Source: an optimization exercise on an open RTL-to-GDS flow (aim: small area, a short achievable clock period and few clock cycles per item). Production flows keep margins and buffers that such runs may drop.
Where RTL was checked, it was by simulation tests only, not by an equivalence proof against the original.
The series may have gaps, and a smaller design here may also do less where the tests do not look.
Function not checked in runs 1 to 3 and 11: the RTL went through the layout flow alone.

===== flow/flow/run.sh =====
#!/bin/bash
set -euo pipefail
bash standard.sh SETUP_SLACK_MARGIN=6.5 TNS_END_PERCENT=100 finish > orfs_make.log 2>&1

===== flow/standard.sh =====
#!/bin/bash
# synth_recipe.tcl (not shown) runs the flow's synth.tcl, then flattens the netlist and writes it again
# the make line also repeats each setting of config.mk as NAME=value (left out here)
make -C /OpenROAD-flow-scripts/flow DESIGN_CONFIG=/design/flow/config.mk WORK_HOME=/design/flow/orfs CLKGATE_MAP_FILE= SYNTH_SCRIPT=/design/flow/synth_recipe.tcl "${@:-finish}"

===== flow/config.mk =====
export PLATFORM = sky130hd
export DESIGN_NAME = FFT_Top
export DESIGN_NICKNAME = FFT_Top
export VERILOG_FILES = /design/flow/design.v
export SDC_FILE = /design/flow/constraint.sdc
export NUM_CORES = 4
export LEC_CHECK = 0
export CAP_MARGIN = 20
export CORE_MARGIN = 2
export CORE_UTILIZATION = 40
export CTS_BUF_LIST = sky130_fd_sc_hd__clkbuf_8
export PLACE_DENSITY = 0.6
export SLEW_MARGIN = 20

===== flow/constraint.sdc =====
create_clock -name core_clock -period 10.0 [get_ports {iCLK}]
set_input_delay 2.0000 -clock core_clock [delete_from_list [all_inputs] [get_ports {iCLK}]]
set_output_delay 2.0000 -clock core_clock [all_outputs]
set_load 0.01 [all_outputs]

===== flow/design.v =====
`timescale 1 ns / 100 ps
module D_REG(iRSTn,
             iCLK,
             iEN,
             iCLR,
             iDATA,
             oDATA);
    parameter WL = 8;
    input	iRSTn;
    input	iCLK;
    input	iEN;
    input	iCLR;
    input	[WL-1:0] iDATA;
    output	[WL-1:0] oDATA;
    reg 	[WL-1:0] oDATA;
    always @(posedge iCLK or negedge iRSTn)
    begin
        if (~iRSTn)
        begin
            oDATA <= 0;
        end
        else if (iCLR)
        begin
            oDATA <= 0;
        end
            else if (iEN)
            begin
            oDATA	 <= iDATA;
            end
        else
        begin
            oDATA	 <= oDATA;
        end
    end
endmodule
`timescale 1 ns / 100 ps
module COUNTER_VER3	(iCLK,
                     iRSTn,
                     iEN,
                     iCLR,
                     oCNT);
parameter WL  = 8;
parameter IV  = 0;  
parameter LSB = 2;
parameter ECV = 13;  
input	       		iCLK;
input	       		iRSTn;
input	     		iCLR;
input	       		iEN;
output	[WL-1:0]	oCNT;
reg		[WL-1:0]	oCNT;
always @(negedge iRSTn or posedge iCLK)
begin
    if (~iRSTn)
    begin
        oCNT <= IV ;
    end
    else if (iCLR)
    begin
        oCNT <= IV ;
    end
        else if (iEN)
        begin
        if (oCNT[WL-1:LSB] == ECV)
        begin
            oCNT <= IV;
        end
        else
        begin
            oCNT <= oCNT+1;
        end
        end
    else
    begin
        oCNT <= oCNT;
    end
end
endmodule
`timescale 1 ns / 100 ps
module BF(iDATA1,
          iDATA2,
          oDATA_add,
          oDATA_sub);
    parameter IL = 16;
    parameter OL = IL+1;
    input	[IL-1:0] 	iDATA1;
    input	[IL-1:0] 	iDATA2;
    output	[OL-1:0] 	oDATA_add;
    output	[OL-1:0] 	oDATA_sub;
    assign oDATA_add = {iDATA1[IL-1],iDATA1} + {iDATA2[IL-1],iDATA2};
    assign oDATA_sub = {iDATA1[IL-1],iDATA1} - {iDATA2[IL-1],iDATA2};
endmodule
`timescale 1 ns / 100 ps
module CLIP(iDATA,
            oDATA);
    parameter IL = 10;  
    parameter OL = 8;  
    input  [IL-1:0] iDATA;  
    output [OL-1:0] oDATA;  
    wire   [OL-1:0] oDATA;
    assign oDATA = (iDATA[IL-1]) ?
    ((((&iDATA[IL-2:OL-1]) == 0)|((|iDATA[OL-2:0]) == 0)) ?
    ({iDATA[IL-1],{(OL-2){1'b0}},{1'b1}}) :
    ({iDATA[IL-1],iDATA[OL-2:0]})) :  
    ((|(iDATA[IL-2:OL-1])) ?
    ({iDATA[IL-1],{(OL-1){1'b1}}}) : ({iDATA[IL-1],iDATA[OL-2:0]}));
endmodule
`timescale 1 ns / 100 ps
module ROUND_2B(iDATA,
                oDATA);
    parameter IL = 10;
    parameter OL = 7;
    parameter RL = IL - OL;
    input [IL-1:0] iDATA;
    output [OL-1:0] oDATA;
    wire [1:0] sel = iDATA[RL-1:RL-2];
    assign oDATA = (iDATA[IL-1] == 0) ?
    (&iDATA[IL-2:RL-1]) ?
    (iDATA[IL-1:RL]) :
    (iDATA[IL-1:RL]+iDATA[RL-1]) :
    (sel == 2'b00 || sel == 2'b01) ?
    (iDATA[IL-1:RL]) :
    (sel == 2'b10) ?
    (iDATA[IL-1:RL]+|(iDATA[RL-2:0])) : (iDATA[IL-1:RL]+1'b1);
endmodule
`timescale 1 ns / 100 ps
module CPX_MULT(iCLK,
                iRSTn,
                iEN,
                iCLR,
                iDATA_re_1,
                iDATA_im_1,
                iDATA_re_2,
                iDATA_im_2,
                oDATA_re,
                oDATA_im);
    parameter IL1 = 9;
    parameter IL2 = 10;
    parameter OL  = IL1+IL2;
    input 				iCLK;
    input				iRSTn;
    input				iEN;
    input				iCLR;
    input	[IL1-1:0]	iDATA_re_1;
    input	[IL1-1:0]	iDATA_im_1;
    input	[IL2-1:0]	iDATA_re_2;
    input	[IL2-1:0]	iDATA_im_2;
    output	[OL-1:0]	oDATA_re, oDATA_im;
    wire	[OL-2:0]	comp_re_1, comp_im_1;
    wire	[OL-2:0]	comp_re_2, comp_im_2;
    wire	[OL-1:0]	oDATA_re_tmp;
    wire	[OL-1:0]	oDATA_im_tmp;
    wire	[OL-2:0]	D_ff_re1, D_ff_im1,D_ff_re2, D_ff_im2;
    wire	[OL-2:0] 	iDATA1_re_ext  = {{(IL2-1){iDATA_re_1[IL1-1]}}, iDATA_re_1};
    wire 	[OL-2:0] 	iDATA2_re_ext = {{(IL1-1){iDATA_re_2[IL2-1]}}, iDATA_re_2};
    wire	[OL-2:0] 	iDATA1_im_ext  = {{(IL2-1){iDATA_im_1[IL1-1]}}, iDATA_im_1};
    wire	[OL-2:0] 	iDATA2_im_ext  = {{(IL1-1){iDATA_im_2[IL2-1]}}, iDATA_im_2};
    assign	comp_re_1 = iDATA1_re_ext*iDATA2_re_ext;
    assign	comp_re_2 = iDATA1_im_ext*iDATA2_im_ext;
    assign	comp_im_1 = iDATA1_re_ext*iDATA2_im_ext;
    assign	comp_im_2 = iDATA2_re_ext*iDATA1_im_ext;
    assign	oDATA_re_tmp = {{comp_re_1[OL-2],comp_re_1}}-{{comp_re_2[OL-2],comp_re_2}};
    assign	oDATA_im_tmp = {{comp_im_1[OL-2],comp_im_1}}+{{comp_im_2[OL-2],comp_im_2}};
    D_REG#(
    .WL(OL)
    )D_FF_oDATA_RE(
    .iCLK(iCLK),
    .iRSTn(iRSTn),
    .iEN(iEN),
    .iCLR(iCLR),
    .iDATA(oDATA_re_tmp),
    .oDATA(oDATA_re)
    );
    D_REG#(
    .WL(OL)
    )D_FF_oDATA_IM(
    .iCLK(iCLK),
    .iRSTn(iRSTn),
    .iEN(iEN),
    .iCLR(iCLR),
    .iDATA(oDATA_im_tmp),
    .oDATA(oDATA_im)
    );
endmodule
`timescale 1 ns / 100 ps
module TW_ROM(twiddle_addr,
              oDATA_RE,
              oDATA_IM);
    parameter WL = 10;
    parameter WN = 3;
    parameter paraP0000 = 10'b0000000000;  
    parameter paraP3827 = 10'b0011000100;  
    parameter paraN3827 = 10'b1100111100;  
    parameter paraP7071 = 10'b0101101010;  
    parameter paraN7071 = 10'b1010010110;  
    parameter paraP9239 = 10'b0111011001;  
    parameter paraN9239 = 10'b1000100110;  
    parameter paraP1000 = 10'b0111111111;  
    parameter paraN1000 = 10'b1000000001;  
    input		[WN-1:0]		twiddle_addr;
    output		[WL-1:0] 		oDATA_RE;
    output  	[WL-1:0] 		oDATA_IM;
    reg			[WL-1:0]		oDATA_RE;
    reg			[WL-1:0]		oDATA_IM;
    always @(*)
    begin
        case(twiddle_addr)	 
            'd00:
            begin
                oDATA_RE = paraP1000;
                oDATA_IM = paraP0000;
            end
            'd01:
            begin
                oDATA_RE = paraP9239;
                oDATA_IM = paraN3827;
            end
            'd02:
            begin
                oDATA_RE = paraP7071;
                oDATA_IM = paraN7071;
            end
            'd03:
            begin
                oDATA_RE = paraP3827;
                oDATA_IM = paraN9239;
            end
            'd04:
            begin
                oDATA_RE = paraP0000;
                oDATA_IM = paraN1000;
            end
            'd05:
            begin
                oDATA_RE = paraN3827;
                oDATA_IM = paraN9239;
            end
            'd06:
            begin
                oDATA_RE = paraN7071;
                oDATA_IM = paraN7071;
            end
            'd07:
            begin
                oDATA_RE = paraN9239;
                oDATA_IM = paraN3827;
            end
            default:
            begin
                oDATA_RE = 10'b0100000000;
                oDATA_IM = 10'b0000000000;
            end
        endcase
    end
endmodule
`timescale 1 ns / 100 ps
module SINGLE_BF(iRSTn,
                 iCLK,
                 iCLR,
                 iEN,
                 STATE,
                 iDATA,
                 oEN,
                 oDATA);
    parameter	STATE0	 = 3'b000;
    parameter	STATE1	 = 3'b001;
    parameter	STATE2	 = 3'b010;
    parameter	STATE3	 = 3'b011;
    parameter	STATE4	 = 3'b100;
    parameter	CNT	 = 	16;
    parameter	IL 	 = 	16;
    parameter	OL 	 = 	16;
    parameter	TW	  = 	10;
    input 					iRSTn;
    input 					iCLK;
    input 					iCLR;
    input					iEN;
    input	[2:0]			STATE;
    input	[2*IL-1:0]		iDATA;
    output 					oEN;
    output	[2*OL-1:0]		oDATA;
    wire	[IL-1:0]		iDATA_RE = iDATA[2*IL-1:IL];
    wire	[IL-1:0]		iDATA_IM = iDATA[IL-1:0];
    wire	[IL-1:0]		iDATA_RE_D;
    wire	[IL-1:0]		iDATA_IM_D;
    wire	[IL	 :0]		oDATA_RE_HIGH;
    wire	[IL	 :0]		oDATA_RE_LOW;
    wire	[IL	 :0]		oDATA_IM_HIGH;
    wire	[IL	 :0]		oDATA_IM_LOW;
    wire	[OL-1:0]		oDATA_RE_HIGH_C;
    wire	[OL-1:0]		oDATA_IM_HIGH_C;
    wire	[2*OL-1:0]		oDATA_HIGH;
    wire					Cnt_EN;
    wire	[3:0]			oCNT;
    wire	[2:0]			TW_ADDR;
    wire	[TW-1:0]		Tw_RE;
    wire	[TW-1:0]		Tw_IM;
    wire	[IL+TW:0]		oDATA_RE_LOW_TW;
    wire	[IL+TW:0]		oDATA_IM_LOW_TW;
    wire	[OL+1:0]		oDATA_RE_LOW_R;
    wire	[OL+1:0]		oDATA_IM_LOW_R;
    wire	[OL-1:0]		oDATA_RE_LOW_C;
    wire	[OL-1:0]		oDATA_IM_LOW_C;
    wire	[2*OL-1:0]		oDATA_LOW;
    wire	[2*OL-1:0]		oDATA_TMP;
    wire                    iEN_1D;
    wire                    iEN_2D;
    D_REG#(
    .WL(IL)
    )D_REG_BF1_RE(
    .iRSTn(iRSTn),
    .iCLK(iCLK),
    .iEN(iEN||oEN),
    .iCLR(iCLR),
    .iDATA(iDATA_RE),
    .oDATA(iDATA_RE_D)
    );
    D_REG#(
    .WL(IL)
    )D_REG_BF2_IM(
    .iRSTn(iRSTn),
    .iCLK(iCLK),
    .iEN(iEN||oEN),
    .iCLR(iCLR),
    .iDATA(iDATA_IM),
    .oDATA(iDATA_IM_D)
    );
    BF#(
    .IL(IL),
    .OL(IL+1)
    )BF_RE(
    .iDATA1(iDATA_RE_D),		 
    .iDATA2(iDATA_RE),
    .oDATA_add(oDATA_RE_HIGH),		 
    .oDATA_sub(oDATA_RE_LOW)
    );
    BF#(
    .IL(IL),
    .OL(IL+1)
    )BF_IM(
    .iDATA1	(iDATA_IM_D),
    .iDATA2	(iDATA_IM),
    .oDATA_add(oDATA_IM_HIGH),
    .oDATA_sub(oDATA_IM_LOW)
    );
    CLIP#(
    .IL(IL+1),
    .OL(OL)
    )CLIP_HIGH_RE(
    .iDATA(oDATA_RE_HIGH),
    .oDATA(oDATA_RE_HIGH_C)
    );
    CLIP#(
    .IL(IL+1),
    .OL(OL)
    )CLIP_HIGH_IM(
    .iDATA(oDATA_IM_HIGH),
    .oDATA(oDATA_IM_HIGH_C)
    );
    assign	oDATA_HIGH = {oDATA_RE_HIGH_C,oDATA_IM_HIGH_C};
    D_REG#(
    .WL(1'b1)
    )U_D_REG_EN_DELAY(
    .iRSTn(iRSTn),
    .iCLK(iCLK),
    .iEN(1'b1),
    .iCLR(iCLR),
    .iDATA(iEN),
    .oDATA(Cnt_EN)
    );
    COUNTER_VER3#(
    .WL(4),
    .IV(0),
    .LSB(0),
    .ECV(CNT-1)
    )U_COUNTER_V3_WC(
    .iCLK(iCLK),
    .iRSTn(iRSTn),
    .iEN(Cnt_EN),
    .iCLR(iCLR),
    .oCNT(oCNT)
    );
    assign TW_ADDR = (STATE == STATE1) ? {oCNT[3:1]} :
    (STATE == STATE2) ? {oCNT[2:1],1'b0} :
    (STATE == STATE3) ? {oCNT[3],2'b00} :
    (STATE == STATE4) ? {3'b000} : 0;
    TW_ROM U_TW_ROM(		 
    .twiddle_addr(TW_ADDR),
    .oDATA_RE(Tw_RE),
    .oDATA_IM(Tw_IM)
    );
    CPX_MULT#(
    .IL1(IL+1),
    .IL2(10)
    )CPX_MULT_LOW(
    .iCLK(iCLK),
    .iRSTn(iRSTn),
    .iEN(iEN||oEN),
    .iCLR(iCLR),
    .iDATA_re_1(oDATA_RE_LOW),
    .iDATA_im_1(oDATA_IM_LOW),
    .iDATA_re_2(Tw_RE),
    .iDATA_im_2(Tw_IM),
    .oDATA_re(oDATA_RE_LOW_TW),
    .oDATA_im(oDATA_IM_LOW_TW)
    );
    ROUND_2B#(
    .IL(IL+11),
    .OL(IL+2)
    )ROUND_2B_LOW_RE(
    .iDATA(oDATA_RE_LOW_TW),
    .oDATA(oDATA_RE_LOW_R)
    );
    ROUND_2B#(
    .IL(IL+11),
    .OL(IL+2)
    )ROUND_2B_LOW_IM(
    .iDATA(oDATA_IM_LOW_TW),
    .oDATA(oDATA_IM_LOW_R)
    );
    CLIP#(
    .IL(IL+2),
    .OL(OL)
    )CLIP_LOW_RE(
    .iDATA(oDATA_RE_LOW_R),
    .oDATA(oDATA_RE_LOW_C)
    );
    CLIP#(
    .IL(IL+2),
    .OL(OL)
    )CLIP_LOW_IM(
    .iDATA(oDATA_IM_LOW_R),
    .oDATA(oDATA_IM_LOW_C)
    );
    assign oDATA_LOW = {oDATA_RE_LOW_C,oDATA_IM_LOW_C};
    assign	oDATA_TMP = (oCNT[0] == 1) ?
    (oDATA_HIGH) :
    (oCNT[0] == 0) ?
    (oDATA_LOW) : (16'b0);
    D_REG#(
    .WL(1)
    )D_REG_iEN_1D(
    .iRSTn(iRSTn),
    .iCLK(iCLK),
    .iEN(1'b1),
    .iCLR(iCLR),
    .iDATA(iEN),
    .oDATA(iEN_1D)
    );
    D_REG#(
    .WL(1)
    )D_REG_iEN_2D(
    .iRSTn(iRSTn),
    .iCLK(iCLK),
    .iEN(1'b1),
    .iCLR(iCLR),
    .iDATA(iEN_1D),
    .oDATA(iEN_2D)
    );
    D_REG#(
    .WL(1)
    )D_REG_iEN_3D(
    .iRSTn(iRSTn),
    .iCLK(iCLK),
    .iEN(1'b1),
    .iCLR(iCLR),
    .iDATA(iEN_2D),
    .oDATA(oEN)
    );
    D_REG#(
    .WL(2*IL)
    )D_REG_BF_OUT(
    .iRSTn(iRSTn),
    .iCLK(iCLK),
    .iEN(iEN||oEN),
    .iCLR(iCLR),
    .iDATA(oDATA_TMP),
    .oDATA(oDATA)
    );
endmodule
`timescale 1 ns / 100 ps
module MEM_R_CTRL(iRSTn,
                  iCLK,
                  iStart_INT,
                  iCLR,
                  oEN_RC,
                  oEN,
                  RADDR,
                  STATE);
    parameter	STATE0	 = 3'b000;
    parameter	STATE1	 = 3'b001;
    parameter	STATE2	 = 3'b010;
    parameter	STATE3	 = 3'b011;
    parameter	STATE4	 = 3'b100;
    parameter	STATE5	 = 3'b101;
    parameter	CNT		   = 20;
    input 				iRSTn;
    input 				iCLK;
    input 				iStart_INT;
    input 				iCLR;
    output 				oEN_RC;
    output 				oEN;
    output	[6:0]		RADDR;
    output	[2:0]		STATE;
    reg		[2:0]		current_state;
    wire	[2:0]		next_state;
    wire				Cnt_EN;
    wire	[4:0]		oCNT;
    wire				oEN_FINAL;
    always @(posedge iCLK or negedge iRSTn)
    begin
        if (~iRSTn)
        begin
            current_state <= STATE0;
        end
        else if (iCLR)
        begin
            current_state <= STATE0;
        end
        else
        begin
            current_state <= next_state;
        end
    end
    assign next_state = (current_state == STATE0) ? ((iStart_INT == 1) ? STATE1 : STATE0) :
    (current_state == STATE1) ? ((oCNT == CNT-1) ?	STATE2 : STATE1) :
    (current_state == STATE2) ? ((oCNT == CNT-1) ? STATE3 : STATE2) :
    (current_state == STATE3) ? ((oCNT == CNT-1) ? STATE4 : STATE3) :
    (current_state == STATE4) ? ((oCNT == CNT-1) ? STATE5 : STATE4) :
    (current_state == STATE5) ? ((oCNT == CNT-1) ? STATE0 : STATE5) : STATE0;
    assign Cnt_EN = (current_state == STATE0) ? 1'b0 : 1'b1 ;
    COUNTER_VER3#(
    .WL(5),
    .IV(0),
    .LSB(0),
    .ECV(CNT-1)
    )U_COUNTER_V3_WC(
    .iCLK(iCLK),
    .iRSTn(iRSTn),
    .iEN(Cnt_EN),
    .iCLR(iCLR),
    .oCNT(oCNT)
    );
    assign	oEN_RC = (current_state == STATE1) ? ((oCNT < 5'd16) ? {1'b1} : 0) :
    (current_state == STATE2) ? ((oCNT < 5'd16) ? {1'b1} : 0) :
    (current_state == STATE3) ? ((oCNT < 5'd16) ? {1'b1} : 0) :
    (current_state == STATE4) ? ((oCNT < 5'd16) ? {1'b1} : 0) :
    (current_state == STATE5) ? ((oCNT < 5'd16) ? {1'b1} : 0) : 0;
    assign	RADDR = (current_state == STATE1) ? {3'b000,{oCNT[0]},{oCNT[3]},{oCNT[2]},{oCNT[1]}} :
    (current_state == STATE2) ? {3'b001,{oCNT[3]},{oCNT[0]},{oCNT[2]},{oCNT[1]}} :
    (current_state == STATE3) ? {3'b010,{oCNT[2]},{oCNT[1]},{oCNT[0]},{oCNT[3]}} :
    (current_state == STATE4) ? {3'b011,{oCNT[3:0]}} :
    (current_state == STATE5) ? {3'b100,{oCNT[3:0]}} :	0;
    assign	oEN_FINAL = 	(current_state == STATE5)	? ((oCNT < 5'd16) ? 1'b1 : 0) : 0;
    assign	STATE = current_state;
    D_REG#(
    .WL(1)
    )D_REG_oEN(
    .iRSTn(iRSTn),
    .iCLK(iCLK),
    .iCLR(iCLR),
    .iEN(1'b1),
    .iDATA(oEN_FINAL),
    .oDATA(oEN)
    );
endmodule
`timescale 1 ns / 100 ps
module MEM_W_CTRL(iRSTn,
                  iCLK,
                  iStart_W,
                  iCLR,
                  oEN_WC,
                  WADDR);
    parameter	STATE0		 = 3'b000;
    parameter	STATE1		 = 3'b001;
    parameter	STATE2		 = 3'b010;
    parameter	STATE3		 = 3'b011;
    parameter	STATE4		 = 3'b100;
    parameter	CNT			   = 20;
    input 				iRSTn;
    input 				iCLK;
    input 				iStart_W;
    input 				iCLR;
    output 				oEN_WC;
    output	[6:0]		WADDR;
    reg		[2:0]		current_state;
    wire				Cnt_EN;
    wire	[2:0]		next_state;
    wire	[4:0]		oCNT;
    always @(posedge iCLK or negedge iRSTn)
    begin
        if (~iRSTn)
        begin
            current_state <= STATE0;
        end
        else if (iCLR)
        begin
            current_state <= STATE0;
        end
        else
        begin
            current_state <= next_state;
        end
    end
    assign next_state = (current_state == STATE0) ? ((iStart_W == 1) ? STATE1 : STATE0) :
    (current_state == STATE1) ? ((oCNT == CNT-1) ? STATE2 : STATE1) :
    (current_state == STATE2) ? ((oCNT == CNT-1) ? STATE3 : STATE2) :
    (current_state == STATE3) ? ((oCNT == CNT-1) ? STATE4 : STATE3) :
    (current_state == STATE4) ? ((oCNT == CNT-1) ? STATE0 : STATE4) : STATE0;
    assign Cnt_EN = (current_state == STATE0) ? 1'b0 : 1'b1;
    COUNTER_VER3#(
    .WL(5),
    .IV(0),
    .LSB(0),
    .ECV(CNT-1)
    )U_COUNTER_V3_WC(
    .iCLK(iCLK),
    .iRSTn(iRSTn),
    .iEN(Cnt_EN),
    .iCLR(iCLR),
    .oCNT(oCNT)
    );
    assign	oEN_WC = (current_state == STATE1) ? ((oCNT < 5'd16) ? {1'b1} : 0) :
    (current_state == STATE2) ? ((oCNT < 5'd16) ? {1'b1} : 0) :
    (current_state == STATE3) ? ((oCNT < 5'd16) ? {1'b1} : 0) :
    (current_state == STATE4) ? ((oCNT < 5'd16) ? {1'b1} : 0) : 0;
    assign	WADDR = (current_state == STATE1) ? {3'b001,{oCNT[0]},{oCNT[3]},{oCNT[2]},{oCNT[1]}} :
    (current_state == STATE2) ? {3'b010,{oCNT[3]},{oCNT[0]},{oCNT[2]},{oCNT[1]}} :
    (current_state == STATE3) ? {3'b011,{oCNT[2]},{oCNT[1]},{oCNT[0]},{oCNT[3]}} :
    (current_state == STATE4) ? {3'b100,{oCNT[3:0]}} : 0;
endmodule
`timescale 1 ns / 100 ps
module MEMORY(clka,
              ena,
              wea,
              addra,
              dina,
              clkb,
              enb,
              addrb,
              doutb);
    input           clka;
    input           ena;
    input           wea;
    input   [6:0]   addra;
    input   [31:0]  dina;
    input           clkb;
    input           enb;
    input   [6:0]   addrb;
    output  [31:0]  doutb;
    reg     [31:0]  doutb;
    reg     [31:0]  mem [0:79];
    always @(posedge clka)
    begin
        if (ena && wea)
            mem[addra] <= dina;
    end
    always @(posedge clkb)
    begin
        if (enb)
            doutb <= mem[addrb];
    end
endmodule
`timescale 1 ns / 100 ps
module FFT_Top(iRSTn,
               iCLK,
               iStart_INT,
               iCLR,
               iWR_EN,
               iWR_ADDR,
               iWR_DATA,
               oREADY,
               oEN,
               oDATA_re,
               oDATA_im);
    input               iRSTn;
    input               iCLK;
    input               iStart_INT;
    input               iCLR;
    input               iWR_EN;
    input   [3:0]       iWR_ADDR;
    input   [31:0]      iWR_DATA;
    output              oREADY;
    output              oEN;
    output  [15:0]      oDATA_re;
    output  [15:0]      oDATA_im;
    reg                 fresh;       
    reg     [3:0]       nf;          
    reg     [3:0]       fi;          
    reg     [15:0]      asg;         
    reg     [63:0]      wmap;        
    reg     [63:0]      rmap;        
    wire    [3:0]       ws;
    reg                 ir_we, ir_st;
    reg     [3:0]       ir_a;
    reg     [31:0]      ir_d;
    always @(posedge iCLK or negedge iRSTn)
    begin
        if (~iRSTn) begin
            ir_we <= 1'b0;
            ir_st <= 1'b0;
        end
        else begin
            ir_we <= iWR_EN;
            ir_st <= iStart_INT & ~iCLR;
        end
    end
    reg                 ir_rew;
    reg     [3:0]       ir_wm;
    wire                byp   = ir_we && (ir_a == iWR_ADDR);
    always @(posedge iCLK)
    begin
        ir_a   <= iWR_ADDR;
        ir_d   <= iWR_DATA;
        ir_rew <= ~iCLR & ~ir_st & (asg[iWR_ADDR] | byp);
        ir_wm  <= byp ? ws : wmap[iWR_ADDR*4 +: 4];
    end
    wire    [3:0]       wm_a  = ir_wm;
    wire                rew   = ir_rew;
    wire    [3:0]       rm_f  = fresh ? fi : rmap[fi*4 +: 4];
    assign              ws    = rew ? wm_a : nf;    
    wire    [3:0]       wm0_n = (ir_we && ir_a == 4'd0) ? ws : wmap[3:0];
    reg     [63:0]      wmap_n;
    integer             q;
    always @(*)
    begin
        wmap_n = wmap;
        if (ir_we) wmap_n[ir_a*4 +: 4] = ws;
    end
    always @(posedge iCLK or negedge iRSTn)
    begin
        if (~iRSTn) begin
            fresh <= 1'b1;
            nf    <= 4'd0;
            fi    <= 4'd1;
            asg   <= 16'd0;
        end
        else if (iCLR) begin
            fresh <= 1'b1;
            nf    <= 4'd0;
            fi    <= 4'd1;
            asg   <= 16'd0;
        end
        else if (ir_st) begin
            fresh <= 1'b0;
            nf    <= wm0_n;
            fi    <= 4'd1;
            asg   <= 16'd0;
        end
        else if (ir_we) begin
            asg[ir_a] <= 1'b1;
            if (~rew) begin
                nf <= rm_f;
                fi <= fi + 4'd1;
            end
        end
    end
    always @(posedge iCLK)
    begin
        wmap <= wmap_n;
        if (ir_st) rmap <= wmap_n;
    end
    reg     [511:0]     mem;
    genvar              g;
    generate
        for (g = 0; g < 16; g = g + 1) begin : G_MEM
            always @(posedge iCLK)
                if (ir_we && ws == g) mem[g*32 +: 32] <= ir_d;
        end
    endgenerate
    reg                 rd_act;
    reg     [3:0]       rd_t;
    always @(posedge iCLK or negedge iRSTn)
    begin
        if (~iRSTn) begin
            rd_act <= 1'b0;
            rd_t   <= 4'd0;
        end
        else if (iCLR) begin
            rd_act <= 1'b0;
            rd_t   <= 4'd0;
        end
        else if (ir_st) begin
            rd_act <= 1'b1;
            rd_t   <= 4'd0;
        end
        else if (rd_act) begin
            rd_t   <= rd_t + 4'd1;
            if (rd_t == 4'd15) rd_act <= 1'b0;
        end
    end
    reg                 rdy;
    always @(posedge iCLK or negedge iRSTn)
    begin
        if (~iRSTn) rdy <= 1'b1;
        else        rdy <= ~(ir_st & rd_act & (rd_t != 4'd15));
    end
    assign oREADY = rdy;
    wire    [3:0]       rd_t1 = rd_t + 4'd1;
    wire    [3:0]       rs_n  = ir_st ? wm0_n : rmap[rd_t1*4 +: 4];
    reg     [15:0]      rsh;         
    always @(posedge iCLK)
        rsh <= 16'd1 << rs_n;
    reg     [31:0]      rdat;
    integer             m;
    always @(*)
    begin
        rdat = 32'd0;
        for (m = 0; m < 16; m = m + 1)
            rdat = rdat | (mem[m*32 +: 32] & {32{rsh[m]}});
    end
    reg     [31:0]      fd;
    reg                 fv;
    reg     [3:0]       fidx;
    always @(posedge iCLK)
    begin
        fd   <= rdat;
        fidx <= rd_t;
    end
    always @(posedge iCLK or negedge iRSTn)
    begin
        if (~iRSTn)     fv <= 1'b0;
        else if (iCLR)  fv <= 1'b0;
        else            fv <= rd_act;
    end
    wire    [31:0]      y1, y2, y3, y4;
    wire                v1, v2, v3, v4;
    wire    [3:0]       i1, i2, i3, i4;
    SDF_S1 U_S1(.clk(iCLK), .rstn(iRSTn), .clr(iCLR), .x(fd), .xv(fv), .xi(fidx), .y(y1), .yv(v1), .yi(i1));
    SDF_S2 U_S2(.clk(iCLK), .rstn(iRSTn), .clr(iCLR), .x(y1), .xv(v1), .xi(i1), .y(y2), .yv(v2), .yi(i2));
    SDF_S3 U_S3(.clk(iCLK), .rstn(iRSTn), .clr(iCLR), .x(y2), .xv(v2), .xi(i2), .y(y3), .yv(v3), .yi(i3));
    SDF_S4 U_S4(.clk(iCLK), .rstn(iRSTn), .clr(iCLR), .x(y3), .xv(v3), .xi(i3), .y(y4), .yv(v4), .yi(i4));
    assign oEN      = v4;
    assign oDATA_re = y4[31:16];
    assign oDATA_im = y4[15:0];
endmodule
module TAGD(clk, rstn, clr, iv, ii, ov, oi);
    parameter N = 1;
    input               clk, rstn, clr;
    input               iv;
    input   [3:0]       ii;
    output  [N-1:0]     ov;          
    output  [4*N-1:0]   oi;
    reg     [N-1:0]     v;
    reg     [4*N-1:0]   t;
    always @(posedge clk or negedge rstn)
    begin
        if (~rstn)      v <= {N{1'b0}};
        else if (clr)   v <= {N{1'b0}};
        else if (N > 1) v <= {v[N-2:0], iv};
        else            v <= iv;
    end
    always @(posedge clk)
    begin
        if (N > 1) t <= {t[4*N-5:0], ii};
        else       t <= ii;
    end
    assign ov = v;
    assign oi = t;
endmodule
module SAT17(s, y);
    input   [16:0]  s;
    output  [15:0]  y;
    assign y = (s[16] != s[15]) ? (s[16] ? 16'h8001 : 16'h7fff) :
               (s[15:0] == 16'h8000) ? 16'h8001 : s[15:0];
endmodule
module SAT18(s, y);
    input   [17:0]  s;
    output  [15:0]  y;
    wire            ov = s[17] ? ~(&s[16:15]) : (|s[16:15]);
    assign y = ov ? (s[17] ? 16'h8001 : 16'h7fff) :
               (s[15:0] == 16'h8000) ? 16'h8001 : s[15:0];
endmodule
module ADDKS(a, b, ci, s, co);
    parameter N = 17;
    input   [N-1:0] a, b;
    input           ci;
    output  [N-1:0] s;
    output          co;
    reg     [N:0]   G, P, Gn, Pn;
    integer         l, i;
    always @(*)
    begin
        G = {a & b, ci};
        P = {a ^ b, 1'b0};
        for (l = 1; l < N + 1; l = l * 2) begin
            Gn = G;
            Pn = P;
            for (i = l; i < N + 1; i = i + 1) begin
                Gn[i] = G[i] | (P[i] & G[i - l]);
                Pn[i] = P[i] & P[i - l];
            end
            G = Gn;
            P = Pn;
        end
    end
    assign s  = (a ^ b) ^ G[N-1:0];
    assign co = G[N];
endmodule
module ADDBK(a, b, ci, s, co);
    parameter N = 17;
    input   [N-1:0] a, b;
    input           ci;
    output  [N-1:0] s;
    output          co;
    function integer toppow;
        input integer n;
        integer t;
        begin
            t = 1;
            while (t * 2 < n) t = t * 2;
            toppow = t;
        end
    endfunction
    localparam TOP = toppow(N + 1);
    reg     [N:0]   G, P;
    integer         l, i;
    always @(*)
    begin
        G = {a & b, ci};
        P = {a ^ b, 1'b0};
        for (l = 1; l <= TOP; l = l * 2)
            for (i = 2 * l - 1; i < N + 1; i = i + 2 * l) begin
                G[i] = G[i] | (P[i] & G[i - l]);
                P[i] = P[i] & P[i - l];
            end
        for (l = TOP / 2; l >= 1; l = l / 2)
            for (i = 3 * l - 1; i < N + 1; i = i + 2 * l) begin
                G[i] = G[i] | (P[i] & G[i - l]);
                P[i] = P[i] & P[i - l];
            end
    end
    assign s  = (a ^ b) ^ G[N-1:0];
    assign co = G[N];
endmodule
module R511(d, r);
    input   [16:0]  d;
    output  [17:0]  r;
    wire            c = d[8] & (d[16] | (|d[7:0]));
    wire            co;
    ADDKS #(.N(18)) U_A(.a({d[16], d}), .b({{10{~d[16]}}, ~d[16:9]}), .ci(~c), .s(r), .co(co));
endmodule
module BFTOP(a, b, y);
    input   [31:0]  a, b;
    output  [31:0]  y;
    wire    [16:0]  sr, si;
    wire            cr, ci;
    ADDKS #(.N(17)) U_AR(.a({a[31], a[31:16]}), .b({b[31], b[31:16]}), .ci(1'b0), .s(sr), .co(cr));
    ADDKS #(.N(17)) U_AI(.a({a[15], a[15:0]}),  .b({b[15], b[15:0]}),  .ci(1'b0), .s(si), .co(ci));
    SAT17 U_R(.s(sr), .y(y[31:16]));
    SAT17 U_I(.s(si), .y(y[15:0]));
endmodule
module BFSUB(a, b, rot, dr, di);
    input   [31:0]  a, b;
    input           rot;
    output  [16:0]  dr, di;
    wire    [15:0]  ar = a[31:16], ai = a[15:0], br = b[31:16], bi = b[15:0];
    wire    [15:0]  p1 = rot ? ai : ar;
    wire    [15:0]  q1 = rot ? bi : br;
    wire    [15:0]  p2 = rot ? br : ai;
    wire    [15:0]  q2 = rot ? ar : bi;
    wire            cr, ci;
    ADDKS #(.N(17)) U_AR(.a({p1[15], p1}), .b(~{q1[15], q1}), .ci(1'b1), .s(dr), .co(cr));
    ADDKS #(.N(17)) U_AI(.a({p2[15], p2}), .b(~{q2[15], q2}), .ci(1'b1), .s(di), .co(ci));
endmodule
module CSA27(a, b, c, s, y);
    input   [26:0]  a, b, c;
    output  [26:0]  s, y;
    wire    [26:0]  m = (a & b) | (a & c) | (b & c);
    assign s = a ^ b ^ c;
    assign y = {m[25:0], 1'b0};
endmodule
module SDF_S1(clk, rstn, clr, x, xv, xi, y, yv, yi);
    input               clk, rstn, clr;
    input   [31:0]      x;
    input               xv;
    input   [3:0]       xi;
    output  [31:0]      y;
    output              yv;
    output  [3:0]       yi;
    localparam D = 8;
    wire    [8:0]       tv;
    wire    [35:0]      ti;
    TAGD #(.N(9)) U_TAG(.clk(clk), .rstn(rstn), .clr(clr), .iv(xv), .ii(xi), .ov(tv), .oi(ti));
    wire                osel = ti[4*7+3];
    assign yv = tv[8];
    assign yi = ti[35:32];
    reg     [255:0]     sr;          
    wire    [31:0]      a = sr[255:224];
    wire                bf = xv & xi[3];
    wire    [31:0]      top;
    BFTOP U_TOP(.a(a), .b(x), .y(top));
    wire    [16:0]      dr, di;
    BFSUB U_SUB(.a(a), .b(x), .rot(xi[2]), .dr(dr), .di(di));
    reg     [16:0]      d1r, d1i;
    reg     [1:0]       k1;
    reg                 s1;
    reg     [3:0]       bp;
    always @(posedge clk)
    begin
        d1r <= dr;
        d1i <= di;
        k1  <= xi[1:0];
        s1  <= xi[0] & (xi[2] | xi[1]);      
        bp  <= {bp[2:0], bf};
    end
    wire    [17:0]      e1r = {d1r[16], d1r};
    wire    [17:0]      e1i = {d1i[16], d1i};
    wire    [17:0]      sx, sy;
    wire                cx, cy;
    ADDKS #(.N(18)) U_PX(.a(e1r), .b(e1i),  .ci(1'b0), .s(sx), .co(cx));
    ADDKS #(.N(18)) U_PY(.a(e1i), .b(~e1r), .ci(1'b1), .s(sy), .co(cy));
    wire    [17:0]      xx = (k1 == 2'd2) ? sx : e1r;
    wire    [17:0]      yy = (k1 == 2'd2) ? sy : e1i;
    reg     [18:0]      w2r, w2i;
    reg     [17:0]      v2r, v2i;
    reg                 eA2, eB2, gBr, gDr, gFr, gGr, gAi, gBi, gCi, gDi, gEi, gFi, gGi, s2;
    wire                k1_0 = (k1 == 2'd0), k1_1 = (k1 == 2'd1), k1_2 = (k1 == 2'd2), k1_3 = (k1 == 2'd3);
    always @(posedge clk)
    begin
        w2r <= k1_3 ? {yy[17], yy} : k1_2 ? {xx, 1'b0} : {xx[17], xx};
        v2r <= k1[1] ? xx : yy;
        w2i <= k1_3 ? {xx[17], xx} : k1_2 ? {yy, 1'b0} : {yy[17], yy};
        v2i <= k1[1] ? yy : xx;
        eA2 <= ~k1_2;
        eB2 <= ~k1_0;
        s2  <= s1;
        gBr <= k1[0];
        gDr <= ~k1[0];
        gFr <= k1[0];
        gGr <= ~k1[0];
        gAi <= k1_3;
        gBi <= k1[0] ^ k1_3;
        gCi <= ~k1_3;
        gDi <= ~k1[0] ^ k1_3;
        gEi <= k1_1;
        gFi <= k1[0] ^ k1_1;
        gGi <= ~k1[0] ^ k1_1;
    end
    reg     [1:0]       k2;
    always @(posedge clk)
        k2 <= k1;
    wire    [26:0]      ar_, br_, ai_, bi_;
    S1ROWS #(.PI(0)) U_RR(.w(w2r), .v(v2r), .k(k2), .s(s2), .eA(eA2), .eB(eB2),
                .gA(1'b0), .gB(gBr), .gC(1'b1), .gD(gDr), .gE(1'b0), .gF(gFr), .gG(gGr),
                .ps(ar_), .pc(br_));
    S1ROWS #(.PI(1)) U_RI(.w(w2i), .v(v2i), .k(k2), .s(s2), .eA(eA2), .eB(eB2),
                .gA(gAi), .gB(gBi), .gC(gCi), .gD(gDi), .gE(gEi), .gF(gFi), .gG(gGi),
                .ps(ai_), .pc(bi_));
    reg     [26:0]      c3rs, c3rc, c3is, c3ic;
    always @(posedge clk)
    begin
        c3rs <= ar_;
        c3rc <= br_;
        c3is <= ai_;
        c3ic <= bi_;
    end
    wire    [26:0]      qr, qi;
    wire                cqr, cqi;
    ADDKS #(.N(27)) U_QR(.a(c3rs), .b(c3rc), .ci(1'b0), .s(qr), .co(cqr));
    ADDKS #(.N(27)) U_QI(.a(c3is), .b(c3ic), .ci(1'b0), .s(qi), .co(cqi));
    reg     [17:0]      q4r, q4i;
    reg                 f4r, f4i;
    always @(posedge clk)
    begin
        q4r <= qr[26:9];
        q4i <= qi[26:9];
        f4r <= (&qr[8:0]) & ~qr[26];
        f4i <= (&qi[8:0]) & ~qi[26];
    end
    wire    [17:0]      rr, ri;
    wire                crr, cri;
    ADDKS #(.N(18)) U_FR(.a(q4r), .b(18'd0), .ci(f4r), .s(rr), .co(crr));
    ADDKS #(.N(18)) U_FI(.a(q4i), .b(18'd0), .ci(f4i), .s(ri), .co(cri));
    wire    [31:0]      bot;
    SAT18 U_CR(.s(rr), .y(bot[31:16]));
    SAT18 U_CI(.s(ri), .y(bot[15:0]));
    always @(posedge clk)
    begin
        sr[31:0]    <= x;
        sr[127:32]  <= sr[95:0];
        sr[159:128] <= bp[3] ? bot : sr[127:96];
        sr[255:160] <= sr[223:128];
    end
    reg     [31:0]      yr;
    always @(posedge clk)
        yr <= osel ? a : top;
    assign y = yr;
endmodule
module S1ROWS(w, v, k, s, eA, eB, gA, gB, gC, gD, gE, gF, gG, ps, pc);
    parameter PI = 0;
    input   [18:0]  w;
    input   [17:0]  v;
    input   [1:0]   k;
    input           s;               
    input           eA, eB;          
    input           gA, gB, gC, gD, gE, gF, gG;      
    output  [26:0]  ps, pc;
    wire    [18:0]  tA = w ^ {19{gA}}, tB = w ^ {19{gB}}, tC = w ^ {19{gC}}, tD = w ^ {19{gD}};
    wire    [17:0]  tE = v ^ {18{gE}}, tF = v ^ {18{gF}}, tG = v ^ {18{gG}};
    wire    [18:0]  uA = eA ? {~tA[18], tA[17:0]} : 19'd0;
    wire    [18:0]  uB = eB ? {~tB[18], tB[17:0]} : 19'd0;
    wire    [18:0]  uC = eB ? {~tC[18], tC[17:0]} : 19'd0;
    wire    [18:0]  uD = {~tD[18], tD[17:0]};
    wire    [17:0]  uE = eB ? {~tE[17], tE[16:0]} : 18'd0;
    wire    [17:0]  uF = eB ? {~tF[17], tF[16:0]} : 18'd0;
    wire    [17:0]  uG = eB ? {~tG[17], tG[16:0]} : 18'd0;
    wire    [26:0]  rA = {uA[17:0], 9'd0};
    wire    [26:0]  rB = {3'd0, uB, 5'd0};
    wire    [26:0]  rC = {5'd0, uC, 3'd0};
    wire    [26:0]  rD = s ? {7'd0, uD, 1'b0} : {8'd0, uD};
    wire    [26:0]  rE = {1'd0, uE, 8'd0};
    wire    [26:0]  rF = {3'd0, uF, 6'd0};
    wire    [26:0]  rG = {7'd0, uG, 2'd0};
    reg     [26:0]  rK;
    reg             fA, fB, fC, fD, fE, fF, fG, xA, xB, xE;
    always @(*)
    begin
        xA = (k != 2'd2);
        xB = (k != 2'd0);
        fA = PI ? (k == 2'd3) : 1'b0;
        fB = k[0] ^ (PI ? (k == 2'd3) : 1'b0);
        fC = PI ? (k != 2'd3) : 1'b1;
        fD = ~k[0] ^ (PI ? (k == 2'd3) : 1'b0);
        fE = PI ? (k == 2'd1) : 1'b0;
        fF = k[0] ^ (PI ? (k == 2'd1) : 1'b0);
        fG = ~k[0] ^ (PI ? (k == 2'd1) : 1'b0);
        rK = 27'd255;
        if (xA) rK = rK + (fA ? 27'd512 : 27'd0);                          
        if (xB) rK = rK + (fB ? 27'd32  : 27'd0) - 27'd8388608;            
        if (xB) rK = rK + (fC ? 27'd8   : 27'd0) - 27'd2097152;            
        if (s)  rK = rK + (fD ? 27'd2   : 27'd0) - 27'd524288;             
        else    rK = rK + (fD ? 27'd1   : 27'd0) - 27'd262144;             
        if (xB) rK = rK + (fE ? 27'd256 : 27'd0) - 27'd33554432;           
        if (xB) rK = rK + (fF ? 27'd64  : 27'd0) - 27'd8388608;            
        if (xB) rK = rK + (fG ? 27'd4   : 27'd0) - 27'd524288;             
    end
    wire    [26:0]  s1, c1, s2, c2, s3, c3, s4, c4, s5, c5, s6, c6;
    CSA27 U1(.a(rA), .b(rB), .c(rC), .s(s1), .y(c1));
    CSA27 U2(.a(rD), .b(rE), .c(rF), .s(s2), .y(c2));
    CSA27 U3(.a(s1), .b(c1), .c(s2), .s(s3), .y(c3));
    CSA27 U4(.a(c2), .b(rG), .c(rK), .s(s4), .y(c4));
    CSA27 U5(.a(s3), .b(c3), .c(s4), .s(s5), .y(c5));
    CSA27 U6(.a(s5), .b(c5), .c(c4), .s(s6), .y(c6));
    assign ps = s6;
    assign pc = c6;
endmodule
module SDF_S2(clk, rstn, clr, x, xv, xi, y, yv, yi);
    input               clk, rstn, clr;
    input   [31:0]      x;
    input               xv;
    input   [3:0]       xi;
    output  [31:0]      y;
    output              yv;
    output  [3:0]       yi;
    wire    [4:0]       tv;
    wire    [19:0]      ti;
    TAGD #(.N(5)) U_TAG(.clk(clk), .rstn(rstn), .clr(clr), .iv(xv), .ii(xi), .ov(tv), .oi(ti));
    wire                osel = ti[4*3+2];
    assign yv = tv[4];
    assign yi = ti[19:16];
    reg     [127:0]     sr;
    wire    [31:0]      a = sr[127:96];
    wire                bf = xv & xi[2];
    wire    [31:0]      top;
    BFTOP U_TOP(.a(a), .b(x), .y(top));
    wire    [16:0]      dr, di;
    BFSUB U_SUB(.a(a), .b(x), .rot(xi[1]), .dr(dr), .di(di));
    reg     [16:0]      d1r, d1i;
    reg                 w1;
    reg     [2:0]       bp;
    always @(posedge clk)
    begin
        d1r <= dr;
        d1i <= di;
        w1  <= xi[0];
        bp  <= {bp[1:0], bf};
    end
    wire    [17:0]      e1r = {d1r[16], d1r};
    wire    [17:0]      e1i = {d1i[16], d1i};
    wire    [17:0]      sx, sy;
    wire                cx, cy;
    ADDKS #(.N(18)) U_PX(.a(e1r), .b(e1i),  .ci(1'b0), .s(sx), .co(cx));
    ADDKS #(.N(18)) U_PY(.a(e1i), .b(~e1r), .ci(1'b1), .s(sy), .co(cy));
    reg     [17:0]      x2, y2;
    reg                 w2;
    always @(posedge clk)
    begin
        x2 <= w1 ? sx : e1r;
        y2 <= w1 ? sy : e1i;
        w2 <= w1;
    end
    wire    [26:0]      pr_s, pr_c, pi_s, pi_c;
    S2ROWS U_RR(.z(x2), .w(w2), .ps(pr_s), .pc(pr_c));
    S2ROWS U_RI(.z(y2), .w(w2), .ps(pi_s), .pc(pi_c));
    wire    [8:0]       lr, li;
    wire                lcr, lci;
    ADDKS #(.N(9)) U_LR(.a(pr_s[8:0]), .b(pr_c[8:0]), .ci(1'b0), .s(lr), .co(lcr));
    ADDKS #(.N(9)) U_LI(.a(pi_s[8:0]), .b(pi_c[8:0]), .ci(1'b0), .s(li), .co(lci));
    reg     [17:0]      c3rs, c3rc, c3is, c3ic;
    reg                 c3rk, c3ik;
    always @(posedge clk)
    begin
        c3rs <= pr_s[26:9];
        c3rc <= pr_c[26:9];
        c3is <= pi_s[26:9];
        c3ic <= pi_c[26:9];
        c3rk <= lcr;
        c3ik <= lci;
    end
    wire    [17:0]      qr, qi;
    wire                cqr, cqi;
    ADDKS #(.N(18)) U_QR(.a(c3rs), .b(c3rc), .ci(c3rk), .s(qr), .co(cqr));
    ADDKS #(.N(18)) U_QI(.a(c3is), .b(c3ic), .ci(c3ik), .s(qi), .co(cqi));
    wire    [31:0]      bot;
    SAT18 U_CR(.s(qr), .y(bot[31:16]));
    SAT18 U_CI(.s(qi), .y(bot[15:0]));
    always @(posedge clk)
    begin
        sr[31:0]   <= x;
        sr[95:32]  <= sr[63:0];
        sr[127:96] <= bp[2] ? bot : sr[95:64];
    end
    reg     [31:0]      yr;
    always @(posedge clk)
        yr <= osel ? a : top;
    assign y = yr;
endmodule
module S2ROWS(z, w, ps, pc);
    input   [17:0]  z;
    input           w;
    output  [26:0]  ps, pc;
    wire    [17:0]  up = {~z[17], z[16:0]};      
    wire    [17:0]  un = {z[17], ~z[16:0]};      
    wire    [26:0]  r1 = {up, 9'd0};
    wire    [26:0]  r2 = w ? {2'd0, un, 7'd0} : {9'd0, un};
    wire    [26:0]  r3 = w ? {4'd0, un, 5'd0} : 27'd0;
    wire    [26:0]  r4 = w ? {6'd0, up, 3'd0} : 27'd0;
    wire    [26:0]  r5 = w ? {8'd0, up, 1'b0} : 27'd0;
    wire    [26:0]  kw = 27'd255 - 27'd67108864 + 27'd128 - 27'd16777216
                   + 27'd32 - 27'd4194304 - 27'd1048576 - 27'd262144;
    wire    [26:0]  kn = 27'd255 - 27'd67108864 + 27'd1 - 27'd131072;
    wire    [26:0]  rk = (w ? kw : kn) + {26'd0, ~z[17]};
    wire    [26:0]  s1, c1, s2, c2, s3, c3, s4, c4;
    CSA27 U1(.a(r1), .b(r2), .c(r3), .s(s1), .y(c1));
    CSA27 U2(.a(r4), .b(r5), .c(rk), .s(s2), .y(c2));
    CSA27 U3(.a(s1), .b(c1), .c(s2), .s(s3), .y(c3));
    CSA27 U4(.a(s3), .b(c3), .c(c2), .s(s4), .y(c4));
    assign ps = s4;
    assign pc = c4;
endmodule
module SDF_S3(clk, rstn, clr, x, xv, xi, y, yv, yi);
    input               clk, rstn, clr;
    input   [31:0]      x;
    input               xv;
    input   [3:0]       xi;
    output  [31:0]      y;
    output              yv;
    output  [3:0]       yi;
    wire    [2:0]       tv;
    wire    [11:0]      ti;
    TAGD #(.N(3)) U_TAG(.clk(clk), .rstn(rstn), .clr(clr), .iv(xv), .ii(xi), .ov(tv), .oi(ti));
    wire                osel = ti[4*1+1];
    assign yv = tv[2];
    assign yi = ti[11:8];
    reg     [63:0]      sr;
    wire    [31:0]      a = sr[63:32];
    wire                bf = xv & xi[1];
    wire    [31:0]      top;
    BFTOP U_TOP(.a(a), .b(x), .y(top));
    wire    [16:0]      dr, di;
    BFSUB U_SUB(.a(a), .b(x), .rot(xi[0]), .dr(dr), .di(di));
    reg     [16:0]      d1r, d1i;
    reg                 b1;
    always @(posedge clk)
    begin
        d1r <= dr;
        d1i <= di;
        b1  <= bf;
    end
    wire    [17:0]      mr, mi;
    R511 U_MR(.d(d1r), .r(mr));
    R511 U_MI(.d(d1i), .r(mi));
    wire    [31:0]      bot;
    SAT18 U_CR(.s(mr), .y(bot[31:16]));
    SAT18 U_CI(.s(mi), .y(bot[15:0]));
    always @(posedge clk)
    begin
        sr[31:0]  <= x;
        sr[63:32] <= b1 ? bot : sr[31:0];
    end
    reg     [31:0]      yr;
    always @(posedge clk)
        yr <= osel ? a : top;
    assign y = yr;
endmodule
module SDF_S4(clk, rstn, clr, x, xv, xi, y, yv, yi);
    input               clk, rstn, clr;
    input   [31:0]      x;
    input               xv;
    input   [3:0]       xi;
    output  [31:0]      y;
    output              yv;
    output  [3:0]       yi;
    wire    [1:0]       tv;
    wire    [7:0]       ti;
    TAGD #(.N(2)) U_TAG(.clk(clk), .rstn(rstn), .clr(clr), .iv(xv), .ii(xi), .ov(tv), .oi(ti));
    wire                osel = ti[4*0+0];
    assign yv = tv[1];
    assign yi = ti[7:4];
    reg     [31:0]      sr;
    wire    [31:0]      a = sr;
    wire    [31:0]      top;
    BFTOP U_TOP(.a(a), .b(x), .y(top));
    wire    [16:0]      dr, di;
    BFSUB U_SUB(.a(a), .b(x), .rot(1'b0), .dr(dr), .di(di));
    reg     [16:0]      d1r, d1i;
    always @(posedge clk)
    begin
        d1r <= dr;
        d1i <= di;
    end
    wire    [17:0]      mr, mi;
    R511 U_MR(.d(d1r), .r(mr));
    R511 U_MI(.d(d1i), .r(mi));
    wire    [31:0]      bot;
    SAT18 U_CR(.s(mr), .y(bot[31:16]));
    SAT18 U_CI(.s(mi), .y(bot[15:0]));
    always @(posedge clk)
        sr <= x;
    reg     [31:0]      yr;
    always @(posedge clk)
        yr <= osel ? bot : top;
    assign y = yr;
endmodule

### Metal 1, run 1

Scale bar: 100 um. Supply wires on this layer in gray.
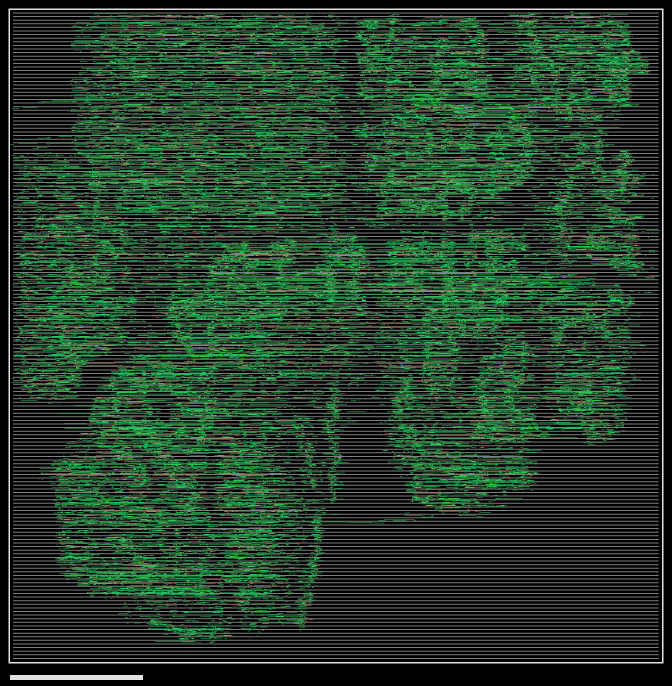
share of all routed wire = 43%
nets with wire on the layer = 9625
main direction = horizontal
longest straight run = 204 um

### Signal wires on met2, run 1

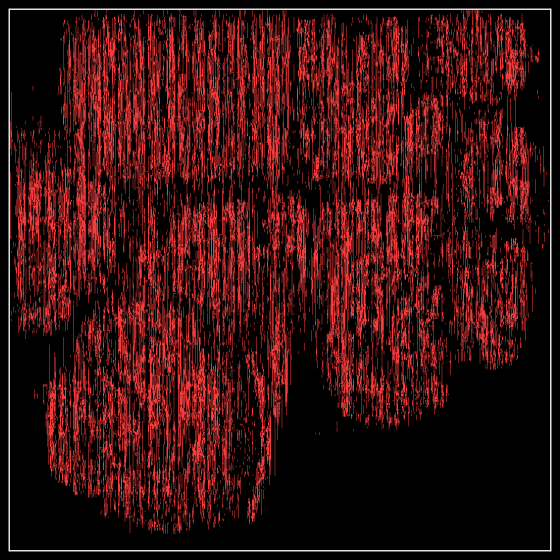
wire length on this layer = 124 mm
main direction = vertical
nets with wire on the layer = 8431
share of all routed wire = 47%
longest straight run = 127 um

==> impl_metrics.tcl, run 1 <==
set metrics [dict create \
    endpoint_kind "output port" \
    ys_ff_latch 1929 \
    fmax_ghz 0.274 \
    antenna_found_initial 15 \
    wl_met2_um 124000 \
    start_util 0.401 \
    syn_area_um2 95200 \
    crit_buf_inv 1 \
    slew_violations 0 \
    cp-start-kind "flip-flop" \
    holdBufCountCts 0 \
    port_buffers 74 \
    die_w_um 492 \
    dp_worst_setup_slack_ps 5620 \
    final_util 0.458 \
    reg2reg_depth 13 \
    cpLargestDelayFamily "flip-flops" \
    rsz0062_at_grt "true" \
    critical_path.slowest_cell "dfstp_2" \
    rows 179 \
    cts_inserted_buffers 335 \
    timing.final.crit_period_ps 3650 \
    synth_flop_cell "dfxtp_1" \
    globalplace.congestion 0.908 \
    syn_to_final_growth_pct 14.1 \
    yosysSeqAreaShare 0.469 \
    cts_tree "built" \
    worst_slack_ps 6350 \
    tns_ps 0 \
    grt_overflow 0 \
    crit_type "flip-flop to output port" \
    grt_max_degree 112 \
    grt_pass1_vias 66825 \
    vias 66842 \
    wl_met1_um 115000 \
    maxUsedRoutingLayer "met5" \
    crit_chain "buf_6" \
    muxShareOfSynthArea 0.0418 \
    route.detailed.drc 0 \
    wl_per_cell_um 21.2 \
    root_buffer "clkbuf_8" \
    synthCells 8741 \
    relSlewSlack 0.281 \
    stdcell_count 12431 \
    synth-xor-area-share 0.0545 \
    drtIter0Drc 4761 \
    track_usage 0.211 \
    cts-resized-gates 301 \
    layout_commonest_cell "dfxtp_1" \
    synth_edf_count 576 \
    hold_viol 0 \
    grt_use_met1 0.277 \
    synth-adder-area-share 0.153 \
    clock-sinks 1929 \
    final_cell_mix "1227 x dfxtp_1, 775 x inv_1, 636 x ha_1" \
    critical_path_arrival_ps 1650 \
    synth_cell_types 106 \
    status "complete, no violations" \
    yosys.area_share.simple 0.107 \
    via_per_inst 5.38 \
]
### Met3 routing, run 1

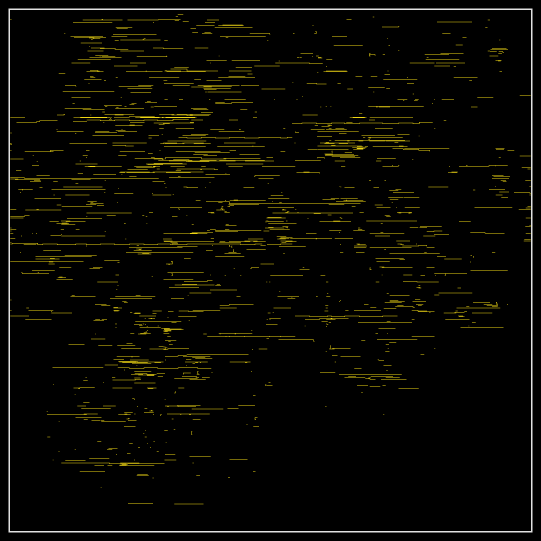
main direction = horizontal
share of all routed wire = 5.4%
wire length on this layer = 14200 um
nets with wire on the layer = 637
met3 Track Usage GR: 0.0300
final wirelength: 263000 um

### M4 wires, run 1

Supply wires on this layer in gray.
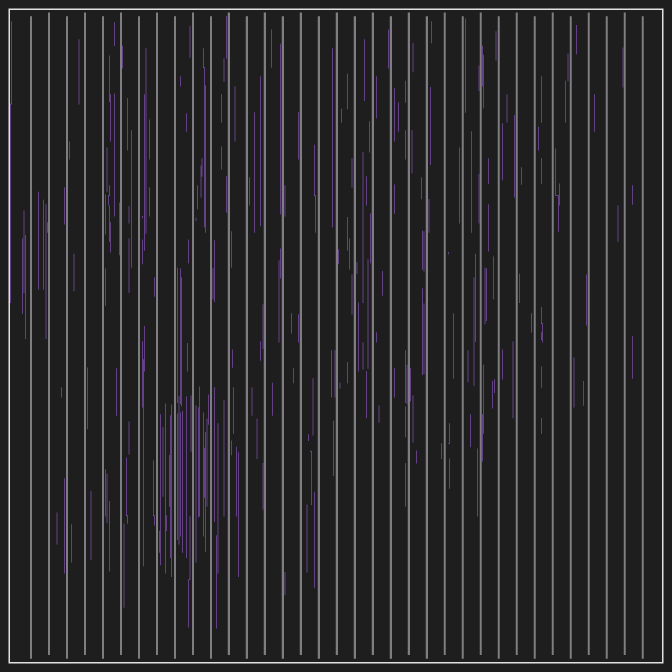
wire length on this layer = 10300 um
share of all routed wire = 3.9%
longest straight run = 156 um
main direction = vertical

[run 1: worst max path at each step]
stage / startpoint / end / slack [ps] / depth (start not counted)
after global routing: U_S3.d1i[2] / U_S3.sr[32] / 6220 / 13
after global placement: U_S2.U_TAG.t[4] / U_S2.c3rk / 5660 / 11
final: rdy / oREADY / 6350 / 1
after CTS: rdy / oREADY / 6250 / 1
after floorplan: iWR_ADDR[0] / ir_rew / 6500 / 5
after detailed placement: iWR_ADDR[1] / ir_wm[1] / 5620 / 5
[run 1: area by class of cell]
cell class	count	area (um^2)
Timing Repair Buffer	232	2260
Timing Repair inverter	1	5.00
Multi-Input combinational cell	5836	48300
Inverter	680	2560
Clock inverter	200	1470
Clock buffer	382	5260
Antenna cell	4	10.0
Fill cell	21850	129000
Sequential cell	1929	44800
Tap cell	3167	3960
[run 1: state kept, by name (all words and copies together) (netlist names), 33 cells and up]
name and flops:
U_S1.U_TAG.t 33, U_S1.sr 256, U_S2.sr 128, U_S3.sr 64, mem 512, rmap 64
wmap 64
### Routing congestion, run 1

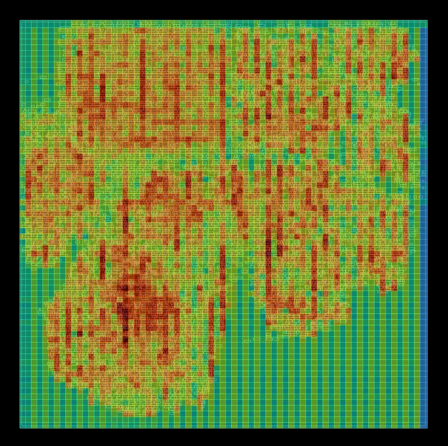

==> inputs of run 2 (changes only) <==
--- a/flow/config.mk
+++ b/flow/config.mk
@@ -8,6 +8,5 @@
 export CAP_MARGIN = 20
 export CORE_MARGIN = 2
-export CORE_UTILIZATION = 40
-export CTS_BUF_LIST = sky130_fd_sc_hd__clkbuf_8
-export PLACE_DENSITY = 0.6
+export CORE_UTILIZATION = 60
+export PLACE_DENSITY = 0.72
 export SLEW_MARGIN = 20
### Routing congestion, run 2

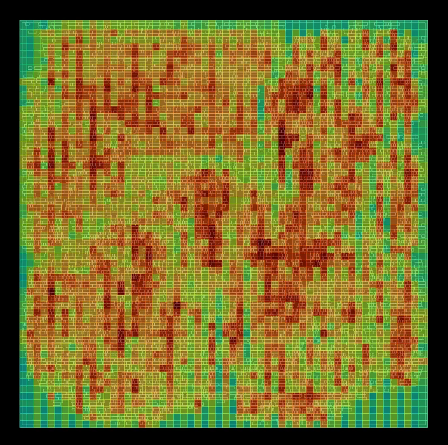
GRT busiest layer: met2
global-route usage over all layers: 0.302
wire length per cell: 22.6 um
global routing usage on met1: 0.386
final core occ: 0.679

### Cell placement, run 2

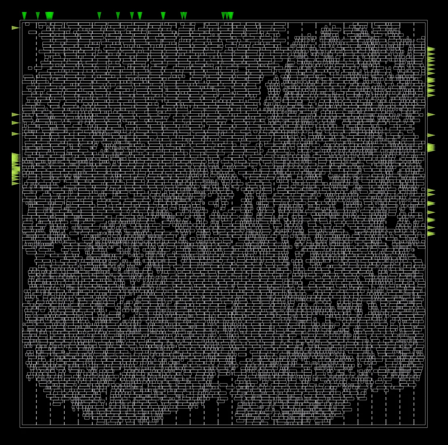
FFs & Latches: 1929
Placement Rows: 146
Seq/total area: 0.417

### M4 wires, run 2

Supply wires on this layer in gray.
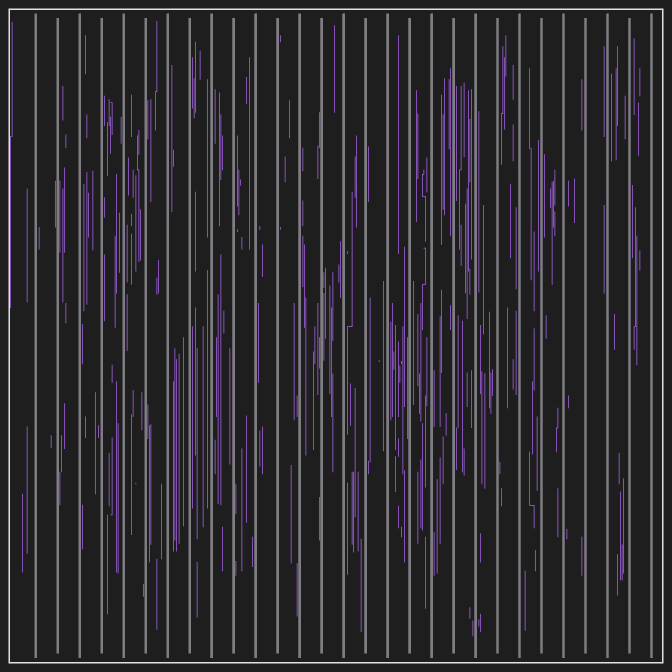
final wirelength: 251000 um
routed vias: 66802

==> run 2 against run 1 <==
- utilization up 22 points
- maximum frequency down 1.5%
- worst setup slack worse by 57 ps
- critical endpoint is now U_S3.sr[32]
- flip-flop and latch count unchanged
- cell area down 1.1%
- die area down 33%
- still clean on timing, DRC and antenna
- non-clock buffer count down 9
- register-to-register slack worse by 100 ps
- cell count down 11%
==> impl_metrics.tcl, run 2 <==
set metrics [dict create \
    multi_input_cells 5836 \
    status "complete, no violations" \
    h-tree-depth 4 \
    synth_edf_count 576 \
    synth_cell_types 106 \
    cts_tree "built" \
    port_buffers 74 \
    critical_path_arrival_ps 4430 \
    start_util 0.602 \
    nNonClkInverters 681 \
    num_tap_cells 2072 \
    drive_gt1_frac 0.109 \
    synthCells 8741 \
    stdcell_count 11105 \
    grt_overflow 0 \
    fill_cells 11665 \
    tns_ps 0 \
    synth_top_area_frac 0.273 \
    nClkBuffers 254 \
    slew_violations 0 \
    holdBufCountCts 0 \
    maxUsedRoutingLayer "met5" \
    final_cell_mix "1256 x dfxtp_1, 673 x inv_1, 632 x ha_1" \
    root_buffer "clkbuf_16" \
    reg_top3 "mem: 512 flops, U_S1.sr: 256 flops, U_S2.sr: 128 flops" \
    whs_ps 280 \
    timing.final.crit_period_ps 3700 \
    globalplace.congestion 0.941 \
    fmax_ghz 0.270 \
    wl_met1_um 101000 \
    largest_reg_flops 512 \
    route.detailed.drc 0 \
    syn_to_final_growth_pct 12.7 \
    hold_viol 0 \
    relSlewSlack 0.274 \
    die_w_um 402 \
    worst_slack_ps 6300 \
    non_clock_buffer_count 223 \
    ys_ff_latch 1929 \
    antennaDiodeCount 2 \
    drtIter0Drc 5693 \
    rsz0062_at_grt "true" \
    multi_input_area_um2 48300 \
    multi_input_area_share 0.450 \
    grt_pass1_vias 65943 \
    buf_share 0.0204 \
    critical_path_required_ps 10730 \
    top_register "mem" \
    cts_inserted_buffers 191 \
    cp-start-kind "flip-flop" \
    dominant_cells "multi-input gates" \
    clock-sinks 1929 \
    synth_flop_cell "dfxtp_1" \
    crit_buf_inv 0 \
    syn_area_um2 95200 \
    via_per_inst 6.02 \
    crit_chain "or4_4 -> o31ai_4 -> fa_2 -> a21oi_4 -> nor2_4 -> nor3_2 -> or4_4 -> a211o_4 -> a21boi_4 -> or2_4 -> xnor2_1 -> or4_1 -> o31ai_2" \
    yosysSeqAreaShare 0.469 \
    grt_max_degree 99 \
    grtUsageMet3 0.0509 \
    final-clk-cell-share 0.0645 \
    critical_path.slowest_cell "or4_4" \
    dp_worst_setup_slack_ps 5610 \
    crit_type "flip-flop to flip-flop" \
    antenna_found_initial 7 \
    endpoint_kind "flip-flop" \
    min_path_type "flip-flop to flip-flop" \
    cpLargestDelayFamily "simple AND/OR/NAND/NOR gates" \
    wl_met2_um 119000 \
    layout_commonest_cell "dfxtp_1" \
    regArea_um2 44700 \
]
[run 2: path summary, 6_finish.rpt]
kind                                  start              end  slack, ps  depth (start not counted)
max in group asynchronous             iRSTn          rd_t[0]       8190                          2
worst max-delay path            U_S3.d1i[1]      U_S3.sr[32]       6300                         13
worst max register to register  U_S3.d1i[1]      U_S3.sr[32]       6300                         13
min in group asynchronous             iRSTn  U_S2.U_TAG.v[0]       1270                          2
worst min-delay path            U_S1.sr[82]     U_S1.sr[114]        280                          0
worst min register to register  U_S1.sr[82]     U_S1.sr[114]        280                          0
[run 2: repair_timing]
item | in CTS | in global routing
resized for setup | 176 | 204
pin swaps | 35 | 74
cloned | 4 | 4
endpoints found under the setup margin | 368 | 271
setup buffers | 37 | 42
[run 2: cell families (layout without fill, tap and decap cells)]
kind of cell               count (synthesis)  after routing  share of synthesized area
adders and majority gates                974            974                      0.153
buffers and inverters                    990           1266                     0.0394
and+or+nand+nor                         2062           2063                      0.107
other                                      2             14                  0.0000789
xor gates and xnor gates                 592            592                     0.0545
DFF                                     1929           1929                      0.469
muxes                                    313            313                     0.0418
AOI/OAI and AO/OA                       1879           1882                      0.135
### Met3 routing, run 2

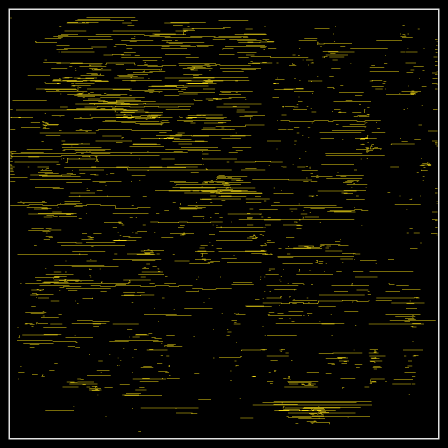

==> inputs of run 3 (changes only) <==
--- a/flow/config.mk
+++ b/flow/config.mk
@@ -8,5 +8,7 @@
 export CAP_MARGIN = 20
 export CORE_MARGIN = 2
-export CORE_UTILIZATION = 60
-export PLACE_DENSITY = 0.72
+export CORE_UTILIZATION = 40
+export CTS_BUF_LIST = sky130_fd_sc_hd__clkbuf_4 sky130_fd_sc_hd__clkbuf_8 sky130_fd_sc_hd__clkbuf_16
+export CTS_CLUSTER_SIZE = 25
+export PLACE_DENSITY = 0.6
 export SLEW_MARGIN = 20
### Met3 routing, run 3

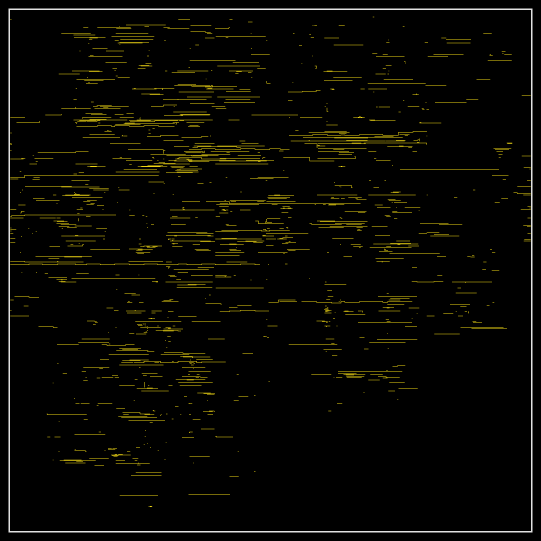
share of all routed wire = 5.1%
longest straight run = 127 um
main direction = horizontal
wire length on this layer = 13200 um
routed vias: 66134
met3 Track Usage GR: 0.0267
final wirelength: 262000 um

### M4 wires, run 3

Supply wires on this layer in gray.
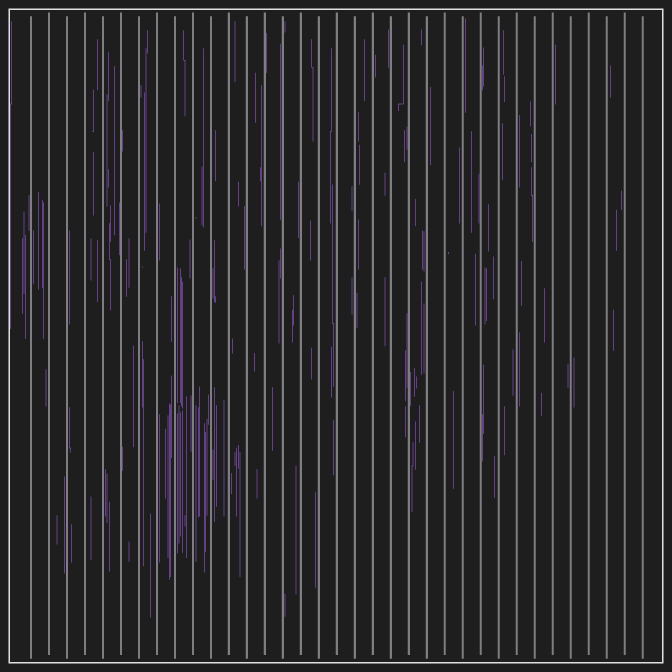
longest straight run = 170 um
nets with wire on the layer = 125
wire length on this layer = 9330 um
main direction = vertical
share of all routed wire = 3.6%

### Cell placement, run 3

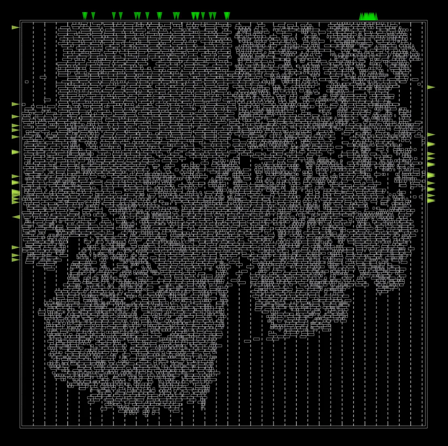
# Taps: 3167
Placement Rows: 179
FILL cells: 21628

==> run 3 against run 2 <==
- still clean
- synthesized area did not move
- cell count up 10%
- global-route usage shrank 9.3 points
- first-iteration DRC count is 17% lower
- flip-flop and latch count unchanged
- sequential share of layout area down 0.66 points
- critical path depth is the same
- clock skew decreased by 26 ps
- worst setup slack better by 96 ps
==> impl_metrics.tcl, run 3 <==
set metrics [dict create \
    status "complete, no violations" \
    cts_buffer_depth 3 \
    maxUsedRoutingLayer "met5" \
    track_usage 0.209 \
    cp-start-kind "flip-flop" \
    nets 9880 \
    slowest_delay_ps 550 \
    cts_inserted_buffers 203 \
    drive_gt1_frac 0.114 \
    timing.final.crit_period_ps 3610 \
    drtIter0Drc 4729 \
    critical_path_arrival_ps 4300 \
    critical_path.slowest_cell "or4_4" \
    grt_pass1_vias 65752 \
    layout_commonest_cell "dfxtp_1" \
    hp-start "U_S1.sr[159]" \
    antenna_found_initial 12 \
    synth_commonest_cells "1300 x dfxtp_1, 680 x inv_1, 644 x ha_1" \
    synth_top_area_frac 0.273 \
    crit_chain "or4_4 -> o31ai_4 -> fa_2 -> a21oi_4 -> nor2_4 -> nor3_2 -> or4_4 -> a211o_4 -> a21boi_4 -> nor3_2 -> a211o_4 -> o41ai_2 -> o31ai_1" \
    fin_crit_sh 0.361 \
    fmax_ghz 0.277 \
    maxCapViolCount 0 \
    port_buffers 74 \
    grt_use_met1 0.277 \
    largest_reg_flops 512 \
    root_buffer "clkbuf_16" \
    cts-resized-gates 197 \
    finalInstanceArea_um2 109000 \
    via_per_inst 5.41 \
    syn_to_final_growth_pct 14.6 \
    hold_end "U_S1.sr[191]" \
    rsz0062_at_grt "true" \
    synth_edf_count 576 \
    clk_latency_ps 880 \
    final_util 0.460 \
    critical_path_required_ps 10690 \
    r2r_slack_ps 6390 \
    synth-adder-area-share 0.153 \
    holdPathStages 0 \
    route.detailed.drc 0 \
    globalplace.congestion 0.908 \
    muxShareOfSynthArea 0.0418 \
    yosys.area_share.simple 0.107 \
    crit_type "flip-flop to flip-flop" \
    stdcell_count 12217 \
    holdBufCountCts 0 \
    synth_cell_types 106 \
    crit_buf_inv 0 \
    wl_per_cell_um 21.4 \
    synthCells 8741 \
    die_w_um 492 \
    yosysSeqAreaShare 0.469 \
    clock-sinks 1929 \
    start_util 0.401 \
    final_cell_mix "1250 x dfxtp_1, 672 x inv_1, 632 x ha_1" \
    cpLargestDelayFamily "compound AO/OA/AOI/OAI gates" \
    endpoint_kind "flip-flop" \
    wl_met1_um 114000 \
    min_path_type "flip-flop to flip-flop" \
    busiest_layer "met2" \
    cts_tree "built" \
    slew_violations 0 \
    synth_top_family_by_area "adder cells" \
    synth-xor-area-share 0.0545 \
    wl_met2_um 124000 \
    reg2reg_depth 13 \
    syn_area_um2 95200 \
    worst_slack_ps 6390 \
    avgSynthCellArea_um2 10.9 \
    postCtsSetupBuffers 37 \
    synth_flop_cell "dfxtp_1" \
    grt_max_degree 112 \
    ios 75 \
    dr_wl_met3_um 13200 \
    h-tree-depth 4 \
    grt_pass1_wl_um 394000 \
    ys_ff_latch 1929 \
    top_register "mem" \
    relSlewSlack 0.301 \
    hold_viol 0 \
    reg_top3 "mem: 512 flops, U_S1.sr: 256 flops, U_S2.sr: 128 flops" \
    dp_worst_setup_slack_ps 5620 \
    reg2reg_from "U_S3.d1i[2]" \
    synth_compound_area_frac 0.135 \
    worstReg2RegEnd "U_S3.sr[32]" \
    grt_overflow 0 \
    tns_ps 0 \
    whs_ps 293 \
]
-- run 3: cell counts after synthesis --
Identical to the previous run, type by type.
-- run 3: cell families after synthesis --
logic type	count (synthesis)
other	2
AOI/OAI and AO/OA	1879
muxes	313
xor gates and xnor gates	592
adders and majority gates	974
buffers and inverters	990
and+or+nand+nor	2062
DFF	1929
-- run 3: worst max path at each step --
| stage | slack [ps] | from | end | cells after the start |
|---|---|---|---|---|
| 6_report | 6390 | U_S3.d1i[2] | U_S3.sr[32] | 13 |
| 5_1_grt | 6220 | U_S3.d1i[2] | U_S3.sr[32] | 13 |
| 4_1_cts | 6390 | rdy | oREADY | 1 |
| 3_5_place_dp | 5620 | iWR_ADDR[1] | ir_wm[1] | 5 |
| 3_3_place_gp | 5660 | U_S2.U_TAG.t[4] | U_S2.c3rk | 11 |
| 2_1_floorplan | 6500 | iWR_ADDR[0] | ir_rew | 5 |
-- run 3: cell type report --
cell class / instances / area, um^2
fillers: 21628 / 128000
multi-input cells: 5835 / 48200
flip-flops and latches: 1929 / 44700
clock buffers: 265 / 5800
well taps: 3167 / 3960
inverters: 680 / 2560
repair buffers: 224 / 2220
clock inverters: 114 / 1500
repair inverters: 1 / 5.00
diodes: 2 / 5.00
### Metal 1, run 3

Scale bar: 100 um. Supply wires on this layer in gray.
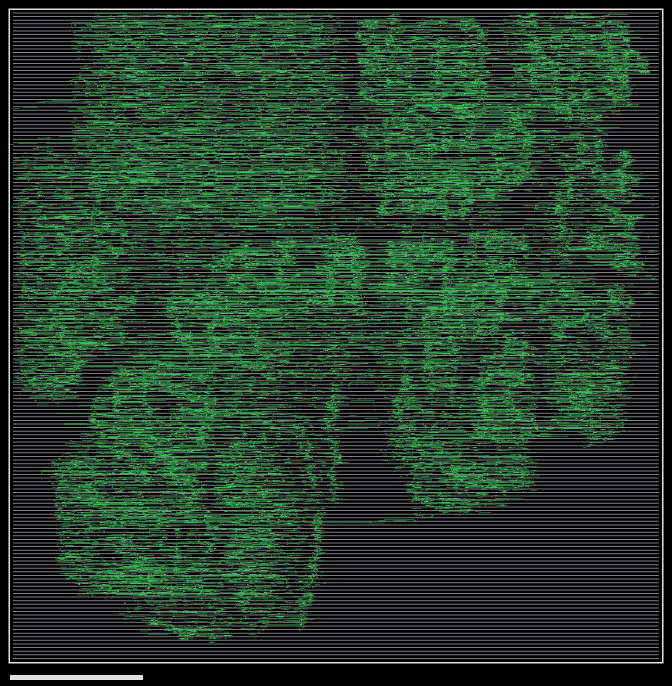

==> inputs of run 4 (changes only) <==
--- a/flow/design.v
+++ b/flow/design.v
@@ -1266,5 +1266,4 @@
     reg     [63:0]      sr;
     wire    [31:0]      a = sr[63:32];
-    wire                bf = xv & xi[1];
     wire    [31:0]      top;
     BFTOP U_TOP(.a(a), .b(x), .y(top));
@@ -1272,25 +1271,26 @@
     BFSUB U_SUB(.a(a), .b(x), .rot(xi[0]), .dr(dr), .di(di));
     reg     [16:0]      d1r, d1i;
-    reg                 b1;
     always @(posedge clk)
     begin
         d1r <= dr;
         d1i <= di;
-        b1  <= bf;
     end
     wire    [17:0]      mr, mi;
     R511 U_MR(.d(d1r), .r(mr));
     R511 U_MI(.d(d1i), .r(mi));
-    wire    [31:0]      bot;
-    SAT18 U_CR(.s(mr), .y(bot[31:16]));
-    SAT18 U_CI(.s(mi), .y(bot[15:0]));
+    reg     [17:0]      m2r, m2i;
     always @(posedge clk)
     begin
-        sr[31:0]  <= x;
-        sr[63:32] <= b1 ? bot : sr[31:0];
+        m2r <= mr;
+        m2i <= mi;
     end
+    wire    [31:0]      bot;
+    SAT18 U_CR(.s(m2r), .y(bot[31:16]));
+    SAT18 U_CI(.s(m2i), .y(bot[15:0]));
+    always @(posedge clk)
+        sr <= {sr[31:0], x};
     reg     [31:0]      yr;
     always @(posedge clk)
-        yr <= osel ? a : top;
+        yr <= osel ? bot : top;
     assign y = yr;
 endmodule
==> flow/flow/run.sh (replaced) <==
#!/bin/bash
set -euo pipefail
bash standard.sh SETUP_SLACK_MARGIN=6.8 TNS_END_PERCENT=100 finish > orfs_make.log 2>&1
--- a/flow/config.mk
+++ b/flow/config.mk
@@ -9,6 +9,4 @@
 export CORE_MARGIN = 2
 export CORE_UTILIZATION = 40
-export CTS_BUF_LIST = sky130_fd_sc_hd__clkbuf_4 sky130_fd_sc_hd__clkbuf_8 sky130_fd_sc_hd__clkbuf_16
-export CTS_CLUSTER_SIZE = 25
 export PLACE_DENSITY = 0.6
 export SLEW_MARGIN = 20
### Metal 1, run 4

Scale bar: 100 um. Supply wires on this layer in gray.
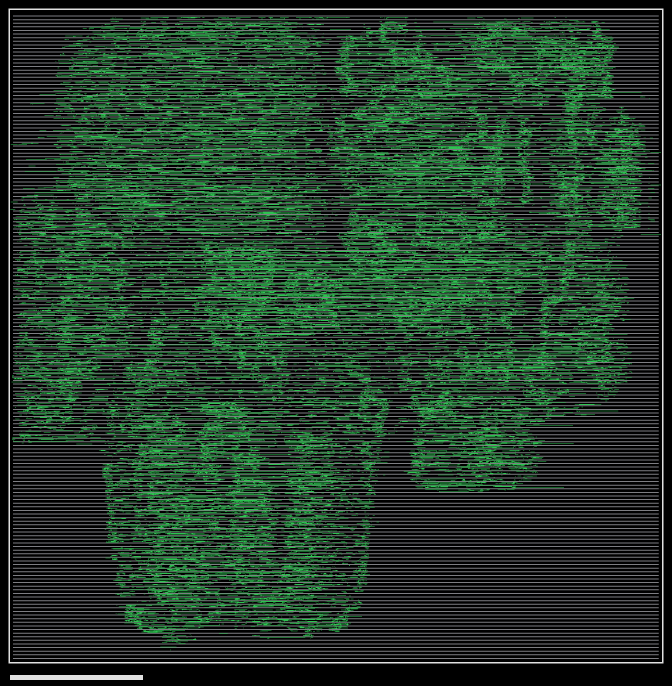
global routing usage on met1: 0.271
final wirelength: 256000 um
routed vias: 66010

### Signal wires on met2, run 4

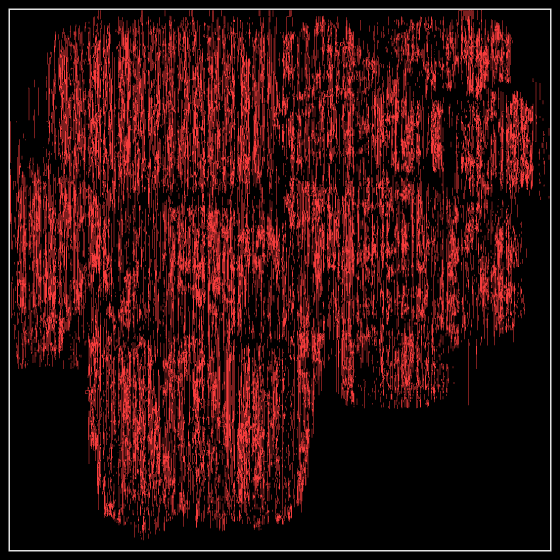
main direction = vertical
longest straight run = 128 um
wire length on this layer = 124 mm

### M4 wires, run 4

Supply wires on this layer in gray.
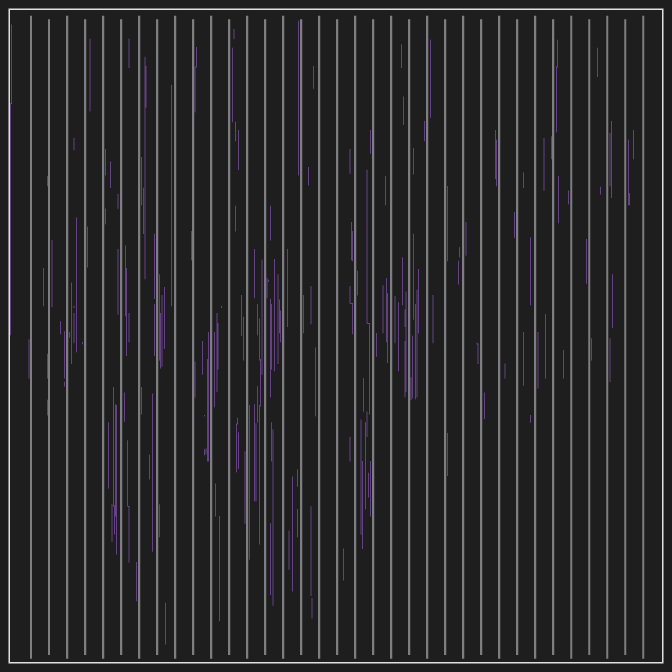
main direction = vertical
wire length on this layer = 7670 um
share of all routed wire = 3.0%
longest straight run = 174 um
nets with wire on the layer = 127

==> run 4 against run 3 <==
- via count down 0.19%
- maximum frequency down 1.2%
- die area down 0.16%
- hold slack worse by 19 ps
- largest cell class unchanged
- still clean on timing, DRC and antenna
- first-iteration DRC count down 8.1%
- global-route usage down 0.51 points
- clock-buffer cell count up 21
- synthesized area down 0.16%
- cell count up 0.88%
- critical path type unchanged
- highest routed layer unchanged
==> impl_metrics.tcl, run 4 <==
set metrics [dict create \
    status "complete, no violations" \
    cts_tree "built" \
    avgSynthCellArea_um2 11.0 \
    route.detailed.drc 0 \
    reg2reg_from "U_S2.yr[16]" \
    crit_end "U_S3.yr[28]" \
    flops_and_latches 1964 \
    critical_path_required_ps 10700 \
    non_clock_buffer_count 398 \
    globalplace.congestion 0.892 \
    dp_worst_setup_slack_ps 5350 \
    crit_type "flip-flop to flip-flop" \
    grt_pass1_vias 66457 \
    maxUsedRoutingLayer "met5" \
    synth_top_area_frac 0.281 \
    critPathLaunch "U_S2.yr[16]" \
    rows 178 \
    port_buffers 74 \
    hp-start "U_S2.sr[26]" \
    finalInstanceArea_um2 113000 \
    antenna_found_initial 8 \
    num_tap_cells 3150 \
    drtIter0Drc 4345 \
    tns_ps 0 \
    maxCapViolCount 0 \
    final_util 0.480 \
    fin_crit_sh 0.365 \
    nClkBuffers 286 \
    slew_violations 0 \
    r2r_slack_ps 6350 \
    cts_buffer_depth 3 \
    nNonClkInverters 662 \
    cp-start-kind "flip-flop" \
    wl_met1_um 112000 \
    fmax_ghz 0.274 \
    timing.final.crit_period_ps 3650 \
    worst_slack_ps 6350 \
    largest_reg_flops 512 \
    multi_input_area_um2 49700 \
    syn_to_final_growth_pct 19.1 \
    grt_pass1_wl_um 389000 \
    grt_max_degree 67 \
    rsz0062_at_grt "true" \
    dominant_cells "multi-input gates" \
    holdPathStages 0 \
    h-tree-depth 4 \
    die_w_um 491 \
    wl_met2_um 124000 \
    wl_per_cell_um 20.8 \
    crit_buf_inv 1 \
    busiest_layer "met2" \
    synth_commonest_cells "1335 x dfxtp_1, 660 x inv_1, 644 x ha_1" \
    drive_gt1_frac 0.173 \
    endpoint_kind "flip-flop" \
    track_usage 0.204 \
    synth_edf_count 576 \
    cpLargestDelayFamily "simple AND/OR/NAND/NOR gates" \
    slowest_delay_ps 510 \
    fill_cells 21119 \
    yosysSeqAreaShare 0.477 \
    whs_ps 275 \
    dr_wl_met3_um 12400 \
    start_util 0.403 \
    worstReg2RegEnd "U_S3.yr[28]" \
    layout_commonest_cell "dfxtp_1" \
    synthCells 8663 \
    antennaDiodeCount 7 \
    grtUsageMet3 0.0270 \
    syn_area_um2 95000 \
    top_register "mem" \
    critical_path.slowest_cell "or4_1" \
    clk_latency_ps 860 \
    worst-path-stages 13 \
    hold_viol 0 \
    hold_end "U_S2.sr[58]" \
    multi_input_area_share 0.439 \
    reg2reg_depth 13 \
    ys_ff_latch 1964 \
    synth_flop_cell "dfxtp_1" \
    min_path_type "flip-flop to flip-flop" \
    regArea_um2 45600 \
    nets 9998 \
]
Testbench counts for the RTL of run 4, summed over its fixed seeds: cycles 3,360, items 192.
==> run 4: changes by cell type in the layout (fill, tap and decap cells not counted), moves of 35 or more <==
| cell | previous run | this run |
|---|---|---|
| dfxtp_2 | 38 | 82 |
| ha_1 | 632 | 592 |
| inv_1 | 672 | 629 |
| o21ai_0 | 313 | 274 |
| clkbuf_1 | 0 | 35 |
| o21a_1 | 139 | 82 |
| buf_4 | 112 | 236 |
==> run 4: what timing repair did <==
action | 4_1_cts | 5_1_grt
gates resized for setup | 516 | 538
hold endpoints to repair | 0 | 0
setup endpoints to repair | 672 | 324
hold buffers | 0 | 0
pin swaps | 150 | 283
setup buffers | 128 | 116
gates cloned | 15 | 13
==> run 4: kinds of logic (layout without fill, tap and decap cells) <==
| kind of cell | after synthesis | after routing | synth area share |
|---|---|---|---|
| simple gates | 1996 | 2000 | 0.102 |
| xor+xnor | 636 | 636 | 0.0586 |
| mux | 324 | 324 | 0.0432 |
| other cells | 2 | 19 | 0.0000790 |
| flops | 1964 | 1964 | 0.477 |
| compound gates | 1814 | 1818 | 0.128 |
| fa+ha+maj | 972 | 972 | 0.153 |
| buf+inv | 955 | 1441 | 0.0378 |
### Routing congestion, run 4

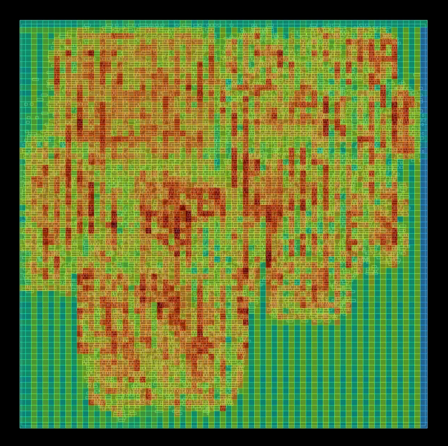

==> inputs of run 5 (changes only) <==
==> flow/flow/run.sh (replaced) <==
#!/bin/bash
set -euo pipefail
bash standard.sh SETUP_SLACK_MARGIN=6.2 TNS_END_PERCENT=100 finish > orfs_make.log 2>&1
### Routing congestion, run 5

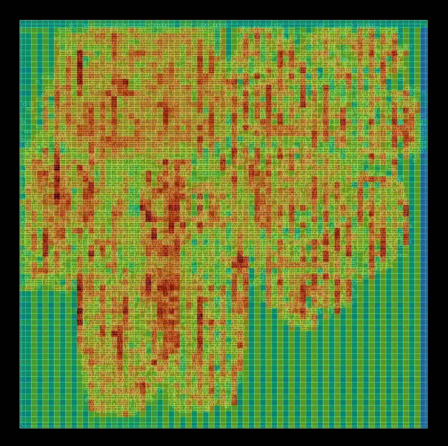
final core occ: 0.455
global routing usage on met1: 0.263
met2 Use GR: 0.334

### Metal 1, run 5

Scale bar: 100 um. Supply wires on this layer in gray.
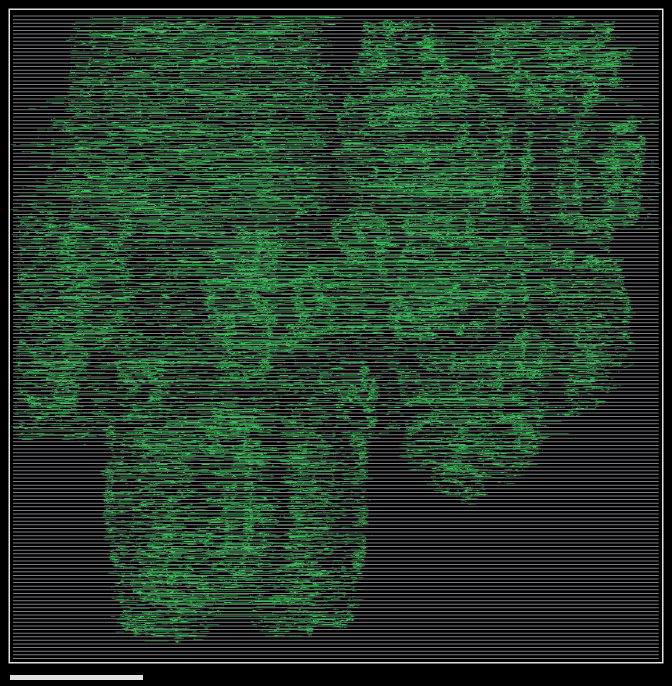
share of all routed wire = 44%
wire length on this layer = 109 mm

### Met3 routing, run 5

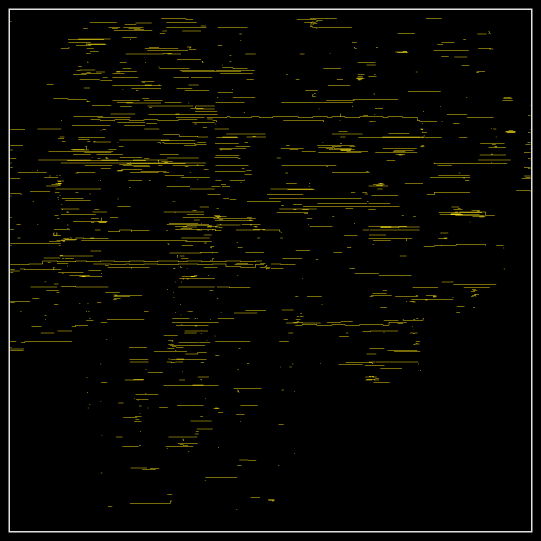
main direction = horizontal
share of all routed wire = 4.7%
wire length on this layer = 11500 um
longest straight run = 99.6 um

==> run 5 against run 4 <==
- still clean on timing, DRC and antenna
- global-route usage down 0.63 points
- cell area down 5.3%
- clock skew grew 6.4 ps
- via count decreased by 2.7%
- utilization down 2.5 points
- hold slack lost 24 ps
- non-clock buffer count shrank 238
==> impl_metrics.tcl, run 5 <==
set metrics [dict create \
    layout_commonest_cell "dfxtp_1" \
    synth_flop_cell "dfxtp_1" \
    fmax_ghz 0.264 \
    syn_to_final_growth_pct 12.8 \
    endpoint_kind "flip-flop" \
    wl_met2_um 117000 \
    cts-resized-gates 17 \
    reg2reg_from "U_S2.yr[16]" \
    postCtsSetupBuffers 3 \
    whs_ps 251 \
    status "complete, no violations" \
    largest_reg_flops 512 \
    wl_per_cell_um 20.2 \
    die_w_um 491 \
    critical_path_required_ps 10730 \
    tns_ps 0 \
    ys_ff_latch 1964 \
    hp-start "U_S2.sr[53]" \
    slowest_delay_ps 490 \
    crit_buf_inv 2 \
    r2r_slack_ps 6210 \
    worst_slack_ps 6210 \
    h-tree-depth 4 \
    fin_crit_sh 0.379 \
    cts_tree "built" \
    yosysSeqAreaShare 0.477 \
    maxUsedRoutingLayer "met4" \
    grt_pass1_vias 64610 \
    syn_area_um2 95000 \
    hold_end "U_S2.sr[85]" \
    min_path_type "flip-flop to flip-flop" \
    holdPathStages 0 \
    port_buffers 74 \
    holdBufCountCts 0 \
    rsz0062_at_grt "true" \
    top_register "mem" \
    dr_wl_met3_um 11500 \
    synth_commonest_cells "1335 x dfxtp_1, 660 x inv_1, 644 x ha_1" \
    cp-start-kind "flip-flop" \
    synth_top_area_frac 0.281 \
    finalInstanceArea_um2 107000 \
    synth_edf_count 576 \
    clk_latency_ps 860 \
    drtIter0Drc 4653 \
    globalplace.congestion 0.893 \
    reg2reg_depth 14 \
    worstReg2RegEnd "U_S3.yr[21]" \
    wl_met1_um 109000 \
    antenna_found_initial 4 \
    nets 9749 \
    maxCapViolCount 0 \
]
[run 5: cell counts after synthesis]
Identical to the previous run, type by type.
[run 5: worst max path at each step]
stage,start,endpoint,slack [ps],cells after the start
after detailed placement,iWR_ADDR[1],ir_wm[3],5530,4
after global routing,U_S2.yr[16],U_S3.yr[21],6090,14
after CTS,U_S2.c3rs[1],U_S2.sr[112],6200,11
final,U_S2.yr[16],U_S3.yr[21],6210,14
after floorplan,iWR_ADDR[1],ir_wm[0],6280,5
after global placement,iWR_ADDR[1],ir_wm[0],5630,4
[run 5: per-layer routing]
metal,track usage,vias to the layer above
met1,0.263,31503
met3,0.0263,413
met5,0,-
met4,0.0630,0
met2,0.334,1628
li1,-,30697
[run 5: cell type report]
type                       count  area (um^2)
fill                       21725       128000
multi-input combinational   5755        46600
sequential                  1964        45400
clock buffer                 281         5670
tap                         3150         3940
inverter                     661         2480
timing repair buffer         160         1550
clock inverter               100         1480
antenna                        5         12.5
[run 5: cells by family after synthesis]
family          after synthesis  share of synthesized area
simple gates               1996                      0.102
flops                      1964                      0.477
compound gates             1814                      0.128
fa+ha+maj                   972                      0.153
buf+inv                     955                     0.0378
xor+xnor                    636                     0.0586
mux                         324                     0.0432
other cells                   2                  0.0000790
### Signal wires on met2, run 5

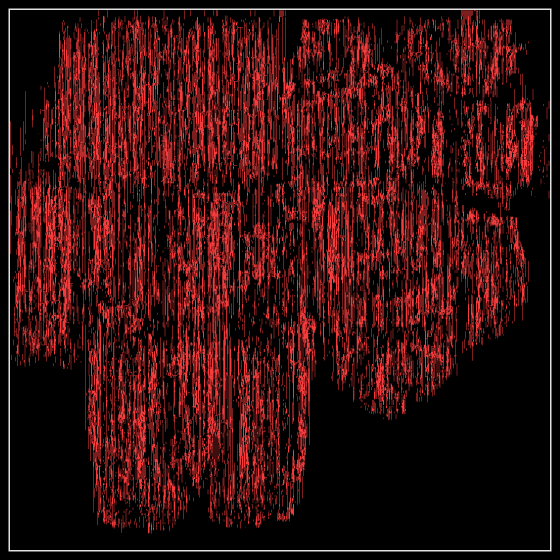

==> inputs of run 6 (changes only) <==
==> flow/flow/run.sh (replaced) <==
#!/bin/bash
set -euo pipefail
bash standard.sh SETUP_SLACK_MARGIN=6.5 TNS_END_PERCENT=100 finish > orfs_make.log 2>&1
### Signal wires on met2, run 6

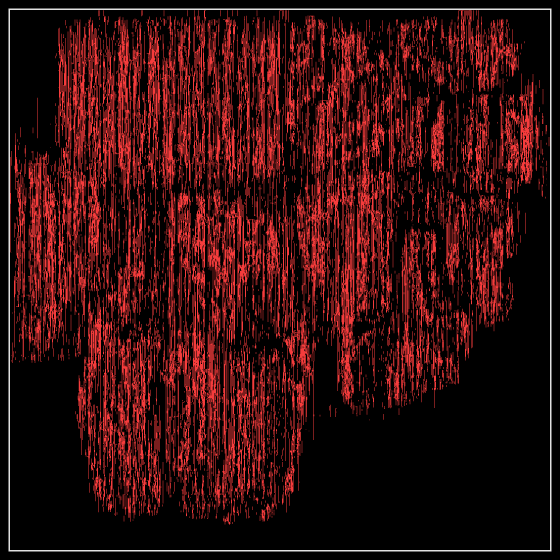
final wirelength: 246000 um
routed vias: 64708
met2 Use GR: 0.334

### Routing congestion, run 6

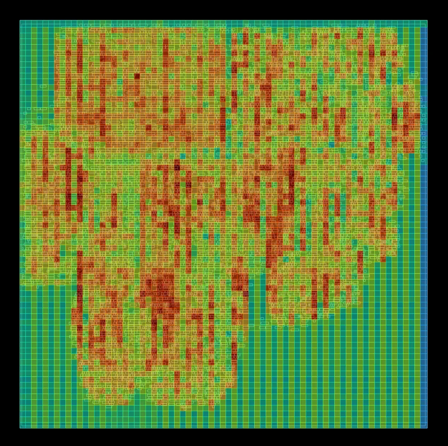
met3 Track Usage GR: 0.0269
global-route usage over all layers: 0.198
wire length per cell: 20.3 um

==> run 6 against run 5 <==
- die area did not move
- global-route usage about the same
- utilization is 0.52 points higher
- still clean on timing, DRC and antenna
- via count grew 0.73%
- critical endpoint is now U_S3.yr[24]
- synthesized cell count stayed put
==> impl_metrics.tcl, run 6 <==
set metrics [dict create \
    status "complete, no violations" \
    nClkBuffers 277 \
    fin_crit_sh 0.355 \
    synth_top_family_by_area "adder cells" \
    crit_type "flip-flop to flip-flop" \
    maxCapViolCount 0 \
    cpLargestDelayFamily "simple AND/OR/NAND/NOR gates" \
    endpoint_kind "flip-flop" \
    route.detailed.drc 0 \
    globalplace.congestion 0.898 \
    flops_and_latches 1964 \
    grt_use_met1 0.262 \
    syn_area_um2 95000 \
    grt_pass1_wl_um 378000 \
    yosysSeqAreaShare 0.477 \
    tns_ps 0 \
    synth_top_area_frac 0.281 \
    ios 75 \
    cp_max_fo 5 \
    place_area_um2 99300 \
    muxShareOfSynthArea 0.0432 \
    cts_tree "built" \
    crit_chain "ha_4 -> inv_2 -> fa_2 -> nor2b_2 -> o31a_1 -> o31a_1 -> o22ai_2 -> xnor2_1 -> or4_1 -> or4_1 -> o41a_1 -> buf_4 -> nor2_4 -> nor3_1" \
    setup_violations 0 \
    antenna_left 0 \
    buf_share 0.0200 \
    tightest_slew_ps 1200 \
    reg_top3 "mem: 512 flops, U_S1.sr: 256 flops, U_S2.sr: 128 flops" \
    synth_cell_types 91 \
    worst-path-stages 14 \
    synth_compound_area_frac 0.128 \
    final_cell_mix "1286 x dfxtp_1, 656 x inv_1, 632 x ha_1" \
    firstDrtPassIters 9 \
    crit_buf_inv 2 \
    fin_worst_skew_ps 97.5 \
    slew_violations 0 \
    dp.cells 11669 \
    slowest_delay_ps 500 \
    critical_path_required_ps 10720 \
    regArea_um2 45500 \
    fmax_ghz 0.282 \
    nNonClkInverters 661 \
    die_w_um 491 \
    synth_edf_count 576 \
    drtIter0Drc 4661 \
    die_height_um 491 \
    top_register "mem" \
    grt_overflow 0 \
    nets 9810 \
    final-clk-cell-share 0.0647 \
    non_clock_buffer_count 220 \
    timing.final.crit_period_ps 3550 \
    synthArstFlopShare 0.0270 \
    drive_gt1_frac 0.103 \
    multi_input_area_um2 47300 \
    reg2reg_depth 14 \
    ys_warn_count 15 \
    cts_buffer_depth 3 \
    synthCells 8663 \
    port_buffers 74 \
    holdPathStages 0 \
    stdcell_count 12139 \
    hpwl_um 170000 \
    cp-start-kind "flip-flop" \
    grt_pass1_vias 65200 \
    synth_largest_area_cell "dfxtp_1" \
    hold_viol 0 \
    clock-sinks 1964 \
    multi_input_cells 5756 \
    critical_path_arrival_ps 4270 \
    holdBufCountCts 0 \
    busiest_layer "met2" \
    whs_ps 300 \
    root_buffer "clkbuf_16" \
    layout_commonest_cell "dfxtp_1" \
    ys_ff_latch 1964 \
    clk_pin_slew_ps 60 \
    die_area_um2 241000 \
    syn_to_final_growth_pct 14.1 \
    h-tree-depth 4 \
    synth_flop_cell "dfxtp_1" \
    synth-xor-area-share 0.0586 \
    final_util 0.460 \
    dominant_cells "multi-input gates" \
    finalInstanceArea_um2 108000 \
    antenna_found_initial 5 \
    antennaDiodeCount 12 \
    relSlewSlack 0.195 \
    multi_input_area_share 0.436 \
    critical_path.slowest_cell "or4_1" \
    synth-adder-area-share 0.153 \
    synth_commonest_cells "1335 x dfxtp_1, 660 x inv_1, 644 x ha_1" \
    worst_slack_ps 6450 \
    rsz0062_at_grt "true" \
    clk_latency_ps 850 \
    largest_reg_flops 512 \
    min_path_type "flip-flop to flip-flop" \
    cts_inserted_buffers 201 \
    yosys.area_share.simple 0.102 \
]
### Cell placement, run 6

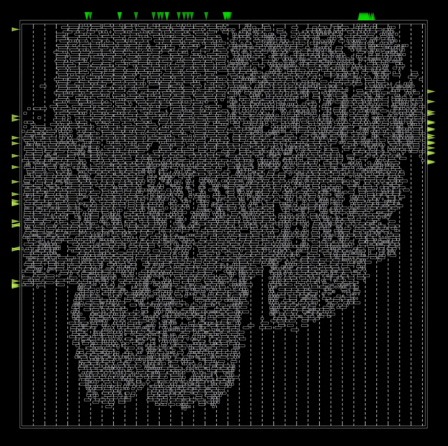
FILL cells: 21604
Seq/total area: 0.419
Placement Rows: 178
core footprint: 236000 um^2
# Taps: 3150

-- run 6: cell counts after synthesis --
Identical to the previous run, type by type.
-- run 6: final timing paths --
check / from / to / slack (ps)
min in group asynchronous: iRSTn / asg[8] / 1250
worst max register to register: U_S3.sr[48] / U_S3.yr[24] / 6450
worst max-delay path: U_S3.sr[48] / U_S3.yr[24] / 6450
max in group asynchronous: iRSTn / asg[0] / 8250
worst min-delay path: U_S1.sr[189] / U_S1.sr[221] / 300
worst min register to register: U_S1.sr[189] / U_S1.sr[221] / 300
-- run 6: metal layers --
metal  up-vias  routed length, um
met5         -                240
met4         4               8460
met3       468              12300
met2      1748             118000
met1     31651             108000
li1      30837                  -
-- run 6: what timing repair did --
item	CTS	global route
gates cloned	3	8
endpoints found under the setup margin	277	233
gates resized for setup	158	177
pin swaps	18	53
setup buffers	26	45
### Metal 1, run 6

Scale bar: 100 um. Supply wires on this layer in gray.
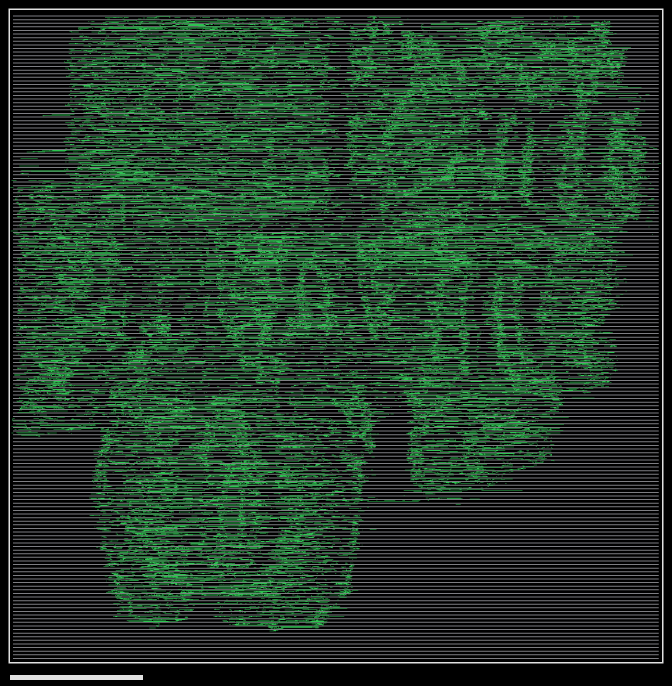

==> inputs of run 7 (changes only) <==
--- a/flow/config.mk
+++ b/flow/config.mk
@@ -9,4 +9,6 @@
 export CORE_MARGIN = 2
 export CORE_UTILIZATION = 40
+export CTS_CLUSTER_DIAMETER = 180
+export CTS_CLUSTER_SIZE = 28
 export PLACE_DENSITY = 0.6
 export SLEW_MARGIN = 20
### Metal 1, run 7

Scale bar: 100 um. Supply wires on this layer in gray.
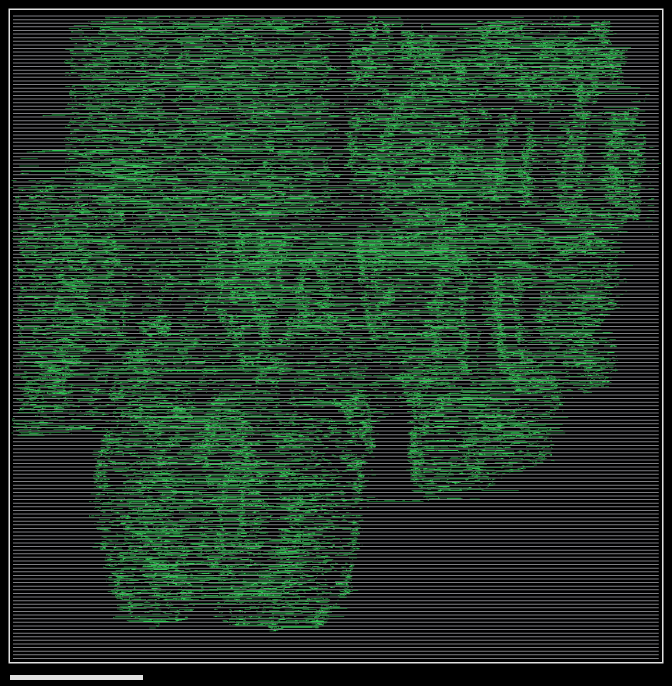
wire length on this layer = 108 mm
share of all routed wire = 44%

### Signal wires on met2, run 7

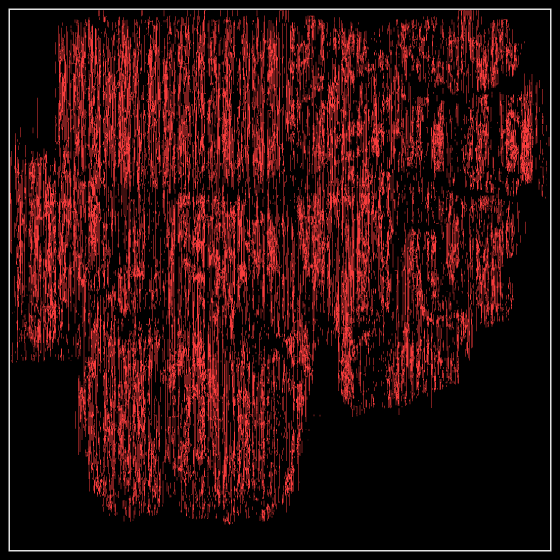
nets with wire on the layer = 8035
wire length on this layer = 117 mm
share of all routed wire = 48%
longest straight run = 144 um
main direction = vertical
met2 Use GR: 0.332
routed vias: 63412
final wirelength: 243000 um

### M4 wires, run 7

Supply wires on this layer in gray.
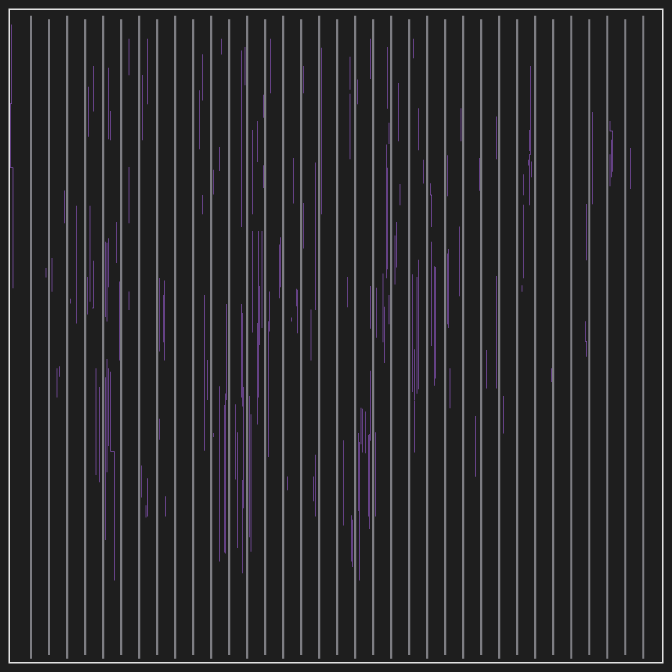
wire length on this layer = 7710 um
longest straight run = 133 um
nets with wire on the layer = 117

==> run 7 against run 6 <==
- die area did not move
- synthesized cell count did not move
- clock skew fell by 20 ps
- cell count decreased by 2.1%
==> impl_metrics.tcl, run 7 <==
set metrics [dict create \
    non_clock_buffer_count 222 \
    grt_pass1_wl_um 372000 \
    final-clk-cell-share 0.0225 \
    min_path_type "flip-flop to flip-flop" \
    r2r_slack_ps 6450 \
    cp_max_fo 5 \
    synth_largest_area_cell "dfxtp_1" \
    cts_inserted_buffers 80 \
    muxShareOfSynthArea 0.0432 \
    ios 75 \
    syn_area_um2 95000 \
    synth_cell_types 91 \
    synthArstFlopShare 0.0270 \
    cts_buffer_depth 3 \
    grt_use_met1 0.261 \
    holdBufCountCts 0 \
    die_area_um2 241000 \
    yosysSeqAreaShare 0.477 \
    synth_top_area_frac 0.281 \
    reg2reg_from "U_S3.sr[48]" \
    reg2reg_depth 14 \
    grtUsageMet3 0.0216 \
    ys_ff_latch 1964 \
    ys_warn_count 15 \
    cts_tree "built" \
    fmax_ghz 0.281 \
    synth_flop_cell "dfxtp_1" \
    wl_per_cell_um 20.4 \
    rows 178 \
    dominant_cells "multi-input gates" \
    root_buffer "clkbuf_16" \
    die_height_um 491 \
    multi_input_area_share 0.456 \
    grt_pass1_vias 63676 \
    syn_to_final_growth_pct 9.10 \
    nets 9692 \
    worstReg2RegEnd "U_S3.yr[24]" \
    largest_reg_flops 512 \
    layout_commonest_cell "dfxtp_1" \
    synth_top_family_by_area "adder cells" \
    die_w_um 491 \
    place_area_um2 99300 \
    synth-adder-area-share 0.153 \
    crit_end "U_S3.yr[24]" \
    hp-start "U_S2.sr[59]" \
    rsz0062_at_grt "true" \
    dr_wl_met3_um 10500 \
    tns_ps 0 \
    buf_share 0.0205 \
    final_cell_mix "1276 x dfxtp_1, 656 x inv_1, 632 x ha_1" \
    setup_violations 0 \
    nNonClkInverters 661 \
    drtIter0Drc 4573 \
    tightest_slew_ps 1150 \
    holdPathStages 0 \
    synth_commonest_cells "1335 x dfxtp_1, 660 x inv_1, 644 x ha_1" \
    fin_worst_skew_ps 77.8 \
    clk_latency_ps 790 \
    nClkBuffers 116 \
    crit_type "flip-flop to flip-flop" \
    final_util 0.440 \
    critical_path_arrival_ps 4220 \
    wl_met2_um 117000 \
    route.detailed.drc 0 \
    synth_compound_area_frac 0.128 \
    clk_pin_slew_ps 110 \
    firstDrtPassIters 5 \
    synth-xor-area-share 0.0586 \
    maxCapViolCount 0 \
    timing.final.crit_period_ps 3550 \
    status "complete, no violations" \
    antenna_found_initial 6 \
    synthCells 8663 \
    relSlewSlack 0.232 \
    critical_path_required_ps 10670 \
    hold_viol 0 \
    wl_met1_um 108000 \
    busiest_layer "met2" \
    endpoint_kind "flip-flop" \
    clock-sinks 1964 \
    regArea_um2 45500 \
    flops_and_latches 1964 \
    port_buffers 74 \
    top_register "mem" \
    multi_input_area_um2 47300 \
    yosys.area_share.simple 0.102 \
    h-tree-depth 3 \
    finalInstanceArea_um2 104000 \
    grt_overflow 0 \
    whs_ps 309 \
    cp-start-kind "flip-flop" \
    reg_top3 "mem: 512 flops, U_S1.sr: 256 flops, U_S2.sr: 128 flops" \
    track_usage 0.195 \
]
run 7: cell counts after synthesis:
No cell type changed its count.
run 7: critical path, cell delays in order, from the launching register on:
cell,delay (ps)
dfxtp_4,370
ha_4,160
inv_2,50
fa_2,210
nor2b_2,50
o31a_1,310
o31a_1,290
o22ai_2,160
xnor2_1,100
or4_1,500
or4_1,420
o41a_1,380
buf_4,160
nor2_4,180
nor3_1,100
run 7: cell families (layout without fill, tap and decap cells):
family | after synthesis | count (layout)
buf+inv | 955 | 1007
flops | 1964 | 1964
fa+ha+maj | 972 | 972
xor+xnor | 636 | 636
other cells | 2 | 17
simple gates | 1996 | 1997
mux | 324 | 324
compound gates | 1814 | 1816
run 7: timing repair:
item / CTS / global route
cloned: 3 / 7
buffers inserted: 29 / 46
endpoints found under the setup margin: 273 / 227
pin swaps: 16 / 52
gates resized for setup: 154 / 180
### Met3 routing, run 7

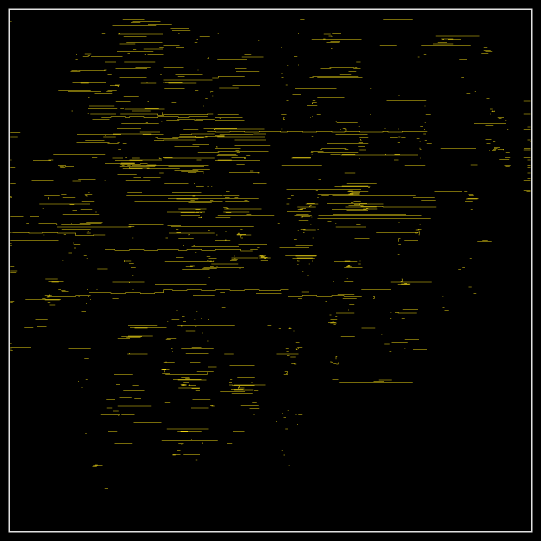

==> inputs of run 8 (changes only) <==
--- a/flow/config.mk
+++ b/flow/config.mk
@@ -9,6 +9,6 @@
 export CORE_MARGIN = 2
 export CORE_UTILIZATION = 40
-export CTS_CLUSTER_DIAMETER = 180
-export CTS_CLUSTER_SIZE = 28
+export CTS_CLUSTER_DIAMETER = 160
+export CTS_CLUSTER_SIZE = 24
 export PLACE_DENSITY = 0.6
 export SLEW_MARGIN = 20
### Met3 routing, run 8

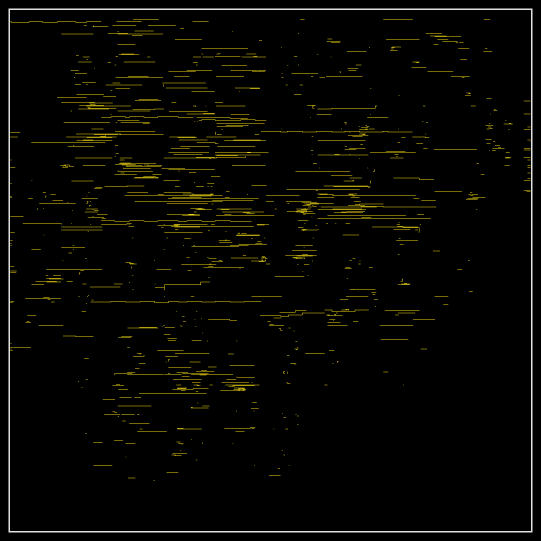
share of all routed wire = 4.3%
wire length on this layer = 10500 um
longest straight run = 107 um
met3 Track Usage GR: 0.0211
final wirelength: 243000 um
routed vias: 63492

### Metal 1, run 8

Scale bar: 100 um. Supply wires on this layer in gray.
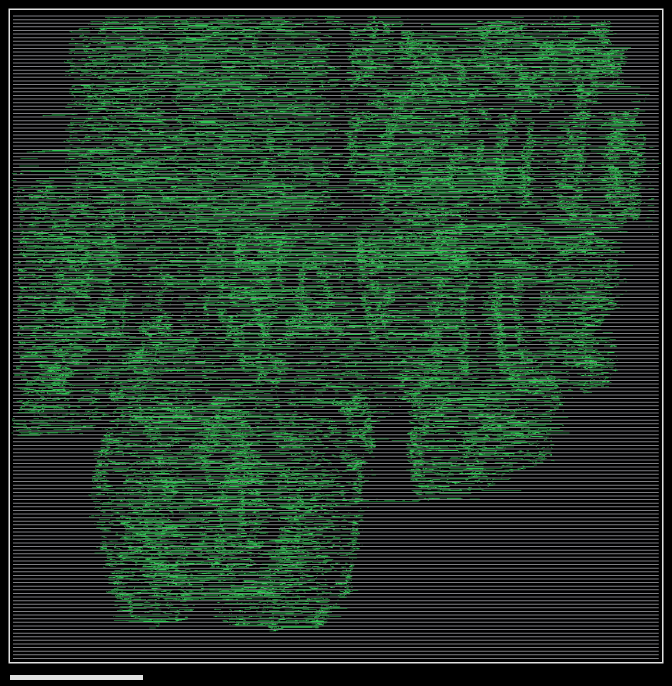
global routing usage on met1: 0.261

### Cell placement, run 8

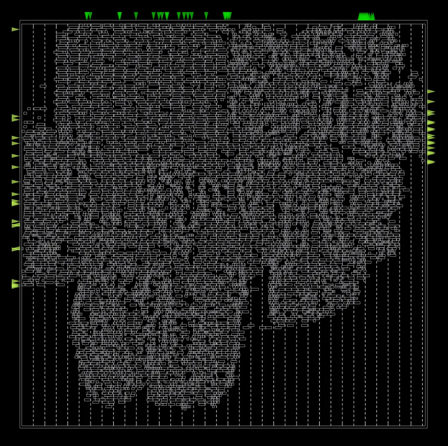
Seq/total area: 0.437
FILL cells: 21938
final core occ: 0.441
FFs & Latches: 1964

==> run 8 against run 7 <==
- cell count is essentially flat
- die area is the same
- utilization grew 0.15 points
==> impl_metrics.tcl, run 8 <==
set metrics [dict create \
    holdPathStages 0 \
    clk_latency_ps 780 \
    clk_pin_slew_ps 100 \
    dr_wl_met3_um 10500 \
    clock-sinks 1964 \
    fin_worst_skew_ps 71.7 \
    synth_largest_area_cell "dfxtp_1" \
    synth_commonest_cells "1335 x dfxtp_1, 660 x inv_1, 644 x ha_1" \
    rows 178 \
    cts_tree "built" \
    fmax_ghz 0.283 \
    worstReg2RegEnd "U_S3.yr[20]" \
    layout_commonest_cell "dfxtp_1" \
    maxUsedRoutingLayer "met5" \
    firstDrtPassIters 5 \
    busiest_layer "met2" \
    crit_end "U_S3.yr[20]" \
    top_register "mem" \
    status "complete, no violations" \
    synthArstFlopShare 0.0270 \
    root_buffer "clkbuf_16" \
    ios 75 \
    cpLargestDelayFamily "simple AND/OR/NAND/NOR gates" \
    whs_ps 296 \
    synthCells 8663 \
    crit_type "flip-flop to flip-flop" \
    syn_area_um2 95000 \
    critical_path.slowest_cell "or4_1" \
    reg2reg_depth 13 \
    die_w_um 491 \
    tns_ps 0 \
    die_area_um2 241000 \
    reg2reg_from "U_S2.yr[17]" \
    min_path_type "flip-flop to flip-flop" \
    cp_max_fo 5 \
    antenna_found_initial 6 \
    hold_viol 0 \
    slowest_delay_ps 500 \
    grt_pass1_wl_um 373000 \
    wl_met2_um 116000 \
    endpoint_kind "flip-flop" \
    wl_met1_um 108000 \
    wl_per_cell_um 20.4 \
    crit_chain "inv_1 -> fa_2 -> nor2b_2 -> o31a_1 -> o31a_1 -> o22ai_2 -> xnor2_1 -> or4_1 -> or4_1 -> o41a_1 -> buf_6 -> nor2_4 -> nor3_1" \
    ys_ff_latch 1964 \
    crit_buf_inv 2 \
    largest_reg_flops 512 \
    maxCapViolCount 0 \
    port_buffers 74 \
    die_height_um 491 \
    final_cell_mix "1278 x dfxtp_1, 655 x inv_1, 631 x ha_1" \
    setup_violations 0 \
    reg_top3 "mem: 512 flops, U_S1.sr: 256 flops, U_S2.sr: 128 flops" \
    relSlewSlack 0.232 \
    synth_flop_cell "dfxtp_1" \
    grt_pass1_vias 63887 \
    critical_path_required_ps 10640 \
    track_usage 0.195 \
    finalInstanceArea_um2 104000 \
    synth_cell_types 91 \
    syn_to_final_growth_pct 9.46 \
    grt_overflow 0 \
    timing.final.crit_period_ps 3530 \
    worst-path-stages 13 \
    cts_buffer_depth 3 \
    drtIter0Drc 4620 \
    cp-start-kind "flip-flop" \
    rsz0062_at_grt "true" \
    r2r_slack_ps 6470 \
    holdBufCountCts 0 \
    critical_path_arrival_ps 4170 \
]
[run 8: cell counts after synthesis]
No cell type changed its count.
[run 8: final cells by class]
| cell class | count | area [um^2] |
|---|---|---|
| Sequential cell | 1964 | 45500 |
| Timing Repair Buffer | 217 | 2120 |
| Tap cell | 3150 | 3940 |
| Clock buffer | 134 | 2480 |
| Clock inverter | 8 | 209 |
| Antenna cell | 3 | 7.51 |
| Multi-Input combinational cell | 5756 | 47300 |
| Inverter | 661 | 2490 |
| Fill cell | 21938 | 132000 |
[run 8: repair_timing]
| action | CTS | global route |
|---|---|---|
| cloned | 3 | 7 |
| setup endpoints to repair | 274 | 232 |
| pin swaps | 17 | 52 |
| setup buffers | 34 | 35 |
| gates resized for setup | 156 | 176 |
[run 8: kinds of logic after synthesis]
kind of cell	count (synthesis)	synth area share
simple gates	1996	0.102
flops	1964	0.477
buf+inv	955	0.0378
xor+xnor	636	0.0586
fa+ha+maj	972	0.153
other cells	2	0.0000790
mux	324	0.0432
compound gates	1814	0.128
### M4 wires, run 8

Supply wires on this layer in gray.
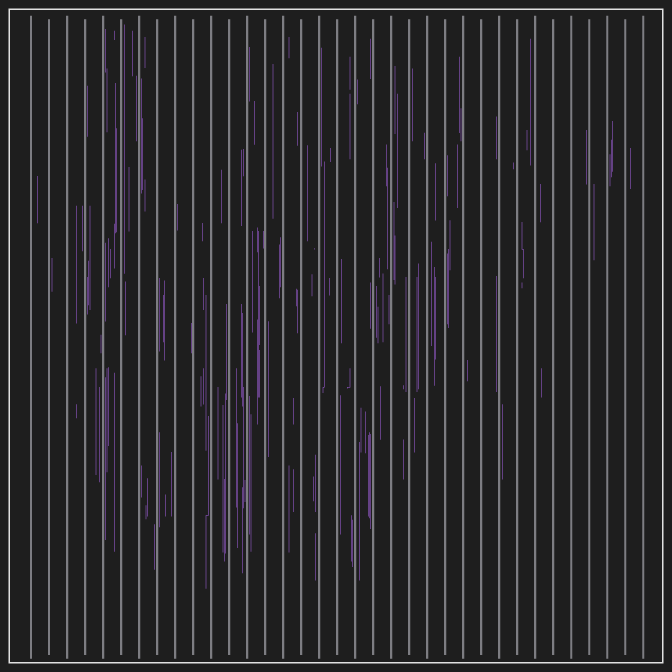

==> inputs of run 9 (changes only) <==
--- a/flow/config.mk
+++ b/flow/config.mk
@@ -9,6 +9,6 @@
 export CORE_MARGIN = 2
 export CORE_UTILIZATION = 40
-export CTS_CLUSTER_DIAMETER = 160
-export CTS_CLUSTER_SIZE = 24
+export CTS_CLUSTER_DIAMETER = 140
+export CTS_CLUSTER_SIZE = 20
 export PLACE_DENSITY = 0.6
 export SLEW_MARGIN = 20
### M4 wires, run 9

Supply wires on this layer in gray.
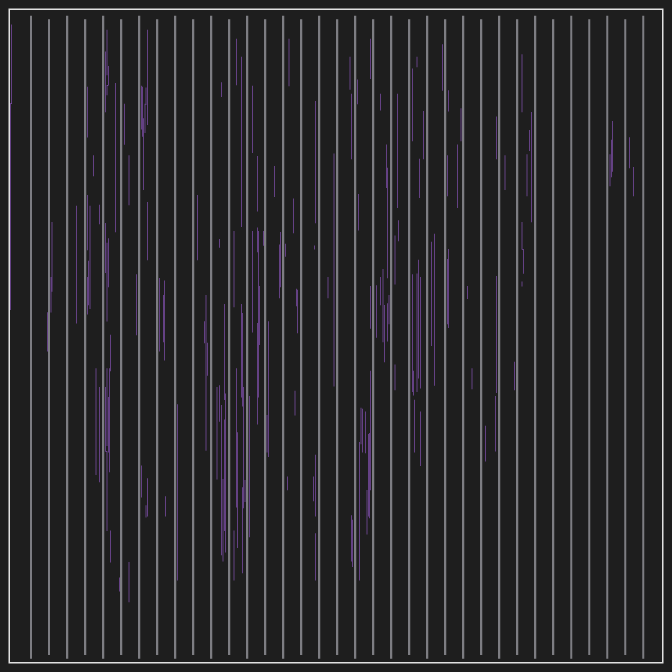
longest straight run = 175 um
wire length on this layer = 7960 um
main direction = vertical

### Metal 1, run 9

Scale bar: 100 um. Supply wires on this layer in gray.
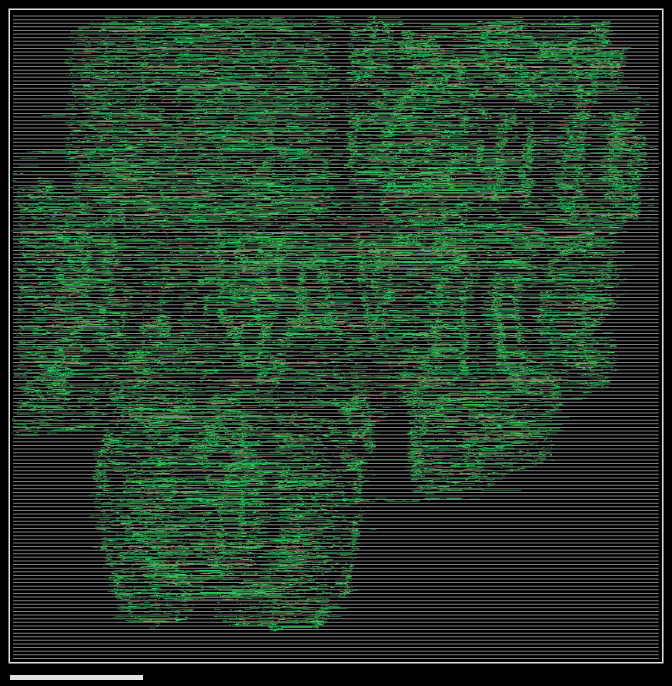
longest straight run = 86.0 um
main direction = horizontal
share of all routed wire = 44%
routed vias: 63645
global routing usage on met1: 0.262

### Routing congestion, run 9

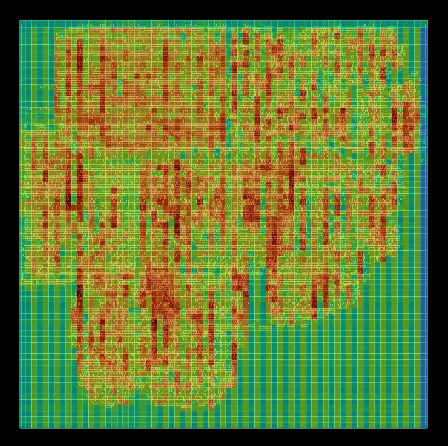
final core occ: 0.443
global-route usage over all layers: 0.196
wire length per cell: 20.4 um
met2 Use GR: 0.331

==> run 9 against run 8 <==
- critical endpoint is now U_S3.yr[21]
- critical path depth unchanged
- clock skew rose by 44 ps
- synthesized cell count stayed put
- highest routed layer unchanged
==> impl_metrics.tcl, run 9 <==
set metrics [dict create \
    status "complete, no violations" \
    rsz0062_at_grt "true" \
    clk_pin_slew_ps 90 \
    ios 75 \
    synthCells 8663 \
    fill_cells 21951 \
    final_cell_mix "1282 x dfxtp_1, 655 x inv_1, 632 x ha_1" \
    tns_ps 0 \
    holdPathStages 0 \
    holdBufCountCts 0 \
    cts_tree "built" \
    buf_share 0.0198 \
    num_tap_cells 3150 \
    dominant_cells "multi-input gates" \
    multi_input_cells 5756 \
    grt_pass1_wl_um 373000 \
    firstDrtPassIters 6 \
    flops_and_latches 1964 \
    top_register "mem" \
    rows 178 \
    port_buffers 74 \
    worst-path-stages 13 \
    fmax_ghz 0.285 \
    busiest_layer "met2" \
    largest_reg_flops 512 \
    critical_path_required_ps 10640 \
    final-clk-cell-share 0.0301 \
    synth_cell_types 91 \
    worstReg2RegEnd "U_S3.yr[21]" \
    cp_max_fo 5 \
    multi_input_area_share 0.453 \
    seq-cell-share 0.436 \
    wl_met1_um 107000 \
    syn_to_final_growth_pct 9.82 \
    layout_commonest_cell "dfxtp_1" \
    reg_top3 "mem: 512 flops, U_S1.sr: 256 flops, U_S2.sr: 128 flops" \
    non_clock_buffer_count 214 \
    root_buffer "clkbuf_16" \
    antenna_found_initial 5 \
    crit_type "flip-flop to flip-flop" \
    synth_flop_cell "dfxtp_1" \
    antennaDiodeCount 5 \
    fin_worst_skew_ps 116 \
]
==> run 9: worst register-to-register path, stage by stage (launching register included) <==
cell     delay, ps
dfxtp_4        410
inv_1           80
fa_2           410
nor2b_2        150
o31a_1         180
o31a_1         200
o22ai_2         90
xnor2_1        150
or4_1          500
or4_1          430
o41a_1         380
buf_6          150
nor2_4         150
nor3_1         110
==> run 9: logic make-up after synthesis <==
| family | after synthesis | synth area share |
|---|---|---|
| fa+ha+maj | 972 | 0.153 |
| xor+xnor | 636 | 0.0586 |
| mux | 324 | 0.0432 |
| compound gates | 1814 | 0.128 |
| simple gates | 1996 | 0.102 |
| flops | 1964 | 0.477 |
| buf+inv | 955 | 0.0378 |
| other cells | 2 | 0.0000790 |
### Cell placement, run 9

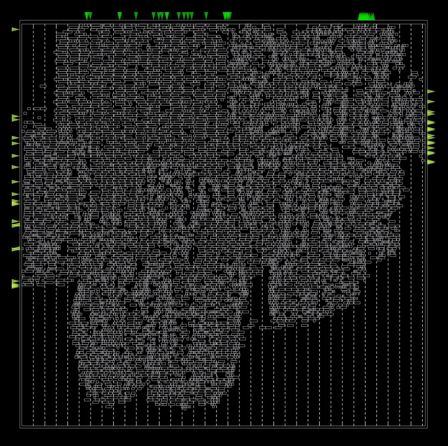

==> inputs of run 10 (changes only) <==
--- a/flow/config.mk
+++ b/flow/config.mk
@@ -8,7 +8,7 @@
 export CAP_MARGIN = 20
 export CORE_MARGIN = 2
-export CORE_UTILIZATION = 40
+export CORE_UTILIZATION = 50
 export CTS_CLUSTER_DIAMETER = 140
 export CTS_CLUSTER_SIZE = 20
-export PLACE_DENSITY = 0.6
+export PLACE_DENSITY = 0.7
 export SLEW_MARGIN = 20
### Cell placement, run 10

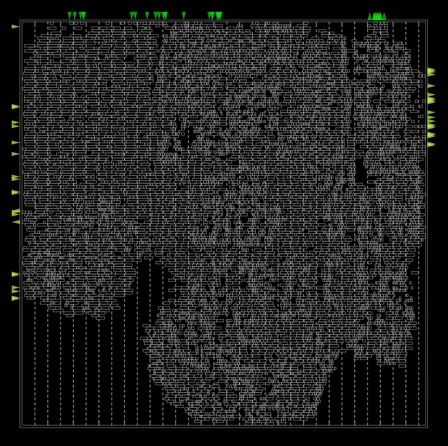
Seq/total area: 0.438
# Taps: 2511
final non-filler cell total: 11287
core footprint: 190000 um^2

### Signal wires on met2, run 10

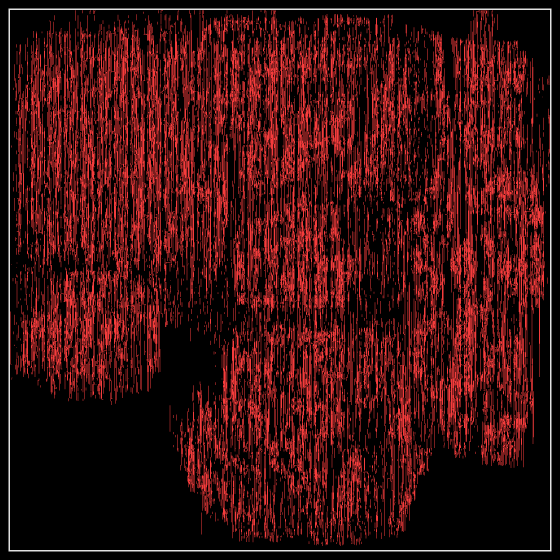
share of all routed wire = 49%
wire length on this layer = 121 mm
longest straight run = 135 um
nets with wire on the layer = 8211
main direction = vertical
met2 Use GR: 0.434
final wirelength: 245000 um
routed vias: 64983

==> run 10 against run 9 <==
- register-to-register slack got worse by 90 ps
- flip-flop and latch count unchanged
- hold slack got worse by 24 ps
- via count increased by 2.1%
- global-route usage increased by 5.2 points
- clock skew decreased by 22 ps
- still clean
- synthesized area unchanged
==> impl_metrics.tcl, run 10 <==
set metrics [dict create \
    status "complete, no violations" \
    reg_top3 "mem: 512 flops, U_S1.sr: 256 flops, U_S2.sr: 128 flops" \
    ys_warn_count 15 \
    synthCells 8663 \
    grt_use_met1 0.320 \
    timing.final.crit_period_ps 3590 \
    maxCapViolCount 0 \
    slowest_delay_ps 500 \
    endpoint_kind "flip-flop" \
    antennaDiodeCount 8 \
    rsz0062_at_grt "true" \
    dp_worst_setup_slack_ps 5590 \
    ios 75 \
    multi_input_area_um2 47400 \
    multi_input_area_share 0.456 \
    holdBufCountCts 0 \
    fmax_ghz 0.278 \
    hpwl_um 171000 \
    track_usage 0.248 \
    synth_commonest_cells "1335 x dfxtp_1, 660 x inv_1, 644 x ha_1" \
    busiest_layer "met2" \
    syn_area_um2 95000 \
    largest_reg_flops 512 \
    clock-sinks 1964 \
    flops_and_latches 1964 \
    critical_path_required_ps 10640 \
    root_buffer "clkbuf_16" \
    clk_pin_slew_ps 80 \
    grt_max_degree 93 \
    h-tree-depth 3 \
    cts_tree "built" \
    worst_slack_ps 6410 \
    port_buffers 74 \
    multi_input_cells 5756 \
    final-clk-cell-share 0.0298 \
    top_register "mem" \
    tns_ps 0 \
    die_area_um2 194000 \
    hp-start "U_S1.sr[176]" \
    final_util 0.548 \
    synth_cell_types 91 \
    cts_inserted_buffers 108 \
    die_height_um 440 \
    firstDrtPassIters 6 \
    slew_violations 0 \
    crit_chain "inv_1 -> fa_2 -> nor2b_2 -> o31a_1 -> o31a_1 -> o22ai_2 -> xnor2_2 -> or4_1 -> or4_1 -> o41a_1 -> buf_6 -> nor2_4 -> buf_12 -> nor3_4" \
    setup_violations 0 \
    ys_ff_latch 1964 \
    crit_type "flip-flop to flip-flop" \
    layout_commonest_cell "dfxtp_1" \
    synthArstFlopShare 0.0270 \
    cp_max_fo 5 \
    globalplace.congestion 0.962 \
    fill_cells 16072 \
    dp.cells 11027 \
    final_cell_mix "1288 x dfxtp_1, 656 x inv_1, 633 x ha_1" \
    grt_overflow 0 \
    critical_path_arrival_ps 4240 \
    buf_share 0.0216 \
    non_clock_buffer_count 226 \
    critical_path.slowest_cell "or4_1" \
    nClkBuffers 152 \
    dominant_cells "multi-input gates" \
    synth_flop_cell "dfxtp_1" \
    syn_to_final_growth_pct 9.26 \
    die_w_um 440 \
    nets 9723 \
    whs_ps 262 \
    hold_viol 0 \
    rows 160 \
    nNonClkInverters 661 \
    cts_buffer_depth 3 \
    min_path_type "flip-flop to flip-flop" \
    avgSynthCellArea_um2 11.0 \
    antenna_found_initial 13 \
    grt_pass1_wl_um 373000 \
    fin_worst_skew_ps 94.5 \
]
### Routing congestion, run 10

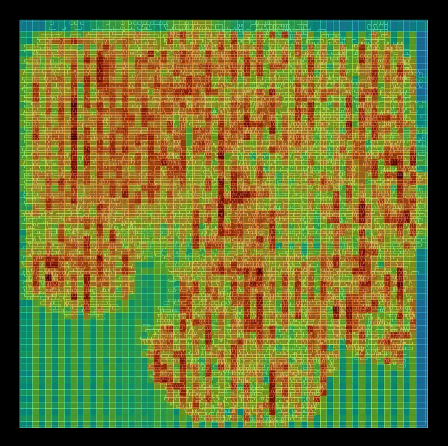
wire length per cell: 21.7 um
met3 Track Usage GR: 0.0321

[run 10: cell counts after synthesis]
No cell type changed its count.
[run 10: cells by family after synthesis]
| kind of cell | count (synthesis) | synth area share |
|---|---|---|
| flip-flops | 1964 | 0.477 |
| XOR/XNOR | 636 | 0.0586 |
| AO/OA/AOI/OAI | 1814 | 0.128 |
| buffers and inverters | 955 | 0.0378 |
| other | 2 | 0.0000790 |
| multiplexers | 324 | 0.0432 |
| AND/OR/NAND/NOR | 1996 | 0.102 |
| adder cells (fa/ha/maj) | 972 | 0.153 |
[run 10: final timing paths]
check,endpoint,slack [ps],cells after the start
setup / recovery,U_S3.yr[28],6410,14
hold / removal,U_S1.sr[208],260,0
setup reg to reg,U_S3.yr[28],6410,14
hold reg to reg,U_S1.sr[208],260,0
max in group asynchronous,ir_st,8170,2
min in group asynchronous,nf[3],1290,2
[run 10: metal layers]
layer  share of wire  up-vias
met3           0.058      440
met2            0.49     2101
li1                -    30493
met1            0.42    31945
met5         0.00087        -
met4           0.030        4
[run 10: repair_timing]
item / CTS / global route
setup buffers: 41 / 41
pin swaps: 27 / 61
cloned: 4 / 5
setup endpoints to repair: 340 / 216
gates resized for setup: 159 / 169
### M4 wires, run 10

Supply wires on this layer in gray.
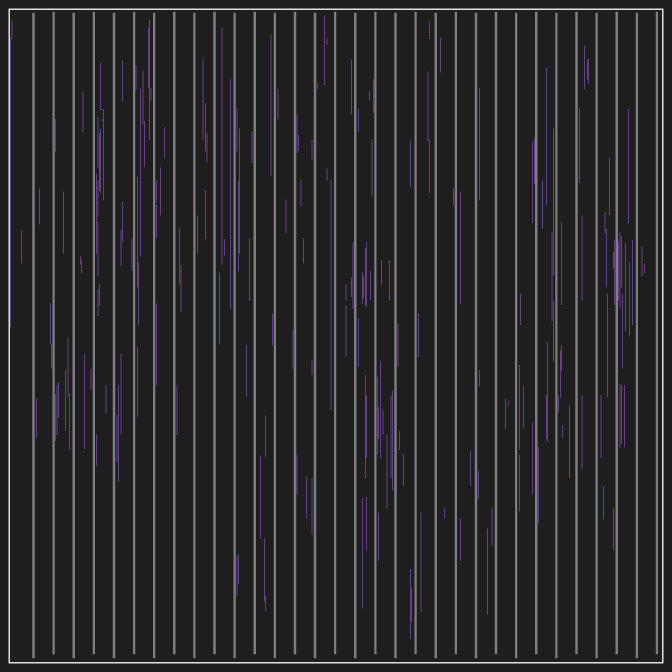

==> inputs of run 11 (changes only) <==
--- a/flow/design.v
+++ b/flow/design.v
@@ -990,5 +990,5 @@
     wire                bf = xv & xi[3];
     wire    [31:0]      top;
-    BFTOP U_TOP(.a(a), .b(x), .y(top));
+    BFTOP U_TOP(.a(a), .b(x & {32{~osel}}), .y(top));
     wire    [16:0]      dr, di;
     BFSUB U_SUB(.a(a), .b(x), .rot(xi[2]), .dr(dr), .di(di));
@@ -1085,5 +1085,5 @@
     reg     [31:0]      yr;
     always @(posedge clk)
-        yr <= osel ? a : top;
+        yr <= top;
     assign y = yr;
 endmodule
@@ -1164,5 +1164,5 @@
     wire                bf = xv & xi[2];
     wire    [31:0]      top;
-    BFTOP U_TOP(.a(a), .b(x), .y(top));
+    BFTOP U_TOP(.a(a), .b(x & {32{~osel}}), .y(top));
     wire    [16:0]      dr, di;
     BFSUB U_SUB(.a(a), .b(x), .rot(xi[1]), .dr(dr), .di(di));
@@ -1224,5 +1224,5 @@
     reg     [31:0]      yr;
     always @(posedge clk)
-        yr <= osel ? a : top;
+        yr <= top;
     assign y = yr;
 endmodule
--- a/flow/config.mk
+++ b/flow/config.mk
@@ -8,7 +8,7 @@
 export CAP_MARGIN = 20
 export CORE_MARGIN = 2
-export CORE_UTILIZATION = 50
+export CORE_UTILIZATION = 40
 export CTS_CLUSTER_DIAMETER = 140
 export CTS_CLUSTER_SIZE = 20
-export PLACE_DENSITY = 0.7
+export PLACE_DENSITY = 0.6
 export SLEW_MARGIN = 20
### M4 wires, run 11

Supply wires on this layer in gray.
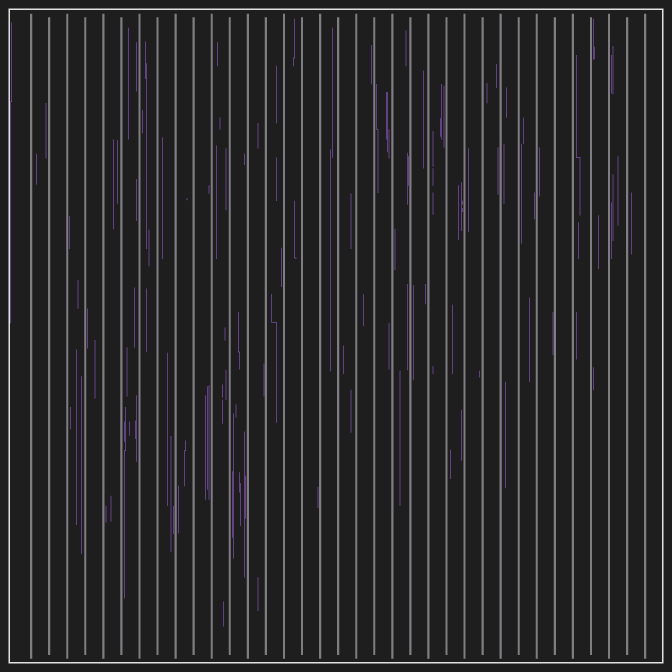
main direction = vertical
longest straight run = 167 um
nets with wire on the layer = 88

### Metal 1, run 11

Scale bar: 100 um. Supply wires on this layer in gray.
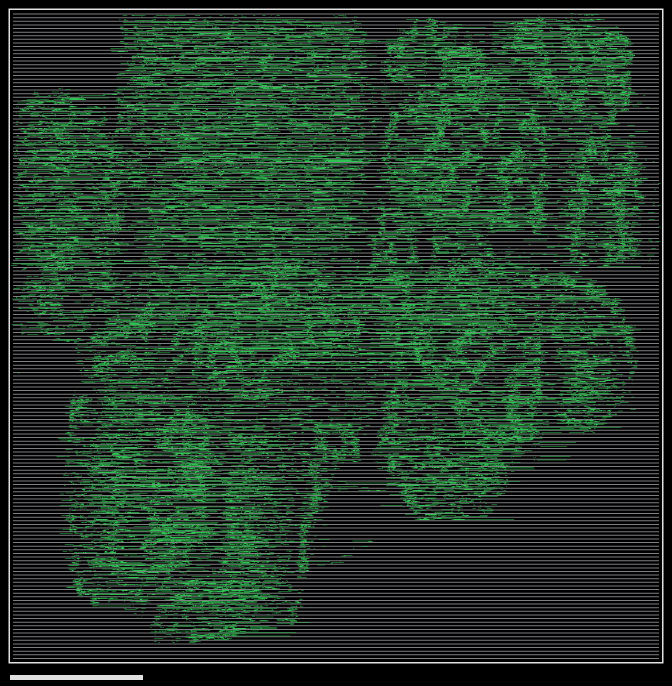
longest straight run = 111 um
wire length on this layer = 107 mm
main direction = horizontal
nets with wire on the layer = 9303
share of all routed wire = 44%
final wirelength: 242000 um
global routing usage on met1: 0.263
routed vias: 63206

### Routing congestion, run 11

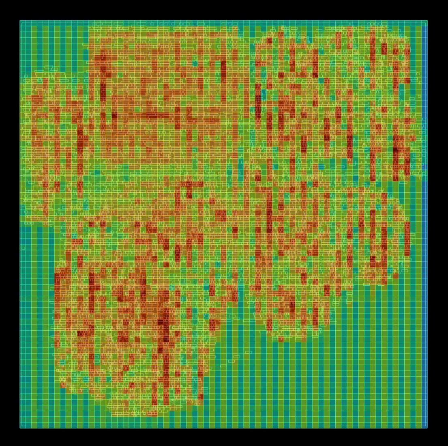
met3 Track Usage GR: 0.0201
wire length per cell: 20.3 um
global-route usage over all layers: 0.194
final core occ: 0.447

==> run 11 against run 10 <==
- cell count rose by 5.6%
- synthesized cell count is 0.76% lower
- die area rose by 24%
- non-clock buffer count rose by 46
- utilization is 10 points lower
- clock skew rose by 8.8 ps
- clock-buffer cell count rose by 4
- critical path type unchanged
==> impl_metrics.tcl, run 11 <==
set metrics [dict create \
    synthArstFlopShare 0.0270 \
    drive_gt1_frac 0.0956 \
    dr_wl_met3_um 11300 \
    timing.final.crit_period_ps 3590 \
    reg_top3 "mem: 512 flops, U_S1.sr: 256 flops, U_S2.sr: 128 flops" \
    synth_flop_cell "dfxtp_1" \
    wl_met1_um 107000 \
    hp-start "U_S2.sr[42]" \
    layout_commonest_cell "dfxtp_1" \
    ys_ff_latch 1964 \
    grt_pass1_vias 62986 \
    synth_cell_types 91 \
    yosys.area_share.simple 0.101 \
    cts_inserted_buffers 109 \
    crit_chain "fa_2 -> a21oi_4 -> o21ai_2 -> xor2_2 -> or4_4 -> or4_4 -> or4_4 -> or4_4 -> o311ai_2 -> o21a_1 -> o22a_1" \
    root_buffer "clkbuf_16" \
    ys_warn_count 15 \
    r2r_slack_ps 6410 \
    synth-xor-area-share 0.0581 \
    busiest_layer "met2" \
    synthCells 8597 \
    worst_slack_ps 6410 \
    rsz0062_at_grt "true" \
    antenna_left 0 \
    top_register "mem" \
    antenna_found_initial 13 \
    grt_overflow 0 \
    critical_path_arrival_ps 4270 \
    cts_tree "built" \
    hpwl_um 166000 \
    slowest_delay_ps 530 \
    maxUsedRoutingLayer "met5" \
    crit_type "flip-flop to flip-flop" \
    hold_viol 0 \
    final_cell_mix "1287 x dfxtp_1, 651 x inv_1, 633 x ha_1" \
    cts_buffer_depth 3 \
    min_path_type "flip-flop to flip-flop" \
    place_area_um2 98800 \
    largest_reg_flops 512 \
    clk_latency_ps 830 \
    tns_ps 0 \
    core_um2 235000 \
    syn_to_final_growth_pct 11.2 \
    critical_path_required_ps 10690 \
    wl_met2_um 118000 \
    nets 9714 \
    synth_commonest_cells "1335 x dfxtp_1, 656 x inv_1, 644 x ha_1" \
    synth_compound_area_frac 0.120 \
    worstReg2RegEnd "U_S2.sr[96]" \
    tightest_slew_ps 1060 \
    status "complete, no violations" \
    fin_worst_skew_ps 103 \
    synth_top_area_frac 0.283 \
    fmax_ghz 0.279 \
    holdBufCountCts 0 \
    grt_pass1_wl_um 369000 \
    die_w_um 490 \
    holdPathStages 0 \
    endpoint_kind "flip-flop" \
    slew_violations 0 \
    setup_violations 0 \
    rows 178 \
    hold_end "U_S2.sr[74]" \
    die_height_um 490 \
    cp-start-kind "flip-flop" \
    avgSynthCellArea_um2 11.0 \
    synth-adder-area-share 0.158 \
    relSlewSlack 0.293 \
    muxShareOfSynthArea 0.0446 \
    synth_edf_count 576 \
    firstDrtPassIters 6 \
    synth_top_family_by_area "adder cells" \
    worst-path-stages 11 \
    clk_pin_slew_ps 80 \
    clock-sinks 1964 \
    port_buffers 74 \
    whs_ps 297 \
    cp_max_fo 2 \
    h-tree-depth 3 \
    grt_max_degree 93 \
    gr-usage-met2 0.334 \
    die_area_um2 240000 \
    critical_path.slowest_cell "or4_4" \
    crit_end "U_S2.sr[96]" \
    ios 75 \
    syn_area_um2 94400 \
    reg2reg_depth 11 \
    fill_cells 21613 \
    dp.cells 11605 \
    dp_worst_setup_slack_ps 5480 \
    maxCapViolCount 0 \
    stdcell_count 11920 \
    globalplace.congestion 0.894 \
]
[run 11: changes by cell type after synthesis, sizes merged, moves of 14 or more]
cell,delta
or3,-18
a221oi,-14
a211oi,-23
o22a,-19
a21oi,+89
xor2,-38
o21ai,-28
nor2,+20
nor2b,+38
maj3,+38
and3,-14
nand2,-23
xnor2,+28
[run 11: layout make-up]
| cell class | instances | area [um^2] | area share |
|---|---|---|---|
| Clock buffer | 156 | 2900 | 0.0277 |
| Antenna cell | 5 | 12.5 | 0.000119 |
| Timing Repair inverter | 1 | 5.00 | 0.0000477 |
| Sequential cell | 1964 | 45400 | 0.433 |
| Tap cell | 3150 | 3940 | 0.0375 |
| Timing Repair Buffer | 272 | 2670 | 0.0254 |
| Multi-Input combinational cell | 5702 | 47300 | 0.451 |
| Inverter | 658 | 2470 | 0.0236 |
| Clock inverter | 12 | 246 | 0.00235 |
[run 11: timing repair]
item                                   CTS  global route
gates resized for setup                160           264
pin swaps                               29           144
setup endpoints to repair              391           280
setup buffers                           44            81
cloned                                   5            12
endpoints found under the hold margin    0             0
### Met3 routing, run 11

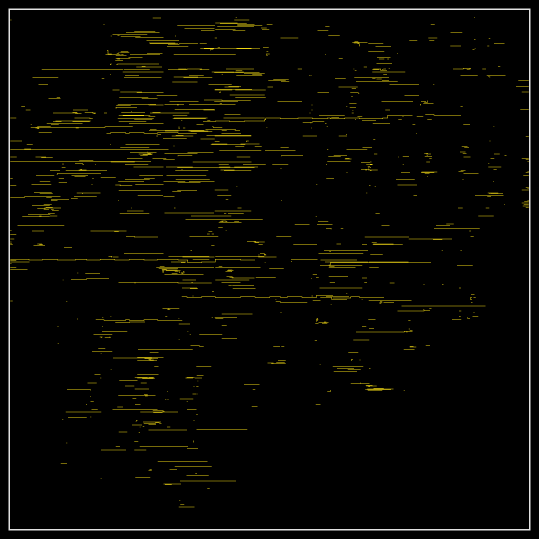

==> inputs of run 12 (changes only) <==
--- a/flow/design.v
+++ b/flow/design.v
@@ -990,5 +990,5 @@
     wire                bf = xv & xi[3];
     wire    [31:0]      top;
-    BFTOP U_TOP(.a(a), .b(x & {32{~osel}}), .y(top));
+    BFTOP U_TOP(.a(a), .b(x), .y(top));
     wire    [16:0]      dr, di;
     BFSUB U_SUB(.a(a), .b(x), .rot(xi[2]), .dr(dr), .di(di));
@@ -1085,5 +1085,5 @@
     reg     [31:0]      yr;
     always @(posedge clk)
-        yr <= top;
+        yr <= osel ? a : top;
     assign y = yr;
 endmodule
@@ -1164,5 +1164,5 @@
     wire                bf = xv & xi[2];
     wire    [31:0]      top;
-    BFTOP U_TOP(.a(a), .b(x & {32{~osel}}), .y(top));
+    BFTOP U_TOP(.a(a), .b(x), .y(top));
     wire    [16:0]      dr, di;
     BFSUB U_SUB(.a(a), .b(x), .rot(xi[1]), .dr(dr), .di(di));
@@ -1224,5 +1224,5 @@
     reg     [31:0]      yr;
     always @(posedge clk)
-        yr <= top;
+        yr <= osel ? a : top;
     assign y = yr;
 endmodule
==> flow/flow/run.sh (replaced) <==
#!/bin/bash
set -euo pipefail
bash standard.sh SETUP_SLACK_MARGIN=6.6 TNS_END_PERCENT=100 finish > orfs_make.log 2>&1
### Met3 routing, run 12

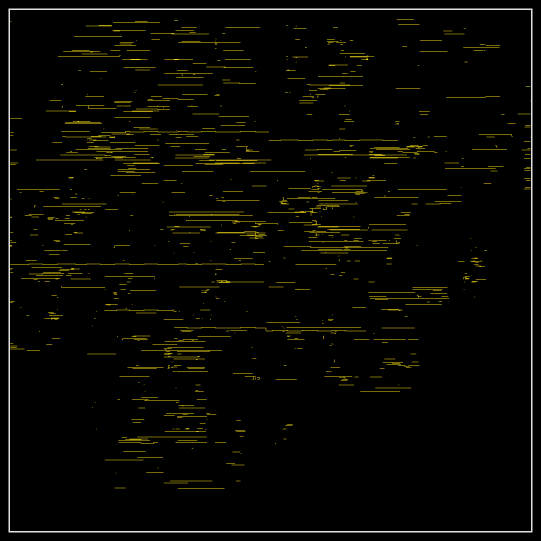
met3 Track Usage GR: 0.0210
routed vias: 64239

### Routing congestion, run 12

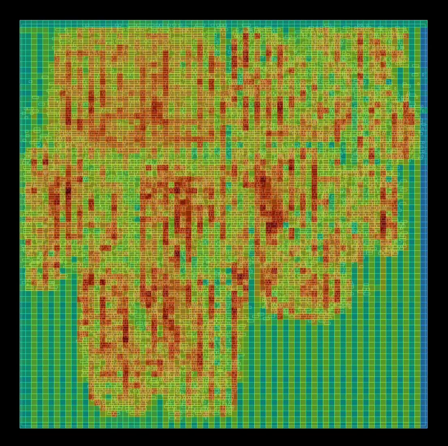
global routing usage on met1: 0.265
final core occ: 0.447
wire length per cell: 20.7 um

==> run 12 against run 11 <==
- clock skew fell by 18 ps
- critical endpoint is now U_S3.yr[25]
- still clean on timing, DRC and antenna
- hold slack got worse by 24 ps
- routed wire length rose by 2.5%
- maximum frequency rose by 0.35%
- cell count rose by 0.30%
- non-clock buffer count fell by 23
==> impl_metrics.tcl, run 12 <==
set metrics [dict create \
    synth_compound_area_frac 0.128 \
    muxShareOfSynthArea 0.0432 \
    cp-start-kind "flip-flop" \
    hold_end "U_S1.sr[252]" \
    synth-adder-area-share 0.153 \
    die_height_um 491 \
    nClkBuffers 159 \
    seq-cell-share 0.432 \
    critical_path.slowest_cell "or4_1" \
    fill_cells 21934 \
    fmax_ghz 0.280 \
    syn_to_final_growth_pct 10.7 \
    slowest_delay_ps 480 \
    maxCapViolCount 0 \
    clk_latency_ps 810 \
    wl_met2_um 119000 \
    root_buffer "clkbuf_16" \
    wl_met1_um 110000 \
    dominant_cells "multi-input gates" \
    track_usage 0.198 \
    synth_flop_cell "dfxtp_1" \
    rows 178 \
    largest_reg_flops 512 \
    status "complete, no violations" \
    worst-path-stages 13 \
    worst_slack_ps 6430 \
    globalplace.congestion 0.899 \
    ys_ff_latch 1964 \
    maxUsedRoutingLayer "met4" \
    min_path_type "flip-flop to flip-flop" \
    drive_gt1_frac 0.0978 \
    cts_buffer_depth 3 \
    die_area_um2 241000 \
    firstDrtPassIters 6 \
    cts-resized-gates 305 \
    dr_wl_met3_um 11300 \
    clk_pin_slew_ps 90 \
    crit_end "U_S3.yr[25]" \
]
Testbench counts for the RTL of run 12, summed over its fixed seeds: cycles 3,360, items 192.
### M4 wires, run 12

Supply wires on this layer in gray.
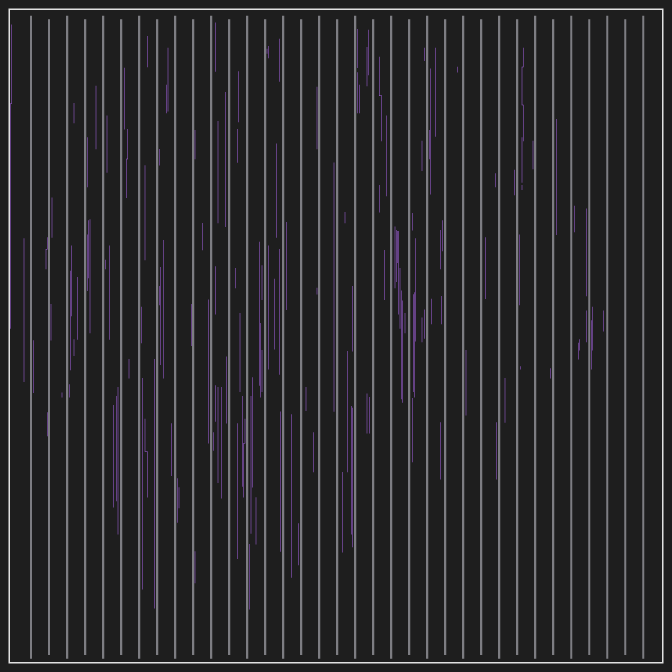
share of all routed wire = 3.0%
wire length on this layer = 7440 um
nets with wire on the layer = 105
longest straight run = 188 um
main direction = vertical

run 12: stage by stage:
| step | utilization | hold slack (ps) | cells | area (um^2) |
|---|---|---|---|---|
| after floorplan | - | 310 | 8673 | 95200 |
| after global placement | 0.421 | 310 | 11665 | 99300 |
| after detailed placement | 0.421 | 312 | 11665 | 99300 |
| after CTS | 0.440 | 273 | 11876 | 104000 |
| after global routing | 0.447 | 289 | 11954 | 105000 |
| final | 0.447 | 272 | 11956 | 105000 |
run 12: cell families (layout without fill, tap and decap cells):
| family | Yosys count | after routing |
|---|---|---|
| DFF | 1964 | 1964 |
| xor gates and xnor gates | 636 | 636 |
| buffers and inverters | 955 | 1079 |
| AOI/OAI and AO/OA | 1814 | 1818 |
| and+or+nand+nor | 1996 | 1997 |
| muxes | 324 | 324 |
| adders and majority gates | 972 | 972 |
| other | 2 | 16 |
### Signal wires on met2, run 12

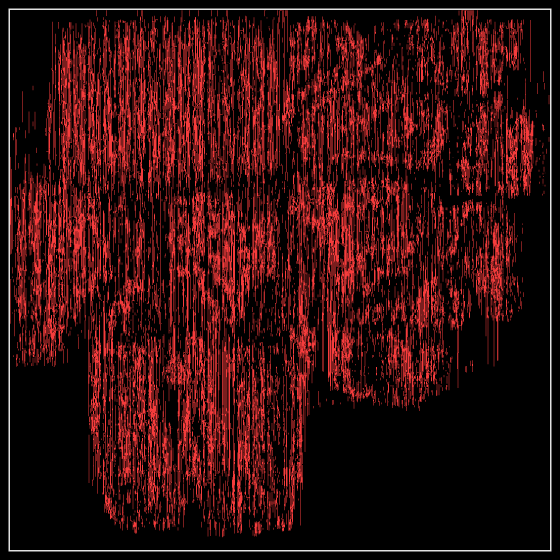

==> inputs of run 13 (changes only) <==
==> flow/flow/run.sh (replaced) <==
#!/bin/bash
set -euo pipefail
bash standard.sh SETUP_SLACK_MARGIN=6.4 TNS_END_PERCENT=100 finish > orfs_make.log 2>&1
### Signal wires on met2, run 13

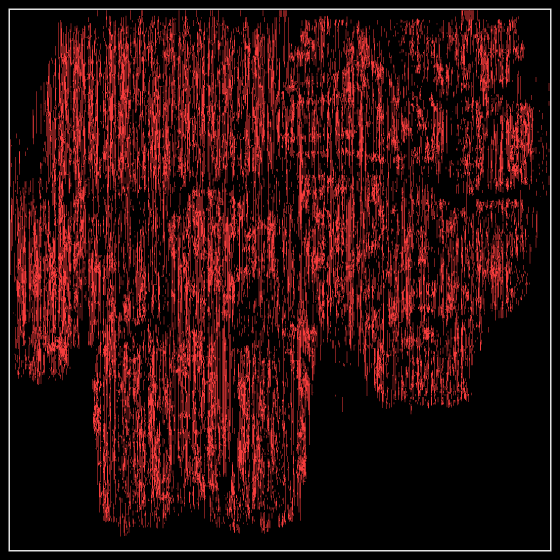
longest straight run = 146 um
wire length on this layer = 117 mm
nets with wire on the layer = 8081
main direction = vertical

### Cell placement, run 13

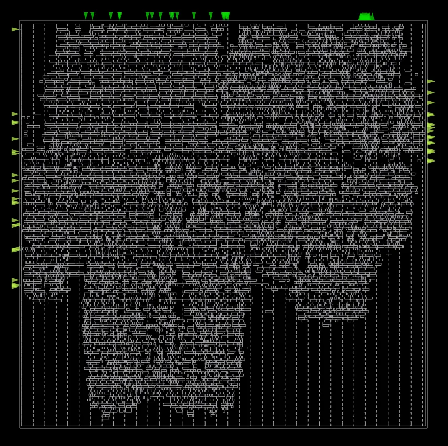
Seq/total area: 0.437
# Taps: 3150
core footprint: 236000 um^2
final core occ: 0.441
FILL cells: 21879

### Metal 1, run 13

Scale bar: 100 um. Supply wires on this layer in gray.
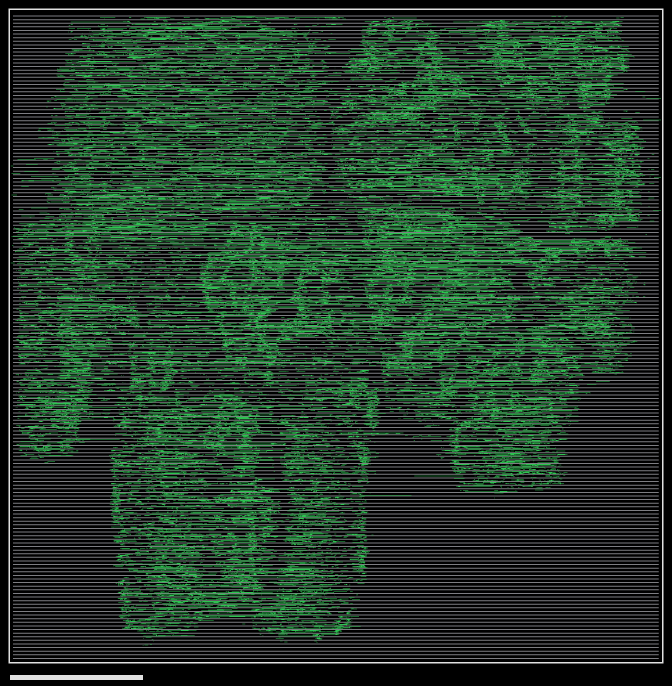
longest straight run = 160 um
nets with wire on the layer = 9313

==> run 13 against run 12 <==
- critical path depth increased by 2
- register-to-register slack got worse by 130 ps
- via count decreased by 0.84%
- global-route usage decreased by 0.15 points
- utilization decreased by 0.53 points
==> impl_metrics.tcl, run 13 <==
set metrics [dict create \
    status "complete, no violations" \
    route.detailed.drc 0 \
    die_height_um 491 \
    dominant_cells "multi-input gates" \
    syn_area_um2 95000 \
    antenna_found_initial 9 \
    ys_ff_latch 1964 \
    vias 63700 \
    nClkBuffers 155 \
    synth_compound_area_frac 0.128 \
    rows 178 \
    hold_viol 0 \
    grtUsageMet3 0.0203 \
    maxCapViolCount 0 \
    postCtsSetupBuffers 16 \
    buf_share 0.0192 \
    final_cell_mix "1304 x dfxtp_1, 657 x inv_1, 635 x ha_1" \
    yosys.area_share.simple 0.102 \
    ios 75 \
    grt_max_degree 93 \
    regArea_um2 45400 \
    clk_pin_slew_ps 80 \
    globalplace.congestion 0.917 \
    port_buffers 74 \
    endpoint_kind "flip-flop" \
    cp-start-kind "flip-flop" \
    wl_met1_um 109000 \
    grt_use_met1 0.265 \
    wl_per_cell_um 20.5 \
    drtIter0Drc 4576 \
    dr_wl_met3_um 11300 \
    syn_to_final_growth_pct 9.39 \
    tns_ps 0 \
    slowest_delay_ps 510 \
    crit_type "flip-flop to flip-flop" \
    track_usage 0.197 \
    firstDrtPassIters 7 \
    rsz0062_at_grt "true" \
    cts-resized-gates 109 \
    fmax_ghz 0.270 \
    synth_flop_cell "dfxtp_1" \
    stdcell_count 11906 \
    r2r_slack_ps 6300 \
    dp.cells 11667 \
    non_clock_buffer_count 206 \
    multi_input_area_um2 47000 \
    maxUsedRoutingLayer "met5" \
    ys_warn_count 15 \
    clk_latency_ps 800 \
    wl_met2_um 117000 \
    cts_buffer_depth 3 \
    min_path_type "flip-flop to flip-flop" \
    root_buffer "clkbuf_16" \
    synth_commonest_cells "1335 x dfxtp_1, 660 x inv_1, 644 x ha_1" \
    drive_gt1_frac 0.0719 \
    largest_reg_flops 512 \
    synth-adder-area-share 0.153 \
    muxShareOfSynthArea 0.0432 \
    critical_path.slowest_cell "or4_1" \
    die_area_um2 241000 \
]
[run 13: through the flow]
step	hold slack (ps)	setup WS [ps]	area, um^2	util
floorplan	310	6410	95100	-
global placement	310	5270	99300	0.421
detailed placement	312	5260	99300	0.421
CTS	283	6110	103000	0.437
global route	298	6200	104000	0.441
finish	292	6300	104000	0.441
[run 13: worst register-to-register path, stage by stage (launching register included)]
cell	delay, ps
dfxtp_4	380
ha_4	180
inv_2	50
fa_2	210
nor2b_2	50
o31a_1	310
o31a_1	290
o22ai_2	180
xnor2_2	100
or4_1	510
or4_1	410
o41a_1	360
buf_6	150
nor2_4	180
buf_4	160
nor3_4	40
[run 13: path summary, 6_finish.rpt]
check	start	end	depth (start not counted)
min reg2reg	U_S1.sr[141]	U_S1.sr[173]	0
max reg2reg	U_S2.yr[16]	U_S3.yr[26]	15
max in group asynchronous	iRSTn	rd_t[0]	2
min	U_S1.sr[141]	U_S1.sr[173]	0
min in group asynchronous	iRSTn	U_S4.U_TAG.v[1]	2
max	U_S2.yr[16]	U_S3.yr[26]	15

==> notes/layouts.md <==
Pictures saved along the way, in no particular order.

Metal 1.
Scale bar: 100 um. Supply wires on this layer in gray.
(a)
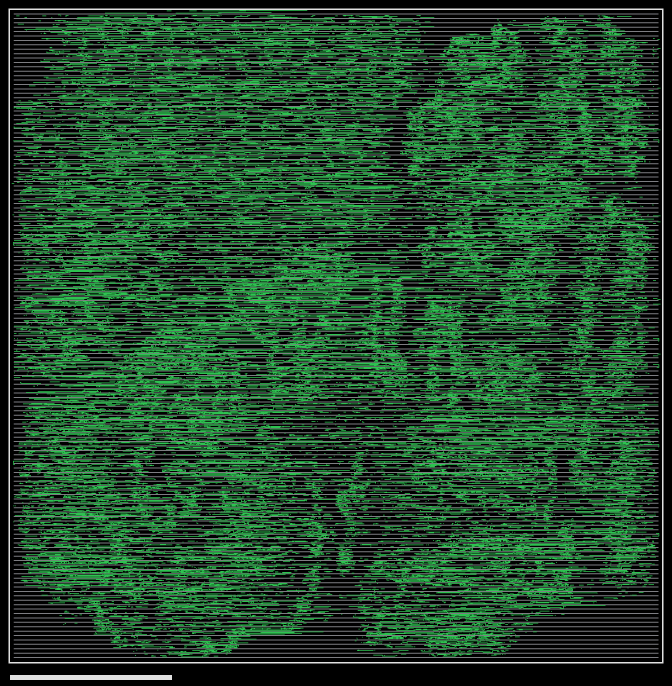
(b)
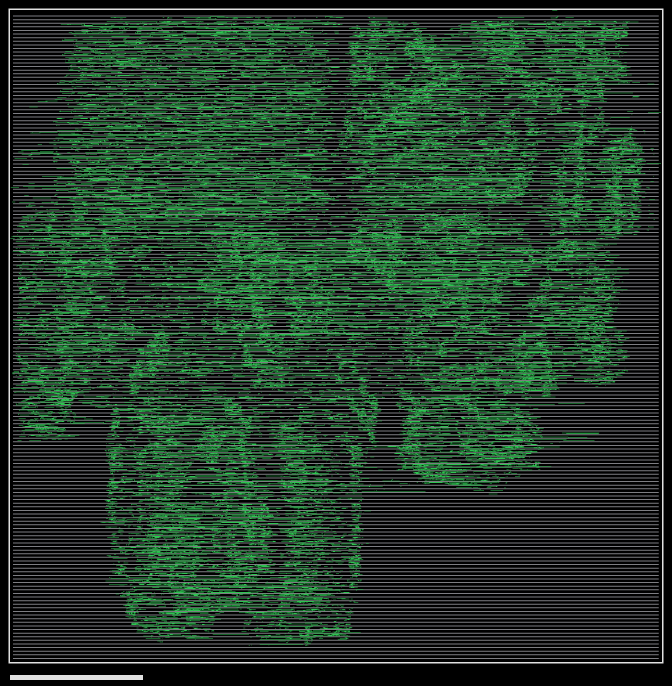
(c)
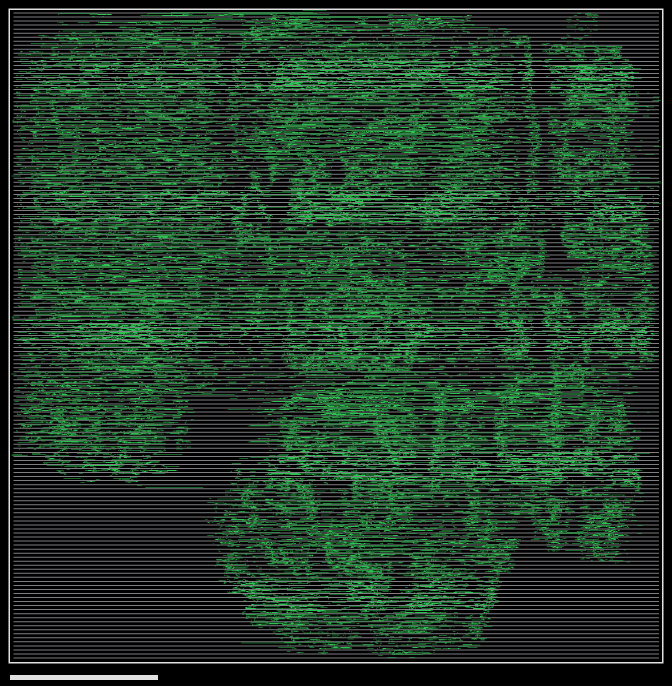
Of these, smallest die: (a)
Of these, largest die: (b)
(a) -> run 2
(c) -> run 10
(b) -> run 12

[what the ideal ports hide]
No port has a modelled driver above. Below, the same layouts with a new extraction and two added sets of constraints. Step 1 assumes that a clkbuf_16 drives the clock port and a buf_2 every other input. Step 2 also shifts input and output timing later by t, the mid clock arrival at the registers, as if the neighbouring blocks saw the same clock. Three values: no drivers, after step 1, after step 2; two values: the first two.
| run | shift t [ns] | setup slack, ns | worst setup path after step 2 | worst register clock-pin slew, ns | pins driven straight from the clock port |
|---|---|---|---|---|---|
| run 1 | 1.103 | 6.354 / 6.266 / 5.663 | input to register | 0.07 / 0.07 | 1 |
| run 2 | 0.906 | 6.297 / 6.297 / 5.864 | input to register | 0.07 / 0.07 | 1 |
| run 3 | 0.936 | 6.393 / 6.374 / 5.837 | input to register | 0.07 / 0.07 | 1 |
| run 4 | 0.923 | 6.348 / 6.348 / 5.946 | input to register | 0.07 / 0.07 | 1 |
| run 5 | 0.911 | 6.210 / 6.188 / 5.554 | input to register | 0.08 / 0.08 | 1 |
| run 6 | 0.895 | 6.453 / 6.422 / 5.761 | input to register | 0.07 / 0.07 | 1 |
| run 7 | 0.834 | 6.446 / 6.446 / 5.842 | input to register | 0.12 / 0.12 | 1 |
| run 8 | 0.844 | 6.467 / 6.467 / 5.839 | input to register | 0.11 / 0.11 | 1 |
| run 9 | 0.844 | 6.492 / 6.468 / 5.785 | input to register | 0.10 / 0.10 | 1 |
| run 10 | 0.873 | 6.407 / 6.407 / 5.759 | input to register | 0.10 / 0.10 | 1 |
| run 11 | 0.869 | 6.415 / 6.415 / 5.843 | input to register | 0.10 / 0.10 | 1 |
| run 12 | 0.860 | 6.427 / 6.380 / 5.839 | input to register | 0.09 / 0.09 | 1 |
| run 13 | 0.859 | 6.298 / 6.298 / 5.710 | input to register | 0.10 / 0.10 | 1 |
After both steps setup and hold are still met in every run listed. For run 9, which loses most, drivers alone change the setup slack by -0.024 ns; drivers and shift together by -0.707 ns.
